This design comes from an exercise in tuning for small area on the open sky130 flow, not from production work.
The RTL was checked by simulation tests, not by an equivalence proof against the original design.
Not every run is shown, and edits may drop behaviour that the tests do not exercise.
No activity file was given, so power comes from the tool's default toggle rates.

`flow/run.sh`:
```
#!/bin/bash
# synth_recipe.tcl (not shown) runs the flow's synth.tcl, then flattens the netlist and writes it again
# the make line also repeats each setting of config.mk as NAME=value (left out here)
make -C /OpenROAD-flow-scripts/flow DESIGN_CONFIG=/design/flow/config.mk WORK_HOME=/design/flow/orfs CLKGATE_MAP_FILE= SYNTH_SCRIPT=/design/flow/synth_recipe.tcl finish
```
`flow/config.mk`:
```
export PLATFORM = sky130hd
export DESIGN_NAME = top
export DESIGN_NICKNAME = top
export VERILOG_FILES = /design/flow/design.v
export SDC_FILE = /design/flow/constraint.sdc
export NUM_CORES = 4
export LEC_CHECK = 0
export CAP_MARGIN = 20
export CORE_MARGIN = 2
export CORE_UTILIZATION = 30
export PLACE_DENSITY = 0.5
export SLEW_MARGIN = 20
```
`flow/constraint.sdc`:
```
create_clock -name core_clock -period 25.0 [get_ports {clk}]
set_input_delay 5.0000 -clock core_clock [delete_from_list [all_inputs] [get_ports {clk}]]
set_output_delay 5.0000 -clock core_clock [all_outputs]
set_load 0.01 [all_outputs]
```
`flow/design.v`:
```
module PC(
  input                                 clk,
  input                                 rst,
  input         [32-1:0]        PC_in_pred,
  input		[32-1:0]	mepc,
  input					flag_mret,
  input                                 jump_sel,
  input                                 taken_sel,
  input                                 Istall,
  input                                 Dstall,
  input					wfi_stall,
  input					interrupt,
  input					mret,
  output logic  [32-1:0]        PC_address,
  output logic                          Icache_en
);
  logic [32-1:0]		PC_address_tmp;
  logic		 			flag_stall;
  assign flag_stall = Istall || Dstall || wfi_stall;
  assign PC_address = (flag_mret)? mepc : PC_address_tmp;
  always_ff@(posedge clk)begin
    if(rst)begin
      PC_address_tmp <= 32'h0fff_fffc;
      Icache_en <= 1'b0;
    end
    else if(!flag_stall)begin
   	  if(interrupt)begin
		PC_address_tmp <= 32'h1000_0000;   
		Icache_en <= 1'b1;
	  end
	  else begin
        PC_address_tmp <= PC_in_pred;
        Icache_en <= 1'b1;
	  end
    end
    else
        Icache_en <= 1'b0;
  end
endmodule
module PC_adder(
  input         [32-1:0]        PC_address,
  input         [32-1:0]        PC_added_EXE,
  input         [32-1:0]        imm_EXE,
  output logic  [32-1:0]        PC_added,
  output logic  [32-1:0]        PC_jump
);
  always_comb begin
    PC_added   = PC_address + 32'd4;
    PC_jump = PC_added_EXE + imm_EXE - 32'd8;
  end
endmodule
module controller(
  input         [32-1:0]    instruction,
  input								interrupt,
  output logic  [2:0]               MEM_ctr,   
  output logic  [2:0]               WB_ctr,   
  output logic                      RF_read,
  output logic                      csr_read,
  output logic                      csr_write,
  output logic                      imm_select,
  output logic                      alu_en,
  output logic                      utype_sel,
  output logic                      asipc_sel,
  output logic [1:0]                csr_imm_sel,
  output logic                      csr_result_sel,
  output logic 						wfi_stall,
  output logic						flag_mret
);
  logic     [6:0]                   opcode;
  logic     [2:0]                   funct3;
  assign opcode = instruction[6:0];
  assign funct3 = instruction[14:12];
  always_comb begin
    MEM_ctr         = 3'b0;
    WB_ctr          = 3'b0;
    RF_read         = 1'b0;
    csr_read        = 1'b0;
    csr_write       = 1'b0;
    imm_select      = 1'b0;
    alu_en          = 1'b1;
    utype_sel       = 1'b0;
    asipc_sel       = 1'b0;
    csr_imm_sel     = 2'b0;
    csr_result_sel  = 1'b0;
    wfi_stall       = 1'b0;
    flag_mret       = 1'b0;
    case(opcode)
      'b0110011:begin
        MEM_ctr         = 3'b000;
        WB_ctr          = 3'b011;
        RF_read         = 1'b1;
        csr_read        = 1'b0;
        csr_write       = 1'b0;
        imm_select      = 1'b0;
        alu_en          = 1'b1;
        utype_sel       = 1'b0;
        asipc_sel       = 1'b0;
        csr_imm_sel     = 2'b0;
        csr_result_sel  = 1'b0;
		wfi_stall	    = 1'b0;
		flag_mret	    = 1'b0;
      end
      'b0010011:begin
        if(instruction[31:20] == 12'b0)begin   
          MEM_ctr         = 3'b000;
          WB_ctr          = 3'b011;
          RF_read      	  = 1'b1;
          csr_read        = 1'b0;
          csr_write       = 1'b0;
          imm_select      = 1'b1;
          alu_en          = 1'b1;
          utype_sel       = 1'b0;
          asipc_sel       = 1'b0;
          csr_imm_sel     = 2'b0;
          csr_result_sel  = 1'b0;
		  wfi_stall	      = 1'b0;
		  flag_mret	      = 1'b0;
        end
        else begin   
          MEM_ctr         = 3'b000;
          WB_ctr          = 3'b011;
          RF_read         = 1'b1;
          csr_read        = 1'b0;
          csr_write       = 1'b0;
          imm_select      = 1'b1;
          alu_en          = 1'b1;
          utype_sel       = 1'b0;
          asipc_sel       = 1'b0;
          csr_imm_sel     = 2'b0;
          csr_result_sel  = 1'b0;
		  wfi_stall	      = 1'b0;
		  flag_mret	      = 1'b0;
        end
      end
      7'b0000011:begin   
        MEM_ctr         = 3'b001;
        WB_ctr          = 3'b010;
        RF_read         = 1'b1;
        csr_read        = 1'b0;
        csr_write       = 1'b0;
        imm_select      = 1'b1;
        alu_en          = 1'b1;
        utype_sel       = 1'b0;
        asipc_sel       = 1'b0;
        csr_imm_sel     = 2'b0;
        csr_result_sel  = 1'b0;
	    wfi_stall	    = 1'b0;
		flag_mret	    = 1'b0;
      end
      'b0100011:begin
        MEM_ctr         = 3'b011;
        WB_ctr          = 3'b000;
        RF_read         = 1'b1;
        csr_read        = 1'b0;
        csr_write       = 1'b0;
        imm_select      = 1'b1;
        alu_en          = 1'b1;
        utype_sel       = 1'b0;
        asipc_sel       = 1'b0;
        csr_imm_sel     = 2'b0;
        csr_result_sel  = 1'b0;
		wfi_stall	    = 1'b0;
		flag_mret	    = 1'b0;
      end
      'b1100011:begin
        MEM_ctr         = 3'b100;
        WB_ctr          = 3'b001;
        RF_read         = 1'b1;
        csr_read        = 1'b0;
        csr_write       = 1'b0;
        imm_select      = 1'b0;
        alu_en          = 1'b1;
        utype_sel       = 1'b0;
        asipc_sel       = 1'b0;
        csr_imm_sel     = 2'b0;
        csr_result_sel  = 1'b0;
		wfi_stall	    = 1'b0;
		flag_mret	    = 1'b0;
      end
      'b0110111:begin
        MEM_ctr         = 3'b000;
        WB_ctr          = 3'b011;
        RF_read         = 1'b1;
        csr_read        = 1'b0;
        csr_write       = 1'b0;
        imm_select      = 1'b1;
        alu_en          = 1'b1;
        utype_sel       = 1'b1;
        asipc_sel       = 1'b0;
        csr_imm_sel     = 2'b0;
        csr_result_sel  = 1'b0;
		wfi_stall	    = 1'b0;
		flag_mret	    = 1'b0;
      end
      'b1101111:begin
        MEM_ctr         = 3'b100;
        WB_ctr          = 3'b111;
        RF_read         = 1'b1;
        csr_read        = 1'b0;
        csr_write       = 1'b0;
        imm_select      = 1'b1;
        alu_en          = 1'b1;
        utype_sel       = 1'b0;
        asipc_sel       = 1'b0;
        csr_imm_sel     = 2'b0;
        csr_result_sel  = 1'b0;
		wfi_stall	    = 1'b0;
		flag_mret	    = 1'b0;
      end
      'b1100111:begin
        MEM_ctr         = 3'b100;
        WB_ctr          = 3'b111;
        RF_read         = 1'b1;
        csr_read        = 1'b0;
        csr_write       = 1'b0;
        imm_select      = 1'b1;
        alu_en          = 1'b1;
        utype_sel       = 1'b0;
        asipc_sel       = 1'b0;
        csr_imm_sel     = 2'b0;
        csr_result_sel  = 1'b0;
		wfi_stall	    = 1'b0;
		flag_mret	    = 1'b0;
      end
      'b0010111:begin
        MEM_ctr         = 3'b000;
        WB_ctr          = 3'b011;
        RF_read         = 1'b1;
        csr_read        = 1'b0;
        csr_write       = 1'b0;
        imm_select      = 1'b1;
        alu_en          = 1'b1;
        utype_sel       = 1'b0;
        asipc_sel       = 1'b1;
        csr_imm_sel     = 2'b0;
        csr_result_sel  = 1'b0;
		wfi_stall	    = 1'b0;
		flag_mret	    = 1'b0;
      end
      'b1110011:begin
	    if(funct3 == 3'b000)begin   
		  case(instruction[24:20])
		  5'b00010:begin   
			MEM_ctr         = 3'b0;
        	WB_ctr          = 3'b0;
        	RF_read         = 1'b0;
        	csr_read        = 1'b1;
        	csr_write       = 1'b0;				
        	imm_select      = 1'b0;		 
        	alu_en          = 1'b0;		 
        	utype_sel       = 1'b0;		 
        	asipc_sel       = 1'b0;		 
        	csr_imm_sel     = 2'b0;		 
        	csr_result_sel  = 1'b0;
        	wfi_stall		= 1'b0;
		    flag_mret	    = 1'b1;
		  end  
		  5'b00101:begin   
		     MEM_ctr         = 3'b0;
		     WB_ctr          = 3'b0;
		     RF_read         = 1'b0;
		     csr_read        = 1'b0;
		     csr_write       = 1'b1;				
		     imm_select      = 1'b0;		 
		     alu_en          = 1'b0;		 
		     utype_sel       = 1'b0;		 
		     asipc_sel       = 1'b0;		 
		     csr_imm_sel     = 2'b10;		 
		     csr_result_sel  = 1'b0;
			 wfi_stall		 = (interrupt)? 1'b0 : 1'b1;
		     flag_mret	     = 1'b0;
		  end 
		  endcase
		end
		else if(((funct3 == 3'b001) || (funct3 == 3'b101)) && instruction[11:7] == 5'b0)begin   
          MEM_ctr         = 3'b0;
          WB_ctr          = 3'b001;
          RF_read         = 1'b1;
          csr_read        = 1'b0;
          csr_write       = 1'b1;
          imm_select      = 1'b0;
          alu_en          = 1'b1;
          utype_sel       = 1'b0;
          asipc_sel       = 1'b0;
          csr_imm_sel     = 2'b0;
          csr_result_sel  = 1'b0;
		  wfi_stall	      = 1'b0;
		  flag_mret	      = 1'b0;
        end
        else if(instruction[19:15] == 5'b0)begin   
          MEM_ctr         = 3'b0;
          WB_ctr          = 3'b011;
          RF_read         = 1'b0;
          csr_read        = 1'b1;
          csr_write       = 1'b0;
          imm_select      = 1'b0;
          alu_en          = 1'b1;
          utype_sel       = 1'b0;
          asipc_sel       = 1'b0;
          csr_imm_sel     = 2'b0;
          csr_result_sel  = 1'b1;
		  wfi_stall	      = 1'b0;
		  flag_mret	      = 1'b0;
        end		
        else begin
          case(funct3)
          3'b101, 3'b110, 3'b111:begin   
            MEM_ctr         = 3'b000;
            WB_ctr          = 3'b011;
            RF_read         = 1'b1;
            csr_read        = 1'b1;
            csr_write       = 1'b1;
            imm_select      = 1'b0;
            alu_en          = 1'b1;
            utype_sel       = 1'b0;
            asipc_sel       = 1'b0;
            csr_imm_sel     = 2'b01;
            csr_result_sel  = 1'b1;
		    wfi_stall	    = 1'b0;
		    flag_mret	    = 1'b0;
          end
          default:begin
            MEM_ctr         = 3'b000;
            WB_ctr          = 3'b011;
            RF_read         = 1'b1;
            csr_read        = 1'b1;
            csr_write       = 1'b1;
            imm_select      = 1'b0;
            alu_en          = 1'b1;
            utype_sel       = 1'b0;
            asipc_sel       = 1'b0;
            csr_imm_sel     = 2'b0;
            csr_result_sel  = 1'b1;
		    wfi_stall	    = 1'b0;
		    flag_mret	    = 1'b0;
          end
          endcase
        end
      end
      default:begin
        MEM_ctr         = 3'b0;
        WB_ctr          = 3'b0;
        RF_read         = 1'b0;
        csr_read        = 1'b0;
        csr_write       = 1'b0;
        imm_select      = 1'b0;
        alu_en          = 1'b1;
        utype_sel       = 1'b0;
        asipc_sel       = 1'b0;
        csr_imm_sel     = 2'b0;
        csr_result_sel  = 1'b0;
		wfi_stall	    = 1'b0;
		flag_mret	    = 1'b0;
      end
    endcase
  end
endmodule
module RegFile(
  input                                 clk,
  input                                 rst,
  input         [4:0]                   Read_addr_1,
  input         [4:0]                   Read_addr_2,
  input         [4:0]                   write_addr,
  input         [32-1:0]        write_data,
  input                                 RF_write,
  input                                 RF_read,
  input                                 Istall,
  input                                 Dstall,
  input									wfi_stall,
  output logic  [32-1:0]        Read_data_1,
  output logic  [32-1:0]        Read_data_2
);
  logic     [31:0]                      mem[31:1];
  logic     [31:1]                      valid;
  logic                                 flag_stall;
  logic                                 we;
  assign flag_stall = Istall || Dstall || wfi_stall;
  assign we = RF_write && (!flag_stall) && (write_addr != 0);
  always_ff@(posedge clk, posedge rst)begin
    if(rst)
      valid <= 31'b0;
    else if(we)
      valid[write_addr] <= 1'b1;
  end
  always_ff@(posedge clk)begin
    if(we)
      mem[write_addr] <= write_data;
  end
  logic     [31:0]                      r1;
  logic     [31:0]                      r2;
  always_comb begin
    r1 = 32'b0;
    r2 = 32'b0;
    for(int i = 1; i < 32; i++)begin
      r1 = r1 | ({32{(Read_addr_1 == i) && valid[i]}} & mem[i]);
      r2 = r2 | ({32{(Read_addr_2 == i) && valid[i]}} & mem[i]);
    end
  end
  always_comb begin
    if(we && (Read_addr_1 == write_addr))
      Read_data_1 = write_data;
    else if(RF_read && (!flag_stall))
      Read_data_1 = r1;
    else
      Read_data_1 = 32'b0;
  end
  always_comb begin
    if(we && (Read_addr_2 == write_addr))
      Read_data_2 = write_data;
    else if(RF_read && (!flag_stall))
      Read_data_2 = r2;
    else
      Read_data_2 = 32'b0;
  end
endmodule
module CSR(
  input                                 clk,
  input                                 rst,
  input         [2:0]                   funct3,
  input         [32-1:0]        PC_address,
  input         [12-1:0]    csr_read_addr,
  input         [12-1:0]    csr_write_addr,
  input         [32-1:0]        csr_write_tmp,
  input         [32-1:0]        csr_read_data_EXE,
  input                                 csr_read,
  input                                 csr_write,
  input                                 csr_data_sel,
  input                                 Istall,
  input                                 Dstall,
  input                                 interrupt,
  output logic  [32-1:0]        csr_read_data
);
  logic     [32-1:0]            mstatus;
  logic     [32-1:0]            mie;
  logic     [32-1:0]            mtvec;
  logic     [32-1:0]            mepc;
  logic     [32-1:0]            mip;
  logic     [32-1:0]            mcycle;
  logic     [32-1:0]            minstret;
  logic     [32-1:0]            mcycleh;
  logic     [32-1:0]            minstreth;
  logic     [32-1:0]            csr_write_data;
  logic flag_stall;
  assign flag_stall = Istall || Dstall;  
  assign {mstatus[31:13], mstatus[10:8], mstatus[6:4], mstatus[2:0]} = {19'b0, 3'b0, 3'b0, 3'b0};
  assign {mie[31:12], mie[10:0]} = {20'b0, 11'b0};
  assign  mip[11]                = interrupt;   
  assign  mtvec                  = 32'h10000000;
  assign {mip[31:12], mip[10:0]} = {20'b0, 11'b0};
  always_comb begin
    if(csr_write)begin
      case(funct3)
      3'b000, 3'b001, 3'b101:   
        csr_write_data = csr_write_tmp;
      3'b010, 3'b110:   
        csr_write_data = csr_read_data_EXE | csr_write_tmp;
      3'b011, 3'b111:   
        csr_write_data = csr_read_data_EXE & (~csr_write_tmp);
      default:
        csr_write_data = 32'b0;
      endcase
    end
    else
      csr_write_data = 32'b0;
  end
  always_ff@(posedge clk, posedge rst)begin   
    if(rst)begin
      {mstatus[12:11], mstatus[7], mstatus[3]}      <= 4'b0;
      mie[11]                                       <= 1'b0;
      mepc                                          <= 32'd0;
    end
    else begin
      if(csr_write && (!flag_stall))begin
        case(csr_write_addr)   
        12'h300: {mstatus[12:11], mstatus[7], mstatus[3]} <= {csr_write_data[12:11], csr_write_data[7], csr_write_data[3]};
        12'h304: mie[11]                                  <= csr_write_data[11];
        12'h341, 12'h105: mepc                            <= csr_write_data;   
        endcase
      end
    end
  end
  always_ff@(posedge clk, posedge rst)begin   
    if(rst)begin
      mcycle        <= 32'd0;
      mcycleh       <= 32'd0;
    end
    else if(mcycle == 32'hFFFFFFFF)begin
      mcycle        <= mcycle + 1;
      mcycleh       <= mcycleh + 1;
    end
    else
      mcycle        <= mcycle + 1;
  end
  always_ff@(posedge clk, posedge rst)begin
    if(rst)begin
      minstret      <= 32'hFFFFFFFF;
      minstreth     <= 32'hFFFFFFFF;
    end
    else if(minstret == 32'hFFFFFFFF && (!flag_stall))begin
      minstret      <= minstret + 1;
      minstreth     <= minstreth + 1;
    end
    else if(!flag_stall)
      minstret      <= minstret + 1;
  end
  always_comb begin
    if(csr_read)begin
      if(csr_data_sel)   
        case(csr_read_addr)
        12'h300: csr_read_data = {19'b0, csr_write_data[12:11], 3'b0, csr_write_data[7], 3'b0, csr_write_data[3], 3'b0};
        12'h304: csr_read_data = {20'b0, csr_write_data[11], 11'b0};
        12'h305: csr_read_data = 32'h10000000;
        12'h341: csr_read_data = csr_write_data;
        12'hB00: csr_read_data = csr_write_data;
        12'hB02: csr_read_data = csr_write_data;
        12'hB80: csr_read_data = csr_write_data;
        12'hB82: csr_read_data = csr_write_data;
        default: csr_read_data = 32'b0;
        endcase
      else begin
        case(csr_read_addr)
        12'h300: 		  csr_read_data = mstatus;
        12'h304: 		  csr_read_data = mie;
        12'h305: 		  csr_read_data = mtvec;
        12'h341, 12'h302: csr_read_data = mepc;
        12'hB00: 		  csr_read_data = mcycle;
        12'hB02: 		  csr_read_data = minstret;
        12'hB80: 		  csr_read_data = mcycleh;
        12'hB82: 		  csr_read_data = minstreth;
        default: 		  csr_read_data = 32'b0;
        endcase
      end
    end
    else
      csr_read_data = 32'b0;
  end
endmodule
module ALU(
  input         [32-1:0]        src1,
  input         [32-1:0]        src2,
  input         [6:0]                   opcode_EXE,
  input         [6:0]                   funct7,
  input         [2:0]                   funct3_EXE,
  input                                 branch,
  input                                 enable,
  output logic  [32-1:0]        alu_result,
  output logic                          jump_sel
);
  logic     [63:0]            temp;
  logic                                 alu_zero;
  assign jump_sel = branch & alu_zero;
  assign temp = (funct7 == 7'b0100000)? {{(32){src1[31]}}, src1} >> src2[4:0] : 64'b0;
  always_comb begin
    alu_result = 32'b0;
    alu_zero = 1'b0;
    if(enable)begin
      case(opcode_EXE)
        'b0110011, 'b0010011:
          case(funct3_EXE)
            'b000:begin
              if(funct7 == 7'b0100000)begin   
                alu_result = src1 - src2;
                alu_zero = 1'b0;
              end
              else begin
                alu_result = src1 + src2;   
                alu_zero = 1'b0;
              end
            end
            'b010:begin
              if(src1[31] > src2[31])begin
                alu_result = 32'b1;
                alu_zero = 1'b0;
              end
              else if(src1[31] < src2[31])begin
                alu_result = 32'b0;
                alu_zero = 1'b0;
              end
              else begin
                alu_result = (src1[30:0] < src2[30:0])? 32'b1 : 32'b0;
                alu_zero = 1'b0;
              end
            end
            'b100:begin
              alu_result = src1 ^ src2;
              alu_zero = 1'b0;
            end
            'b001:begin
              alu_result = src1 << src2[4:0];
              alu_zero = 1'b0;
            end
            'b101:begin
              if(funct7 == 7'b010_0000)begin   
                alu_result = temp[31:0];
                alu_zero = 1'b0;
              end
              else begin   
                alu_result = src1 >> src2[4:0];
                alu_zero = 1'b0;
              end
            end
            'b110:begin
              alu_result = src1 | src2;
              alu_zero = 1'b0;
            end
            'b111:begin
              alu_result = src1 & src2;
              alu_zero = 1'b0;
            end
            'b011:begin
              alu_result = (src1 < src2);
              alu_zero = 1'b0;
            end
          endcase   
          7'b0000011:begin   
            case(funct3_EXE)
              3'b010:begin   
                alu_result = src1 + src2;   
                alu_zero = 1'b0;
              end
              3'b000:begin   
                alu_result = src1 + src2;
                alu_zero = 1'b0;
              end
              3'b001:begin   
                alu_result = src1 + src2;
                alu_zero = 1'b0;
              end
              3'b100:begin   
                alu_result = src1 + src2;
                alu_zero = 1'b0;
              end
              3'b101:begin   
                alu_result = src1 + src2;
                alu_zero = 1'b0;
              end
            endcase  
          end
          'b0100011:begin
            alu_result = src1 + src2;
            alu_zero = 1'b0;
          end
          'b1100011:begin
            case(funct3_EXE)
              3'b000:begin   
                alu_result = src1 - src2;
                alu_zero = (alu_result == 0);
              end
              3'b001:begin 
                alu_result = src1 - src2;
                alu_zero = (alu_result != 0);
              end
              3'b100:begin   
                if (src1[31] < src2[31])begin
                  alu_result = 32'b0;   
                  alu_zero = 1'b0;   
                end
                else if(src1[31] > src2[31])begin
                  alu_result = 32'b0;
                  alu_zero = 1'b1;   
                end
                else begin
                  alu_result = 32'b0;   
                  alu_zero = (src1[30:0] < src2[30:0]);
                end
              end
              3'b101:begin   
                if (src1[31] < src2[31])begin
                  alu_result = 32'b0;
                  alu_zero = 1'b1;   
                end
                else if(src1[31] > src2[31])begin
                  alu_result = 32'b0;
                  alu_zero = 1'b0;   
                end
                else begin
                  alu_result = 32'b0;
                  alu_zero = ((src1[30:0] > src2[30:0]) || (src1 == src2));
                end
              end
              3'b110:begin   
                alu_result = 32'b0;
                alu_zero = (src1 < src2);
              end
              3'b111:begin   
                alu_result = 32'b0;
                alu_zero = ((src1 > src2) || (src1 == src2));
              end
              default:begin
                alu_result = 32'b0;
                alu_zero = 1'b0;
              end
            endcase
          end
          'b0110111:begin
            alu_result = src2;
            alu_zero = 1'b0;
          end
          'b1101111:begin
            alu_result = 32'b0;
            alu_zero = 1'b1;  
          end
          'b1100111:begin
            alu_result = src1 + src2;
            alu_zero = 1'b1;  
          end
          'b0010111:begin
            alu_result = src1 + src2 - 32'd4;  
            alu_zero = 1'b1;
          end
          'b1110011:begin
              alu_result = src2;   
              alu_zero = 1'b0;
          end
          default:begin
            alu_result = 32'b0;
            alu_zero = 1'b0;
          end   
        endcase
    end   
    else begin
      alu_result = 32'b0;
      alu_zero = 1'b0;
    end   
  end
endmodule
module imm_generator(
  input         [32-1:0]        imm_in,
  output logic  [32-1:0]        imm
);
  logic     [6:0]                       opcode_ID;
  assign opcode_ID = imm_in[6:0];
  always_comb begin
    case(opcode_ID)
      'b0010011, 'b0000011, 'b1100111:begin   
      if(imm_in[31] == 0)
        imm = {20'b0, imm_in[31:20]};
      else if(imm_in[31] == 1)
        imm = {20'hfffff, imm_in[31:20]};
      else
        imm = 32'b0;
      end
      'b0100011:begin
      if(imm_in[31] == 0)
        imm = {20'b0, imm_in[31:25], imm_in[11:7]};
      else if(imm_in[31] == 1)
        imm = {20'hfffff, imm_in[31:25], imm_in[11:7]};
      else
        imm = 32'b0;
      end
      'b1100011:begin
        if (imm_in[31] == 0)
          imm = {19'b0,imm_in[31], imm_in[7], imm_in[30:25], imm_in[11:8], 1'b0};
        else if (imm_in[31] == 1)
          imm = {19'h7ffff,imm_in[31], imm_in[7], imm_in[30:25], imm_in[11:8], 1'b0};
        else
          imm = 32'b0;
      end
      'b0110111, 'b0010111:
      imm = {imm_in[31:12], 12'b0};
      'b1101111:begin
        if (imm_in[31] == 0 )
          imm = {11'b0, imm_in[31], imm_in[19:12], imm_in[20], imm_in[30:21], 1'b0};
        else if(imm_in[31] == 1)
          imm = {11'h7ff, imm_in[31], imm_in[19:12], imm_in[20], imm_in[30:21], 1'b0};
        else
          imm = 32'b0;
      end
      'b1110011:
        imm = {27'b0, imm_in[19:15]};   
      default:   
        imm = 32'b0;
    endcase
  end
endmodule
module pipreg_IF_ID(
  input                                 clk,
  input                                 rst,
  input                                 address_rst,
  input         [32-1:0]        PC_added,
  input         [32-1:0]        Icache_out,
  input                                 Istall,
  input                                 Dstall,
  input									wfi_stall,
  input                                 flush,
  input                                 flush_jalr,
  output logic  [32-1:0]        PC_added_ID,
  output logic  [32-1:0]        instruction,
  output logic  [4:0]                   Read_addr_1_ID,
  output logic  [4:0]                   Read_addr_2_ID,
  output logic  [4:0]                   write_addr_ID,
  output logic  [11:0]                  csr_addr_ID,
  output logic  [32-1:0]        imm_in
);
  logic                                 flag_stall;
  logic                                 flag_flush;
  assign flag_stall  = Istall || Dstall || wfi_stall;
  assign flag_flush  = flush || flush_jalr;
  assign Read_addr_1_ID = instruction[19:15];
  assign Read_addr_2_ID = instruction[24:20];
  assign write_addr_ID  = instruction[11:7];
  assign csr_addr_ID    = instruction[31:20];
  assign imm_in         = instruction;
  always_ff@(posedge clk, posedge rst)begin
    if(rst)begin
      PC_added_ID        <= 32'b0;
      instruction        <= 32'd0;
    end
    else if(address_rst)begin
      PC_added_ID        <= 32'b0;
      instruction        <= 32'd0;
    end
    else if(!flag_stall) begin
      if(!flag_flush)begin
        PC_added_ID      <= PC_added;
        instruction      <= Icache_out;
      end
      else begin
        PC_added_ID      <= 32'b0;
        instruction      <= 32'h00000013;
      end
    end
  end
endmodule
module pipreg_ID_EXE(
    input                                   clk,
    input                                   rst,
    input           [32-1:0]        PC_added_ID,
    input           [32-1:0]        instruction,
    input           [4:0]                   Read_addr_1_ID,
    input           [4:0]                   Read_addr_2_ID,
    input           [32-1:0]        Read_data_1,
    input           [32-1:0]        Read_data_2,
    input           [4:0]                   write_addr_ID,
    input           [11:0]                  csr_addr_ID,
    input           [32-1:0]        csr_read_data,
    input           [32-1:0]        imm,
    input           [2:0]                   WB_ctr,
    input           [2:0]                   MEM_ctr,
    input                                   csr_write,
    input                                   imm_select,
    input                                   alu_en_ID,
    input                                   utype_sel,
    input                                   asipc_sel,
    input                                   csr_imm_sel,
    input                                   csr_result_sel,
    input                                   Istall,
    input                                   Dstall,
	input									wfi_stall,
    input                                   flush,
    input                                   flush_jalr,
    output logic    [32-1:0]        PC_added_EXE,
    output logic    [6:0]                   opcode_EXE,
    output logic    [2:0]                   funct3_EXE,
    output logic    [6:0]                   funct7,
    output logic    [4:0]                   Read_addr_1_EXE,
    output logic    [4:0]                   Read_addr_2_EXE,
    output logic    [32-1:0]        Read_data_1_EXE,
    output logic    [32-1:0]        Read_data_2_EXE,
    output logic    [4:0]                   write_addr_EXE,
    output logic    [12-1:0]    csr_addr_EXE,
    output logic    [32-1:0]        csr_read_data_EXE,
    output logic    [32-1:0]        imm_EXE,
    output logic    [2:0]                   WB_ctr_ID_EXE,
    output logic    [2:0]                   MEM_ctr_ID_EXE,
    output logic                            csr_write_EXE,
    output logic                            imm_select_ID_EXE,
    output logic                            alu_en_EXE,
    output logic                            utype_sel_ID_EXE,
    output logic                            asipc_sel_ID_EXE,
    output logic                            csr_imm_sel_EXE,
    output logic                            csr_result_sel_EXE
);
  logic                                     flag_stall;
  logic                                     flag_flush;
  assign flag_stall = Istall || Dstall || wfi_stall;
  assign flag_flush = flush || flush_jalr;
  assign csr_addr_EXE = {funct7, Read_addr_2_EXE};
  always_ff@(posedge clk, posedge rst)begin
    if(rst)begin
      PC_added_EXE                       <= 32'b0;
      opcode_EXE                         <= 7'd0;
      funct3_EXE                         <= 3'd0;
      funct7                             <= 7'd0;
      Read_addr_1_EXE                    <= 5'b0;
      Read_addr_2_EXE                    <= 5'b0;
      Read_data_1_EXE                    <= 32'b0;
      Read_data_2_EXE                    <= 32'b0;
      write_addr_EXE                     <= 5'b0;
      csr_read_data_EXE                  <= 32'b0;
      imm_EXE                            <= 32'b0;
      WB_ctr_ID_EXE                      <= 3'b0;
      MEM_ctr_ID_EXE                     <= 3'b0;
      csr_write_EXE                      <= 1'b0;
      {imm_select_ID_EXE, alu_en_EXE}    <= 2'b0;
      utype_sel_ID_EXE                   <= 1'b0;
      asipc_sel_ID_EXE                   <= 1'b0;
      csr_imm_sel_EXE                    <= 1'b0;
      csr_result_sel_EXE                 <= 1'b0;
    end
    else if(!flag_stall)begin
      if(!flag_flush)begin
        PC_added_EXE                     <= PC_added_ID;
        opcode_EXE                       <= instruction[6:0];
        funct3_EXE                       <= instruction[14:12];
        funct7                           <= instruction[31:25];
        Read_addr_1_EXE                  <= Read_addr_1_ID;
        Read_addr_2_EXE                  <= Read_addr_2_ID;
        Read_data_1_EXE                  <= Read_data_1;
        Read_data_2_EXE                  <= Read_data_2;
        write_addr_EXE                   <= write_addr_ID;
        csr_read_data_EXE                <= csr_read_data;
        imm_EXE                          <= imm;
        WB_ctr_ID_EXE                    <= WB_ctr;
        MEM_ctr_ID_EXE                   <= MEM_ctr;
        csr_write_EXE                    <= csr_write;
        {imm_select_ID_EXE, alu_en_EXE}  <= {imm_select, alu_en_ID};
        utype_sel_ID_EXE                 <= utype_sel;
        asipc_sel_ID_EXE                 <= asipc_sel;
        csr_imm_sel_EXE                  <= csr_imm_sel;
        csr_result_sel_EXE               <= csr_result_sel;
      end
      else begin
        PC_added_EXE                     <= 32'b0;
        opcode_EXE                       <= 7'd0;
        funct3_EXE                       <= 3'd0;
        funct7                           <= 7'd0;
        Read_addr_1_EXE                  <= 5'b0;
        Read_addr_2_EXE                  <= 5'b0;
        Read_data_1_EXE                  <= 32'b0;
        Read_data_2_EXE                  <= 32'b0;
        write_addr_EXE                   <= 5'b0;
        csr_read_data_EXE                <= 32'b0;
        imm_EXE                          <= 32'h00000013;
        WB_ctr_ID_EXE                    <= 3'b0;
        MEM_ctr_ID_EXE                   <= 3'b0;
        csr_write_EXE                    <= 1'b0;
        {imm_select_ID_EXE, alu_en_EXE}  <= 2'b0;
        utype_sel_ID_EXE                 <= 1'b0;
        asipc_sel_ID_EXE                 <= 1'b0;
        csr_imm_sel_EXE                  <= 1'b0;
        csr_result_sel_EXE               <= 1'b0;
      end
    end
  end
endmodule
module pipreg_EXE_MEM(
  input                                 clk,
  input                                 rst,
  input         [32-1:0]        PC_added_EXE,
  input         [4:0]                   Read_addr_2_EXE,
  input         [4:0]                   write_addr_EXE,
  input         [32-1:0]        alu_result,
  input         [32-1:0]        Read_data_sw_EXE,
  input         [6:0]                   opcode_EXE,
  input         [2:0]                   funct3_EXE,
  input         [2:0]                   MEM_ctr_ID_EXE,
  input         [2:0]                   WB_ctr_ID_EXE,
  input                                 Istall,
  input                                 Dstall,
  input 								wfi_stall,
  output logic  [32-1:0]        PC_added_MEM,
  output logic  [4:0]                   Read_addr_2_MEM,
  output logic  [4:0]                   write_addr_MEM,
  output logic  [32-1:0]        alu_result_MEM,
  output logic  [32-1:0]        D_address,
  output logic  [32-1:0]        Read_data_2_MEM,
  output logic  [6:0]                   opcode_MEM,
  output logic  [2:0]                   funct3_MEM,
  output logic                          Dcache_en,
  output logic                          Dcache_write,
  output logic  [2:0]                   WB_ctr_EXE_MEM
);
  logic                                 flag_stall;
  assign flag_stall = Istall || Dstall || wfi_stall;
  assign D_address = alu_result_MEM;
  always_ff@(posedge clk, posedge rst)begin
    if(rst)begin
      PC_added_MEM              <= 32'b0;
      Read_addr_2_MEM           <= 5'd0;
      write_addr_MEM            <= 5'b0;
      alu_result_MEM            <= 32'b0;
      Read_data_2_MEM           <= 32'b0;
      opcode_MEM                <= 7'd0;
      funct3_MEM                <= 3'd0;
      {Dcache_write, Dcache_en} <= 2'b0;
      WB_ctr_EXE_MEM            <= 3'b0;
    end
    else if(!flag_stall)begin
      PC_added_MEM              <= PC_added_EXE;
      Read_addr_2_MEM           <= Read_addr_2_EXE;
      write_addr_MEM            <= write_addr_EXE;
      alu_result_MEM            <= alu_result;
      Read_data_2_MEM           <= Read_data_sw_EXE;
      opcode_MEM                <= opcode_EXE;
      funct3_MEM                <= funct3_EXE;
      {Dcache_write, Dcache_en} <= MEM_ctr_ID_EXE[1:0];
      WB_ctr_EXE_MEM            <= WB_ctr_ID_EXE;
    end
    else
      Dcache_en                 <= 1'b0;
  end
endmodule
module pipreg_MEM_WB(
  input                                 clk,
  input                                 rst,
  input         [32-1:0]        PC_added_MEM,
  input         [4:0]                   write_addr_MEM,
  input         [32-1:0]        alu_result_MEM,
  input         [32-1:0]        Dcache_out_ext,
  input         [2:0]                   WB_ctr_EXE_MEM,
  input                                 Istall,
  input                                 Dstall,
  input									wfi_stall,
  output logic  [4:0]                   write_addr,
  output logic                          RF_write_WB,
  output logic  [32-1:0]        write_data
);
  logic                                 flag_stall;
  assign flag_stall = Istall || Dstall || wfi_stall;
  always_ff@(posedge clk, posedge rst)begin
    if(rst)begin
      write_addr        <= 5'b0;
      RF_write_WB       <= 1'b0;
      write_data        <= 32'b0;
    end
    else if(!flag_stall)begin
      write_addr        <= write_addr_MEM;
      RF_write_WB       <= WB_ctr_EXE_MEM[1];
      write_data        <= WB_ctr_EXE_MEM[2] ? PC_added_MEM :
                           WB_ctr_EXE_MEM[0] ? alu_result_MEM : Dcache_out_ext;
    end
  end
endmodule
module mux_imm(
  input         [32-1:0]        a,
  input         [32-1:0]        b,
  input                                 select,
  output logic  [32-1:0]        y
);
  assign y  = (!select)? a : b;
endmodule
module mux_jal(
  input         [32-1:0]        a,
  input         [32-1:0]        b,
  input                                 select,
  output logic  [32-1:0]        y
);
  assign y  = (!select)? a : b;
endmodule
module mux_lw(
  input         [32-1:0]        a,
  input         [32-1:0]        b,
  input                                 select,
  output logic  [32-1:0]        y
);
  assign y  = (!select)? a : b;
endmodule
module mux_utype(
  input         [32-1:0]        a,
  input         [32-1:0]        b,
  input                                 select,
  output logic  [32-1:0]        y
);
  assign y  = (!select)? a : b;
endmodule
module forwarding(
  input         [4:0]       write_addr_MEM,
  input         [4:0]       write_addr,
  input         [4:0]       Read_addr_1_EXE,
  input         [4:0]       Read_addr_2_EXE,
  input                     RF_write_WB,
  input                     RF_write_MEM,   
  input         [6:0]       opcode_EXE,
  input         [6:0]       opcode_MEM,
  input                     Dcache_en,
  input                     Dcache_write,
  output logic  [1:0]       rs_sel,
  output logic  [1:0]       rt_sel,
  output logic              sw_data_sel
);
  logic                     rs_hazard_EXE;
  logic                     rs_hazard_MEM;
  logic                     rs_hazard_WB;
  logic                     rt_hazard_EXE;
  logic                     rt_hazard_MEM;
  logic                     rt_hazard_WB;
  assign rs_hazard_EXE  = (opcode_MEM == 'b0000011) && (!Dcache_write) && (write_addr_MEM == Read_addr_1_EXE) && (RF_write_MEM) && (write_addr_MEM != 5'b0);
  assign rs_hazard_MEM  = (write_addr_MEM == Read_addr_1_EXE) && (RF_write_MEM) && (write_addr_MEM != 5'b0);
  assign rs_hazard_WB   = (write_addr == Read_addr_1_EXE) && (RF_write_WB) && (write_addr != 5'b0);
  assign rt_hazard_EXE  = (opcode_MEM == 'b0000011) && (!Dcache_write) && (write_addr_MEM == Read_addr_2_EXE) && (RF_write_MEM) && (write_addr_MEM != 5'b0);
  assign rt_hazard_MEM  = (write_addr_MEM == Read_addr_2_EXE) && (RF_write_MEM) && (write_addr_MEM != 5'b0);
  assign rt_hazard_WB   = (write_addr == Read_addr_2_EXE) && (RF_write_WB) && (write_addr != 5'b0);
  always_comb begin
    if(rs_hazard_EXE)
      rs_sel = 2'b11;
    else if(rs_hazard_MEM)  
      rs_sel = 2'b01;
    else if(rs_hazard_WB)  
      rs_sel = 2'b10;  
    else
      rs_sel = 2'b00;
  end
  always_comb begin
    if((opcode_EXE != 'b0010011 ) && (opcode_EXE != 'b0100011) && (opcode_EXE != 7'b0000_011) && (opcode_EXE != 'b0110111))begin  
      if(rt_hazard_EXE)
        rt_sel = 2'b11;
      else if(rt_hazard_MEM)
        rt_sel = 2'b01;
      else if(rt_hazard_WB)
        rt_sel = 2'b10;
      else
        rt_sel = 2'b00;
    end
    else if(opcode_EXE == 'b0100011)begin
      if((Dcache_en) && (!Dcache_write) && (write_addr_MEM == Read_addr_2_EXE) && (RF_write_MEM) && (write_addr_MEM != 5'b0))
        rt_sel = 2'b11;
      else
        rt_sel = 2'b00;
    end
    else
      rt_sel = 2'b00;
  end
  always_comb begin   
    if(RF_write_WB && (opcode_EXE == 'b0100011))begin
      if(write_addr == Read_addr_2_EXE)
        sw_data_sel = 1'b1;
      else
        sw_data_sel = 1'b0;
    end
    else
      sw_data_sel = 1'b0;
  end
endmodule
module forwarding_csr(
  input         [12-1:0]       csr_read_addr,
  input         [12-1:0]       csr_write_addr,
  output logic                              csr_data_sel
);
  always_comb begin
      if(csr_read_addr == csr_write_addr)
        csr_data_sel = 1'b1;
      else
        csr_data_sel = 1'b0;
  end
endmodule
module mux_rs(
  input         [32-1:0]        Read_data_1_EXE_asipc,
  input         [32-1:0]        alu_result_MEM,
  input         [32-1:0]        write_data,
  input         [32-1:0]        Dcache_out_ext,
  input         [1:0]                   rs_sel,
  output logic  [32-1:0]        src1
);
  always_comb begin
    case(rs_sel)
      2'b00: src1 = Read_data_1_EXE_asipc;
      2'b01: src1 = alu_result_MEM;
      2'b10: src1 = write_data;
      2'b11: src1 = Dcache_out_ext;
    endcase
  end
endmodule
module mux_rt(
  input         [32-1:0]        imm_out,
  input         [32-1:0]        alu_result_MEM,
  input         [32-1:0]        write_data,
  input         [32-1:0]        Dcache_out_ext,
  input         [1:0]                   rt_sel,
  output logic  [32-1:0]        src2
);
  always_comb begin
    case(rt_sel)
      2'b00: src2 = imm_out;
      2'b01: src2 = alu_result_MEM;
      2'b10: src2 = write_data;
      2'b11: src2 = Dcache_out_ext;
    endcase
  end
endmodule
module mux_csr_imm(
  input         [32-1:0]        src1,
  input         [32-1:0]        imm_EXE,
  input			[32-1:0]		PC_added_EXE,
  input         [1:0]                   csr_imm_sel_EXE,
  output logic  [32-1:0]        csr_write_tmp
);
  always_comb begin
    case(csr_imm_sel_EXE)
    2'b00: csr_write_tmp = src1;
    2'b01: csr_write_tmp = imm_EXE;
	2'b10: csr_write_tmp = PC_added_EXE;
    default: csr_write_tmp = src1;
    endcase
  end
endmodule
module mux_csr_result(
  input         [32-1:0]        alu_result_tmp,
  input         [32-1:0]        csr_read_data_EXE,
  input                                 csr_result_sel_EXE,
  output logic  [32-1:0]        alu_result
);
  always_comb begin
    case(csr_result_sel_EXE)
    1'b0: alu_result  = alu_result_tmp;
    1'b1: alu_result  = csr_read_data_EXE;
    default: alu_result = alu_result_tmp;
    endcase
  end
endmodule
module mux_sw_data(
  input         [32-1:0]        Read_data_2_EXE_u,   
  input         [32-1:0]        write_data,
  input                                 sw_data_sel,
  output logic  [32-1:0]        Read_data_sw_EXE
  );
  always_comb begin
    case(sw_data_sel)
      1'b0: Read_data_sw_EXE = Read_data_2_EXE_u;
      1'b1: Read_data_sw_EXE = write_data;
    endcase
  end
endmodule
module forwarding_2(
  input         [4:0]       write_addr,
  input         [4:0]       Read_addr_2_MEM,
  input                     Dcache_write,
  input                     RF_write_WB,
  input         [6:0]       opcode_MEM,
  output logic              D_in_sel
);
  logic                     dcache_hazard_MEM;
  assign dcache_hazard_MEM = ((opcode_MEM == 'b0100011)||(opcode_MEM == 7'b0000011)) && Dcache_write && (write_addr == Read_addr_2_MEM) && (write_addr != 5'd0) && RF_write_WB;
  always_comb begin
    if(dcache_hazard_MEM)
      D_in_sel = 1'b1;
    else
      D_in_sel = 1'b0;   
  end
endmodule
module mux_D_in(
  input         [32-1:0]        Read_data_2_MEM,
  input         [32-1:0]        write_data,   
  input                                 D_in_sel,
  output logic  [32-1:0]        Dcache_in
);
  always_comb begin
    case(D_in_sel)
      1'b0: Dcache_in = Read_data_2_MEM;
      1'b1: Dcache_in = write_data;
    endcase
  end
endmodule
module queue(
  input                                 clk,
  input                                 rst,
  input         [32-1:0]        PC_added,
  input         [6:0]                   opcode_IF,   
  input         [6:0]                   opcode_ID,
  input         [6:0]                   imm_IM_31_25,
  input         [12:0]                  imm_IM_24_12,
  input         [4:0]                   imm_IM_11_7,
  input                                 taken_sel,
  input                                 Istall,
  input                                 Dstall,
  input									wfi_stall,
  output logic  [32-1:0]        PC_imm,
  output logic  [32-1:0]        PC_imm_que
 );
  logic     [32-1:0]            imm_que;
  logic     [32-1:0]            slots;   
  logic                                 flag_stall;
  assign flag_stall = Istall || Dstall || wfi_stall;
  always_comb begin
    if(taken_sel)
      imm_que = PC_added;
    else
      imm_que = PC_added - 32'd4 + {{20{imm_IM_31_25[6]}}, imm_IM_11_7[0], imm_IM_31_25[5:0], imm_IM_11_7[4:1], 1'b0};
  end
  always_ff@(posedge clk, posedge rst)begin
    if(rst)begin
      slots <= 32'b0;
      PC_imm_que <= 32'b0;
    end
    else begin
      if(!flag_stall)
        slots <= imm_que;
      if((!flag_stall) && (opcode_ID == 'b1100011))
        PC_imm_que <= slots;
    end
  end
  always_ff@(posedge clk, posedge rst)begin
    if(rst)
      PC_imm <= 32'b0;
    else begin
      case(opcode_IF)
        'b1100011:
        PC_imm <= PC_added - 32'd4 + {{20{imm_IM_31_25[6]}}, imm_IM_11_7[0], imm_IM_31_25[5:0], imm_IM_11_7[4:1], 1'b0};
        'b1101111:
        PC_imm <= PC_added - 32'd4 + {{11{imm_IM_31_25[6]}}, imm_IM_31_25[6], imm_IM_24_12[7:0], imm_IM_24_12[8], imm_IM_31_25[5:0], imm_IM_24_12[12:9], 1'b0};
        default:
        PC_imm <= 32'd0;
      endcase
    end
end
endmodule
module predict(
  input                     clk,
  input                     rst,
  input         [6:0]       opcode_EXE,
  input                     jump_sel,
  input                     Istall,
  input                     Dstall,
  input						wfi_stall,
  output logic              taken_sel
);
  parameter                 ntaken0 = 2'b00, ntaken1 = 2'b01, taken1 = 2'b10, taken0 = 2'b11;
  logic                     flag_stall;
  logic [1:0]               cstate;
  logic [1:0]               nstate;
  assign flag_stall = Istall || Dstall || wfi_stall;
  always_ff@(posedge clk, posedge rst)begin
    if(rst)
      cstate <= ntaken0;
    else if(!flag_stall)
      cstate <= nstate;
  end
  always_comb begin
    if(jump_sel && (opcode_EXE == 'b1100011))begin
      case(cstate)
        ntaken0:begin
          if(jump_sel)
            nstate = ntaken1;
          else
            nstate = ntaken0;
        end
        ntaken1:begin
          if(jump_sel)
            nstate = taken1;
          else
            nstate = ntaken0;
        end
        taken1:begin
          if(jump_sel)
            nstate = taken0;
          else
            nstate = ntaken1;
        end
        taken0:begin
          if(jump_sel)
            nstate = taken0;
          else
            nstate = taken1;
        end
      endcase
    end
    else   
      nstate = cstate;
  end
  always_comb begin
    case(cstate)
      ntaken0, ntaken1:
      taken_sel = 1'b0;
      taken0, taken1:
      taken_sel = 1'b1;
    endcase
  end
endmodule
module mux_pred(
  input         [32-1:0]        PC_added,
  input         [32-1:0]        PC_imm_que,
  input         [32-1:0]        PC_imm,
  input         [6:0]                   opcode_EXE,
  input         [6:0]                   opcode_IF,
  input                                 taken_sel,
  input                                 jump_sel,
  input                                 Istall,
  input                                 Dstall,
  output logic  [32-1:0]        PC_in_pred,
  output logic                          flush
);
  logic                                 Btype_IF;
  logic                                 Btype_EXE;
  logic                                 flag_stall;
  assign Btype_IF   = (opcode_IF == 'b1100011);
  assign Btype_EXE  = (opcode_EXE == 'b1100011);
  assign flag_stall = Istall || Dstall;
  always_comb begin
    if((opcode_IF == 'b1101111) && (taken_sel))begin
      PC_in_pred = PC_imm;
      flush = 1'b0;
    end
    else if(!flag_stall)begin
      case({Btype_IF, Btype_EXE, taken_sel, jump_sel})
      4'b0000, 4'b0001, 4'b0010, 4'b0011, 4'b0100, 4'b1000, 4'b1001, 4'b1100, 4'b0111:begin
        PC_in_pred = PC_added;
        flush = 1'b0;
      end
     4'b0101, 4'b0110, 4'b1101, 4'b1110:begin
        PC_in_pred = PC_imm_que;
        flush = 1'b1;
      end
     4'b1010, 4'b1011, 4'b1111:begin
        PC_in_pred = PC_imm;
        flush = 1'b0;
      end
      default:begin
        PC_in_pred = PC_added;
        flush = 1'b0;
      end
      endcase
    end
    else begin
      PC_in_pred = PC_added;
      flush = 1'b0;
    end
  end
endmodule
module mux_jalr(
  input         [32-1:0]        PC_jump,
  input         [32-1:0]        alu_result,
  input         [6:0]                   opcode_EXE,
  output logic  [32-1:0]        PC_jump_jalr,
  output logic                          flush_jalr
);
  logic                                 jalr_sel;
  assign jalr_sel = (opcode_EXE == 'b1100111);
  always_comb begin
    case(jalr_sel)
      1'b0: begin
        PC_jump_jalr = PC_jump;
        flush_jalr = 1'b0;
      end
      1'b1:begin
        PC_jump_jalr = alu_result;
        flush_jalr = 1'b1;
      end
    endcase
  end
endmodule
module mux_asipc(
  input         [32-1:0]        PC_added_EXE,
  input         [32-1:0]        Read_data_1_EXE,
  input                                 asipc_sel,  
  output logic  [32-1:0]        Read_data_1_EXE_asipc
);
  always_comb begin
    case(asipc_sel)
      1'b0: Read_data_1_EXE_asipc = Read_data_1_EXE;
      1'b1: Read_data_1_EXE_asipc = PC_added_EXE;
    endcase
  end
endmodule
module load_extension(
  input         [32-1:0]        Dcache_out,
  input         [6:0]                   opcode_MEM,
  input         [2:0]                   funct3_MEM,
  output logic  [32-1:0]        Dcache_out_ext
);
  always_comb begin
    if(opcode_MEM == 'b0000011)begin
      case(funct3_MEM)
        3'b000:   
          Dcache_out_ext = {{24{Dcache_out[7]}}, Dcache_out[7:0]};
        3'b001:   
          Dcache_out_ext = {{16{Dcache_out[15]}}, Dcache_out[15:0]};
        3'b100:   
          Dcache_out_ext = {24'b0, Dcache_out[7:0]};
        3'b101:
          Dcache_out_ext = {16'b0, Dcache_out[15:0]};
        default:   
          Dcache_out_ext = Dcache_out;
      endcase
    end
    else
      Dcache_out_ext = Dcache_out;
  end
endmodule
module valid_array(
  input                         CK,
  input                         rst,
  input     [2-1:0]        A,
  input                         CS,
  input                         OE,   
  output logic                  v_bit
);
  logic                         v_idx[(1<<2)-1:0];
  always_ff@(posedge CK, posedge rst)begin
    if(rst)begin
      for(int i = 0; i < (1<<2); i++ )
        v_idx[i] <= 1'b0;
      v_bit <= 1'b0;
    end
    else if(CS)begin
      if(OE)   
        v_bit <= v_idx[A];
      else   
        v_idx[A] <= 1'b1;
    end
  end
endmodule
module tag_array(
  input                         CK,
  input         [2-1:0]    A,
  input         [26-1:0]      DI,
  input                         WEB,
  input                         OE,
  input                         CS,
  output logic  [26-1:0]      DO
);
  logic     [26-1:0]          mem[(1<<2)-1:0];
  logic     [2-1:0]        a_q;
  always_ff@(posedge CK)begin
    if(CS)begin
      a_q <= A;
      if(!WEB)
        mem[A] <= DI;
    end
  end
  assign DO = (OE)? mem[a_q] : 26'b0;
endmodule
module data_array(
  input                         CK,
  input         [2-1:0]    A,
  input         [31:0]          DI,
  input         [3:0]           WEB,
  input                         OE,
  input                         CS,
  output logic  [31:0]          DO
);
  logic     [31:0]              mem[(1<<2)-1:0];
  logic     [2-1:0]        a_q;
  always_ff@(posedge CK)begin
    if(CS)begin
      a_q <= A;
      for(int b = 0; b < 4; b++)begin
        if(!WEB[b])
          mem[A][b*8 +: 8] <= DI[b*8 +: 8];
      end
    end
  end
  assign DO = (OE)? mem[a_q] : 32'b0;
endmodule
module I_comparator(
  input     [26-1:0]      tag,
  input     [26-1:0]      I_tag,
  input                     v_bit,
  output logic              hit
);
  assign hit = ((tag==I_tag) && v_bit)? 1'b1 : 1'b0;
endmodule
module I_ctr(
  input                                 clk,
  input                                 rst,
  input         [32-1:0]        address,
  input                                 Icache_en,
  input                                 ready,
  input                                 hit,
  input                                 stall_Dcount,
  input									wfi_stall,
  output logic                          CS_tag,
  output logic                          OE_tag,
  output logic                          WEB_tag,
  output logic  [3:0]                   CS_data,
  output logic                          OE_data,
  output logic  [4-1:0]           WEB_data,
  output logic                          Istall,
  output logic                          IM_enable,
  output logic  [32-1:0]        IM_address,
  output logic                          address_rst
);
  parameter                             IDLE = 3'b000, FETCH = 3'b001, WAIT = 3'b010, COUNT = 3'b011, READ = 3'b100;
  logic     [2:0]                       cstate;
  logic     [2:0]                       nstate;
  logic     [1:0]                       counter;
  logic									flag_stall;
  logic     [63:0]                      L1I_access;
  logic     [63:0]                      L1I_miss;
  assign 	flag_stall = stall_Dcount || wfi_stall;
  always_ff@(posedge clk, posedge rst)begin
    if(rst)
      counter <= 2'b0;
    else if((cstate == IDLE)||((counter == 2'b11) && ready))
      counter <= 2'b0;
    else if((cstate == COUNT)&& ready && (!flag_stall))
      counter <= counter + 1;
  end
  always_ff@(posedge clk, posedge rst)begin
    if(rst)
      address_rst <=1'b1;
    else
      address_rst <= 1'b0;
  end
  always_ff@(posedge clk, posedge rst)begin
    if(rst)begin
      L1I_access <= 32'b0;
      L1I_miss <= 32'b0;
    end
    else if(cstate == FETCH)begin
      L1I_access <= L1I_access + 1;
      L1I_miss <= L1I_miss + 1;
    end
  end
  always_ff@(posedge clk, posedge rst)begin
    if(rst)
      cstate <= IDLE;
    else
      cstate <= nstate;
  end
  always_comb begin
    nstate = IDLE;   
    case(cstate)
    IDLE:begin
      if(Icache_en)   
        nstate = FETCH;
      else
        nstate = IDLE;
    end
    FETCH:
      nstate = WAIT;
    WAIT:begin
      if(hit)
        nstate = READ;
      else
        nstate = COUNT;
    end
    COUNT:begin
      if((counter == 2'b11) && ready)
        nstate = READ;
      else
        nstate = COUNT;
    end
    READ:
      nstate = IDLE;
    endcase
  end
  always_comb begin
    CS_tag            = 1'b0;
    OE_tag            = 1'b0;
    WEB_tag           = 1'b0;
    OE_data           = 1'b1;
    WEB_data          = 4'b1111;
    Istall            = 1'b0;
    IM_enable         = 1'b0;
    IM_address        = address;
    CS_data           = 4'b0000;
    case(cstate)
    IDLE: begin
      CS_tag            = 1'b0;
      OE_tag            = 1'b0;
      WEB_tag           = 1'b0;
      OE_data           = 1'b1;
      WEB_data          = 4'b1111;
      Istall            = (Icache_en)? 1'b1 : 1'b0;
      IM_enable         = 1'b0;
      IM_address        = address;
      case(address[3:2])
      2'b00: CS_data    = 4'b0001;
      2'b01: CS_data    = 4'b0010;
      2'b10: CS_data    = 4'b0100;
      2'b11: CS_data    = 4'b1000;
      default: CS_data  = 4'b0000;
      endcase
    end
    FETCH:begin
      CS_tag            = 1'b1;
      OE_tag            = 1'b1;
      WEB_tag           = 1'b1;
      CS_data           = 4'b0;
      OE_data           = 1'b0;
      WEB_data          = 4'b0;
      Istall            = 1'b1;
      IM_enable         = 1'b0;
      IM_address        = address;
    end
    WAIT:begin
      CS_tag            = 1'b1;
      OE_tag            = 1'b1;
      WEB_tag           = 1'b1;
      CS_data           = 4'b0;
      OE_data           = 1'b0;
      WEB_data          = 4'b0;
      Istall            = 1'b1;
      IM_enable         = 1'b0;
      IM_address        = address;
    end
    COUNT:begin
      CS_tag            = 1'b0;
      OE_tag            = 1'b0;
      WEB_tag           = 1'b0;
      CS_data           = 4'b0001 << counter;
      OE_data           = 1'b0;
      WEB_data          = 4'b0000;
      Istall            = 1'b1;
      IM_enable         = 1'b1;
      IM_address        = {address[31:4], counter, 2'b00};
    end
    READ:begin
      CS_tag            = 1'b1;
      OE_tag            = 1'b0;
      WEB_tag           = 1'b0;
      OE_data           = 1'b1 ;
      WEB_data          = 4'b1111;
      Istall            = 1'b1;
      IM_enable         = 1'b0;
      IM_address        = address;
      case(address[3:2])
      2'b00: CS_data    = 4'b0001;
      2'b01: CS_data    = 4'b0010;
      2'b10: CS_data    = 4'b0100;
      2'b11: CS_data    = 4'b1000;
      default: CS_data  = 4'b0000;
      endcase
    end
    endcase
  end
endmodule
module mux_DO(
  input         [32-1:0]        DO_0,
  input         [32-1:0]        DO_1,
  input         [32-1:0]        DO_2,
  input         [32-1:0]        DO_3,
  input         [1:0]                   DO_sel,  
  output logic  [32-1:0]        data
);
  always_comb begin
    case(DO_sel)
      2'b00: data = DO_0;
      2'b01: data = DO_1;
      2'b10: data = DO_2;
      2'b11: data = DO_3;
    default: data = 32'b0;
    endcase
  end
endmodule
module I_performance(
  input                     clk,
  input                     rst,
  input                     Icache_en,
  input                     v_bit,
  input                     hit,
  output logic  [63:0]      L1I_access,
  output logic  [63:0]      L1I_miss
);
  always_ff@(posedge clk, posedge rst)begin
    if(rst)
      L1I_access <= 64'b0;
    else if(Icache_en)
      L1I_access <= L1I_access + 1;
  end
  always_ff@(posedge clk, posedge rst)begin
    if(rst)
      L1I_miss <= 64'b0;
    else if((!hit) && v_bit)
      L1I_miss <= L1I_miss + 1;
  end
endmodule
module Icache(
  input                                 clk,
  input                                 rst,
  input         [32-1:0]        address,
  input                                 Icache_en,
  input                                 ready,
  input                                 stall_Dcount,
  input									wfi_stall,
  input         [32-1:0]        DataIn,
  output logic  [32-1:0]        DataOut,
  output logic                          IM_enable,
  output logic  [32-1:0]        IM_address,
  output logic                          Istall,
  output logic                          hit,
  output logic                          address_rst,
  output logic  [63:0]                  L1I_access,
  output logic  [63:0]                  L1I_miss
);
  logic     [32-1:0]            DO[3:0];
  logic                                 CS_tag;
  logic                                 OE_tag;
  logic                                 v_bit;
  logic                                 WEB_tag;
  logic                                 OE_data;
  logic     [26-1:0]                  tag;
  logic     [3:0]                       WEB_data;
  logic     [3:0]                       CS_data;
  valid_array v_array(
        .CK(clk),
        .rst(rst),
        .A(address[2+3:4]),
        .CS(CS_tag),
        .OE(OE_tag),
        .v_bit(v_bit)
        );
  tag_array t_array(
        .CK(clk),
        .A(address[2+3:4]),
        .DO(tag),
        .DI(address[31:2+4]),
        .WEB(WEB_tag),
        .OE(OE_tag),
        .CS(CS_tag)
        );
  data_array d_array0(
        .CK(clk),
        .A(address[2+3:4]),
        .DO(DO[0]),
        .DI(DataIn),
        .WEB(WEB_data),
        .OE(OE_data),
        .CS(CS_data[0])
        );
  data_array d_array1(
        .CK(clk),
        .A(address[2+3:4]),
        .DO(DO[1]),
        .DI(DataIn),
        .WEB(WEB_data),
        .OE(OE_data),
        .CS(CS_data[1])
        );
  data_array d_array2(
        .CK(clk),
        .A(address[2+3:4]),
        .DO(DO[2]),
        .DI(DataIn),
        .WEB(WEB_data),
        .OE(OE_data),
        .CS(CS_data[2])
        );
  data_array d_array3(
        .CK(clk),
        .A(address[2+3:4]),
        .DO(DO[3]),
        .DI(DataIn),
        .WEB(WEB_data),
        .OE(OE_data),
        .CS(CS_data[3])
        );
  mux_DO mux_DO_I(
        .DO_0(DO[0]),
        .DO_1(DO[1]),
        .DO_2(DO[2]),
        .DO_3(DO[3]),
        .DO_sel(address[3:2]),
        .data(DataOut)
        );
  I_comparator I_comp(
        .tag(tag),
        .I_tag(address[31:2+4]),  
        .v_bit(v_bit),
        .hit(hit)
        );
  I_performance I_perf(
        .clk(clk),
        .rst(rst),
        .Icache_en(Icache_en),
        .v_bit(v_bit),
        .hit(hit),
        .L1I_access(L1I_access),
        .L1I_miss(L1I_miss)
        );
  I_ctr I_ctr(
        .clk(clk),
        .rst(rst),
        .address(address),
        .Icache_en(Icache_en),
        .ready(ready),
        .hit(hit),
        .stall_Dcount(stall_Dcount),
		.wfi_stall(wfi_stall),
        .CS_tag(CS_tag),
        .OE_tag(OE_tag),
        .WEB_tag(WEB_tag),
        .CS_data(CS_data),
        .OE_data(OE_data),
        .WEB_data(WEB_data),
        .Istall(Istall),
        .IM_enable(IM_enable),
        .IM_address(IM_address),
        .address_rst(address_rst)
        );
endmodule
module D_comparator(
  input     [26-1:0]      tag,
  input     [26-1:0]      D_tag,
  input                     v_bit,
  output logic              hit
);
  assign hit = ((tag == D_tag) && v_bit)? 1'b1 : 1'b0;
endmodule
module D_ctr(
  input                                 clk,
  input                                 rst,
  input         [32-1:0]        address,
  input                                 Dcache_en,
  input                                 Dcache_write,  
  input                                 ready,
  input                                 hit,
  input         [2:0]                   funct3_MEM,
  output logic                          CS_tag,
  output logic                          OE_tag,
  output logic                          WEB_tag,
  output logic  [3:0]                   CS_data,
  output logic                          OE_data,
  output logic  [4-1:0]           WEB_data,
  output logic                          Dstall,
  output logic                          stall_Dcount,
  output logic  [32-1:0]        DM_address,
  output logic                          DM_enable,
  output logic                          DM_write,
  output logic                          D_sel
);
  parameter                             IDLE = 3'b000, FETCH = 3'b001, WAIT = 3'b010, COUNT = 3'b011, READ = 3'b100, WRITE = 3'b101, WRITE_DM = 3'b110;
  logic     [2:0]                       cstate;
  logic     [2:0]                       nstate;
  logic     [1:0]                       counter;
  logic     [63:0]                      L1D_access;
  logic     [63:0]                      L1D_miss;
  always_ff@(posedge clk, posedge rst)begin
    if(rst)
      counter <= 2'b0;
    else if(cstate == IDLE)
      counter <= 2'b0;
    else if( (cstate == COUNT) && ready )
      counter <= counter + 1;
  end
  always_ff@(posedge clk, posedge rst)begin
    if(rst)begin
      L1D_access <= 32'b0;
      L1D_miss <= 32'b0;
    end
    else if(cstate == FETCH)begin
      L1D_access <= L1D_access + 1;
      L1D_miss <= L1D_miss + 1;
    end
  end
  always_ff@(posedge clk, posedge rst)begin
    if(rst)
      cstate <= IDLE;
    else
      cstate <= nstate;
  end
  always_comb begin
    case(cstate)
    IDLE:begin
      if(Dcache_en)
        nstate = FETCH;
      else
        nstate = IDLE;
    end
    FETCH:
      nstate = WAIT;
    WAIT:begin
      if(hit && (!Dcache_write))
        nstate = READ;
      else if(hit && Dcache_write)
        nstate = WRITE;
      else   
        nstate = COUNT;
    end
    COUNT:begin
      if((counter == 2'b11) && ready && Dcache_write)
        nstate = WRITE;
      else if((counter == 2'b11) && ready && (!(Dcache_write)))
        nstate = READ;
      else
        nstate = COUNT;
    end
    READ:begin
      if(Dcache_write)
        nstate = WRITE_DM;
      else
        nstate = IDLE;
    end
    WRITE:
      nstate = READ;   
    WRITE_DM:
      if(ready)
        nstate = IDLE;
      else
        nstate = WRITE_DM;
    default: nstate = IDLE;
    endcase
  end
  always_comb begin
    CS_tag            = 1'b0;
    OE_tag            = 1'b0;
    WEB_tag           = 1'b0;
    OE_data           = 1'b1;
    WEB_data          = 4'b1111;
    Dstall            = 1'b0;
    stall_Dcount      = 1'b0;
    DM_address        = address;
    DM_enable         = 1'b0;
    DM_write          = 1'b0;
    D_sel             = 1'b0;
    CS_data           = 4'b0000;
    case(cstate)
    IDLE: begin
      CS_tag            = 1'b0;
      OE_tag            = 1'b0;
      WEB_tag           = 1'b0;
      OE_data           = 1'b1;
      WEB_data          = 4'b1111;
      Dstall            = 1'b0;
      stall_Dcount      = 1'b0;
      DM_address        = address;
      DM_enable         = 1'b0;
      DM_write          = 1'b0;
      D_sel             = 1'b0;
      case(address[3:2])
        2'b00: CS_data  = 4'b0001;
        2'b01: CS_data  = 4'b0010;
        2'b10: CS_data  = 4'b0100;
        2'b11: CS_data  = 4'b1000;
      endcase
    end
    FETCH:begin
      CS_tag            = 1'b1;
      OE_tag            = 1'b1;
      WEB_tag           = 1'b1;
      CS_data           = 1'b0;
      OE_data           = 1'b0;
      WEB_data          = 4'b0;
      Dstall            = 1'b1;
      stall_Dcount      = 1'b0;
      DM_address        = address;
      DM_enable         = 1'b0;
      DM_write          = 1'b0;
      D_sel             = 1'b0;
    end
    WAIT:begin
      CS_tag            = 1'b1;
      OE_tag            = 1'b1;
      WEB_tag           = 1'b1;
      CS_data           = 1'b0;
      OE_data           = 1'b0;
      WEB_data          = 4'b0;
      Dstall            = 1'b1;
      stall_Dcount      = 1'b0;
      DM_address        = address;
      DM_enable         = 1'b0;
      DM_write          = 1'b0;
      D_sel             = 1'b0;
    end
    COUNT:begin
      CS_tag            = 1'b0;
      OE_tag            = 1'b0;
      WEB_tag           = 1'b0;
      CS_data           = 4'b0001 << counter;
      OE_data           = 1'b0;
      WEB_data          = 4'b0000;
      Dstall            = 1'b1;
      stall_Dcount      = 1'b1;
      DM_address        = {address[31:4], counter, 2'b00};
      DM_enable         = 1'b1;
      DM_write          = 1'b0;
      D_sel             = 1'b1;   
    end
    READ:begin
      CS_tag            = 1'b1;   
      OE_tag            = 1'b0;
      WEB_tag           = 1'b0;
      OE_data           = 1'b1;
      WEB_data          = 4'b1111;
      Dstall            = 1'b1;
      stall_Dcount      = 1'b0;
      DM_address        = address;
      DM_enable         = (Dcache_write)? 1'b1 : 1'b0;
      DM_write          = (Dcache_write)? 1'b1 : 1'b0;
      D_sel             = 1'b0;
      case(address[3:2])
        2'b00: CS_data  = 4'b0001;
        2'b01: CS_data  = 4'b0010;
        2'b10: CS_data  = 4'b0100;
        2'b11: CS_data  = 4'b1000;
      endcase
    end
    WRITE:begin
      CS_tag            = 1'b1;
      OE_tag            = 1'b0;
      WEB_tag           = 1'b0;
      OE_data           = 1'b0;
      Dstall            = 1'b1;
      stall_Dcount      = 1'b1;
      DM_address        = address;
      DM_enable         = 1'b0;
      DM_write          = 1'b0;
      D_sel             = 1'b0;   
      case(address[3:2])
        2'b00: CS_data  = 4'b0001;
        2'b01: CS_data  = 4'b0010;
        2'b10: CS_data  = 4'b0100;
        2'b11: CS_data  = 4'b1000;
      endcase
      if(funct3_MEM == 3'b000)begin   
        case(address[1:0])
          2'b00: WEB_data = 4'b1110;
          2'b01: WEB_data = 4'b1101;
          2'b10: WEB_data = 4'b1011;
          2'b11: WEB_data = 4'b0111;
        endcase
      end
      else if(funct3_MEM == 3'b001)begin   
        WEB_data        = 4'b1100;
      end
      else
        WEB_data        = 4'b0000;
    end
    WRITE_DM:begin
      CS_tag            = 1'b0;
      OE_tag            = 1'b0;
      WEB_tag           = 1'b0;
      OE_data           = 1'b1;
      WEB_data          = 4'b1111;   
      Dstall            = 1'b1;
      stall_Dcount      = 1'b1;
      DM_address        = address;
      DM_enable         = 1'b1;
      DM_write          = 1'b1;
      D_sel             = 1'b0;   
      case(address[3:2])
        2'b00: CS_data  = 4'b0001;
        2'b01: CS_data  = 4'b0010;
        2'b10: CS_data  = 4'b0100;
        2'b11: CS_data  = 4'b1000;
      endcase
    end
    endcase
  end
endmodule
module mux_Din(
  input         [32-1:0]        Dcache_in,
  input         [32-1:0]        DM_out,
  input                                 D_sel,
  output logic  [32-1:0]        Dcache_in_DI
);
  always_comb begin
    case(D_sel)
      1'b0:Dcache_in_DI = Dcache_in;
      1'b1:Dcache_in_DI = DM_out;
    endcase
  end
endmodule
module D_performance(
  input                     clk,
  input                     rst,
  input                     Dcache_en,
  input                     v_bit,
  input                     hit,
  output logic  [63:0]      L1D_access,
  output logic  [63:0]      L1D_miss
);
  always_ff@(posedge clk, posedge rst)begin
    if(rst)
      L1D_access <= 64'b0;
    else if(Dcache_en)
      L1D_access <= L1D_access + 1;
  end
  always_ff@(posedge clk, posedge rst)begin
    if(rst)
      L1D_miss <= 64'b0;
    else if((!hit) && v_bit)
      L1D_miss <= L1D_miss + 1;
  end
endmodule
module Dcache(
  input                                 clk,
  input                                 rst,
  input         [32-1:0]        address,   
  input                                 Dcache_en,
  input                                 Dcache_write,
  input         [32-1:0]        Dcache_in,
  input                                 ready,
  input         [32-1:0]        DataIn,
  input         [2:0]                   funct3_MEM,
  output logic  [32-1:0]        DataOut,
  output logic  [32-1:0]        DM_address,
  output logic                          DM_enable,
  output logic                          DM_write,
  output logic                          Dstall,
  output logic                          stall_Dcount,
  output logic  [63:0]                  L1D_access,
  output logic  [63:0]                  L1D_miss
);
  logic     [32-1:0]            DO[3:0];
  logic     [32-1:0]            Dcache_in_DI;
  logic                                 CS_tag;
  logic                                 OE_tag;
  logic                                 v_bit;
  logic                                 WEB_tag;
  logic                                 OE_data;
  logic                                 hit;
  logic                                 D_sel;
  logic     [26-1:0]                  tag;
  logic     [3:0]                       WEB_data;
  logic     [3:0]                       CS_data;
  valid_array v_array(
        .CK(clk),
        .rst(rst),
        .A(address[2+3:4]),
        .CS(CS_tag),
        .OE(OE_tag),
        .v_bit(v_bit)
        );
  tag_array t_array(
        .CK(clk),
        .A(address[2+3:4]),
        .DO(tag),
        .DI(address[31:2+4]),
        .WEB(WEB_tag),
        .OE(OE_tag),
        .CS(CS_tag)
        );
  data_array d_array0(
        .CK(clk),
        .A(address[2+3:4]),
        .DO(DO[0]),
        .DI(Dcache_in_DI),  
        .WEB(WEB_data),
        .OE(OE_data),
        .CS(CS_data[0])
        );
  data_array d_array1(
        .CK(clk),
        .A(address[2+3:4]),
        .DO(DO[1]),
        .DI(Dcache_in_DI),  
        .WEB(WEB_data),
        .OE(OE_data),
		.CS(CS_data[1])
        );
  data_array d_array2(
        .CK(clk),
        .A(address[2+3:4]),
        .DO(DO[2]),
        .DI(Dcache_in_DI),  
        .WEB(WEB_data),
        .OE(OE_data),
        .CS(CS_data[2])
        );
  data_array d_array3(
        .CK(clk),
        .A(address[2+3:4]),
        .DO(DO[3]),
        .DI(Dcache_in_DI),  
        .WEB(WEB_data),
        .OE(OE_data),
        .CS(CS_data[3])
        );
  mux_DO mux_DO_D(
        .DO_0(DO[0]),
        .DO_1(DO[1]),
        .DO_2(DO[2]),
        .DO_3(DO[3]),
        .DO_sel(address[3:2]),
        .data(DataOut)
        );
  D_comparator D_comp(
        .tag(tag),
        .D_tag(address[31:2+4]),   
        .v_bit(v_bit),
        .hit(hit)
        );
  D_performance D_perf(
        .clk(clk),
        .rst(rst),
        .Dcache_en(Dcache_en),
        .v_bit(v_bit),
        .hit(hit),
        .L1D_access(L1D_access),
        .L1D_miss(L1D_miss)
  );
  D_ctr D_ctr(
        .clk(clk),
        .rst(rst),
        .address(address),
        .Dcache_en(Dcache_en),
        .Dcache_write(Dcache_write),
        .ready(ready),
        .hit(hit),
        .funct3_MEM(funct3_MEM),
        .CS_tag(CS_tag),
        .OE_tag(OE_tag),
        .WEB_tag(WEB_tag),
        .CS_data(CS_data),
        .OE_data(OE_data),
        .WEB_data(WEB_data),
        .Dstall(Dstall),
        .stall_Dcount(stall_Dcount),
        .DM_address(DM_address),
        .DM_enable(DM_enable),
        .DM_write(DM_write),
        .D_sel(D_sel)
        );
  mux_Din mux_Din(
        .Dcache_in(Dcache_in),
        .DM_out(DataIn),
        .D_sel(D_sel),
        .Dcache_in_DI(Dcache_in_DI)
        );
endmodule
module M_wra(
  input                                     clk,
  input                                     rst,
  input                                     IM_enable,
  input     [32-1:0]                IM_address,
  input                                     DM_enable,
  input     [32-1:0]                DM_address,
  input     [32-1:0]                DM_in,
  input                                     DM_write,
  input                                     HGRANT_M1,
  input                                     HGRANT_M2,
  input     [32-1:0]            HRDATA,
  input                                     HREADY,
  input     [2-1:0]            HRESP,
  output logic  [32-1:0]            IM_out,
  output logic  [32-1:0]            DM_out,
  output logic                              ready,
  output logic  [32-1:0]        HADDR_M1,
  output logic  [32-1:0]        HADDR_M2,
  output logic                              HBUSREQ_M1,
  output logic                              HBUSREQ_M2,
  output logic  [3-1:0]        HSIZE_M1,
  output logic  [3-1:0]        HSIZE_M2,
  output logic  [2-1:0]       HTRANS_M1,
  output logic  [2-1:0]       HTRANS_M2,
  output logic                              HLOCK_M1,
  output logic                              HLOCK_M2,
  output logic  [32-1:0]        HWDATA_M1,
  output logic  [32-1:0]        HWDATA_M2,
  output logic                              HWRITE_M1,
  output logic                              HWRITE_M2
);
  parameter IDLE = 3'b000, WAIT = 3'b001, ADDR = 3'b010, WRITE = 3'b011, READ = 3'b100;
  logic [2:0] cstate, nstate;
  always_ff@(posedge clk)begin
    if(rst)
      cstate <= IDLE;
    else
      cstate <= nstate;
  end
  always_comb begin
    case(cstate)
    IDLE:begin
      if(IM_enable||DM_enable)
        nstate = WAIT;
      else
        nstate = IDLE;
    end
    WAIT:begin
      if((HGRANT_M1||HGRANT_M2))
        nstate = ADDR;
      else
        nstate = WAIT;
    end
    ADDR:begin
      if(DM_write)
        nstate = WRITE;
      else if(!DM_write)
        nstate = READ;
      else
        nstate = ADDR;
    end
    WRITE:begin
      if(HREADY && (!HRESP))
        nstate = IDLE;
      else
        nstate = WRITE;
    end
    READ:begin
      if(HREADY && (!HRESP))
        nstate = IDLE;
      else
        nstate = READ;
    end
    default:
      nstate = IDLE;
    endcase
  end
  always_comb begin
    case(cstate)
    IDLE:begin
      IM_out        = HRDATA;
      DM_out        = HRDATA;
      ready         = 1'b0;
      HADDR_M1      = 32'd0;
      HADDR_M2      = IM_address;
      HBUSREQ_M1    = 1'b0;
      HBUSREQ_M2    = 1'b0;
      HSIZE_M1      = 3'd0;
      HSIZE_M2      = 3'd0;
      HTRANS_M1     = 2'd0;
      HTRANS_M2     = 2'd0;
      HLOCK_M1      = 1'b0;
      HLOCK_M2      = 1'b0;
      HWDATA_M1     = 32'd0;
      HWDATA_M2     = 32'd0;
      HWRITE_M1     = 1'd0;
      HWRITE_M2     = 1'd0;
    end
    WAIT:begin
      IM_out        = 32'd0;
      DM_out        = 32'd0;
      ready         = 1'b0;
      HADDR_M1      = 32'd0;
      HADDR_M2      = IM_address;
      HBUSREQ_M1    = DM_enable;
      HBUSREQ_M2    = IM_enable;
      HSIZE_M1      = 3'b0;
      HSIZE_M2      = 3'b0;
      HTRANS_M1     = 2'b0;
      HTRANS_M2     = 2'b0;
      HLOCK_M1      = 1'b0;
      HLOCK_M2      = 1'b0;
      HWDATA_M1     = 32'd0;
      HWDATA_M2     = 32'd0;
      HWRITE_M1     = 1'b0;
      HWRITE_M2     = 1'b0;
    end
    ADDR:begin
      IM_out        = 32'd0;
      DM_out        = 32'd0;
      ready         = 1'b0;
      HADDR_M1      = DM_address;
      HADDR_M2      = IM_address;
      HBUSREQ_M1    = 1'b0;
      HBUSREQ_M2    = 1'b0;
      HSIZE_M1      = 3'b010;
      HSIZE_M2      = 3'b010;
      HTRANS_M1     = 2'b10;
      HTRANS_M2     = 2'b10;
      HLOCK_M1      = 1'b0;
      HLOCK_M2      = 1'b0;
      HWDATA_M1     = 32'd0;
      HWDATA_M2     = 32'd0;
      HWRITE_M1     = 1'b0;
      HWRITE_M2     = 1'b0;
    end
    WRITE:begin   
      IM_out        = 32'd0;
      DM_out        = 32'd0;
      ready         = HREADY;
      HADDR_M1      = DM_address;
      HADDR_M2      = 32'b0;
      HBUSREQ_M1    = 1'b0;
      HBUSREQ_M2    = 1'b0;
      HSIZE_M1      = 3'b010;
      HSIZE_M2      = 3'b010;
      HTRANS_M1     = 2'b10;
      HTRANS_M2     = 2'b10;
      HLOCK_M1      = 1'b0;
      HLOCK_M2      = 1'b0;
      HWDATA_M1     = DM_in;   
      HWDATA_M2     = 32'd0;   
      HWRITE_M1     = 1'b1;
      HWRITE_M2     = 1'b0;
    end
    READ:begin
      IM_out        = HRDATA;
      DM_out        = HRDATA;
      ready         = HREADY;
      HADDR_M1      = DM_address;
      HADDR_M2      = IM_address;
      HBUSREQ_M1    = 1'b0;
      HBUSREQ_M2    = 1'b0;
      HSIZE_M1      = 3'b010;
      HSIZE_M2      = 3'b010;
      HTRANS_M1     = 2'b10;
      HTRANS_M2     = 2'b10;
      HLOCK_M1      = 1'b0;
      HLOCK_M2      = 1'b0;
      HWDATA_M1     = 1'b0;
      HWDATA_M2     = 1'b0;
      HWRITE_M1     = 1'b0;
      HWRITE_M2     = 1'b0;
    end
    default:begin
      IM_out        = 32'b0;
      DM_out        = 32'b0;
      ready         = 1'b0;
      HADDR_M1      = 32'b0;
      HADDR_M2      = 32'b0;
      HBUSREQ_M1    = 1'b0;
      HBUSREQ_M2    = 1'b0;
      HSIZE_M1      = 3'b0;
      HSIZE_M2      = 3'b0;
      HTRANS_M1     = 2'b0;
      HTRANS_M2     = 2'b0;
      HLOCK_M1      = 1'b0;
      HLOCK_M2      = 1'b0;
      HWDATA_M1     = 32'b0;
      HWDATA_M2     = 32'b0;
      HWRITE_M1     = 1'b0;
      HWRITE_M2     = 1'b0;
    end
    endcase
  end
endmodule
module CPU(
  input                                     clk,
  input                                     rst,
  input                                     HGRANT_M1,
  input                                     HGRANT_M2,
  input         [32-1:0]        HRDATA,
  input                                     HREADY,
  input         [2-1:0]        HRESP,
  input                                     interrupt,   
  output logic  [32-1:0]        HADDR_M1,
  output logic  [32-1:0]        HADDR_M2,
  output logic                              HBUSREQ_M1,
  output logic                              HBUSREQ_M2,
  output logic  [3-1:0]        HSIZE_M1,
  output logic  [3-1:0]        HSIZE_M2,
  output logic  [2-1:0]       HTRANS_M1,
  output logic  [2-1:0]       HTRANS_M2,
  output logic                              HLOCK_M1,
  output logic                              HLOCK_M2,
  output logic  [32-1:0]        HWDATA_M1,
  output logic  [32-1:0]        HWDATA_M2,
  output logic                              HWRITE_M1,
  output logic                              HWRITE_M2,
  output logic  [63:0]                      L1I_access,
  output logic  [63:0]                      L1I_miss,
  output logic  [63:0]                      L1D_access,
  output logic  [63:0]                      L1D_miss
);
  logic [32-1:0]                    PC_added;
  logic [32-1:0]                    PC_added_ID;
  logic [32-1:0]                    PC_added_EXE;
  logic [32-1:0]                    PC_added_MEM;
  logic [32-1:0]                    PC_added_WB;
  logic [32-1:0]                    PC_imm;
  logic [32-1:0]                    PC_in_pred;
  logic [32-1:0]                    PC_jump;
  logic [32-1:0]                    PC_jump_jalr;
  logic [32-1:0]                    PC_imm_que;
  logic [32-1:0]                    PC_address;
  logic [32-1:0]                    Icache_out;
  logic [32-1:0]                    instruction;
  logic [6:0]                               opcode_EXE;
  logic [6:0]                               opcode_MEM;
  logic [6:0]                               funct7;
  logic [2:0]                               funct3_EXE;
  logic [2:0]                               funct3_MEM;
  logic [4:0]                               Read_addr_1_ID;
  logic [4:0]                               Read_addr_2_ID;
  logic [4:0]                               write_addr_ID;
  logic [4:0]                               Read_addr_1_EXE;
  logic [4:0]                               Read_addr_2_EXE;
  logic [4:0]                               write_addr_EXE;
  logic [4:0]                               Read_addr_2_MEM;
  logic [4:0]                               write_addr_MEM;
  logic [4:0]                               write_addr;
  logic                                     RF_read;
  logic                                     RF_write_WB;
  logic [32-1:0]                    Read_data_1;
  logic [32-1:0]                    Read_data_1_EXE;
  logic [32-1:0]                    Read_data_1_EXE_asipc;
  logic [32-1:0]                    Read_data_2;
  logic [32-1:0]                    Read_data_2_EXE;
  logic [32-1:0]                    Read_data_2_EXE_u;
  logic [32-1:0]                    Read_data_sw_EXE;
  logic [32-1:0]                    Read_data_2_MEM;
  logic [32-1:0]                    write_data;
  logic [32-1:0]                    write_data_lw;
  logic                                     csr_read;
  logic                                     csr_write;
  logic                                     csr_write_EXE;
  logic [12-1:0]                csr_addr_ID;
  logic [11:0]                              csr_addr_EXE;
  logic [32-1:0]                    csr_read_data;
  logic [32-1:0]                    csr_read_data_EXE;
  logic [32-1:0]                    csr_write_tmp;
  logic                                     IM_enable;
  logic [32-1:0]                    IM_address;
  logic [32-1:0]                    IM_out;
  logic                                     ready;
  logic                                     DM_enable;
  logic [32-1:0]                    DM_address;
  logic [32-1:0]                    DM_out;
  logic                                     DM_write;
  logic                                     Icache_en;
  logic                                     hit;
  logic                                     address_rst;
  logic                                     Istall;
  logic                                     Dcache_en;
  logic [32-1:0]                    D_address;
  logic [32-1:0]                    Dcache_in;
  logic [32-1:0]                    Dcache_out;
  logic [32-1:0]                    Dcache_out_WB;
  logic [32-1:0]                    Dcache_out_ext;
  logic                                     Dcache_write;
  logic                                     Dstall;
  logic [32-1:0]                    imm;
  logic [32-1:0]                    imm_in;
  logic [32-1:0]                    imm_EXE;
  logic [32-1:0]                    imm_out;
  logic                                     alu_en_ID;
  logic                                     alu_en_EXE;
  logic [32-1:0]                    src1;
  logic [32-1:0]                    src2;
  logic [32-1:0]                    alu_result_tmp;
  logic [32-1:0]                    alu_result;
  logic [32-1:0]                    alu_result_MEM;
  logic [32-1:0]                    alu_result_WB;
  logic [2:0]                               MEM_ctr;
  logic [2:0]                               MEM_ctr_ID_EXE;
  logic [2:0]                               WB_ctr;
  logic [2:0]                               WB_ctr_ID_EXE;
  logic [2:0]                               WB_ctr_EXE_MEM;
  logic                                     flush;
  logic                                     flush_jalr;
  logic                                     stall_Dcount;
  logic										wfi_stall;
  logic [1:0]                               rs_sel;
  logic [1:0]                               rt_sel;
  logic                                     imm_select;
  logic                                     imm_select_ID_EXE;
  logic                                     lw_select;
  logic                                     jump_sel;
  logic                                     utype_sel;
  logic                                     utype_sel_ID_EXE;
  logic                                     jal_sel;
  logic                                     taken_sel;
  logic                                     D_in_sel;
  logic                                     asipc_sel;
  logic [1:0]                               csr_imm_sel;
  logic [1:0]                               csr_imm_sel_EXE;
  logic                                     csr_data_sel;
  logic                                     csr_result_sel;
  logic                                     csr_result_sel_EXE;
  logic                                     sw_data_sel;
  logic                                     asipc_sel_ID_EXE;
  logic										flag_mret;
  PC PC(
        .clk(clk),
        .rst(rst),
        .PC_in_pred(PC_in_pred),
		.mepc(csr_read_data),
        .jump_sel(jump_sel),
        .taken_sel(taken_sel),
        .Istall(Istall),
        .Dstall(Dstall),
		.wfi_stall(wfi_stall),
		.interrupt(interrupt),
		.flag_mret(flag_mret),
        .PC_address(PC_address),
        .Icache_en(Icache_en)
        );
  PC_adder PC_adder(
        .PC_address(PC_address),
        .PC_added_EXE(PC_added_EXE),
        .imm_EXE(imm_EXE),
        .PC_added(PC_added),
        .PC_jump(PC_jump)
        );
  pipreg_IF_ID pip_if_id(
        .clk(clk),
        .rst(rst),
        .address_rst(address_rst),
        .PC_added(PC_added),
        .Icache_out(Icache_out),   
        .Istall(Istall),
        .Dstall(Dstall),
		.wfi_stall(wfi_stall),
        .flush(flush),
        .flush_jalr(flush_jalr),
        .PC_added_ID(PC_added_ID),
        .instruction(instruction),
        .Read_addr_1_ID(Read_addr_1_ID),
        .Read_addr_2_ID(Read_addr_2_ID),
        .write_addr_ID(write_addr_ID),
        .csr_addr_ID(csr_addr_ID),
        .imm_in(imm_in)
       );
  pipreg_ID_EXE pip_id_exe(
        .clk(clk),
        .rst(rst),
        .PC_added_ID(PC_added_ID),
        .instruction(instruction),
        .Read_addr_1_ID(Read_addr_1_ID),
        .Read_addr_2_ID(Read_addr_2_ID),
        .Read_data_1(Read_data_1),
        .Read_data_2(Read_data_2),
        .write_addr_ID(write_addr_ID),
        .csr_addr_ID(csr_addr_ID),
        .csr_read_data(csr_read_data),
        .imm(imm),
        .MEM_ctr(MEM_ctr),
        .WB_ctr(WB_ctr),
        .csr_write(csr_write),
        .imm_select(imm_select),
        .alu_en_ID(alu_en_ID),
        .utype_sel(utype_sel),
        .asipc_sel(asipc_sel),
        .csr_imm_sel(csr_imm_sel),
        .csr_result_sel(csr_result_sel),
        .Istall(Istall),
        .Dstall(Dstall),
		.wfi_stall(wfi_stall),
        .flush(flush),
        .flush_jalr(flush_jalr),
        .PC_added_EXE(PC_added_EXE),
        .opcode_EXE(opcode_EXE),
        .funct3_EXE(funct3_EXE),
        .funct7(funct7),
        .Read_addr_1_EXE(Read_addr_1_EXE),
        .Read_addr_2_EXE(Read_addr_2_EXE),
        .Read_data_1_EXE(Read_data_1_EXE),
        .Read_data_2_EXE(Read_data_2_EXE),
        .write_addr_EXE(write_addr_EXE),
        .csr_addr_EXE(csr_addr_EXE),
        .csr_read_data_EXE(csr_read_data_EXE),
        .imm_EXE(imm_EXE),
        .MEM_ctr_ID_EXE(MEM_ctr_ID_EXE),
        .WB_ctr_ID_EXE(WB_ctr_ID_EXE),
        .csr_write_EXE(csr_write_EXE),
        .imm_select_ID_EXE(imm_select_ID_EXE),
        .alu_en_EXE(alu_en_EXE),
        .utype_sel_ID_EXE(utype_sel_ID_EXE),
        .asipc_sel_ID_EXE(asipc_sel_ID_EXE),
        .csr_imm_sel_EXE(csr_imm_sel_EXE),
        .csr_result_sel_EXE(csr_result_sel_EXE)
        );
  pipreg_EXE_MEM pip_exe_mem(
        .clk(clk),
        .rst(rst),
        .PC_added_EXE(PC_added_EXE),
        .Read_addr_2_EXE(Read_addr_2_EXE),
        .write_addr_EXE(write_addr_EXE),
        .alu_result(alu_result),
        .Read_data_sw_EXE(Read_data_sw_EXE),
        .opcode_EXE(opcode_EXE),
        .funct3_EXE(funct3_EXE),
        .MEM_ctr_ID_EXE(MEM_ctr_ID_EXE),
        .WB_ctr_ID_EXE(WB_ctr_ID_EXE),
        .Istall(Istall),
        .Dstall(Dstall),
		.wfi_stall(wfi_stall),
        .PC_added_MEM(PC_added_MEM),
        .Read_addr_2_MEM(Read_addr_2_MEM),
        .write_addr_MEM(write_addr_MEM),
        .alu_result_MEM(alu_result_MEM),
        .D_address(D_address),
        .Read_data_2_MEM(Read_data_2_MEM),
        .opcode_MEM(opcode_MEM),
        .funct3_MEM(funct3_MEM),
        .Dcache_en(Dcache_en),
        .Dcache_write(Dcache_write),
        .WB_ctr_EXE_MEM(WB_ctr_EXE_MEM)
        );
  pipreg_MEM_WB pip_mem_wb(
        .clk(clk),
        .rst(rst),
        .PC_added_MEM(PC_added_MEM),
        .write_addr_MEM(write_addr_MEM),
        .alu_result_MEM(alu_result_MEM),
        .Dcache_out_ext(Dcache_out_ext),
        .WB_ctr_EXE_MEM(WB_ctr_EXE_MEM),
        .Istall(Istall),
        .Dstall(Dstall),
		.wfi_stall(wfi_stall),
        .write_addr(write_addr),
        .RF_write_WB(RF_write_WB),
        .write_data(write_data)
        );
  mux_imm mux_imm(
        .a(Read_data_2_EXE),
        .b(imm_EXE),
        .select(imm_select_ID_EXE),
        .y(imm_out)
        );
  mux_utype mux_utype(
        .a(Read_data_2_EXE),
        .b(src2),
        .select(utype_sel_ID_EXE),
        .y(Read_data_2_EXE_u)
        );
  controller ctr(   
        .instruction(instruction),
        .interrupt(interrupt),
        .MEM_ctr(MEM_ctr),
        .WB_ctr(WB_ctr),
        .RF_read(RF_read),
        .csr_read(csr_read),
        .csr_write(csr_write),
        .imm_select(imm_select),
        .alu_en(alu_en_ID),
        .utype_sel(utype_sel),
        .asipc_sel(asipc_sel),
        .csr_imm_sel(csr_imm_sel),
        .csr_result_sel(csr_result_sel),
		.wfi_stall(wfi_stall),
		.flag_mret(flag_mret)
        );
  RegFile RF(
        .clk(clk),
        .rst(rst),
        .Read_addr_1(Read_addr_1_ID),
        .Read_addr_2(Read_addr_2_ID),
        .write_addr(write_addr),
        .write_data(write_data),
        .Read_data_1(Read_data_1),
        .Read_data_2(Read_data_2),
        .RF_write(RF_write_WB),
        .RF_read(RF_read),
        .Istall(Istall),
        .Dstall(Dstall),
		.wfi_stall(wfi_stall)
        );
  CSR CSR(   
        .clk(clk),
        .rst(rst),
        .funct3(funct3_EXE),
        .PC_address(PC_address),
        .csr_read_addr(csr_addr_ID),
        .csr_write_addr(csr_addr_EXE),
        .csr_write_tmp(csr_write_tmp),   
        .csr_read_data_EXE(csr_read_data_EXE),
        .csr_read(csr_read),
        .csr_write(csr_write_EXE),
        .csr_data_sel(csr_data_sel),
        .Istall(Istall),
        .Dstall(Dstall),
        .csr_read_data(csr_read_data),
        .interrupt(interrupt)
        );
  ALU ALU(
        .src1(src1),
        .src2(src2),
        .opcode_EXE(opcode_EXE),
        .funct7(funct7),
        .funct3_EXE(funct3_EXE),
        .branch(MEM_ctr_ID_EXE[2]),   
        .enable(alu_en_EXE),
        .alu_result(alu_result_tmp),
        .jump_sel(jump_sel)
        );
  mux_csr_result mux_csr_result(
        .alu_result_tmp(alu_result_tmp),
        .csr_read_data_EXE(csr_read_data_EXE),
        .csr_result_sel_EXE(csr_result_sel_EXE),
        .alu_result(alu_result)
        );
  imm_generator imm0(
        .imm_in(imm_in),
        .imm(imm)
        );
  load_extension load_ext(
        .Dcache_out(Dcache_out),
        .opcode_MEM(opcode_MEM),
        .funct3_MEM(funct3_MEM),
        .Dcache_out_ext(Dcache_out_ext)
        );
  forwarding fwd0(
        .write_addr_MEM(write_addr_MEM),
        .write_addr(write_addr),
        .Read_addr_1_EXE(Read_addr_1_EXE),
        .Read_addr_2_EXE(Read_addr_2_EXE),
        .RF_write_WB(RF_write_WB),
        .RF_write_MEM(WB_ctr_EXE_MEM[1]),
        .opcode_EXE(opcode_EXE),
        .opcode_MEM(opcode_MEM),
        .Dcache_en(Dcache_en),
        .Dcache_write(Dcache_write),
        .rs_sel(rs_sel),
        .rt_sel(rt_sel),
        .sw_data_sel(sw_data_sel)
        );
  forwarding_2 fwd1(
        .write_addr(write_addr),
        .Read_addr_2_MEM(Read_addr_2_MEM),
        .Dcache_write(Dcache_write),
        .RF_write_WB(RF_write_WB),
        .opcode_MEM(opcode_MEM),
        .D_in_sel(D_in_sel)
        );
  forwarding_csr fwd_csr(
        .csr_read_addr(csr_addr_ID),
        .csr_write_addr(csr_addr_EXE),
        .csr_data_sel(csr_data_sel)
        );
  mux_csr_imm mux_csr_imm(
        .src1(src1),
        .imm_EXE(imm_EXE),
		.PC_added_EXE(PC_added_EXE),
        .csr_imm_sel_EXE(csr_imm_sel_EXE),
        .csr_write_tmp(csr_write_tmp)
        );
  mux_rs mux_rs(
        .Read_data_1_EXE_asipc(Read_data_1_EXE_asipc),
        .alu_result_MEM(alu_result_MEM),
        .write_data(write_data),
        .Dcache_out_ext(Dcache_out_ext),
        .rs_sel(rs_sel),
        .src1(src1)
        );
  mux_rt mux_rt(
        .imm_out(imm_out),
        .alu_result_MEM(alu_result_MEM),
        .write_data(write_data),
        .Dcache_out_ext(Dcache_out_ext),
        .rt_sel(rt_sel),
        .src2(src2)
        );
  mux_sw_data mux_sw_data(
        .Read_data_2_EXE_u(Read_data_2_EXE_u),  
        .write_data(write_data),
        .sw_data_sel(sw_data_sel),
        .Read_data_sw_EXE(Read_data_sw_EXE)
        );
  mux_D_in mux_D_in(
        .Read_data_2_MEM(Read_data_2_MEM),
        .write_data(write_data),
        .D_in_sel(D_in_sel),
        .Dcache_in(Dcache_in)
        );
  queue queue(
        .clk(clk),
        .rst(rst),
        .PC_added(PC_added),
        .opcode_IF(Icache_out[6:0]),  
        .opcode_ID(instruction[6:0]),
        .imm_IM_31_25(Icache_out[31:25]),
        .imm_IM_24_12(Icache_out[24:12]),
        .imm_IM_11_7(Icache_out[11:7]),
        .taken_sel(taken_sel),
        .Istall(Istall),
        .Dstall(Dstall),
		.wfi_stall(wfi_stall),
        .PC_imm(PC_imm),
        .PC_imm_que(PC_imm_que)
        );
  predict pred(
        .clk(clk),
        .rst(rst),
        .opcode_EXE(opcode_EXE),
        .jump_sel(jump_sel),
        .Istall(Istall),
        .Dstall(Dstall),
		.wfi_stall(wfi_stall),
        .taken_sel(taken_sel)
        );
  mux_pred mux_pred(
        .PC_added(PC_added),
        .PC_imm_que(PC_imm_que),
        .PC_imm(PC_imm),
        .opcode_EXE(opcode_EXE),
        .opcode_IF(Icache_out[6:0]),
        .taken_sel(taken_sel),
        .jump_sel(jump_sel),
        .Istall(Istall),
        .Dstall(Dstall),
        .PC_in_pred(PC_in_pred),
        .flush(flush)
        );
  mux_jalr mux_jalr(
        .PC_jump(PC_jump),
        .alu_result(alu_result),
        .opcode_EXE(opcode_EXE),
        .PC_jump_jalr(PC_jump_jalr),
        .flush_jalr(flush_jalr)
        );
  mux_asipc mux_asipc(
        .PC_added_EXE(PC_added_EXE),
        .Read_data_1_EXE(Read_data_1_EXE),
        .asipc_sel(asipc_sel_ID_EXE),
        .Read_data_1_EXE_asipc(Read_data_1_EXE_asipc)   
        );
  Icache Icache(
        .clk(clk),
        .rst(rst),
        .address(PC_address),
        .Icache_en(Icache_en),
        .ready(ready),   
        .stall_Dcount(stall_Dcount),
		.wfi_stall(wfi_stall),
        .DataIn(IM_out),
        .IM_enable(IM_enable),
        .IM_address(IM_address),
        .DataOut(Icache_out),
        .Istall(Istall),   
        .hit(hit),
        .address_rst(address_rst),
        .L1I_access(L1I_access),
        .L1I_miss(L1I_miss)
        );
  Dcache Dcache(   
        .clk(clk),
        .rst(rst),
        .address(D_address),   
        .Dcache_en(Dcache_en),
        .Dcache_write(Dcache_write),
        .Dcache_in(Dcache_in),
        .ready(ready),
        .DataIn(DM_out),
        .funct3_MEM(funct3_MEM),
        .DM_address(DM_address),
        .DM_enable(DM_enable),
        .DataOut(Dcache_out),
        .DM_write(DM_write),
        .Dstall(Dstall),
        .stall_Dcount(stall_Dcount),   
        .L1D_access(L1D_access),
        .L1D_miss(L1D_miss)
        );
  M_wra M_wrapper0(
        .clk(clk),
        .rst(rst),
        .IM_enable(IM_enable),
        .IM_address(IM_address),
        .DM_enable(DM_enable),
        .DM_address(DM_address),
        .DM_in(Dcache_out),
        .DM_write(DM_write),
        .HGRANT_M1(HGRANT_M1),
        .HGRANT_M2(HGRANT_M2),
        .HRDATA(HRDATA),
        .HREADY(HREADY),
        .HRESP(HRESP),
        .IM_out(IM_out),
        .DM_out(DM_out),
        .ready(ready),
        .HADDR_M1(HADDR_M1),
        .HADDR_M2(HADDR_M2),
        .HBUSREQ_M1(HBUSREQ_M1),
        .HBUSREQ_M2(HBUSREQ_M2),
        .HSIZE_M1(HSIZE_M1),
        .HSIZE_M2(HSIZE_M2),
        .HTRANS_M1(HTRANS_M1),
        .HTRANS_M2(HTRANS_M2),
        .HLOCK_M1(HLOCK_M1),
        .HLOCK_M2(HLOCK_M2),
        .HWDATA_M1(HWDATA_M1),
        .HWDATA_M2(HWDATA_M2),
        .HWRITE_M1(HWRITE_M1),
        .HWRITE_M2(HWRITE_M2)
        );
endmodule
module Arbiter(
  input                                         HCLK,
  input                                         HRESETn,
  input             [2-1:0]       HTRANS,
  input                                         HREADY,
  input             [2-1:0]        HRESP,
  input                                         HBUSREQ0,  
  input                                         HBUSREQ1,
  input                                         HBUSREQ2,
  input                                         HLOCK0,
  input                                         HLOCK1,
  input                                         HLOCK2,
  output  logic                                 HGRANT0,
  output  logic                                 HGRANT1,
  output  logic                                 HGRANT2,
  output  logic     [4-1:0]      HMASTER,   
  output  logic                                 HMASTLOCK
);
  logic     [3-1:0]               ReqMaster;
  logic     [3-1:0]               NextGrantMaster;
  logic     [3-1:0]               GrantMaster;
  logic     [4-1:0]              NextMaster;
  logic                                         NextLock;
  logic                                         StillReq;
  always_comb
  begin
    ReqMaster = {HBUSREQ2, HBUSREQ1, HBUSREQ0};
    {HGRANT2, HGRANT1, HGRANT0} = GrantMaster;
    StillReq = |(ReqMaster & GrantMaster);
  end
  always_comb  
  begin
    if({HBUSREQ2, HBUSREQ1, HBUSREQ0} == 3'b000)
      NextGrantMaster = 3'b001;
    else if({HBUSREQ2, HBUSREQ1, HBUSREQ0} == 3'b110)
      NextGrantMaster = 3'b010;
    else
      NextGrantMaster = {HBUSREQ2, HBUSREQ1, HBUSREQ0};
  end
  always_ff@(posedge HCLK or negedge HRESETn)
  begin
    if (~HRESETn)
      GrantMaster <= #1 3'd0;
    else if (HREADY && (~HMASTLOCK) && (~NextLock) && (~StillReq))
      GrantMaster <= #1 NextGrantMaster;
  end
  always_comb
  begin
    case (GrantMaster)
      3'b001:   
      begin
        NextMaster = 4'b0000;
        NextLock = HLOCK0;
      end
      3'b010:   
      begin
        NextMaster = 4'b0001;
        NextLock = HLOCK1;
      end
      3'b100:   
      begin
        NextMaster = 4'b0010;
        NextLock = HLOCK2;
      end
      default:
      begin
        NextMaster = 4'b0000;
        NextLock = HLOCK0;
      end
    endcase
  end
  always_ff@(posedge HCLK or negedge HRESETn)
  begin
    if (~HRESETn)
      HMASTER <= #1 4'd0;
    else if (HREADY)
      HMASTER <= #1 NextMaster;   
  end
  always_ff@(posedge HCLK or negedge HRESETn)
  begin
    if (~HRESETn)
      HMASTLOCK <= #1 1'b0;
    else if (HREADY)
      HMASTLOCK <= #1 NextLock;
  end
endmodule
module Decoder(
  input         [32-1:0]        HADDR,
  output logic                              HSELDefault,
  output logic                              HSEL_S1,
  output logic                              HSEL_S2,
  output logic                              HSEL_S3,
  output logic                              HSEL_S4,
  output logic                              HSEL_S5
);
  always_comb
  begin
    HSELDefault = ((HADDR[31:28] != 4'b0001)&&(HADDR[31:28] != 4'b0010));
    HSEL_S1 = (HADDR[31:28] == 4'b0001);
    HSEL_S2 = (HADDR[31:28] == 4'b0010);
    HSEL_S3 = (HADDR[31:28] == 4'b0000);   
    HSEL_S4 = (HADDR[31:28] == 4'b0011);   
    HSEL_S5 = (HADDR[31:28] == 4'b0100);   
  end
endmodule
module MuxM2S(
  input                                     HCLK,
  input                                     HRESETn,
  input         [4-1:0]      HMASTER,
  input                                     HREADY,
  input         [32-1:0]        HADDR_M1,
  input         [2-1:0]       HTRANS_M1,
  input                                     HWRITE_M1,
  input         [3-1:0]        HSIZE_M1,
  input         [32-1:0]        HWDATA_M1,
  input         [32-1:0]        HADDR_M2,
  input         [2-1:0]       HTRANS_M2,
  input                                     HWRITE_M2,
  input         [3-1:0]        HSIZE_M2,
  input         [32-1:0]        HWDATA_M2,
  output logic  [32-1:0]        HADDR,
  output logic  [2-1:0]       HTRANS,
  output logic                              HWRITE,
  output logic  [3-1:0]        HSIZE,
  output logic  [32-1:0]        HWDATA
);
  logic [4-1:0] MasterPrev;
  always_ff@(posedge HCLK or negedge HRESETn)
  begin
    if (~HRESETn)
      MasterPrev <= #1 4'd0;
    else if (HREADY)
      MasterPrev <= #1 HMASTER;
  end
  always_comb   
  begin
    case(HMASTER)
      4'b0000:
        HADDR = 32'd0;   
      4'b0001:
        HADDR = HADDR_M1;
      4'b0010:
        HADDR = HADDR_M2;
      default:
        HADDR = 32'b0;
    endcase
  end
  always_comb
  begin
    case(HMASTER)
      4'b0000:
        HTRANS = 2'b0;
      4'b0001:
        HTRANS = HTRANS_M1;
      4'b0010:
        HTRANS = HTRANS_M2;
      default:
        HTRANS = 2'b0;
    endcase
  end
  always_comb   
  begin
    case(HMASTER)
      4'b0000:
        HWRITE = 1'b0;
      4'b0001:
        HWRITE = HWRITE_M1;
      4'b0010:
        HWRITE = HWRITE_M2;
      default:
        HWRITE = 1'b0;
    endcase
  end
  always_comb   
  begin
    case(MasterPrev)
      4'b0000:
        HSIZE = 3'b0;
      4'b0001:
        HSIZE = HSIZE_M1;
      4'b0010:
        HSIZE = HSIZE_M2;
      default:
        HSIZE = 3'b0;
    endcase
  end
  always_comb   
  begin
    case(HMASTER)
      4'b0000:
        HWDATA = 32'd0;
      4'b0001:
        HWDATA = HWDATA_M1;
      4'b0010:
        HWDATA = HWDATA_M2;
      default:
        HWDATA = 32'd0;
    endcase
  end
endmodule
module MuxS2M(
  input                                     HCLK,
  input                                     HRESETn,
  input                                     HSELDefault,       
  input                                     HSEL_S1,           
  input                                     HSEL_S2,           
  input                                     HSEL_S3,
  input                                     HSEL_S4,
  input                                     HSEL_S5,
  input         [32-1:0]        HRDATA_S1,
  input                                     HREADY_S1,
  input         [2-1:0]        HRESP_S1,
  input         [32-1:0]        HRDATA_S2,
  input                                     HREADY_S2,
  input         [2-1:0]        HRESP_S2,
  input         [32-1:0]        HRDATA_S3,
  input                                     HREADY_S3,
  input         [2-1:0]        HRESP_S3,
  input         [32-1:0]        HRDATA_S4,
  input                                     HREADY_S4,
  input         [2-1:0]        HRESP_S4,
  input         [32-1:0]        HRDATA_S5,
  input                                     HREADY_S5,
  input         [2-1:0]        HRESP_S5,
  input                                     HREADYDefault,
  input         [2-1:0]        HRESPDefault,
  output logic  [32-1:0]        HRDATA,
  output logic                              HREADY,
  output logic  [2-1:0]        HRESP
);
  logic     [6-1:0]            SelNext;
  logic     [6-1:0]            SelReg;
  always_comb
  begin
    SelNext = {HSEL_S5, HSEL_S4, HSEL_S3, HSEL_S2, HSEL_S1, HSELDefault};
  end
  always_ff@(posedge HCLK or negedge HRESETn)
  begin
    if (~HRESETn)
      SelReg <= #1 6'd0;
    else if (HREADY)
      SelReg <= #1 SelNext;
  end
  always_comb   
  begin
    case(SelReg)
      6'b000001:   
        HRDATA = 32'd0;
      6'b000010:
        HRDATA = HRDATA_S1;
      6'b000100:
        HRDATA = HRDATA_S2;
      6'b001000:   
        HRDATA = HRDATA_S3;
      6'b010000:   
        HRDATA = HRDATA_S4;
      6'b100000:   
        HRDATA = HRDATA_S5;
      default:
        HRDATA = 32'd0;
    endcase
  end
  always_comb   
  begin
    case(SelReg)
      6'b000001:   
        HREADY = HREADYDefault;
      6'b000010:
        HREADY = HREADY_S1;
      6'b000100:
        HREADY = HREADY_S2;
      6'b001000:
        HREADY = HREADY_S3;
      6'b010000:
        HREADY = HREADY_S4;
      6'b100000:
        HREADY = HREADY_S5;
      default:
        HREADY = 1'b1;   
    endcase
  end
  always_comb   
  begin
    case(SelReg)
      6'b000001:   
        HRESP = HRESPDefault;
      6'b000010:
        HRESP = HRESP_S1;
      6'b000100:
        HRESP = HRESP_S2;
      6'b001000:
        HRESP = HRESP_S3;
      6'b010000:
        HRESP = HRESP_S4;
      6'b100000:
        HRESP = HRESP_S5;
      default:
        HRESP = 2'b0;
    endcase
  end
endmodule
module DefaultSlave(
  input                                     HCLK,
  input                                     HRESETn,
  input         [2-1:0]       HTRANS,
  input                                     HSELDefault,
  output logic                              HREADYDefault,
  output logic  [2-1:0]        HRESPDefault
);
  enum logic [1:0] {
    IDLE, ERROR1, ERROR2
  } cstate, nstate;
  always_ff@(posedge HCLK or negedge HRESETn)
  begin
    if (~HRESETn)
      cstate <= #1 IDLE;
    else
      cstate <= #1 nstate;
  end
  always_comb
  begin
    case (cstate)
      IDLE: nstate = (HSELDefault && ((HTRANS == 2'b10)
        || (HTRANS == 2'b11)))? ERROR1: IDLE;
      ERROR1: nstate = ERROR2;
      ERROR2: nstate = IDLE;
      default: nstate = IDLE;
    endcase
  end
  always_comb
  begin
    HREADYDefault = (cstate != ERROR1);
    HRESPDefault = ((cstate == ERROR1) || (cstate == ERROR2))?
      2'b01: 2'b00;
  end
endmodule
module AHB(
  input                                 HCLK,
  input                                 HRESETn,
  input     [32-1:0]        HADDR_M1,
  input     [2-1:0]       HTRANS_M1,
  input                                 HWRITE_M1,
  input     [3-1:0]        HSIZE_M1,
  input     [32-1:0]        HWDATA_M1,
  input                                 HBUSREQ_M1,
  input                                 HLOCK_M1,
  input     [32-1:0]        HADDR_M2,
  input     [2-1:0]       HTRANS_M2,
  input                                 HWRITE_M2,
  input     [3-1:0]        HSIZE_M2,
  input     [32-1:0]        HWDATA_M2,
  input                                 HBUSREQ_M2,
  input                                 HLOCK_M2,
  input     [32-1:0]        HRDATA_S1,
  input                                 HREADY_S1,
  input     [2-1:0]        HRESP_S1,
  input     [32-1:0]        HRDATA_S2,
  input                                 HREADY_S2,
  input     [2-1:0]        HRESP_S2,
  input     [32-1:0]        HRDATA_S3,
  input                                 HREADY_S3,
  input     [2-1:0]        HRESP_S3,
  input     [32-1:0]        HRDATA_S4,
  input                                 HREADY_S4,
  input     [2-1:0]        HRESP_S4,
  input     [32-1:0]        HRDATA_S5,
  input                                 HREADY_S5,
  input     [2-1:0]        HRESP_S5,
  output    [32-1:0]        HRDATA,
  output                                HREADY,
  output    [2-1:0]        HRESP,
  output                                HGRANT_M1,
  output                                HGRANT_M2,
  output    [2-1:0]       HTRANS,
  output    [32-1:0]        HADDR,
  output                                HWRITE,
  output    [3-1:0]        HSIZE,
  output    [32-1:0]        HWDATA,
  output    [4-1:0]      HMASTER,
  output                                HMASTLOCK,
  output                                HSEL_S1,
  output                                HSEL_S2,
  output                                HSEL_S3,
  output                                HSEL_S4,
  output                                HSEL_S5
);
  logic                                 HSELDefault;
  logic                                 HREADYDefault;
  logic     [2-1:0]        HRESPDefault;
  logic                                 HGRANTdummy;
  Arbiter  uArbiter(
    .HCLK(HCLK),
    .HRESETn(HRESETn),
    .HTRANS(HTRANS),
    .HREADY(HREADY),
    .HRESP(HRESP),
    .HBUSREQ0(1'b0),
    .HBUSREQ1(HBUSREQ_M1),
    .HBUSREQ2(HBUSREQ_M2),
    .HLOCK0(1'b0),
    .HLOCK1(HLOCK_M1),
    .HLOCK2(HLOCK_M2),
    .HGRANT0(HGRANTdummy),
    .HGRANT1(HGRANT_M1),
    .HGRANT2(HGRANT_M2),
    .HMASTER(HMASTER),
    .HMASTLOCK(HMASTLOCK)
  );
  Decoder uDecoder(
    .HADDR(HADDR),
    .HSELDefault(HSELDefault),  
    .HSEL_S1(HSEL_S1),  
    .HSEL_S2(HSEL_S2),  
    .HSEL_S3(HSEL_S3),  
    .HSEL_S4(HSEL_S4),  
    .HSEL_S5(HSEL_S5)   
  );
  MuxM2S uMuxM2S(
    .HCLK(HCLK),
    .HRESETn(HRESETn),
    .HMASTER(HMASTER),
    .HREADY(HREADY),
    .HADDR_M1(HADDR_M1),
    .HTRANS_M1(HTRANS_M1),
    .HWRITE_M1(HWRITE_M1),
    .HSIZE_M1(HSIZE_M1),
    .HWDATA_M1(HWDATA_M1),
    .HADDR_M2(HADDR_M2),
    .HTRANS_M2(HTRANS_M2),
    .HWRITE_M2(HWRITE_M2),
    .HSIZE_M2(HSIZE_M2),
    .HWDATA_M2(HWDATA_M2),
    .HADDR(HADDR),
    .HTRANS(HTRANS),
    .HWRITE(HWRITE),
    .HSIZE(HSIZE),
    .HWDATA(HWDATA)
  );
  MuxS2M uMuxS2M(
    .HCLK(HCLK),
    .HRESETn(HRESETn),
    .HSELDefault(HSELDefault),  
    .HSEL_S1(HSEL_S1),
    .HSEL_S2(HSEL_S2),
    .HSEL_S3(HSEL_S3),
    .HSEL_S4(HSEL_S4),
    .HSEL_S5(HSEL_S5),
    .HRDATA_S1(HRDATA_S1),
    .HREADY_S1(HREADY_S1),
    .HRESP_S1(HRESP_S1),
    .HRDATA_S2(HRDATA_S2),
    .HREADY_S2(HREADY_S2),
    .HRESP_S2(HRESP_S2),
    .HRDATA_S3(HRDATA_S3),
    .HREADY_S3(HREADY_S3),
    .HRESP_S3(HRESP_S3),
    .HRDATA_S4(HRDATA_S4),
    .HREADY_S4(HREADY_S4),
    .HRESP_S4(HRESP_S4),
    .HRDATA_S5(HRDATA_S5),
    .HREADY_S5(HREADY_S5),
    .HRESP_S5(HRESP_S5),
    .HREADYDefault(HREADYDefault),
    .HRESPDefault(HRESPDefault),
    .HRDATA(HRDATA),
    .HREADY(HREADY),
    .HRESP(HRESP)
  );
  DefaultSlave uDefaultSlave(
    .HCLK(HCLK),
    .HRESETn(HRESETn),
    .HTRANS(HTRANS),
    .HSELDefault(HSELDefault),
    .HREADYDefault(HREADYDefault),
    .HRESPDefault(HRESPDefault)
  );
endmodule
module S1_wra(
  input                                     clk,
  input                                     rst,
  input         [32-1:0]        HADDR,
  input         [3-1:0]        HSIZE,
  input         [2-1:0]       HTRANS,
  input         [32-1:0]        HWDATA,
  input                                     HWRITE,
  input         [4-1:0]      HMASTER,
  input                                     HMASTLOCK,
  input                                     HSEL_S1,
  input         [32-1:0]            IM_out,
  output logic  [32-1:0]        HRDATA_S1,
  output logic                              HREADY_S1,
  output logic  [2-1:0]        HRESP_S1,
  output logic                              IM_enable,
  output logic  [32-1:0]            IM_address,
  output logic  [32-1:0]            IM_in,
  output logic                              IM_write
);
  logic [2:0] cstate, nstate;
  parameter IDLE = 3'b000, ADDR = 3'b001, WRITE = 3'b010, WAIT_READ = 3'b011, READ = 3'b100;
  always_ff@(posedge clk, posedge rst)begin
    if(rst)
      cstate <= IDLE;
    else
      cstate <= nstate;
  end
  always_comb begin
    case(cstate)
      IDLE:begin
        if(HSEL_S1&&(HMASTER == 4'b0010))   
          nstate = ADDR;
        else
          nstate = IDLE;
      end
      ADDR:begin
        if(HWRITE)
          nstate = WRITE;
        else
          nstate = WAIT_READ;
      end
      WRITE:
        nstate = IDLE;
      WAIT_READ:
        nstate = READ;
      READ:
        nstate = IDLE;
      default:
        nstate = IDLE;
    endcase
  end
  always_comb begin
    case(cstate)
      IDLE:begin
        HRDATA_S1   = IM_out;
        HREADY_S1   = 1'b1;
        HRESP_S1    = 2'b0;
        IM_enable   = 1'b0;
        IM_address  = HADDR;
        IM_in       = HWDATA;
        IM_write    = HWRITE;
      end
      ADDR:begin
        HRDATA_S1   = 32'b0;
        HREADY_S1   = 1'b0;
        HRESP_S1    = 1'b0;
        IM_enable   = 1'b1;
        IM_address  = HADDR;
        IM_in       = HWDATA;
        IM_write    = HWRITE;
      end
      WRITE:begin   
        HRDATA_S1   = 32'b0;
        HREADY_S1   = 1'b1;
        HRESP_S1    = 1'b0;
        IM_enable   = 1'b1;
        IM_address  = HADDR;
        IM_in       = HWDATA;
        IM_write    = HWRITE;
      end
      WAIT_READ:begin  
        HRDATA_S1   = IM_out;
        HREADY_S1   = 1'b0;
        HRESP_S1    = 1'b0;
        IM_enable   = 1'b1;
        IM_address  = HADDR;  
        IM_in       = 32'b0;
        IM_write    = HWRITE;
      end
      READ:begin
        HRDATA_S1   = IM_out;
        HREADY_S1   = 1'b1;
        HRESP_S1    = 1'b0;
        IM_enable   = 1'b1;
        IM_address  = HADDR;
        IM_in       = 32'b0;
        IM_write    = HWRITE;
      end
      default:begin
        HRDATA_S1   = 32'b0;
        HREADY_S1   = 1'b1;
        HRESP_S1    = 1'b0;
        IM_enable   = 1'b0;
        IM_address  = 32'b0;
        IM_in       = 32'b0;
        IM_write    = 1'b0;
      end
    endcase
  end
endmodule
module S2_wra(
  input                                     clk,
  input                                     rst,
  input         [2-1:0]       HTRANS,
  input         [32-1:0]        HADDR,
  input                                     HWRITE,
  input         [3-1:0]        HSIZE,
  input         [32-1:0]        HWDATA,
  input         [4-1:0]      HMASTER,
  input                                     HMASTLOCK,
  input                                     HSEL_S2,
  input         [32-1:0]            DM_out,
  output logic  [32-1:0]        HRDATA_S2,
  output logic                              HREADY_S2,
  output logic  [2-1:0]        HRESP_S2,
  output logic                              DM_enable,
  output logic  [32-1:0]            DM_address,
  output logic  [32-1:0]            DM_in,
  output logic                              DM_write
);
  logic [2:0] cstate, nstate;
  parameter IDLE = 3'b000, ADDR = 3'b001, WRITE = 3'b010, WAIT_READ = 3'b011, READ = 3'b100;
  always_ff@(posedge clk, posedge rst)begin
    if(rst)
      cstate <= IDLE;
    else
      cstate <= nstate;
  end
  always_comb begin
    case(cstate)
      IDLE:begin
        if(HSEL_S2&&(HMASTER == 4'b0001))  
          nstate = ADDR;
        else
          nstate = IDLE;
      end
      ADDR:begin
        if(HWRITE)
          nstate = WRITE;
        else
          nstate = WAIT_READ;
      end
      WRITE:
        nstate = IDLE;
      WAIT_READ:
        nstate = READ;
      READ:
        nstate = IDLE;
      default:
        nstate = IDLE;
    endcase
  end
  always_comb begin
    case(cstate)
      IDLE:begin
        HRDATA_S2   = 32'b0;
        HREADY_S2   = 1'b1;
        HRESP_S2    = 1'b0;
        DM_enable   = 1'b0;
        DM_address  = HADDR;
        DM_in       = 32'b0;
        DM_write    = 1'b0;
      end
      ADDR:begin
        HRDATA_S2   = 32'b0;
        HREADY_S2   = 1'b0;
        HRESP_S2    = 1'b0;
        DM_enable   = 1'b1;
        DM_address  = HADDR;
        DM_in       = HWDATA;
        DM_write    = HWRITE;
      end
      WRITE:begin
        HRDATA_S2   = 32'b0;
        HREADY_S2   = 1'b1;
        HRESP_S2    = 1'b0;
        DM_enable   = 1'b1;
        DM_address  = HADDR;
        DM_in       = HWDATA;
        DM_write    = HWRITE;
      end
      WAIT_READ:begin
        HRDATA_S2   = 32'b0;   
        HREADY_S2   = 1'b0;
        HRESP_S2    = 1'b0;
        DM_enable   = 1'b1;
        DM_address  = HADDR;   
        DM_in       = 32'b0;
        DM_write    = HWRITE;
      end
      READ:begin
        HRDATA_S2   = DM_out;
        HREADY_S2   = 1'b1;
        HRESP_S2    = 1'b0;
        DM_enable   = 1'b1;
        DM_address  = HADDR;
        DM_in       = 32'b0;
        DM_write    = HWRITE;
      end
      default:begin
        HRDATA_S2   = 32'b0;
        HREADY_S2   = 1'b0;
        HRESP_S2    = 1'b0;
        DM_enable   = 1'b0;
        DM_address  = 32'b0;
        DM_in       = 32'b0;
        DM_write    = 1'b0;
      end
    endcase
  end
endmodule
module top(
  input                             clk,
  input                             rst,
  input         [32-1:0]    IM_out,
  input         [32-1:0]    DM_out,
  output logic                      IM_enable,
  output logic  [32-1:0]    IM_address,
  output logic  [32-1:0]    IM_in,
  output logic                      IM_write,
  output logic                      DM_write,
  output logic                      DM_enable,
  output logic  [32-1:0]    DM_in,
  output logic  [32-1:0]    DM_address,
  output logic  [63:0]              L1I_access,
  output logic  [63:0]              L1I_miss,
  output logic  [63:0]              L1D_access,
  output logic  [63:0]              L1D_miss
);
  logic                             HGRANT_M1;
  logic                             HGRANT_M2;
  logic [32-1:0]        HADDR_M1;
  logic [32-1:0]        HADDR_M2;
  logic                             HBUSREQ_M1;
  logic                             HBUSREQ_M2;
  logic [3-1:0]        HSIZE_M1;
  logic [3-1:0]        HSIZE_M2;
  logic [2-1:0]       HTRANS_M1;
  logic [2-1:0]       HTRANS_M2;
  logic                             HLOCK_M1;
  logic                             HLOCK_M2;
  logic [32-1:0]        HWDATA_M1;
  logic [32-1:0]        HWDATA_M2;
  logic                             HWRITE_M1;
  logic                             HWRITE_M2;
  logic [32-1:0]        HADDR;
  logic [3-1:0]        HSIZE;
  logic [2-1:0]       HTRANS;
  logic [32-1:0]        HRDATA;   
  logic [32-1:0]        HWDATA;
  logic                             HWRITE;
  logic [2-1:0]        HRESP;
  logic                             HREADY;
  logic [4-1:0]      HMASTER;
  logic                             HMASTLOCK;
  logic [32-1:0]        HRDATA_S1;
  logic [32-1:0]        HRDATA_S2;
  logic [32-1:0]        HRDATA_S3;
  logic [32-1:0]        HRDATA_S4;
  logic [32-1:0]        HRDATA_S5;
  logic [2-1:0]        HRESP_S1;
  logic [2-1:0]        HRESP_S2;
  logic [2-1:0]        HRESP_S3;
  logic [2-1:0]        HRESP_S4;
  logic [2-1:0]        HRESP_S5;
  logic                             HREADY_S1;
  logic                             HREADY_S2;
  logic                             HREADY_S3;
  logic                             HREADY_S4;
  logic                             HREADY_S5;
  logic                             HSEL_S1;
  logic                             HSEL_S2;
  logic                             HSEL_S3;
  logic                             HSEL_S4;
  logic                             HSEL_S5;
  CPU CPU0(
         .clk(clk),
         .rst(rst),
         .HGRANT_M1(HGRANT_M1),
         .HGRANT_M2(HGRANT_M2),
         .HRDATA(HRDATA),
         .HREADY(HREADY),
         .HRESP(HRESP),
         .interrupt(1'b0),   
         .HADDR_M1(HADDR_M1),
         .HADDR_M2(HADDR_M2),
         .HBUSREQ_M1(HBUSREQ_M1),
         .HBUSREQ_M2(HBUSREQ_M2),
         .HSIZE_M1(HSIZE_M1),
         .HSIZE_M2(HSIZE_M2),
         .HTRANS_M1(HTRANS_M1),
         .HTRANS_M2(HTRANS_M2),
         .HLOCK_M1(HLOCK_M1),
         .HLOCK_M2(HLOCK_M2),
         .HWDATA_M1(HWDATA_M1),
         .HWDATA_M2(HWDATA_M2),
         .HWRITE_M1(HWRITE_M1),
         .HWRITE_M2(HWRITE_M2),
         .L1I_access(L1I_access),
         .L1I_miss(L1I_miss),
         .L1D_access(L1D_access),
         .L1D_miss(L1D_miss)
         );
  AHB AHB(
         .HCLK(clk),
         .HRESETn(!rst),
         .HADDR_M1(HADDR_M1),
         .HADDR_M2(HADDR_M2),
         .HBUSREQ_M1(HBUSREQ_M1),
         .HBUSREQ_M2(HBUSREQ_M2),
         .HSIZE_M1(HSIZE_M1),
         .HSIZE_M2(HSIZE_M2),
         .HTRANS_M1(HTRANS_M1),
         .HTRANS_M2(HTRANS_M2),
         .HLOCK_M1(HLOCK_M1),
         .HLOCK_M2(HLOCK_M2),
         .HWDATA_M1(HWDATA_M1),
         .HWDATA_M2(HWDATA_M2),
         .HWRITE_M1(HWRITE_M1),
         .HWRITE_M2(HWRITE_M2),
         .HRDATA(HRDATA),
         .HREADY(HREADY),
         .HRESP(HRESP),
         .HGRANT_M1(HGRANT_M1),
         .HGRANT_M2(HGRANT_M2),
         .HRDATA_S1(HRDATA_S1),
         .HRDATA_S2(HRDATA_S2),
         .HREADY_S1(HREADY_S1),
         .HREADY_S2(HREADY_S2),
         .HRESP_S1(HRESP_S1),
         .HRESP_S2(HRESP_S2),
         .HRDATA_S3(32'b0),
         .HRDATA_S4(32'b0),
         .HRDATA_S5(32'b0),
         .HREADY_S3(1'b1),
         .HREADY_S4(1'b1),
         .HREADY_S5(1'b1),
         .HRESP_S3(2'b00),
         .HRESP_S4(2'b00),
         .HRESP_S5(2'b00),
         .HADDR(HADDR),
         .HSIZE(HSIZE),
         .HTRANS(HTRANS),
         .HWDATA(HWDATA),
         .HWRITE(HWRITE),
         .HMASTER(HMASTER),
         .HMASTLOCK(HMASTLOCK),
         .HSEL_S1(HSEL_S1),
         .HSEL_S2(HSEL_S2),
         .HSEL_S3(),
         .HSEL_S4(),
         .HSEL_S5()
         );
  S1_wra IM_wrapper(
         .clk(clk),
         .rst(rst),
         .HADDR(HADDR),
         .HSIZE(HSIZE),
         .HTRANS(HTRANS),
         .HWDATA(HWDATA),
         .HWRITE(HWRITE),
         .HMASTER(HMASTER),
         .HMASTLOCK(HMASTLOCK),
         .HSEL_S1(HSEL_S1),
         .IM_out(IM_out),
         .HRDATA_S1(HRDATA_S1),
         .HREADY_S1(HREADY_S1),
         .HRESP_S1(HRESP_S1),
         .IM_enable(IM_enable),
         .IM_address(IM_address),
         .IM_in(IM_in),
         .IM_write(IM_write)
         );
  S2_wra DM_wrapper(
         .clk(clk),
         .rst(rst),
         .HADDR(HADDR),
         .HSIZE(HSIZE),
         .HTRANS(HTRANS),
         .HWDATA(HWDATA),
         .HWRITE(HWRITE),
         .HMASTER(HMASTER),
         .HMASTLOCK(HMASTLOCK),
         .HSEL_S2(HSEL_S2),
         .DM_out(DM_out),
         .HRDATA_S2(HRDATA_S2),
         .HREADY_S2(HREADY_S2),
         .HRESP_S2(HRESP_S2),
         .DM_enable(DM_enable),
         .DM_address(DM_address),
         .DM_in(DM_in),
         .DM_write(DM_write)
         );
endmodule
```
run_1/util_map.png
Scale: 0.5 px per um. The die is cut into 37 by 37 equal tiles; black is low, pale yellow is high, 0 to 100% covered.
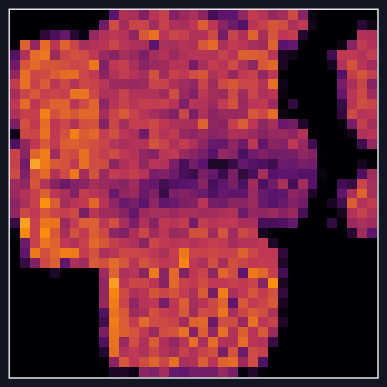
nearly empty tiles = 26%
tiles over 75% full = 0.40%
emptiest ninth of the die = south-east
mean over tiles = 33%
fullest tile = 80%

run_1/congestion_map.png
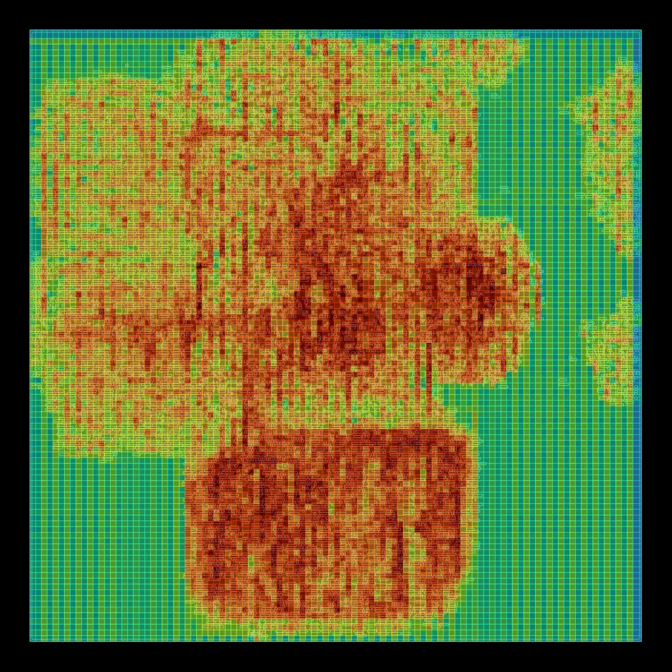
met2 Track Usage GR: 38.4%
met1 usage in global routing: 35.7%
GRT busiest layer: met2

==> results.json, run 1 <==
{
  "outcome": "no timing/DRC/antenna violations",
  "buffers": 994,
  "crit_family": "compound AO/OA/AOI/OAI gates",
  "place_area_sq_mm": 0.175,
  "critPathMaxStageDelay_ns": 0.85,
  "worstSetupEndpoint": "IM_address[1]",
  "required_ns": 20.00,
  "cp.depth": 20,
  "crit_start": "CPU0.pip_mem_wb.write_addr[0]",
  "yosys.area_share.xor_xnor_pct": 3.45,
  "p_comb_uw": 2420,
  "seqAreaFraction_pct": 50.2,
  "antenna_cells": 27,
  "syn2layout_area_growth_pct": 16.9,
  "seq_cell_count": 3318,
  "finalPower_uw": 14400,
  "multi_input_area_share_pct": 33.4,
  "pg_seq_uw": 6440,
  "pwr-share-seq_pct": 44.6,
  "hold_class": "flop to flop",
  "grt-ovfl-total": 0,
  "initial_core_util_pct": 30.1,
  "num_rows": 268,
  "path_max_fanout": 29,
  "design.core.area_sq_mm": 0.532,
  "firstDrtPassIters": 10,
  "p_sw_uw": 4360,
  "dr.max_layer_used": "met5",
  "postLayoutCellArea_sq_mm": 0.187,
  "grt_start_max_net_pins": 233,
  "synth_area_sq_mm": 0.160,
  "antenna_left": 0,
  "min_from": "CPU0.CSR.minstret[3]",
  "final_common_cell": "edfxtp_1",
  "grt_pass1_vias": 121000,
  "final_cell_mix": "edfxtp_1, nand2_1, dfrtp_1",
  "cts_root_buffer": "clkbuf_16",
  "multi_input_gates": 8978,
  "critPathArrivalTime_ns": 7.81,
  "yosysTopAreaCell": "edfxtp_1",
  "clock_buffers": 492,
  "dr_wl_met3_mm": 87.1,
  "layout_setup_ws_ns": 12.19,
  "layout.nets": 14100,
  "hpwl_mm": 493,
  "r2r-end": "CPU0.pip_id_exe.csr_read_data_EXE[23]",
  "die_area_sq_mm": 0.540
}
run_1/port_trees.png
Scale: 1 px per um.
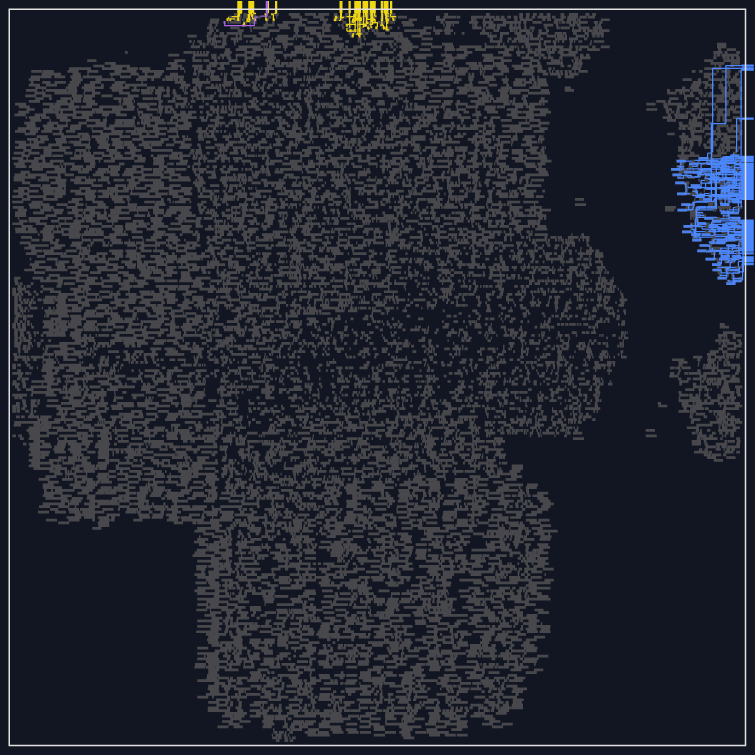
purple -> `IM_enable`  # bits 1, direction output, edge north, end cells 1, buffers 1, wire 55.9 um
blue -> `L1D_miss`  # bits 64, direction output, edge east, end cells 64, buffers 64, wire 3,440 um
yellow -> `IM_address`  # bits 32, direction output, edge north, end cells 32, buffers 32, wire 557 um
number of port buffers: 453
IO Pins: 454

run_1/clock_wires.png
Scale: 1 px per um.
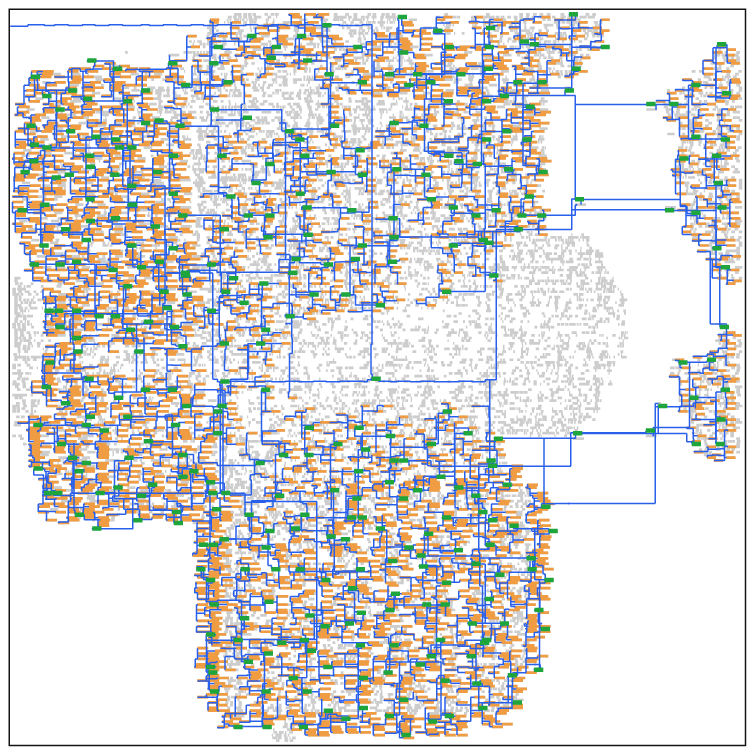
green -> clock-net drivers  # count 370
blue -> clock wires  # length 46.0 mm
orange -> flip-flops  # count 3,318
routed clock nets = 371
clock share of power: 38.5%
Clock group: 5560 uW
clk_skew: 0.170 ns
Clock Latency Late Sink: 1.09 ns

==> run 2, diff against run 1 <==
--- a/flow/design.v
+++ b/flow/design.v
@@ -44,10 +44,10 @@
   output logic  [32-1:0]        PC_added,
   output logic  [32-1:0]        PC_jump
 );
-  always_comb begin
-    PC_added   = PC_address + 32'd4;
-    PC_jump = PC_added_EXE + imm_EXE - 32'd8;
-  end
+  logic     [29:0]                      upper;
+  ripple_inc #(30) inc_pc(.a(PC_address[31:2]), .inc(1'b1), .y(upper));
+  assign PC_added = {upper, PC_address[1:0]};
+  assign PC_jump = 32'b0;   
 endmodule
 module controller(
   input         [32-1:0]    instruction,
@@ -388,18 +388,30 @@
   end
   logic     [31:0]                      r1;
   logic     [31:0]                      r2;
+  logic     [31:0]                      m[31:0];
+  logic     [31:0]                      g1[3:0];
+  logic     [31:0]                      g2[3:0];
+  logic     [31:0]                      vv;
+  assign vv = {valid, 1'b0};
+  always_comb begin
+    m[0] = 32'b0;
+    for(int i = 1; i < 32; i++) m[i] = mem[i];
+  end
   always_comb begin
-    r1 = 32'b0;
-    r2 = 32'b0;
-    for(int i = 1; i < 32; i++)begin
-      r1 = r1 | ({32{(Read_addr_1 == i) && valid[i]}} & mem[i]);
-      r2 = r2 | ({32{(Read_addr_2 == i) && valid[i]}} & mem[i]);
+    for(int g = 0; g < 4; g++)begin
+      g1[g] = 32'b0; g2[g] = 32'b0;
+      for(int k = 0; k < 8; k++)begin
+        g1[g] = g1[g] | ({32{(g*8+k != 0) && (Read_addr_1[2:0] == k) && vv[g*8+k]}} & m[g*8+k]);
+        g2[g] = g2[g] | ({32{(g*8+k != 0) && (Read_addr_2[2:0] == k) && vv[g*8+k]}} & m[g*8+k]);
+      end
     end
+    r1 = g1[Read_addr_1[4:3]];
+    r2 = g2[Read_addr_2[4:3]];
   end
   always_comb begin
     if(we && (Read_addr_1 == write_addr))
       Read_data_1 = write_data;
-    else if(RF_read && (!flag_stall))
+    else if(RF_read)   
       Read_data_1 = r1;
     else
       Read_data_1 = 32'b0;
@@ -407,7 +419,7 @@
   always_comb begin
     if(we && (Read_addr_2 == write_addr))
       Read_data_2 = write_data;
-    else if(RF_read && (!flag_stall))
+    else if(RF_read)
       Read_data_2 = r2;
     else
       Read_data_2 = 32'b0;
@@ -479,29 +491,21 @@
       end
     end
   end
-  always_ff@(posedge clk, posedge rst)begin   
-    if(rst)begin
-      mcycle        <= 32'd0;
-      mcycleh       <= 32'd0;
-    end
-    else if(mcycle == 32'hFFFFFFFF)begin
-      mcycle        <= mcycle + 1;
-      mcycleh       <= mcycleh + 1;
-    end
+  logic     [63:0]                      cycle_n;
+  logic     [63:0]                      instret_n;
+  ripple_inc #(64) inc_cycle(.a({mcycleh, mcycle}), .inc(1'b1), .y(cycle_n));
+  ripple_inc #(64) inc_instret(.a({minstreth, minstret}), .inc(!flag_stall), .y(instret_n));
+  always_ff@(posedge clk, posedge rst)begin
+    if(rst)
+      {mcycleh, mcycle}       <= 64'd0;
     else
-      mcycle        <= mcycle + 1;
+      {mcycleh, mcycle}       <= cycle_n;
   end
   always_ff@(posedge clk, posedge rst)begin
-    if(rst)begin
-      minstret      <= 32'hFFFFFFFF;
-      minstreth     <= 32'hFFFFFFFF;
-    end
-    else if(minstret == 32'hFFFFFFFF && (!flag_stall))begin
-      minstret      <= minstret + 1;
-      minstreth     <= minstreth + 1;
-    end
-    else if(!flag_stall)
-      minstret      <= minstret + 1;
+    if(rst)
+      {minstreth, minstret}   <= 64'hFFFFFFFF_FFFFFFFF;
+    else
+      {minstreth, minstret}   <= instret_n;
   end
   always_comb begin
     if(csr_read)begin
@@ -546,10 +550,50 @@
   output logic  [32-1:0]        alu_result,
   output logic                          jump_sel
 );
-  logic     [63:0]            temp;
   logic                                 alu_zero;
+  logic                                 op_ri;
+  logic                                 is_sub;
+  logic     [32:0]                      sum;
+  logic                                 eq;
+  logic                                 ltu;
+  logic                                 lt;
+  logic                                 sra;
+  logic                                 left;
+  logic     [31:0]                      sh_in;
+  logic     [31:0]                      sh_out;
+  logic     [31:0]                      sll_out;
+  logic     [31:0]                      auipc;
+  assign op_ri  = (opcode_EXE == 'b0110011) || (opcode_EXE == 'b0010011);
+  assign is_sub = (opcode_EXE == 'b1100011) ||
+                  (op_ri && ((funct3_EXE == 'b010) || (funct3_EXE == 'b011) ||
+                             ((funct3_EXE == 'b000) && (funct7 == 7'b0100000))));
+  ripple_add #(32) adder(.a(src1), .b(is_sub ? ~src2 : src2), .cin(is_sub), .y(sum[31:0]), .cout(sum[32]));
+  assign eq     = (sum[31:0] == 32'b0);   
+  assign ltu    = !sum[32];
+  assign lt     = (src1[31] ^ src2[31]) ? src1[31] : sum[31];
+  assign sra    = (funct7 == 7'b0100000);
+  assign left   = !funct3_EXE[2];   
+  always_comb begin
+    for(int i = 0; i < 32; i++)
+      sh_in[i] = left ? src1[31-i] : src1[i];
+  end
+  logic                                 fill;
+  logic     [31:0]                      st[5:0];
+  assign fill = sra & src1[31] & !left;
+  always_comb begin
+    st[0] = sh_in;
+    for(int k = 0; k < 5; k++)
+      for(int i = 0; i < 32; i++)
+        st[k+1][i] = src2[k] ? ((i + (1 << k) < 32) ? st[k][i + (1 << k)] : fill) : st[k][i];
+  end
+  assign sh_out = st[5];
+  always_comb begin
+    for(int i = 0; i < 32; i++)
+      sll_out[i] = sh_out[31-i];
+  end
+  ripple_dec #(30) dec(.a(sum[31:2]), .y(auipc[31:2]));
+  assign auipc[1:0] = sum[1:0];
   assign jump_sel = branch & alu_zero;
-  assign temp = (funct7 == 7'b0100000)? {{(32){src1[31]}}, src1} >> src2[4:0] : 64'b0;
   always_comb begin
     alu_result = 32'b0;
     alu_zero = 1'b0;
@@ -557,171 +601,46 @@
       case(opcode_EXE)
         'b0110011, 'b0010011:
           case(funct3_EXE)
-            'b000:begin
-              if(funct7 == 7'b0100000)begin   
-                alu_result = src1 - src2;
-                alu_zero = 1'b0;
-              end
-              else begin
-                alu_result = src1 + src2;   
-                alu_zero = 1'b0;
-              end
-            end
-            'b010:begin
-              if(src1[31] > src2[31])begin
-                alu_result = 32'b1;
-                alu_zero = 1'b0;
-              end
-              else if(src1[31] < src2[31])begin
-                alu_result = 32'b0;
-                alu_zero = 1'b0;
-              end
-              else begin
-                alu_result = (src1[30:0] < src2[30:0])? 32'b1 : 32'b0;
-                alu_zero = 1'b0;
-              end
-            end
-            'b100:begin
-              alu_result = src1 ^ src2;
-              alu_zero = 1'b0;
-            end
-            'b001:begin
-              alu_result = src1 << src2[4:0];
-              alu_zero = 1'b0;
-            end
-            'b101:begin
-              if(funct7 == 7'b010_0000)begin   
-                alu_result = temp[31:0];
-                alu_zero = 1'b0;
-              end
-              else begin   
-                alu_result = src1 >> src2[4:0];
-                alu_zero = 1'b0;
-              end
-            end
-            'b110:begin
-              alu_result = src1 | src2;
-              alu_zero = 1'b0;
-            end
-            'b111:begin
-              alu_result = src1 & src2;
-              alu_zero = 1'b0;
-            end
-            'b011:begin
-              alu_result = (src1 < src2);
-              alu_zero = 1'b0;
-            end
-          endcase   
-          7'b0000011:begin   
-            case(funct3_EXE)
-              3'b010:begin   
-                alu_result = src1 + src2;   
-                alu_zero = 1'b0;
-              end
-              3'b000:begin   
-                alu_result = src1 + src2;
-                alu_zero = 1'b0;
-              end
-              3'b001:begin   
-                alu_result = src1 + src2;
-                alu_zero = 1'b0;
-              end
-              3'b100:begin   
-                alu_result = src1 + src2;
-                alu_zero = 1'b0;
-              end
-              3'b101:begin   
-                alu_result = src1 + src2;
-                alu_zero = 1'b0;
-              end
-            endcase  
-          end
-          'b0100011:begin
-            alu_result = src1 + src2;
-            alu_zero = 1'b0;
-          end
-          'b1100011:begin
-            case(funct3_EXE)
-              3'b000:begin   
-                alu_result = src1 - src2;
-                alu_zero = (alu_result == 0);
-              end
-              3'b001:begin 
-                alu_result = src1 - src2;
-                alu_zero = (alu_result != 0);
-              end
-              3'b100:begin   
-                if (src1[31] < src2[31])begin
-                  alu_result = 32'b0;   
-                  alu_zero = 1'b0;   
-                end
-                else if(src1[31] > src2[31])begin
-                  alu_result = 32'b0;
-                  alu_zero = 1'b1;   
-                end
-                else begin
-                  alu_result = 32'b0;   
-                  alu_zero = (src1[30:0] < src2[30:0]);
-                end
-              end
-              3'b101:begin   
-                if (src1[31] < src2[31])begin
-                  alu_result = 32'b0;
-                  alu_zero = 1'b1;   
-                end
-                else if(src1[31] > src2[31])begin
-                  alu_result = 32'b0;
-                  alu_zero = 1'b0;   
-                end
-                else begin
-                  alu_result = 32'b0;
-                  alu_zero = ((src1[30:0] > src2[30:0]) || (src1 == src2));
-                end
-              end
-              3'b110:begin   
-                alu_result = 32'b0;
-                alu_zero = (src1 < src2);
-              end
-              3'b111:begin   
-                alu_result = 32'b0;
-                alu_zero = ((src1 > src2) || (src1 == src2));
-              end
-              default:begin
-                alu_result = 32'b0;
-                alu_zero = 1'b0;
-              end
-            endcase
-          end
-          'b0110111:begin
-            alu_result = src2;
-            alu_zero = 1'b0;
-          end
-          'b1101111:begin
-            alu_result = 32'b0;
-            alu_zero = 1'b1;  
-          end
-          'b1100111:begin
-            alu_result = src1 + src2;
-            alu_zero = 1'b1;  
-          end
-          'b0010111:begin
-            alu_result = src1 + src2 - 32'd4;  
-            alu_zero = 1'b1;
-          end
-          'b1110011:begin
-              alu_result = src2;   
-              alu_zero = 1'b0;
-          end
-          default:begin
-            alu_result = 32'b0;
-            alu_zero = 1'b0;
-          end   
-        endcase
-    end   
-    else begin
-      alu_result = 32'b0;
-      alu_zero = 1'b0;
-    end   
+            'b000:  alu_result = sum[31:0];
+            'b010:  alu_result = {31'b0, lt};
+            'b011: alu_result = {31'b0, ltu};
+            'b100:  alu_result = src1 ^ src2;
+            'b110:   alu_result = src1 | src2;
+            'b111:  alu_result = src1 & src2;
+            'b001:  alu_result = sll_out;
+            default: alu_result = sh_out;   
+          endcase
+        7'b0000011:
+          if((funct3_EXE == 3'b010) || (funct3_EXE == 3'b000) || (funct3_EXE == 3'b001) ||
+             (funct3_EXE == 3'b100) || (funct3_EXE == 3'b101))
+            alu_result = sum[31:0];
+        'b0100011:
+          alu_result = sum[31:0];
+        'b1100011:
+          case(funct3_EXE)
+            3'b000: begin alu_result = sum[31:0]; alu_zero = eq;   end
+            3'b001: begin alu_result = sum[31:0]; alu_zero = !eq;  end
+            3'b100: alu_zero = lt;
+            3'b101: alu_zero = !lt;
+            3'b110: alu_zero = ltu;
+            3'b111: alu_zero = !ltu;
+            default: ;
+          endcase
+        'b0110111, 'b1110011:
+          alu_result = src2;
+        'b1101111:
+          alu_zero = 1'b1;
+        'b1100111:begin
+          alu_result = sum[31:0];
+          alu_zero = 1'b1;
+        end
+        'b0010111:begin
+          alu_result = auipc;   
+          alu_zero = 1'b1;
+        end
+        default: ;
+      endcase
+    end
   end
 endmodule
 module imm_generator(
@@ -801,22 +720,22 @@
   assign write_addr_ID  = instruction[11:7];
   assign csr_addr_ID    = instruction[31:20];
   assign imm_in         = instruction;
+  always_ff@(posedge clk)begin
+    if(!flag_stall)
+      PC_added_ID      <= PC_added;
+  end
   always_ff@(posedge clk, posedge rst)begin
     if(rst)begin
-      PC_added_ID        <= 32'b0;
       instruction        <= 32'd0;
     end
     else if(address_rst)begin
-      PC_added_ID        <= 32'b0;
       instruction        <= 32'd0;
     end
     else if(!flag_stall) begin
       if(!flag_flush)begin
-        PC_added_ID      <= PC_added;
         instruction      <= Icache_out;
       end
       else begin
-        PC_added_ID      <= 32'b0;
         instruction      <= 32'h00000013;
       end
     end
@@ -835,6 +754,7 @@
     input           [11:0]                  csr_addr_ID,
     input           [32-1:0]        csr_read_data,
     input           [32-1:0]        imm,
+    input           [32-1:0]        slots,
     input           [2:0]                   WB_ctr,
     input           [2:0]                   MEM_ctr,
     input                                   csr_write,
@@ -842,14 +762,13 @@
     input                                   alu_en_ID,
     input                                   utype_sel,
     input                                   asipc_sel,
-    input                                   csr_imm_sel,
+    input           [1:0]                   csr_imm_sel,
     input                                   csr_result_sel,
     input                                   Istall,
     input                                   Dstall,
 	input									wfi_stall,
     input                                   flush,
     input                                   flush_jalr,
-    output logic    [32-1:0]        PC_added_EXE,
     output logic    [6:0]                   opcode_EXE,
     output logic    [2:0]                   funct3_EXE,
     output logic    [6:0]                   funct7,
@@ -859,7 +778,6 @@
     output logic    [32-1:0]        Read_data_2_EXE,
     output logic    [4:0]                   write_addr_EXE,
     output logic    [12-1:0]    csr_addr_EXE,
-    output logic    [32-1:0]        csr_read_data_EXE,
     output logic    [32-1:0]        imm_EXE,
     output logic    [2:0]                   WB_ctr_ID_EXE,
     output logic    [2:0]                   MEM_ctr_ID_EXE,
@@ -867,7 +785,6 @@
     output logic                            imm_select_ID_EXE,
     output logic                            alu_en_EXE,
     output logic                            utype_sel_ID_EXE,
-    output logic                            asipc_sel_ID_EXE,
     output logic                            csr_imm_sel_EXE,
     output logic                            csr_result_sel_EXE
 );
@@ -876,68 +793,58 @@
   assign flag_stall = Istall || Dstall || wfi_stall;
   assign flag_flush = flush || flush_jalr;
   assign csr_addr_EXE = {funct7, Read_addr_2_EXE};
+  always_ff@(posedge clk)begin
+    if(!flag_stall)begin
+      Read_data_1_EXE                  <= asipc_sel ? PC_added_ID : Read_data_1;
+      Read_data_2_EXE                  <= csr_result_sel ? csr_read_data :
+                                          (WB_ctr[2] || csr_imm_sel[1]) ? PC_added_ID : Read_data_2;
+      imm_EXE                          <= (instruction[6:0] == 'b1100011) ? slots : imm;
+    end
+  end
   always_ff@(posedge clk, posedge rst)begin
     if(rst)begin
-      PC_added_EXE                       <= 32'b0;
       opcode_EXE                         <= 7'd0;
       funct3_EXE                         <= 3'd0;
       funct7                             <= 7'd0;
       Read_addr_1_EXE                    <= 5'b0;
       Read_addr_2_EXE                    <= 5'b0;
-      Read_data_1_EXE                    <= 32'b0;
-      Read_data_2_EXE                    <= 32'b0;
       write_addr_EXE                     <= 5'b0;
-      csr_read_data_EXE                  <= 32'b0;
-      imm_EXE                            <= 32'b0;
       WB_ctr_ID_EXE                      <= 3'b0;
       MEM_ctr_ID_EXE                     <= 3'b0;
       csr_write_EXE                      <= 1'b0;
       {imm_select_ID_EXE, alu_en_EXE}    <= 2'b0;
       utype_sel_ID_EXE                   <= 1'b0;
-      asipc_sel_ID_EXE                   <= 1'b0;
       csr_imm_sel_EXE                    <= 1'b0;
       csr_result_sel_EXE                 <= 1'b0;
     end
     else if(!flag_stall)begin
       if(!flag_flush)begin
-        PC_added_EXE                     <= PC_added_ID;
         opcode_EXE                       <= instruction[6:0];
         funct3_EXE                       <= instruction[14:12];
         funct7                           <= instruction[31:25];
         Read_addr_1_EXE                  <= Read_addr_1_ID;
         Read_addr_2_EXE                  <= Read_addr_2_ID;
-        Read_data_1_EXE                  <= Read_data_1;
-        Read_data_2_EXE                  <= Read_data_2;
         write_addr_EXE                   <= write_addr_ID;
-        csr_read_data_EXE                <= csr_read_data;
-        imm_EXE                          <= imm;
         WB_ctr_ID_EXE                    <= WB_ctr;
         MEM_ctr_ID_EXE                   <= MEM_ctr;
         csr_write_EXE                    <= csr_write;
         {imm_select_ID_EXE, alu_en_EXE}  <= {imm_select, alu_en_ID};
         utype_sel_ID_EXE                 <= utype_sel;
-        asipc_sel_ID_EXE                 <= asipc_sel;
         csr_imm_sel_EXE                  <= csr_imm_sel;
         csr_result_sel_EXE               <= csr_result_sel;
       end
       else begin
-        PC_added_EXE                     <= 32'b0;
         opcode_EXE                       <= 7'd0;
         funct3_EXE                       <= 3'd0;
         funct7                           <= 7'd0;
         Read_addr_1_EXE                  <= 5'b0;
         Read_addr_2_EXE                  <= 5'b0;
-        Read_data_1_EXE                  <= 32'b0;
-        Read_data_2_EXE                  <= 32'b0;
         write_addr_EXE                   <= 5'b0;
-        csr_read_data_EXE                <= 32'b0;
-        imm_EXE                          <= 32'h00000013;
         WB_ctr_ID_EXE                    <= 3'b0;
         MEM_ctr_ID_EXE                   <= 3'b0;
         csr_write_EXE                    <= 1'b0;
         {imm_select_ID_EXE, alu_en_EXE}  <= 2'b0;
         utype_sel_ID_EXE                 <= 1'b0;
-        asipc_sel_ID_EXE                 <= 1'b0;
         csr_imm_sel_EXE                  <= 1'b0;
         csr_result_sel_EXE               <= 1'b0;
       end
@@ -947,7 +854,6 @@
 module pipreg_EXE_MEM(
   input                                 clk,
   input                                 rst,
-  input         [32-1:0]        PC_added_EXE,
   input         [4:0]                   Read_addr_2_EXE,
   input         [4:0]                   write_addr_EXE,
   input         [32-1:0]        alu_result,
@@ -959,7 +865,6 @@
   input                                 Istall,
   input                                 Dstall,
   input 								wfi_stall,
-  output logic  [32-1:0]        PC_added_MEM,
   output logic  [4:0]                   Read_addr_2_MEM,
   output logic  [4:0]                   write_addr_MEM,
   output logic  [32-1:0]        alu_result_MEM,
@@ -974,24 +879,25 @@
   logic                                 flag_stall;
   assign flag_stall = Istall || Dstall || wfi_stall;
   assign D_address = alu_result_MEM;
+  always_ff@(posedge clk)begin
+    if(!flag_stall)begin
+      Read_data_2_MEM           <= Read_data_sw_EXE;
+    end
+  end
   always_ff@(posedge clk, posedge rst)begin
     if(rst)begin
-      PC_added_MEM              <= 32'b0;
       Read_addr_2_MEM           <= 5'd0;
       write_addr_MEM            <= 5'b0;
       alu_result_MEM            <= 32'b0;
-      Read_data_2_MEM           <= 32'b0;
       opcode_MEM                <= 7'd0;
       funct3_MEM                <= 3'd0;
       {Dcache_write, Dcache_en} <= 2'b0;
       WB_ctr_EXE_MEM            <= 3'b0;
     end
     else if(!flag_stall)begin
-      PC_added_MEM              <= PC_added_EXE;
       Read_addr_2_MEM           <= Read_addr_2_EXE;
       write_addr_MEM            <= write_addr_EXE;
       alu_result_MEM            <= alu_result;
-      Read_data_2_MEM           <= Read_data_sw_EXE;
       opcode_MEM                <= opcode_EXE;
       funct3_MEM                <= funct3_EXE;
       {Dcache_write, Dcache_en} <= MEM_ctr_ID_EXE[1:0];
@@ -1018,17 +924,19 @@
 );
   logic                                 flag_stall;
   assign flag_stall = Istall || Dstall || wfi_stall;
+  always_ff@(posedge clk)begin
+    if(!flag_stall)
+      write_data        <= WB_ctr_EXE_MEM[2] ? PC_added_MEM :
+                           WB_ctr_EXE_MEM[0] ? alu_result_MEM : Dcache_out_ext;
+  end
   always_ff@(posedge clk, posedge rst)begin
     if(rst)begin
       write_addr        <= 5'b0;
       RF_write_WB       <= 1'b0;
-      write_data        <= 32'b0;
     end
     else if(!flag_stall)begin
       write_addr        <= write_addr_MEM;
       RF_write_WB       <= WB_ctr_EXE_MEM[1];
-      write_data        <= WB_ctr_EXE_MEM[2] ? PC_added_MEM :
-                           WB_ctr_EXE_MEM[0] ? alu_result_MEM : Dcache_out_ext;
     end
   end
 endmodule
@@ -1254,6 +1162,7 @@
 module queue(
   input                                 clk,
   input                                 rst,
+  input         [32-1:0]        PC_address,
   input         [32-1:0]        PC_added,
   input         [6:0]                   opcode_IF,   
   input         [6:0]                   opcode_ID,
@@ -1265,44 +1174,37 @@
   input                                 Dstall,
   input									wfi_stall,
   output logic  [32-1:0]        PC_imm,
-  output logic  [32-1:0]        PC_imm_que
+  output logic  [32-1:0]        slots
  );
   logic     [32-1:0]            imm_que;
-  logic     [32-1:0]            slots;   
   logic                                 flag_stall;
+  logic     [32-1:0]            imm_B;
+  logic     [32-1:0]            imm_J;
+  logic     [32-1:0]            target;
+  logic                                 Btype_IF;
+  logic                                 Jtype_IF;
   assign flag_stall = Istall || Dstall || wfi_stall;
+  assign Btype_IF = (opcode_IF == 'b1100011);
+  assign Jtype_IF = (opcode_IF == 'b1101111);
+  assign imm_B = {{20{imm_IM_31_25[6]}}, imm_IM_11_7[0], imm_IM_31_25[5:0], imm_IM_11_7[4:1], 1'b0};
+  assign imm_J = {{11{imm_IM_31_25[6]}}, imm_IM_31_25[6], imm_IM_24_12[7:0], imm_IM_24_12[8], imm_IM_31_25[5:0], imm_IM_24_12[12:9], 1'b0};
+  ripple_add #(32) adder(.a(PC_address), .b(Jtype_IF ? imm_J : imm_B), .cin(1'b0), .y(target), .cout());
   always_comb begin
     if(taken_sel)
       imm_que = PC_added;
     else
-      imm_que = PC_added - 32'd4 + {{20{imm_IM_31_25[6]}}, imm_IM_11_7[0], imm_IM_31_25[5:0], imm_IM_11_7[4:1], 1'b0};
+      imm_que = target;
   end
-  always_ff@(posedge clk, posedge rst)begin
-    if(rst)begin
-      slots <= 32'b0;
-      PC_imm_que <= 32'b0;
-    end
-    else begin
-      if(!flag_stall)
-        slots <= imm_que;
-      if((!flag_stall) && (opcode_ID == 'b1100011))
-        PC_imm_que <= slots;
-    end
+  always_ff@(posedge clk)begin
+    if(!flag_stall)
+      slots <= imm_que;
+  end
+  always_ff@(posedge clk)begin
+    if(Btype_IF || Jtype_IF)
+      PC_imm <= target;
+    else
+      PC_imm <= 32'd0;
   end
-  always_ff@(posedge clk, posedge rst)begin
-    if(rst)
-      PC_imm <= 32'b0;
-    else begin
-      case(opcode_IF)
-        'b1100011:
-        PC_imm <= PC_added - 32'd4 + {{20{imm_IM_31_25[6]}}, imm_IM_11_7[0], imm_IM_31_25[5:0], imm_IM_11_7[4:1], 1'b0};
-        'b1101111:
-        PC_imm <= PC_added - 32'd4 + {{11{imm_IM_31_25[6]}}, imm_IM_31_25[6], imm_IM_24_12[7:0], imm_IM_24_12[8], imm_IM_31_25[5:0], imm_IM_24_12[12:9], 1'b0};
-        default:
-        PC_imm <= 32'd0;
-      endcase
-    end
-end
 endmodule
 module predict(
   input                     clk,
@@ -1733,6 +1635,50 @@
     endcase
   end
 endmodule
+module ripple_inc #(parameter int W = 64)(
+  input         [W-1:0]     a,
+  input                     inc,
+  output logic  [W-1:0]     y
+);
+  logic     [W:0]           c;
+  always_comb begin
+    c[0] = inc;
+    for(int i = 0; i < W; i++)begin
+      y[i]   = a[i] ^ c[i];
+      c[i+1] = a[i] & c[i];
+    end
+  end
+endmodule
+module ripple_add #(parameter int W = 32)(
+  input         [W-1:0]     a,
+  input         [W-1:0]     b,
+  input                     cin,
+  output logic  [W-1:0]     y,
+  output logic              cout
+);
+  logic     [W:0]           c;
+  always_comb begin
+    c[0] = cin;
+    for(int i = 0; i < W; i++)begin
+      y[i]   = a[i] ^ b[i] ^ c[i];
+      c[i+1] = (a[i] & b[i]) | (c[i] & (a[i] ^ b[i]));
+    end
+  end
+  assign cout = c[W];
+endmodule
+module ripple_dec #(parameter int W = 32)(
+  input         [W-1:0]     a,
+  output logic  [W-1:0]     y
+);
+  logic     [W:0]           b;
+  always_comb begin
+    b[0] = 1'b1;
+    for(int i = 0; i < W; i++)begin
+      y[i]   = a[i] ^ b[i];
+      b[i+1] = (!a[i]) & b[i];
+    end
+  end
+endmodule
 module I_performance(
   input                     clk,
   input                     rst,
@@ -1742,17 +1688,21 @@
   output logic  [63:0]      L1I_access,
   output logic  [63:0]      L1I_miss
 );
+  logic     [63:0]          access_n;
+  logic     [63:0]          miss_n;
+  ripple_inc #(64) inc_access(.a(L1I_access), .inc(Icache_en), .y(access_n));
+  ripple_inc #(64) inc_miss(.a(L1I_miss), .inc((!hit) && v_bit), .y(miss_n));
   always_ff@(posedge clk, posedge rst)begin
     if(rst)
       L1I_access <= 64'b0;
-    else if(Icache_en)
-      L1I_access <= L1I_access + 1;
+    else
+      L1I_access <= access_n;
   end
   always_ff@(posedge clk, posedge rst)begin
     if(rst)
       L1I_miss <= 64'b0;
-    else if((!hit) && v_bit)
-      L1I_miss <= L1I_miss + 1;
+    else
+      L1I_miss <= miss_n;
   end
 endmodule
 module Icache(
@@ -2150,17 +2100,21 @@
   output logic  [63:0]      L1D_access,
   output logic  [63:0]      L1D_miss
 );
+  logic     [63:0]          access_n;
+  logic     [63:0]          miss_n;
+  ripple_inc #(64) inc_access(.a(L1D_access), .inc(Dcache_en), .y(access_n));
+  ripple_inc #(64) inc_miss(.a(L1D_miss), .inc((!hit) && v_bit), .y(miss_n));
   always_ff@(posedge clk, posedge rst)begin
     if(rst)
       L1D_access <= 64'b0;
-    else if(Dcache_en)
-      L1D_access <= L1D_access + 1;
+    else
+      L1D_access <= access_n;
   end
   always_ff@(posedge clk, posedge rst)begin
     if(rst)
       L1D_miss <= 64'b0;
-    else if((!hit) && v_bit)
-      L1D_miss <= L1D_miss + 1;
+    else
+      L1D_miss <= miss_n;
   end
 endmodule
 module Dcache(
@@ -2632,6 +2586,13 @@
   logic                                     sw_data_sel;
   logic                                     asipc_sel_ID_EXE;
   logic										flag_mret;
+  logic [32-1:0]                    slots;
+  logic                                     csr_imm_sel_EXE0;
+  assign PC_added_EXE          = Read_data_2_EXE;   
+  assign csr_read_data_EXE     = Read_data_2_EXE;   
+  assign PC_imm_que            = imm_EXE;           
+  assign Read_data_1_EXE_asipc = Read_data_1_EXE;   
+  assign csr_imm_sel_EXE       = {1'b0, csr_imm_sel_EXE0};
   PC PC(
         .clk(clk),
         .rst(rst),
@@ -2686,6 +2647,7 @@
         .csr_addr_ID(csr_addr_ID),
         .csr_read_data(csr_read_data),
         .imm(imm),
+        .slots(slots),
         .MEM_ctr(MEM_ctr),
         .WB_ctr(WB_ctr),
         .csr_write(csr_write),
@@ -2700,7 +2662,6 @@
 		.wfi_stall(wfi_stall),
         .flush(flush),
         .flush_jalr(flush_jalr),
-        .PC_added_EXE(PC_added_EXE),
         .opcode_EXE(opcode_EXE),
         .funct3_EXE(funct3_EXE),
         .funct7(funct7),
@@ -2710,7 +2671,6 @@
         .Read_data_2_EXE(Read_data_2_EXE),
         .write_addr_EXE(write_addr_EXE),
         .csr_addr_EXE(csr_addr_EXE),
-        .csr_read_data_EXE(csr_read_data_EXE),
         .imm_EXE(imm_EXE),
         .MEM_ctr_ID_EXE(MEM_ctr_ID_EXE),
         .WB_ctr_ID_EXE(WB_ctr_ID_EXE),
@@ -2718,14 +2678,12 @@
         .imm_select_ID_EXE(imm_select_ID_EXE),
         .alu_en_EXE(alu_en_EXE),
         .utype_sel_ID_EXE(utype_sel_ID_EXE),
-        .asipc_sel_ID_EXE(asipc_sel_ID_EXE),
-        .csr_imm_sel_EXE(csr_imm_sel_EXE),
+        .csr_imm_sel_EXE(csr_imm_sel_EXE0),
         .csr_result_sel_EXE(csr_result_sel_EXE)
         );
   pipreg_EXE_MEM pip_exe_mem(
         .clk(clk),
         .rst(rst),
-        .PC_added_EXE(PC_added_EXE),
         .Read_addr_2_EXE(Read_addr_2_EXE),
         .write_addr_EXE(write_addr_EXE),
         .alu_result(alu_result),
@@ -2737,7 +2695,6 @@
         .Istall(Istall),
         .Dstall(Dstall),
 		.wfi_stall(wfi_stall),
-        .PC_added_MEM(PC_added_MEM),
         .Read_addr_2_MEM(Read_addr_2_MEM),
         .write_addr_MEM(write_addr_MEM),
         .alu_result_MEM(alu_result_MEM),
@@ -2752,7 +2709,7 @@
   pipreg_MEM_WB pip_mem_wb(
         .clk(clk),
         .rst(rst),
-        .PC_added_MEM(PC_added_MEM),
+        .PC_added_MEM(Read_data_2_MEM),   
         .write_addr_MEM(write_addr_MEM),
         .alu_result_MEM(alu_result_MEM),
         .Dcache_out_ext(Dcache_out_ext),
@@ -2918,6 +2875,7 @@
   queue queue(
         .clk(clk),
         .rst(rst),
+        .PC_address(PC_address),
         .PC_added(PC_added),
         .opcode_IF(Icache_out[6:0]),  
         .opcode_ID(instruction[6:0]),
@@ -2929,7 +2887,7 @@
         .Dstall(Dstall),
 		.wfi_stall(wfi_stall),
         .PC_imm(PC_imm),
-        .PC_imm_que(PC_imm_que)
+        .slots(slots)
         );
   predict pred(
         .clk(clk),
@@ -2961,12 +2919,6 @@
         .PC_jump_jalr(PC_jump_jalr),
         .flush_jalr(flush_jalr)
         );
-  mux_asipc mux_asipc(
-        .PC_added_EXE(PC_added_EXE),
-        .Read_data_1_EXE(Read_data_1_EXE),
-        .asipc_sel(asipc_sel_ID_EXE),
-        .Read_data_1_EXE_asipc(Read_data_1_EXE_asipc)   
-        );
   Icache Icache(
         .clk(clk),
         .rst(rst),
--- a/flow/config.mk
+++ b/flow/config.mk
@@ -7,6 +7,8 @@
 export LEC_CHECK = 0
 export CAP_MARGIN = 20
 export CORE_MARGIN = 2
-export CORE_UTILIZATION = 30
-export PLACE_DENSITY = 0.5
+export CORE_UTILIZATION = 55
+export CTS_CLUSTER_DIAMETER = 80
+export CTS_CLUSTER_SIZE = 20
+export PLACE_DENSITY = 0.65
 export SLEW_MARGIN = 20
run_2/util_map.png
The die is cut into 26 by 26 equal tiles; black is low, pale yellow is high, 0 to 100% covered.
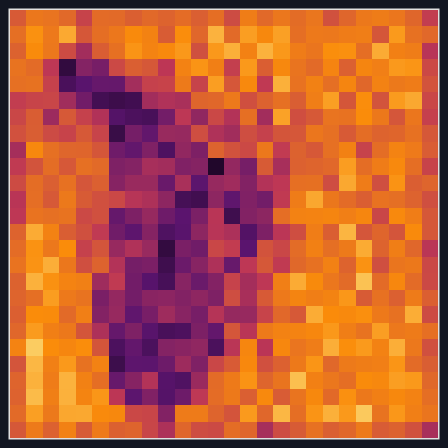
mean over tiles = 58%
fullest tile = 89%
tiles over 75% full = 12%
Final Util: 61.2%
Starting Density: 55.2%
Core Region: 0.270 sq mm

run_2/clock_wires.png
Scale: 1 px per um.
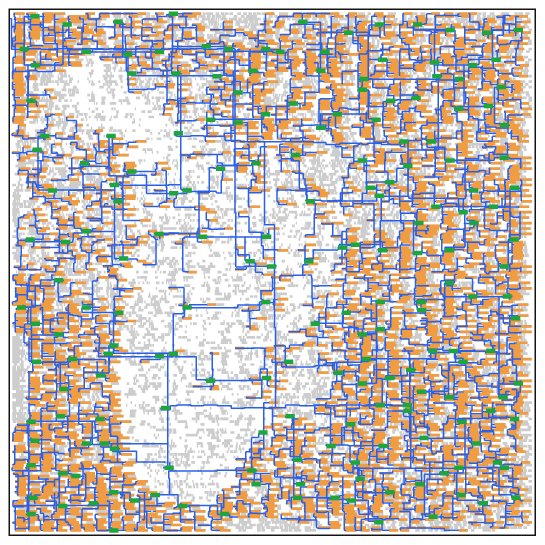
Clock group: 3390 uW
Clock Latency Late Sink: 0.97 ns
clock share of power: 23.6%

run_2/port_trees.png
Scale: 1 px per um.
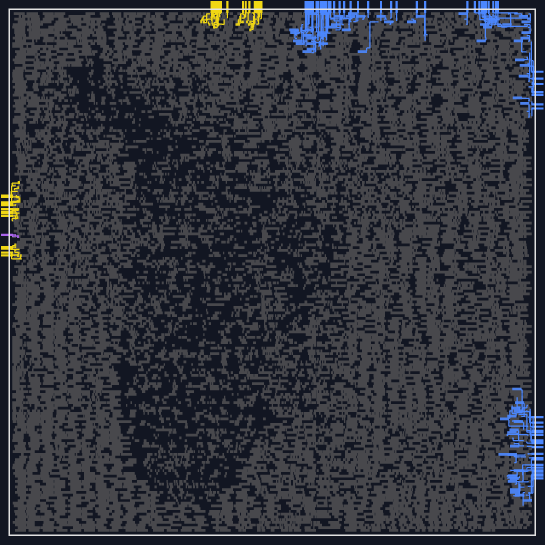

==> run 2 against run 1 <==
Effect of this change: cell area is 12% lower; register-to-register slack got worse by 9.4 ns; routed wire length down 15%; hold slack lost 0.014 ns; clock-buffer cell count is 202 lower; combinational power up 88%; non-clock buffer count fell by 43; cell count decreased by 27%; synthesized area fell by 7.0%; clock skew down 0.095 ns; die area shrank 49%; highest routed layer unchanged.
==> results.json, run 2 <==
{
  "outcome": "no timing/DRC/antenna violations",
  "use_met2_pct": 65.9,
  "fin_skew_ns": 0.0750,
  "grt-ovfl-total": 0,
  "buffers": 951,
  "num_rows": 191,
  "hold_class": "flop to flop",
  "yosys.area_share.xor_xnor_pct": 0.717,
  "clock_buffers": 290,
  "postLayoutCellArea_sq_mm": 0.165,
  "firstDrtPassIters": 13,
  "final_cell_mix": "edfxtp_1, nand2_1, nor2_1",
  "syn2layout_area_growth_pct": 10.9,
  "multi_input_gates": 7181,
  "min_from": "CPU0.Icache.t_array.a_q[0]",
  "worstSetupEndpoint": "CPU0.queue.slots[31]",
  "pg_seq_uw": 6440,
  "p_comb_uw": 4550,
  "crit_family": "adder cells",
  "grt_start_max_net_pins": 159,
  "r2r-end": "CPU0.queue.slots[31]",
  "busiest_layer": "met2",
  "cp.depth": 55,
  "final_common_cell": "edfxtp_1",
  "critPathArrivalTime_ns": 22.83,
  "seq_cell_count": 3188,
  "synth_area_sq_mm": 0.149,
  "hpwl_mm": 443,
  "pwr-share-seq_pct": 44.8,
  "multi_input_area_share_pct": 32.6,
  "grt_pass1_vias": 107000,
  "postCtsHoldBufs": 0,
  "port_buffers": 453,
  "layout_setup_ws_ns": 2.84,
  "io_pins": 454,
  "path_max_fanout": 57,
  "cts_root_buffer": "clkbuf_16",
  "die_area_sq_mm": 0.275,
  "yosysTopAreaCell": "edfxtp_1",
  "seqAreaFraction_pct": 55.5,
  "finalPower_uw": 14400,
  "antenna_left": 0
}
run_2/congestion_map.png
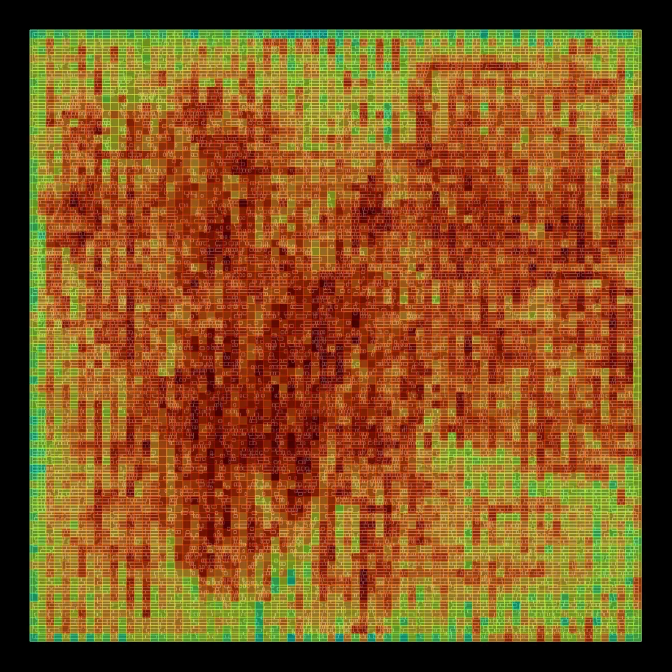

==> run 3, diff against run 2 <==
--- a/flow/design.v
+++ b/flow/design.v
@@ -440,6 +440,8 @@
   input                                 Istall,
   input                                 Dstall,
   input                                 interrupt,
+  input         [63:0]                  L1I_access,
+  input                                 Icache_en,
   output logic  [32-1:0]        csr_read_data
 );
   logic     [32-1:0]            mstatus;
@@ -494,19 +496,14 @@
   logic     [63:0]                      cycle_n;
   logic     [63:0]                      instret_n;
   ripple_inc #(64) inc_cycle(.a({mcycleh, mcycle}), .inc(1'b1), .y(cycle_n));
-  ripple_inc #(64) inc_instret(.a({minstreth, minstret}), .inc(!flag_stall), .y(instret_n));
   always_ff@(posedge clk, posedge rst)begin
     if(rst)
       {mcycleh, mcycle}       <= 64'd0;
     else
       {mcycleh, mcycle}       <= cycle_n;
   end
-  always_ff@(posedge clk, posedge rst)begin
-    if(rst)
-      {minstreth, minstret}   <= 64'hFFFFFFFF_FFFFFFFF;
-    else
-      {minstreth, minstret}   <= instret_n;
-  end
+  ripple_decb #(64) dec_instret(.a(L1I_access), .dec(!Icache_en), .y(instret_n));
+  assign {minstreth, minstret} = instret_n;
   always_comb begin
     if(csr_read)begin
       if(csr_data_sel)   
@@ -877,6 +874,8 @@
   output logic  [2:0]                   WB_ctr_EXE_MEM
 );
   logic                                 flag_stall;
+  logic                                 is_load_MEM;
+  assign opcode_MEM = is_load_MEM ? 7'b0000011 : 7'b0000000;
   assign flag_stall = Istall || Dstall || wfi_stall;
   assign D_address = alu_result_MEM;
   always_ff@(posedge clk)begin
@@ -889,7 +888,7 @@
       Read_addr_2_MEM           <= 5'd0;
       write_addr_MEM            <= 5'b0;
       alu_result_MEM            <= 32'b0;
-      opcode_MEM                <= 7'd0;
+      is_load_MEM               <= 1'b0;
       funct3_MEM                <= 3'd0;
       {Dcache_write, Dcache_en} <= 2'b0;
       WB_ctr_EXE_MEM            <= 3'b0;
@@ -898,7 +897,7 @@
       Read_addr_2_MEM           <= Read_addr_2_EXE;
       write_addr_MEM            <= write_addr_EXE;
       alu_result_MEM            <= alu_result;
-      opcode_MEM                <= opcode_EXE;
+      is_load_MEM               <= (opcode_EXE == 'b0000011);
       funct3_MEM                <= funct3_EXE;
       {Dcache_write, Dcache_en} <= MEM_ctr_ID_EXE[1:0];
       WB_ctr_EXE_MEM            <= WB_ctr_ID_EXE;
@@ -1138,7 +1137,7 @@
   output logic              D_in_sel
 );
   logic                     dcache_hazard_MEM;
-  assign dcache_hazard_MEM = ((opcode_MEM == 'b0100011)||(opcode_MEM == 7'b0000011)) && Dcache_write && (write_addr == Read_addr_2_MEM) && (write_addr != 5'd0) && RF_write_WB;
+  assign dcache_hazard_MEM = Dcache_write && (write_addr == Read_addr_2_MEM) && (write_addr != 5'd0) && RF_write_WB;
   always_comb begin
     if(dcache_hazard_MEM)
       D_in_sel = 1'b1;
@@ -1199,12 +1198,7 @@
     if(!flag_stall)
       slots <= imm_que;
   end
-  always_ff@(posedge clk)begin
-    if(Btype_IF || Jtype_IF)
-      PC_imm <= target;
-    else
-      PC_imm <= 32'd0;
-  end
+  assign PC_imm = (Btype_IF || Jtype_IF) ? target : 32'd0;
 endmodule
 module predict(
   input                     clk,
@@ -1679,6 +1673,20 @@
     end
   end
 endmodule
+module ripple_decb #(parameter int W = 64)(
+  input         [W-1:0]     a,
+  input                     dec,
+  output logic  [W-1:0]     y
+);
+  logic     [W:0]           b;
+  always_comb begin
+    b[0] = dec;
+    for(int i = 0; i < W; i++)begin
+      y[i]   = a[i] ^ b[i];
+      b[i+1] = (!a[i]) & b[i];
+    end
+  end
+endmodule
 module I_performance(
   input                     clk,
   input                     rst,
@@ -2428,24 +2436,24 @@
       HWRITE_M1     = 1'b0;
       HWRITE_M2     = 1'b0;
     end
-    default:begin
-      IM_out        = 32'b0;
-      DM_out        = 32'b0;
+    default:begin   
+      IM_out        = HRDATA;
+      DM_out        = HRDATA;
       ready         = 1'b0;
-      HADDR_M1      = 32'b0;
-      HADDR_M2      = 32'b0;
+      HADDR_M1      = 32'd0;
+      HADDR_M2      = IM_address;
       HBUSREQ_M1    = 1'b0;
       HBUSREQ_M2    = 1'b0;
-      HSIZE_M1      = 3'b0;
-      HSIZE_M2      = 3'b0;
-      HTRANS_M1     = 2'b0;
-      HTRANS_M2     = 2'b0;
+      HSIZE_M1      = 3'd0;
+      HSIZE_M2      = 3'd0;
+      HTRANS_M1     = 2'd0;
+      HTRANS_M2     = 2'd0;
       HLOCK_M1      = 1'b0;
       HLOCK_M2      = 1'b0;
-      HWDATA_M1     = 32'b0;
-      HWDATA_M2     = 32'b0;
-      HWRITE_M1     = 1'b0;
-      HWRITE_M2     = 1'b0;
+      HWDATA_M1     = 32'd0;
+      HWDATA_M2     = 32'd0;
+      HWRITE_M1     = 1'd0;
+      HWRITE_M2     = 1'd0;
     end
     endcase
   end
@@ -2727,12 +2735,7 @@
         .select(imm_select_ID_EXE),
         .y(imm_out)
         );
-  mux_utype mux_utype(
-        .a(Read_data_2_EXE),
-        .b(src2),
-        .select(utype_sel_ID_EXE),
-        .y(Read_data_2_EXE_u)
-        );
+  assign Read_data_2_EXE_u = Read_data_2_EXE;
   controller ctr(   
         .instruction(instruction),
         .interrupt(interrupt),
@@ -2780,7 +2783,9 @@
         .Istall(Istall),
         .Dstall(Dstall),
         .csr_read_data(csr_read_data),
-        .interrupt(interrupt)
+        .interrupt(interrupt),
+        .L1I_access(L1I_access),
+        .Icache_en(Icache_en)
         );
   ALU ALU(
         .src1(src1),
@@ -3565,14 +3570,14 @@
         IM_in       = 32'b0;
         IM_write    = HWRITE;
       end
-      default:begin
-        HRDATA_S1   = 32'b0;
+      default:begin   
+        HRDATA_S1   = IM_out;
         HREADY_S1   = 1'b1;
-        HRESP_S1    = 1'b0;
+        HRESP_S1    = 2'b0;
         IM_enable   = 1'b0;
-        IM_address  = 32'b0;
-        IM_in       = 32'b0;
-        IM_write    = 1'b0;
+        IM_address  = HADDR;
+        IM_in       = HWDATA;
+        IM_write    = HWRITE;
       end
     endcase
   end
@@ -3676,12 +3681,12 @@
         DM_in       = 32'b0;
         DM_write    = HWRITE;
       end
-      default:begin
+      default:begin   
         HRDATA_S2   = 32'b0;
-        HREADY_S2   = 1'b0;
+        HREADY_S2   = 1'b1;
         HRESP_S2    = 1'b0;
         DM_enable   = 1'b0;
-        DM_address  = 32'b0;
+        DM_address  = HADDR;
         DM_in       = 32'b0;
         DM_write    = 1'b0;
       end
==> flow/flow/run.sh (new file) <==
#!/bin/bash
# The standard layout (standard.sh: ORFS from the standard synthesis to
# the routed layout), with two changes to how the layout is made:
#  - the input and output ports are buffered with the smallest buffer,
#    sky130_fd_sc_hd__buf_1, instead of the cell ORFS picks by default;
#  - clock tree synthesis clusters up to 20 sinks (80 um) per leaf buffer,
#    as config.mk asks, and inserts no dummy loads.
# The full output of make (and so of every ORFS step) goes to standard.log;
# each ORFS step also writes its own log under orfs/logs/.
set -euo pipefail
bash standard.sh \
  "BUFFER_PORTS_ARGS=-buffer_cell sky130_fd_sc_hd__buf_1" \
  "CTS_ARGS=-sink_clustering_enable -repair_clock_nets -sink_clustering_size 20 -sink_clustering_max_diameter 80 -dont_use_dummy_load" \
  finish > standard.log 2>&1
==> flow/standard.sh (new file) <==
#!/bin/bash
# synth_recipe.tcl (not shown) runs the flow's synth.tcl, then flattens the netlist and writes it again
# the make line also repeats each setting of config.mk as NAME=value (left out here)
make -C /OpenROAD-flow-scripts/flow DESIGN_CONFIG=/design/flow/config.mk WORK_HOME=/design/flow/orfs CLKGATE_MAP_FILE= SYNTH_SCRIPT=/design/flow/synth_recipe.tcl "${@:-finish}"
removed: flow/run.sh
run_3/congestion_map.png
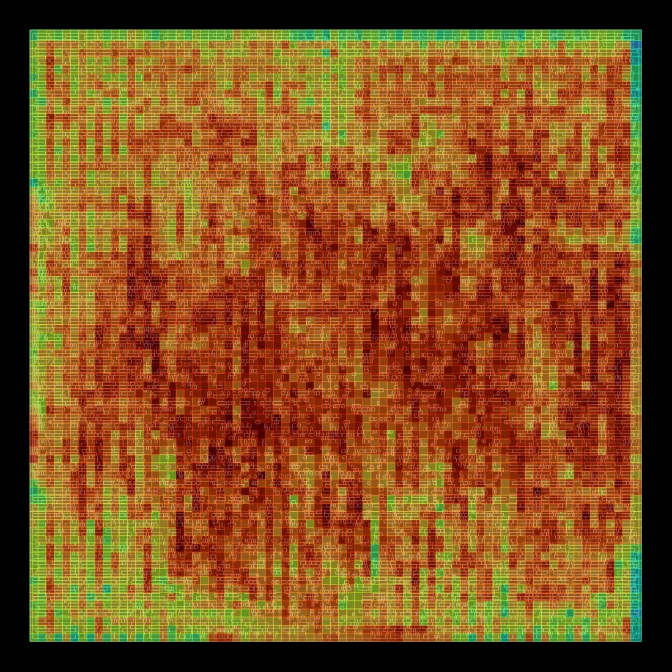
met1 usage in global routing: 60.1%
DR WL/cell: 43.3 um
Global Route Usage Sum: 47.1%
met2 Track Usage GR: 67.6%

run_3/clock_wires.png
Scale: 1 px per um.
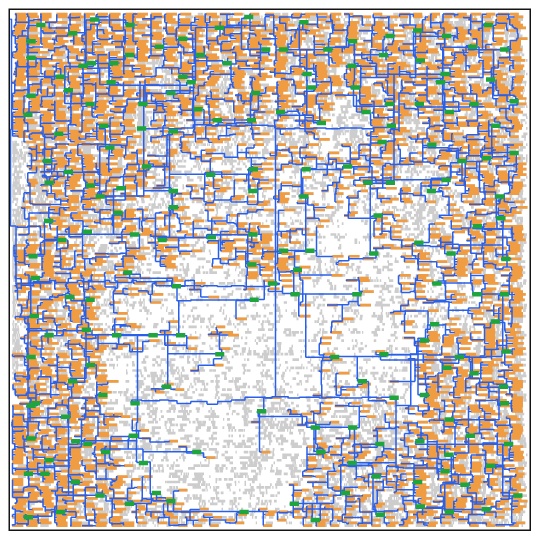
Clock Latency Late Sink: 0.96 ns
clk_skew: 0.134 ns
clock share of power: 25.2%

==> run 3 against run 2 <==
Effect of this change: global-route usage up 1.8 points; non-clock buffer count is 76 higher; first-iteration DRC count increased by 5.1%; via count shrank 1.5%; critical endpoint is now CPU0.Icache.I_perf.L1I_miss[63]; largest cell class unchanged.
==> results.json, run 3 <==
{
  "outcome": "no timing/DRC/antenna violations",
  "buffers": 1027,
  "p_sw_uw": 3910,
  "final_cell_mix": "edfxtp_1, nand2_1, nor2_1",
  "ys_warn_count": 55,
  "cts.sinks": 3085,
  "die_area_sq_mm": 0.270,
  "busiest_layer": "met2",
  "path_clk_slew_ns": 0.09,
  "critPathArrivalTime_ns": 25.18,
  "io_pins": 454,
  "layout_setup_ws_ns": 0.631,
  "min_from": "CPU0.Icache.d_array2.a_q[1]",
  "drt-total-wl_mm": 648,
  "largest_reg_flops": 992,
  "crit_path_start_kind": "flop",
  "p_int_uw": 8220,
  "worstSetupEndpoint": "CPU0.Icache.I_perf.L1I_miss[63]",
  "yosysTopAreaCell": "edfxtp_1",
  "cts-resized-gates": 119,
  "grt_start_max_net_pins": 182,
  "wl_met1_mm": 223,
  "crit_top_cell": "ha_2",
  "num_rows": 189,
  "antenna_left": 0,
  "synthTopCellsByCount": "edfxtp_1, nand2_1, nor2_1",
  "yosys.area_share.xor_xnor_pct": 0.797,
  "postCtsHoldBufs": 0,
  "pg_seq_uw": 6020,
  "final_common_cell": "edfxtp_1",
  "synth_top_family_by_area": "compound AO/OA/AOI/OAI gates",
  "seqAreaFraction_pct": 56.0,
  "grt_pass1_vias": 104000,
  "period_minus_slack_ns": 24.37,
  "crit_start": "CPU0.Icache.I_perf.L1I_access[0]",
  "yosysSeqAreaShare_pct": 61.0,
  "antenna_cells": 40,
  "layout.nets": 12100,
  "dr.max_layer_used": "met5",
  "multi_input_gates": 6860,
  "fillCellCount": 20400,
  "hpwl_mm": 451,
  "holdPathStages": 2,
  "final_cells": 15000,
  "tapCellCount": 3533,
  "synth_area_sq_mm": 0.146,
  "finalPower_uw": 12100,
  "holdWs_ns": 0.427,
  "grt-ovfl-total": 0,
  "hold_class": "flop to flop",
  "nonClkBufAreaFrac_pct": 3.80,
  "antenna_found_initial": 80,
  "p_per_area_mw_per_mm2": 76.1,
  "critPathMaxStageDelay_ns": 0.57,
  "port_buffers": 453,
  "clk-power_uw": 3060,
  "clockBufferDepth": 4,
  "r2r-end": "CPU0.Icache.I_perf.L1I_miss[63]",
  "drive_gt1_share_pct": 14.3,
  "synth_top_area_share_pct": 50.7,
  "firstDrtPassIters": 10,
  "synth.area.mux_share_pct": 7.57,
  "path_max_fanout": 2,
  "dr_wl_met3_mm": 93.6,
  "cts_buffers": 194,
  "seq_cell_count": 3085,
  "required_ns": 25.81,
  "place_area_sq_mm": 0.154,
  "cts_root_buffer": "clkbuf_16",
  "register_area_sq_mm": 0.0893,
  "cp.depth": 139,
  "drc": 0,
  "p_comb_uw": 3060,
  "maxPowerGroup": "sequential cells",
  "syn2layout_area_growth_pct": 9.09,
  "postLayoutCellArea_sq_mm": 0.160,
  "setup_tns_ns": 0,
  "cts_setup_buffers": 1,
  "crit_family": "adder cells",
  "multi_input_area_share_pct": 33.8,
  "pwr-share-seq_pct": 49.6,
  "ir_worst_vdd_uv": 80.4,
  "clock_buffers": 194
}
run_3/util_map.png
The die is cut into 26 by 26 equal tiles; black is low, pale yellow is high, 0 to 100% covered.
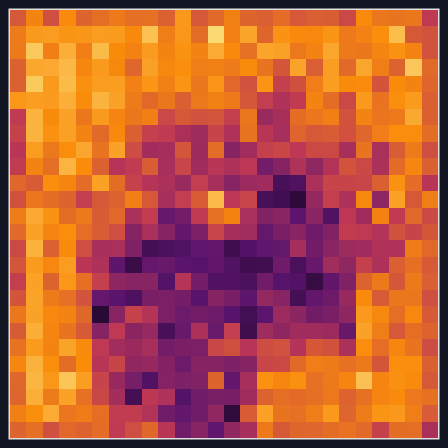
Core Region: 0.265 sq mm
Starting Density: 55.2%
Final Util: 60.2%

run_3/port_trees.png
Scale: 1 px per um.
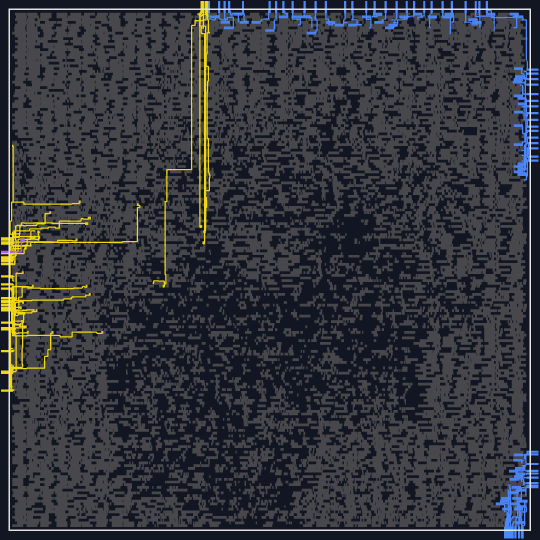

==> run 4, diff against run 3 <==
--- a/flow/design.v
+++ b/flow/design.v
@@ -2595,12 +2595,29 @@
   logic                                     asipc_sel_ID_EXE;
   logic										flag_mret;
   logic [32-1:0]                    slots;
-  logic                                     csr_imm_sel_EXE0;
   assign PC_added_EXE          = Read_data_2_EXE;   
   assign csr_read_data_EXE     = Read_data_2_EXE;   
   assign PC_imm_que            = imm_EXE;           
   assign Read_data_1_EXE_asipc = Read_data_1_EXE;   
-  assign csr_imm_sel_EXE       = {1'b0, csr_imm_sel_EXE0};
+  assign csr_imm_sel_EXE       = {1'b0, csr_imm_sel_x[0]};   
+  logic [1:0]                               csr_imm_sel_x;
+  controller ctr_exe(
+        .instruction({funct7, Read_addr_2_EXE, Read_addr_1_EXE, funct3_EXE, write_addr_EXE, opcode_EXE}),
+        .interrupt(interrupt),
+        .MEM_ctr(MEM_ctr_ID_EXE),
+        .WB_ctr(WB_ctr_ID_EXE),
+        .RF_read(),
+        .csr_read(),
+        .csr_write(csr_write_EXE),
+        .imm_select(imm_select_ID_EXE),
+        .alu_en(alu_en_EXE),
+        .utype_sel(utype_sel_ID_EXE),
+        .asipc_sel(),
+        .csr_imm_sel(csr_imm_sel_x),
+        .csr_result_sel(csr_result_sel_EXE),
+		.wfi_stall(),
+		.flag_mret()
+        );
   PC PC(
         .clk(clk),
         .rst(rst),
@@ -2680,14 +2697,14 @@
         .write_addr_EXE(write_addr_EXE),
         .csr_addr_EXE(csr_addr_EXE),
         .imm_EXE(imm_EXE),
-        .MEM_ctr_ID_EXE(MEM_ctr_ID_EXE),
-        .WB_ctr_ID_EXE(WB_ctr_ID_EXE),
-        .csr_write_EXE(csr_write_EXE),
-        .imm_select_ID_EXE(imm_select_ID_EXE),
-        .alu_en_EXE(alu_en_EXE),
-        .utype_sel_ID_EXE(utype_sel_ID_EXE),
-        .csr_imm_sel_EXE(csr_imm_sel_EXE0),
-        .csr_result_sel_EXE(csr_result_sel_EXE)
+        .MEM_ctr_ID_EXE(),
+        .WB_ctr_ID_EXE(),
+        .csr_write_EXE(),
+        .imm_select_ID_EXE(),
+        .alu_en_EXE(),
+        .utype_sel_ID_EXE(),
+        .csr_imm_sel_EXE(),
+        .csr_result_sel_EXE()
         );
   pipreg_EXE_MEM pip_exe_mem(
         .clk(clk),
run_4/port_trees.png
Scale: 1 px per um.
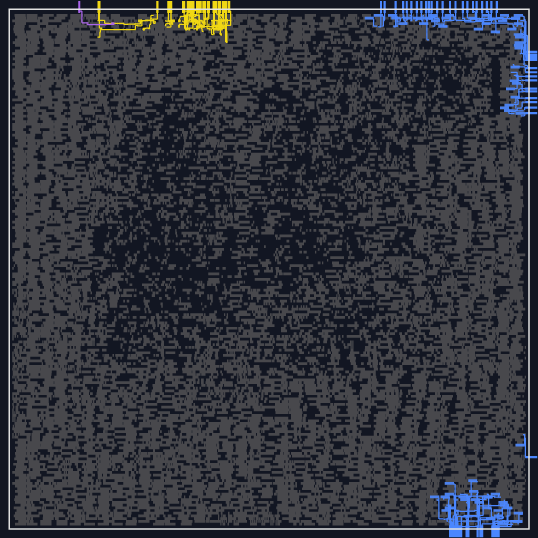
purple -> `IM_enable`  # bits 1, direction output, edge north, end cells 1, buffers 1, wire 49.3 um
yellow -> `IM_address`  # bits 32, direction output, edge north, end cells 32, buffers 32, wire 1,080 um
blue -> `L1D_miss`  # bits 64, direction output, edge 24 south, 23 north, 17 east, end cells 64, buffers 64, wire 2,270 um

run_4/congestion_map.png
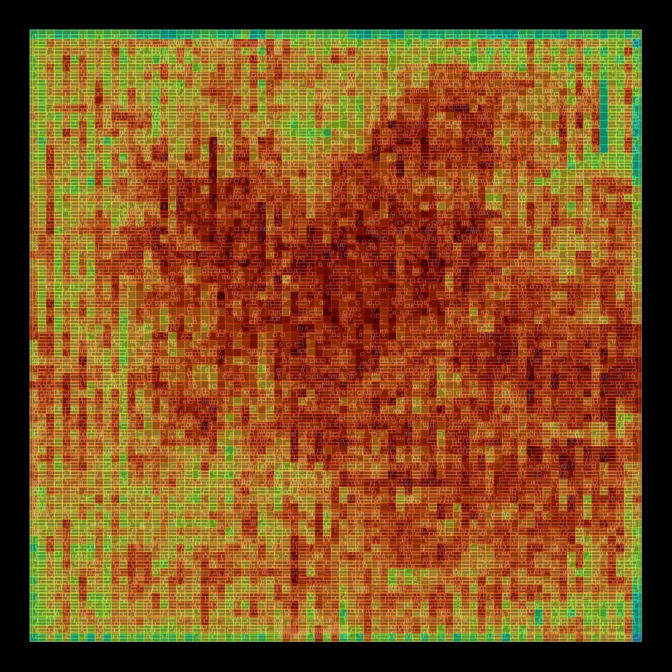
met1 usage in global routing: 59.2%
met3 Usage GRT: 16.4%

run_4/util_map.png
The die is cut into 26 by 26 equal tiles; black is low, pale yellow is high, 0 to 100% covered.
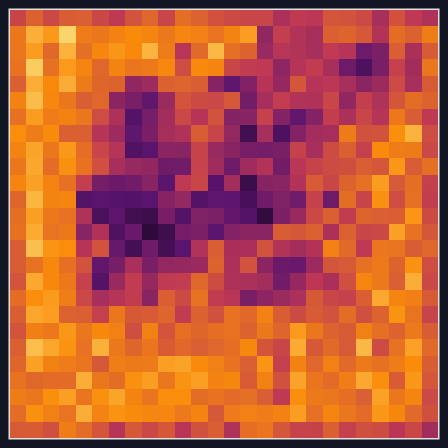
mean over tiles = 57%
tiles over 75% full = 12%
fullest tile = 91%
emptiest ninth of the die = centre

==> run 4 against run 3 <==
Effect of this change: flip-flop and latch count shrank 11; global-route usage shrank 0.33 points; setup slack lost 0.039 ns; combinational power shrank 11%; cell area shrank 0.52%; fmax shrank 0.16%; cell count grew 0.35%; clock skew grew 0.021 ns; total power shrank 4.4%; critical path depth is the same; sequential power shrank 2%; critical endpoint unchanged; largest cell class unchanged; largest power group unchanged; highest routed layer unchanged.
==> results.json, run 4 <==
{
  "fin_skew_ns": 0.156,
  "synth.most_common_cell": "edfxtp_1",
  "grt_util_all_layers_pct": 46.7,
  "path_max_fanout": 3,
  "initial_core_util_pct": 55.3,
  "dr_wl_met3_mm": 92.6,
  "yosysSeqAreaShare_pct": 61.2,
  "drc": 0,
  "buffers": 1068,
  "nonClkBufAreaFrac_pct": 4.00,
  "finalPower_uw": 11600,
  "holdWs_ns": 0.445,
  "final_cell_mix": "edfxtp_1, nand2_1, buf_4",
  "yosysTopAreaCell": "edfxtp_1",
  "clk-power_uw": 2980,
  "worstSetupEndpoint": "CPU0.Icache.I_perf.L1I_miss[63]",
  "layout.nets": 12100,
  "antenna_left": 0,
  "wire_per_inst_um": 42.6,
  "postLayoutCoreUtil_pct": 60.4,
  "ir_worst_vdd_uv": 94.6,
  "wl_met1_mm": 219,
  "crit_top_cell": "ha_2",
  "cts-resized-gates": 83,
  "min_from": "CPU0.Dcache.d_array2.a_q[1]",
  "seqAreaFraction_pct": 56.1,
  "seq_cell_count": 3074,
  "fillCellCount": 20400,
  "antenna_cells": 37,
  "final_cells": 15000,
  "busiest_layer": "met2",
  "antenna_found_initial": 58,
  "grt_start_max_net_pins": 112,
  "pg_seq_uw": 5890,
  "p_per_area_mw_per_mm2": 73.1,
  "outcome": "no timing/DRC/antenna violations",
  "crit_family": "adder cells",
  "setup_tns_ns": 0,
  "worstSkewPairLatency_ns": 0.97,
  "clockBufferDepth": 3,
  "pwr-share-clk_pct": 25.7,
  "synth_area_sq_mm": 0.145,
  "ys_warn_count": 55,
  "num_rows": 188,
  "final_common_cell": "edfxtp_1",
  "syn2layout_area_growth_pct": 9.12,
  "place_area_sq_mm": 0.153,
  "p_int_uw": 7910,
  "cts.sinks": 3074,
  "synthTopCellsByCount": "edfxtp_1, nand2_1, nor2_1",
  "postLayoutCellArea_sq_mm": 0.159,
  "grt_pass1_vias": 105000,
  "die_area_sq_mm": 0.269,
  "postCtsHoldBufs": 0,
  "clock_buffers": 186,
  "p_sw_uw": 3690,
  "period_minus_slack_ns": 24.41,
  "design.core.area_sq_mm": 0.263,
  "p_comb_uw": 2730,
  "synth_top_family_by_area": "compound AO/OA/AOI/OAI gates",
  "required_ns": 25.85,
  "use_met2_pct": 67.4,
  "multi_input_area_share_pct": 33.5,
  "hpwl_mm": 452,
  "firstDrtPassIters": 10,
  "cts_setup_buffers": 1,
  "critPathArrivalTime_ns": 25.26,
  "dr.max_layer_used": "met5",
  "synth.area.mux_share_pct": 7.53,
  "cts_root_buffer": "clkbuf_16",
  "maxPowerGroup": "sequential cells",
  "pwr-share-seq_pct": 50.8,
  "cp.depth": 139,
  "register_area_sq_mm": 0.0890,
  "synth_top_area_share_pct": 50.9,
  "tapCellCount": 3515,
  "cts_buffers": 186,
  "slew_headroom_pct": 8.22,
  "layout_setup_ws_ns": 0.592,
  "port_buffers": 453,
  "multi_input_gates": 6903
}

## separate check: timing with driven ports
How much do the figures lean on ideal ports? The routed layouts below were timed once more, with nothing changed but the port constraints.
Step 1 assumes that a clkbuf_16 drives the clock port and a buf_2 every other input.
Step 2, shift: input delay + t, output delay - t, t = (earliest + latest rising clock arrival at the registers) / 2. This alone moves slack from input paths to output paths.
a / b / c = ideal / step 1 / step 2; a / b = the first two.
run	shift t [ns]	slack for setup (ns)	hold WS [ns]	worst setup path at the end
run 1	1.140	12.188 / 12.053 / 12.240	0.442 / 0.442 / 0.442	register to register
run 2	1.047	2.840 / 2.840 / 2.840	0.428 / 0.428 / 0.428	register to register
run 3	1.015	0.631 / 0.631 / 0.631	0.427 / 0.427 / 0.427	register to register
run 4	1.006	0.592 / 0.592 / 0.592	0.445 / 0.445 / 0.445	register to register
After both steps every run listed still meets setup and hold.
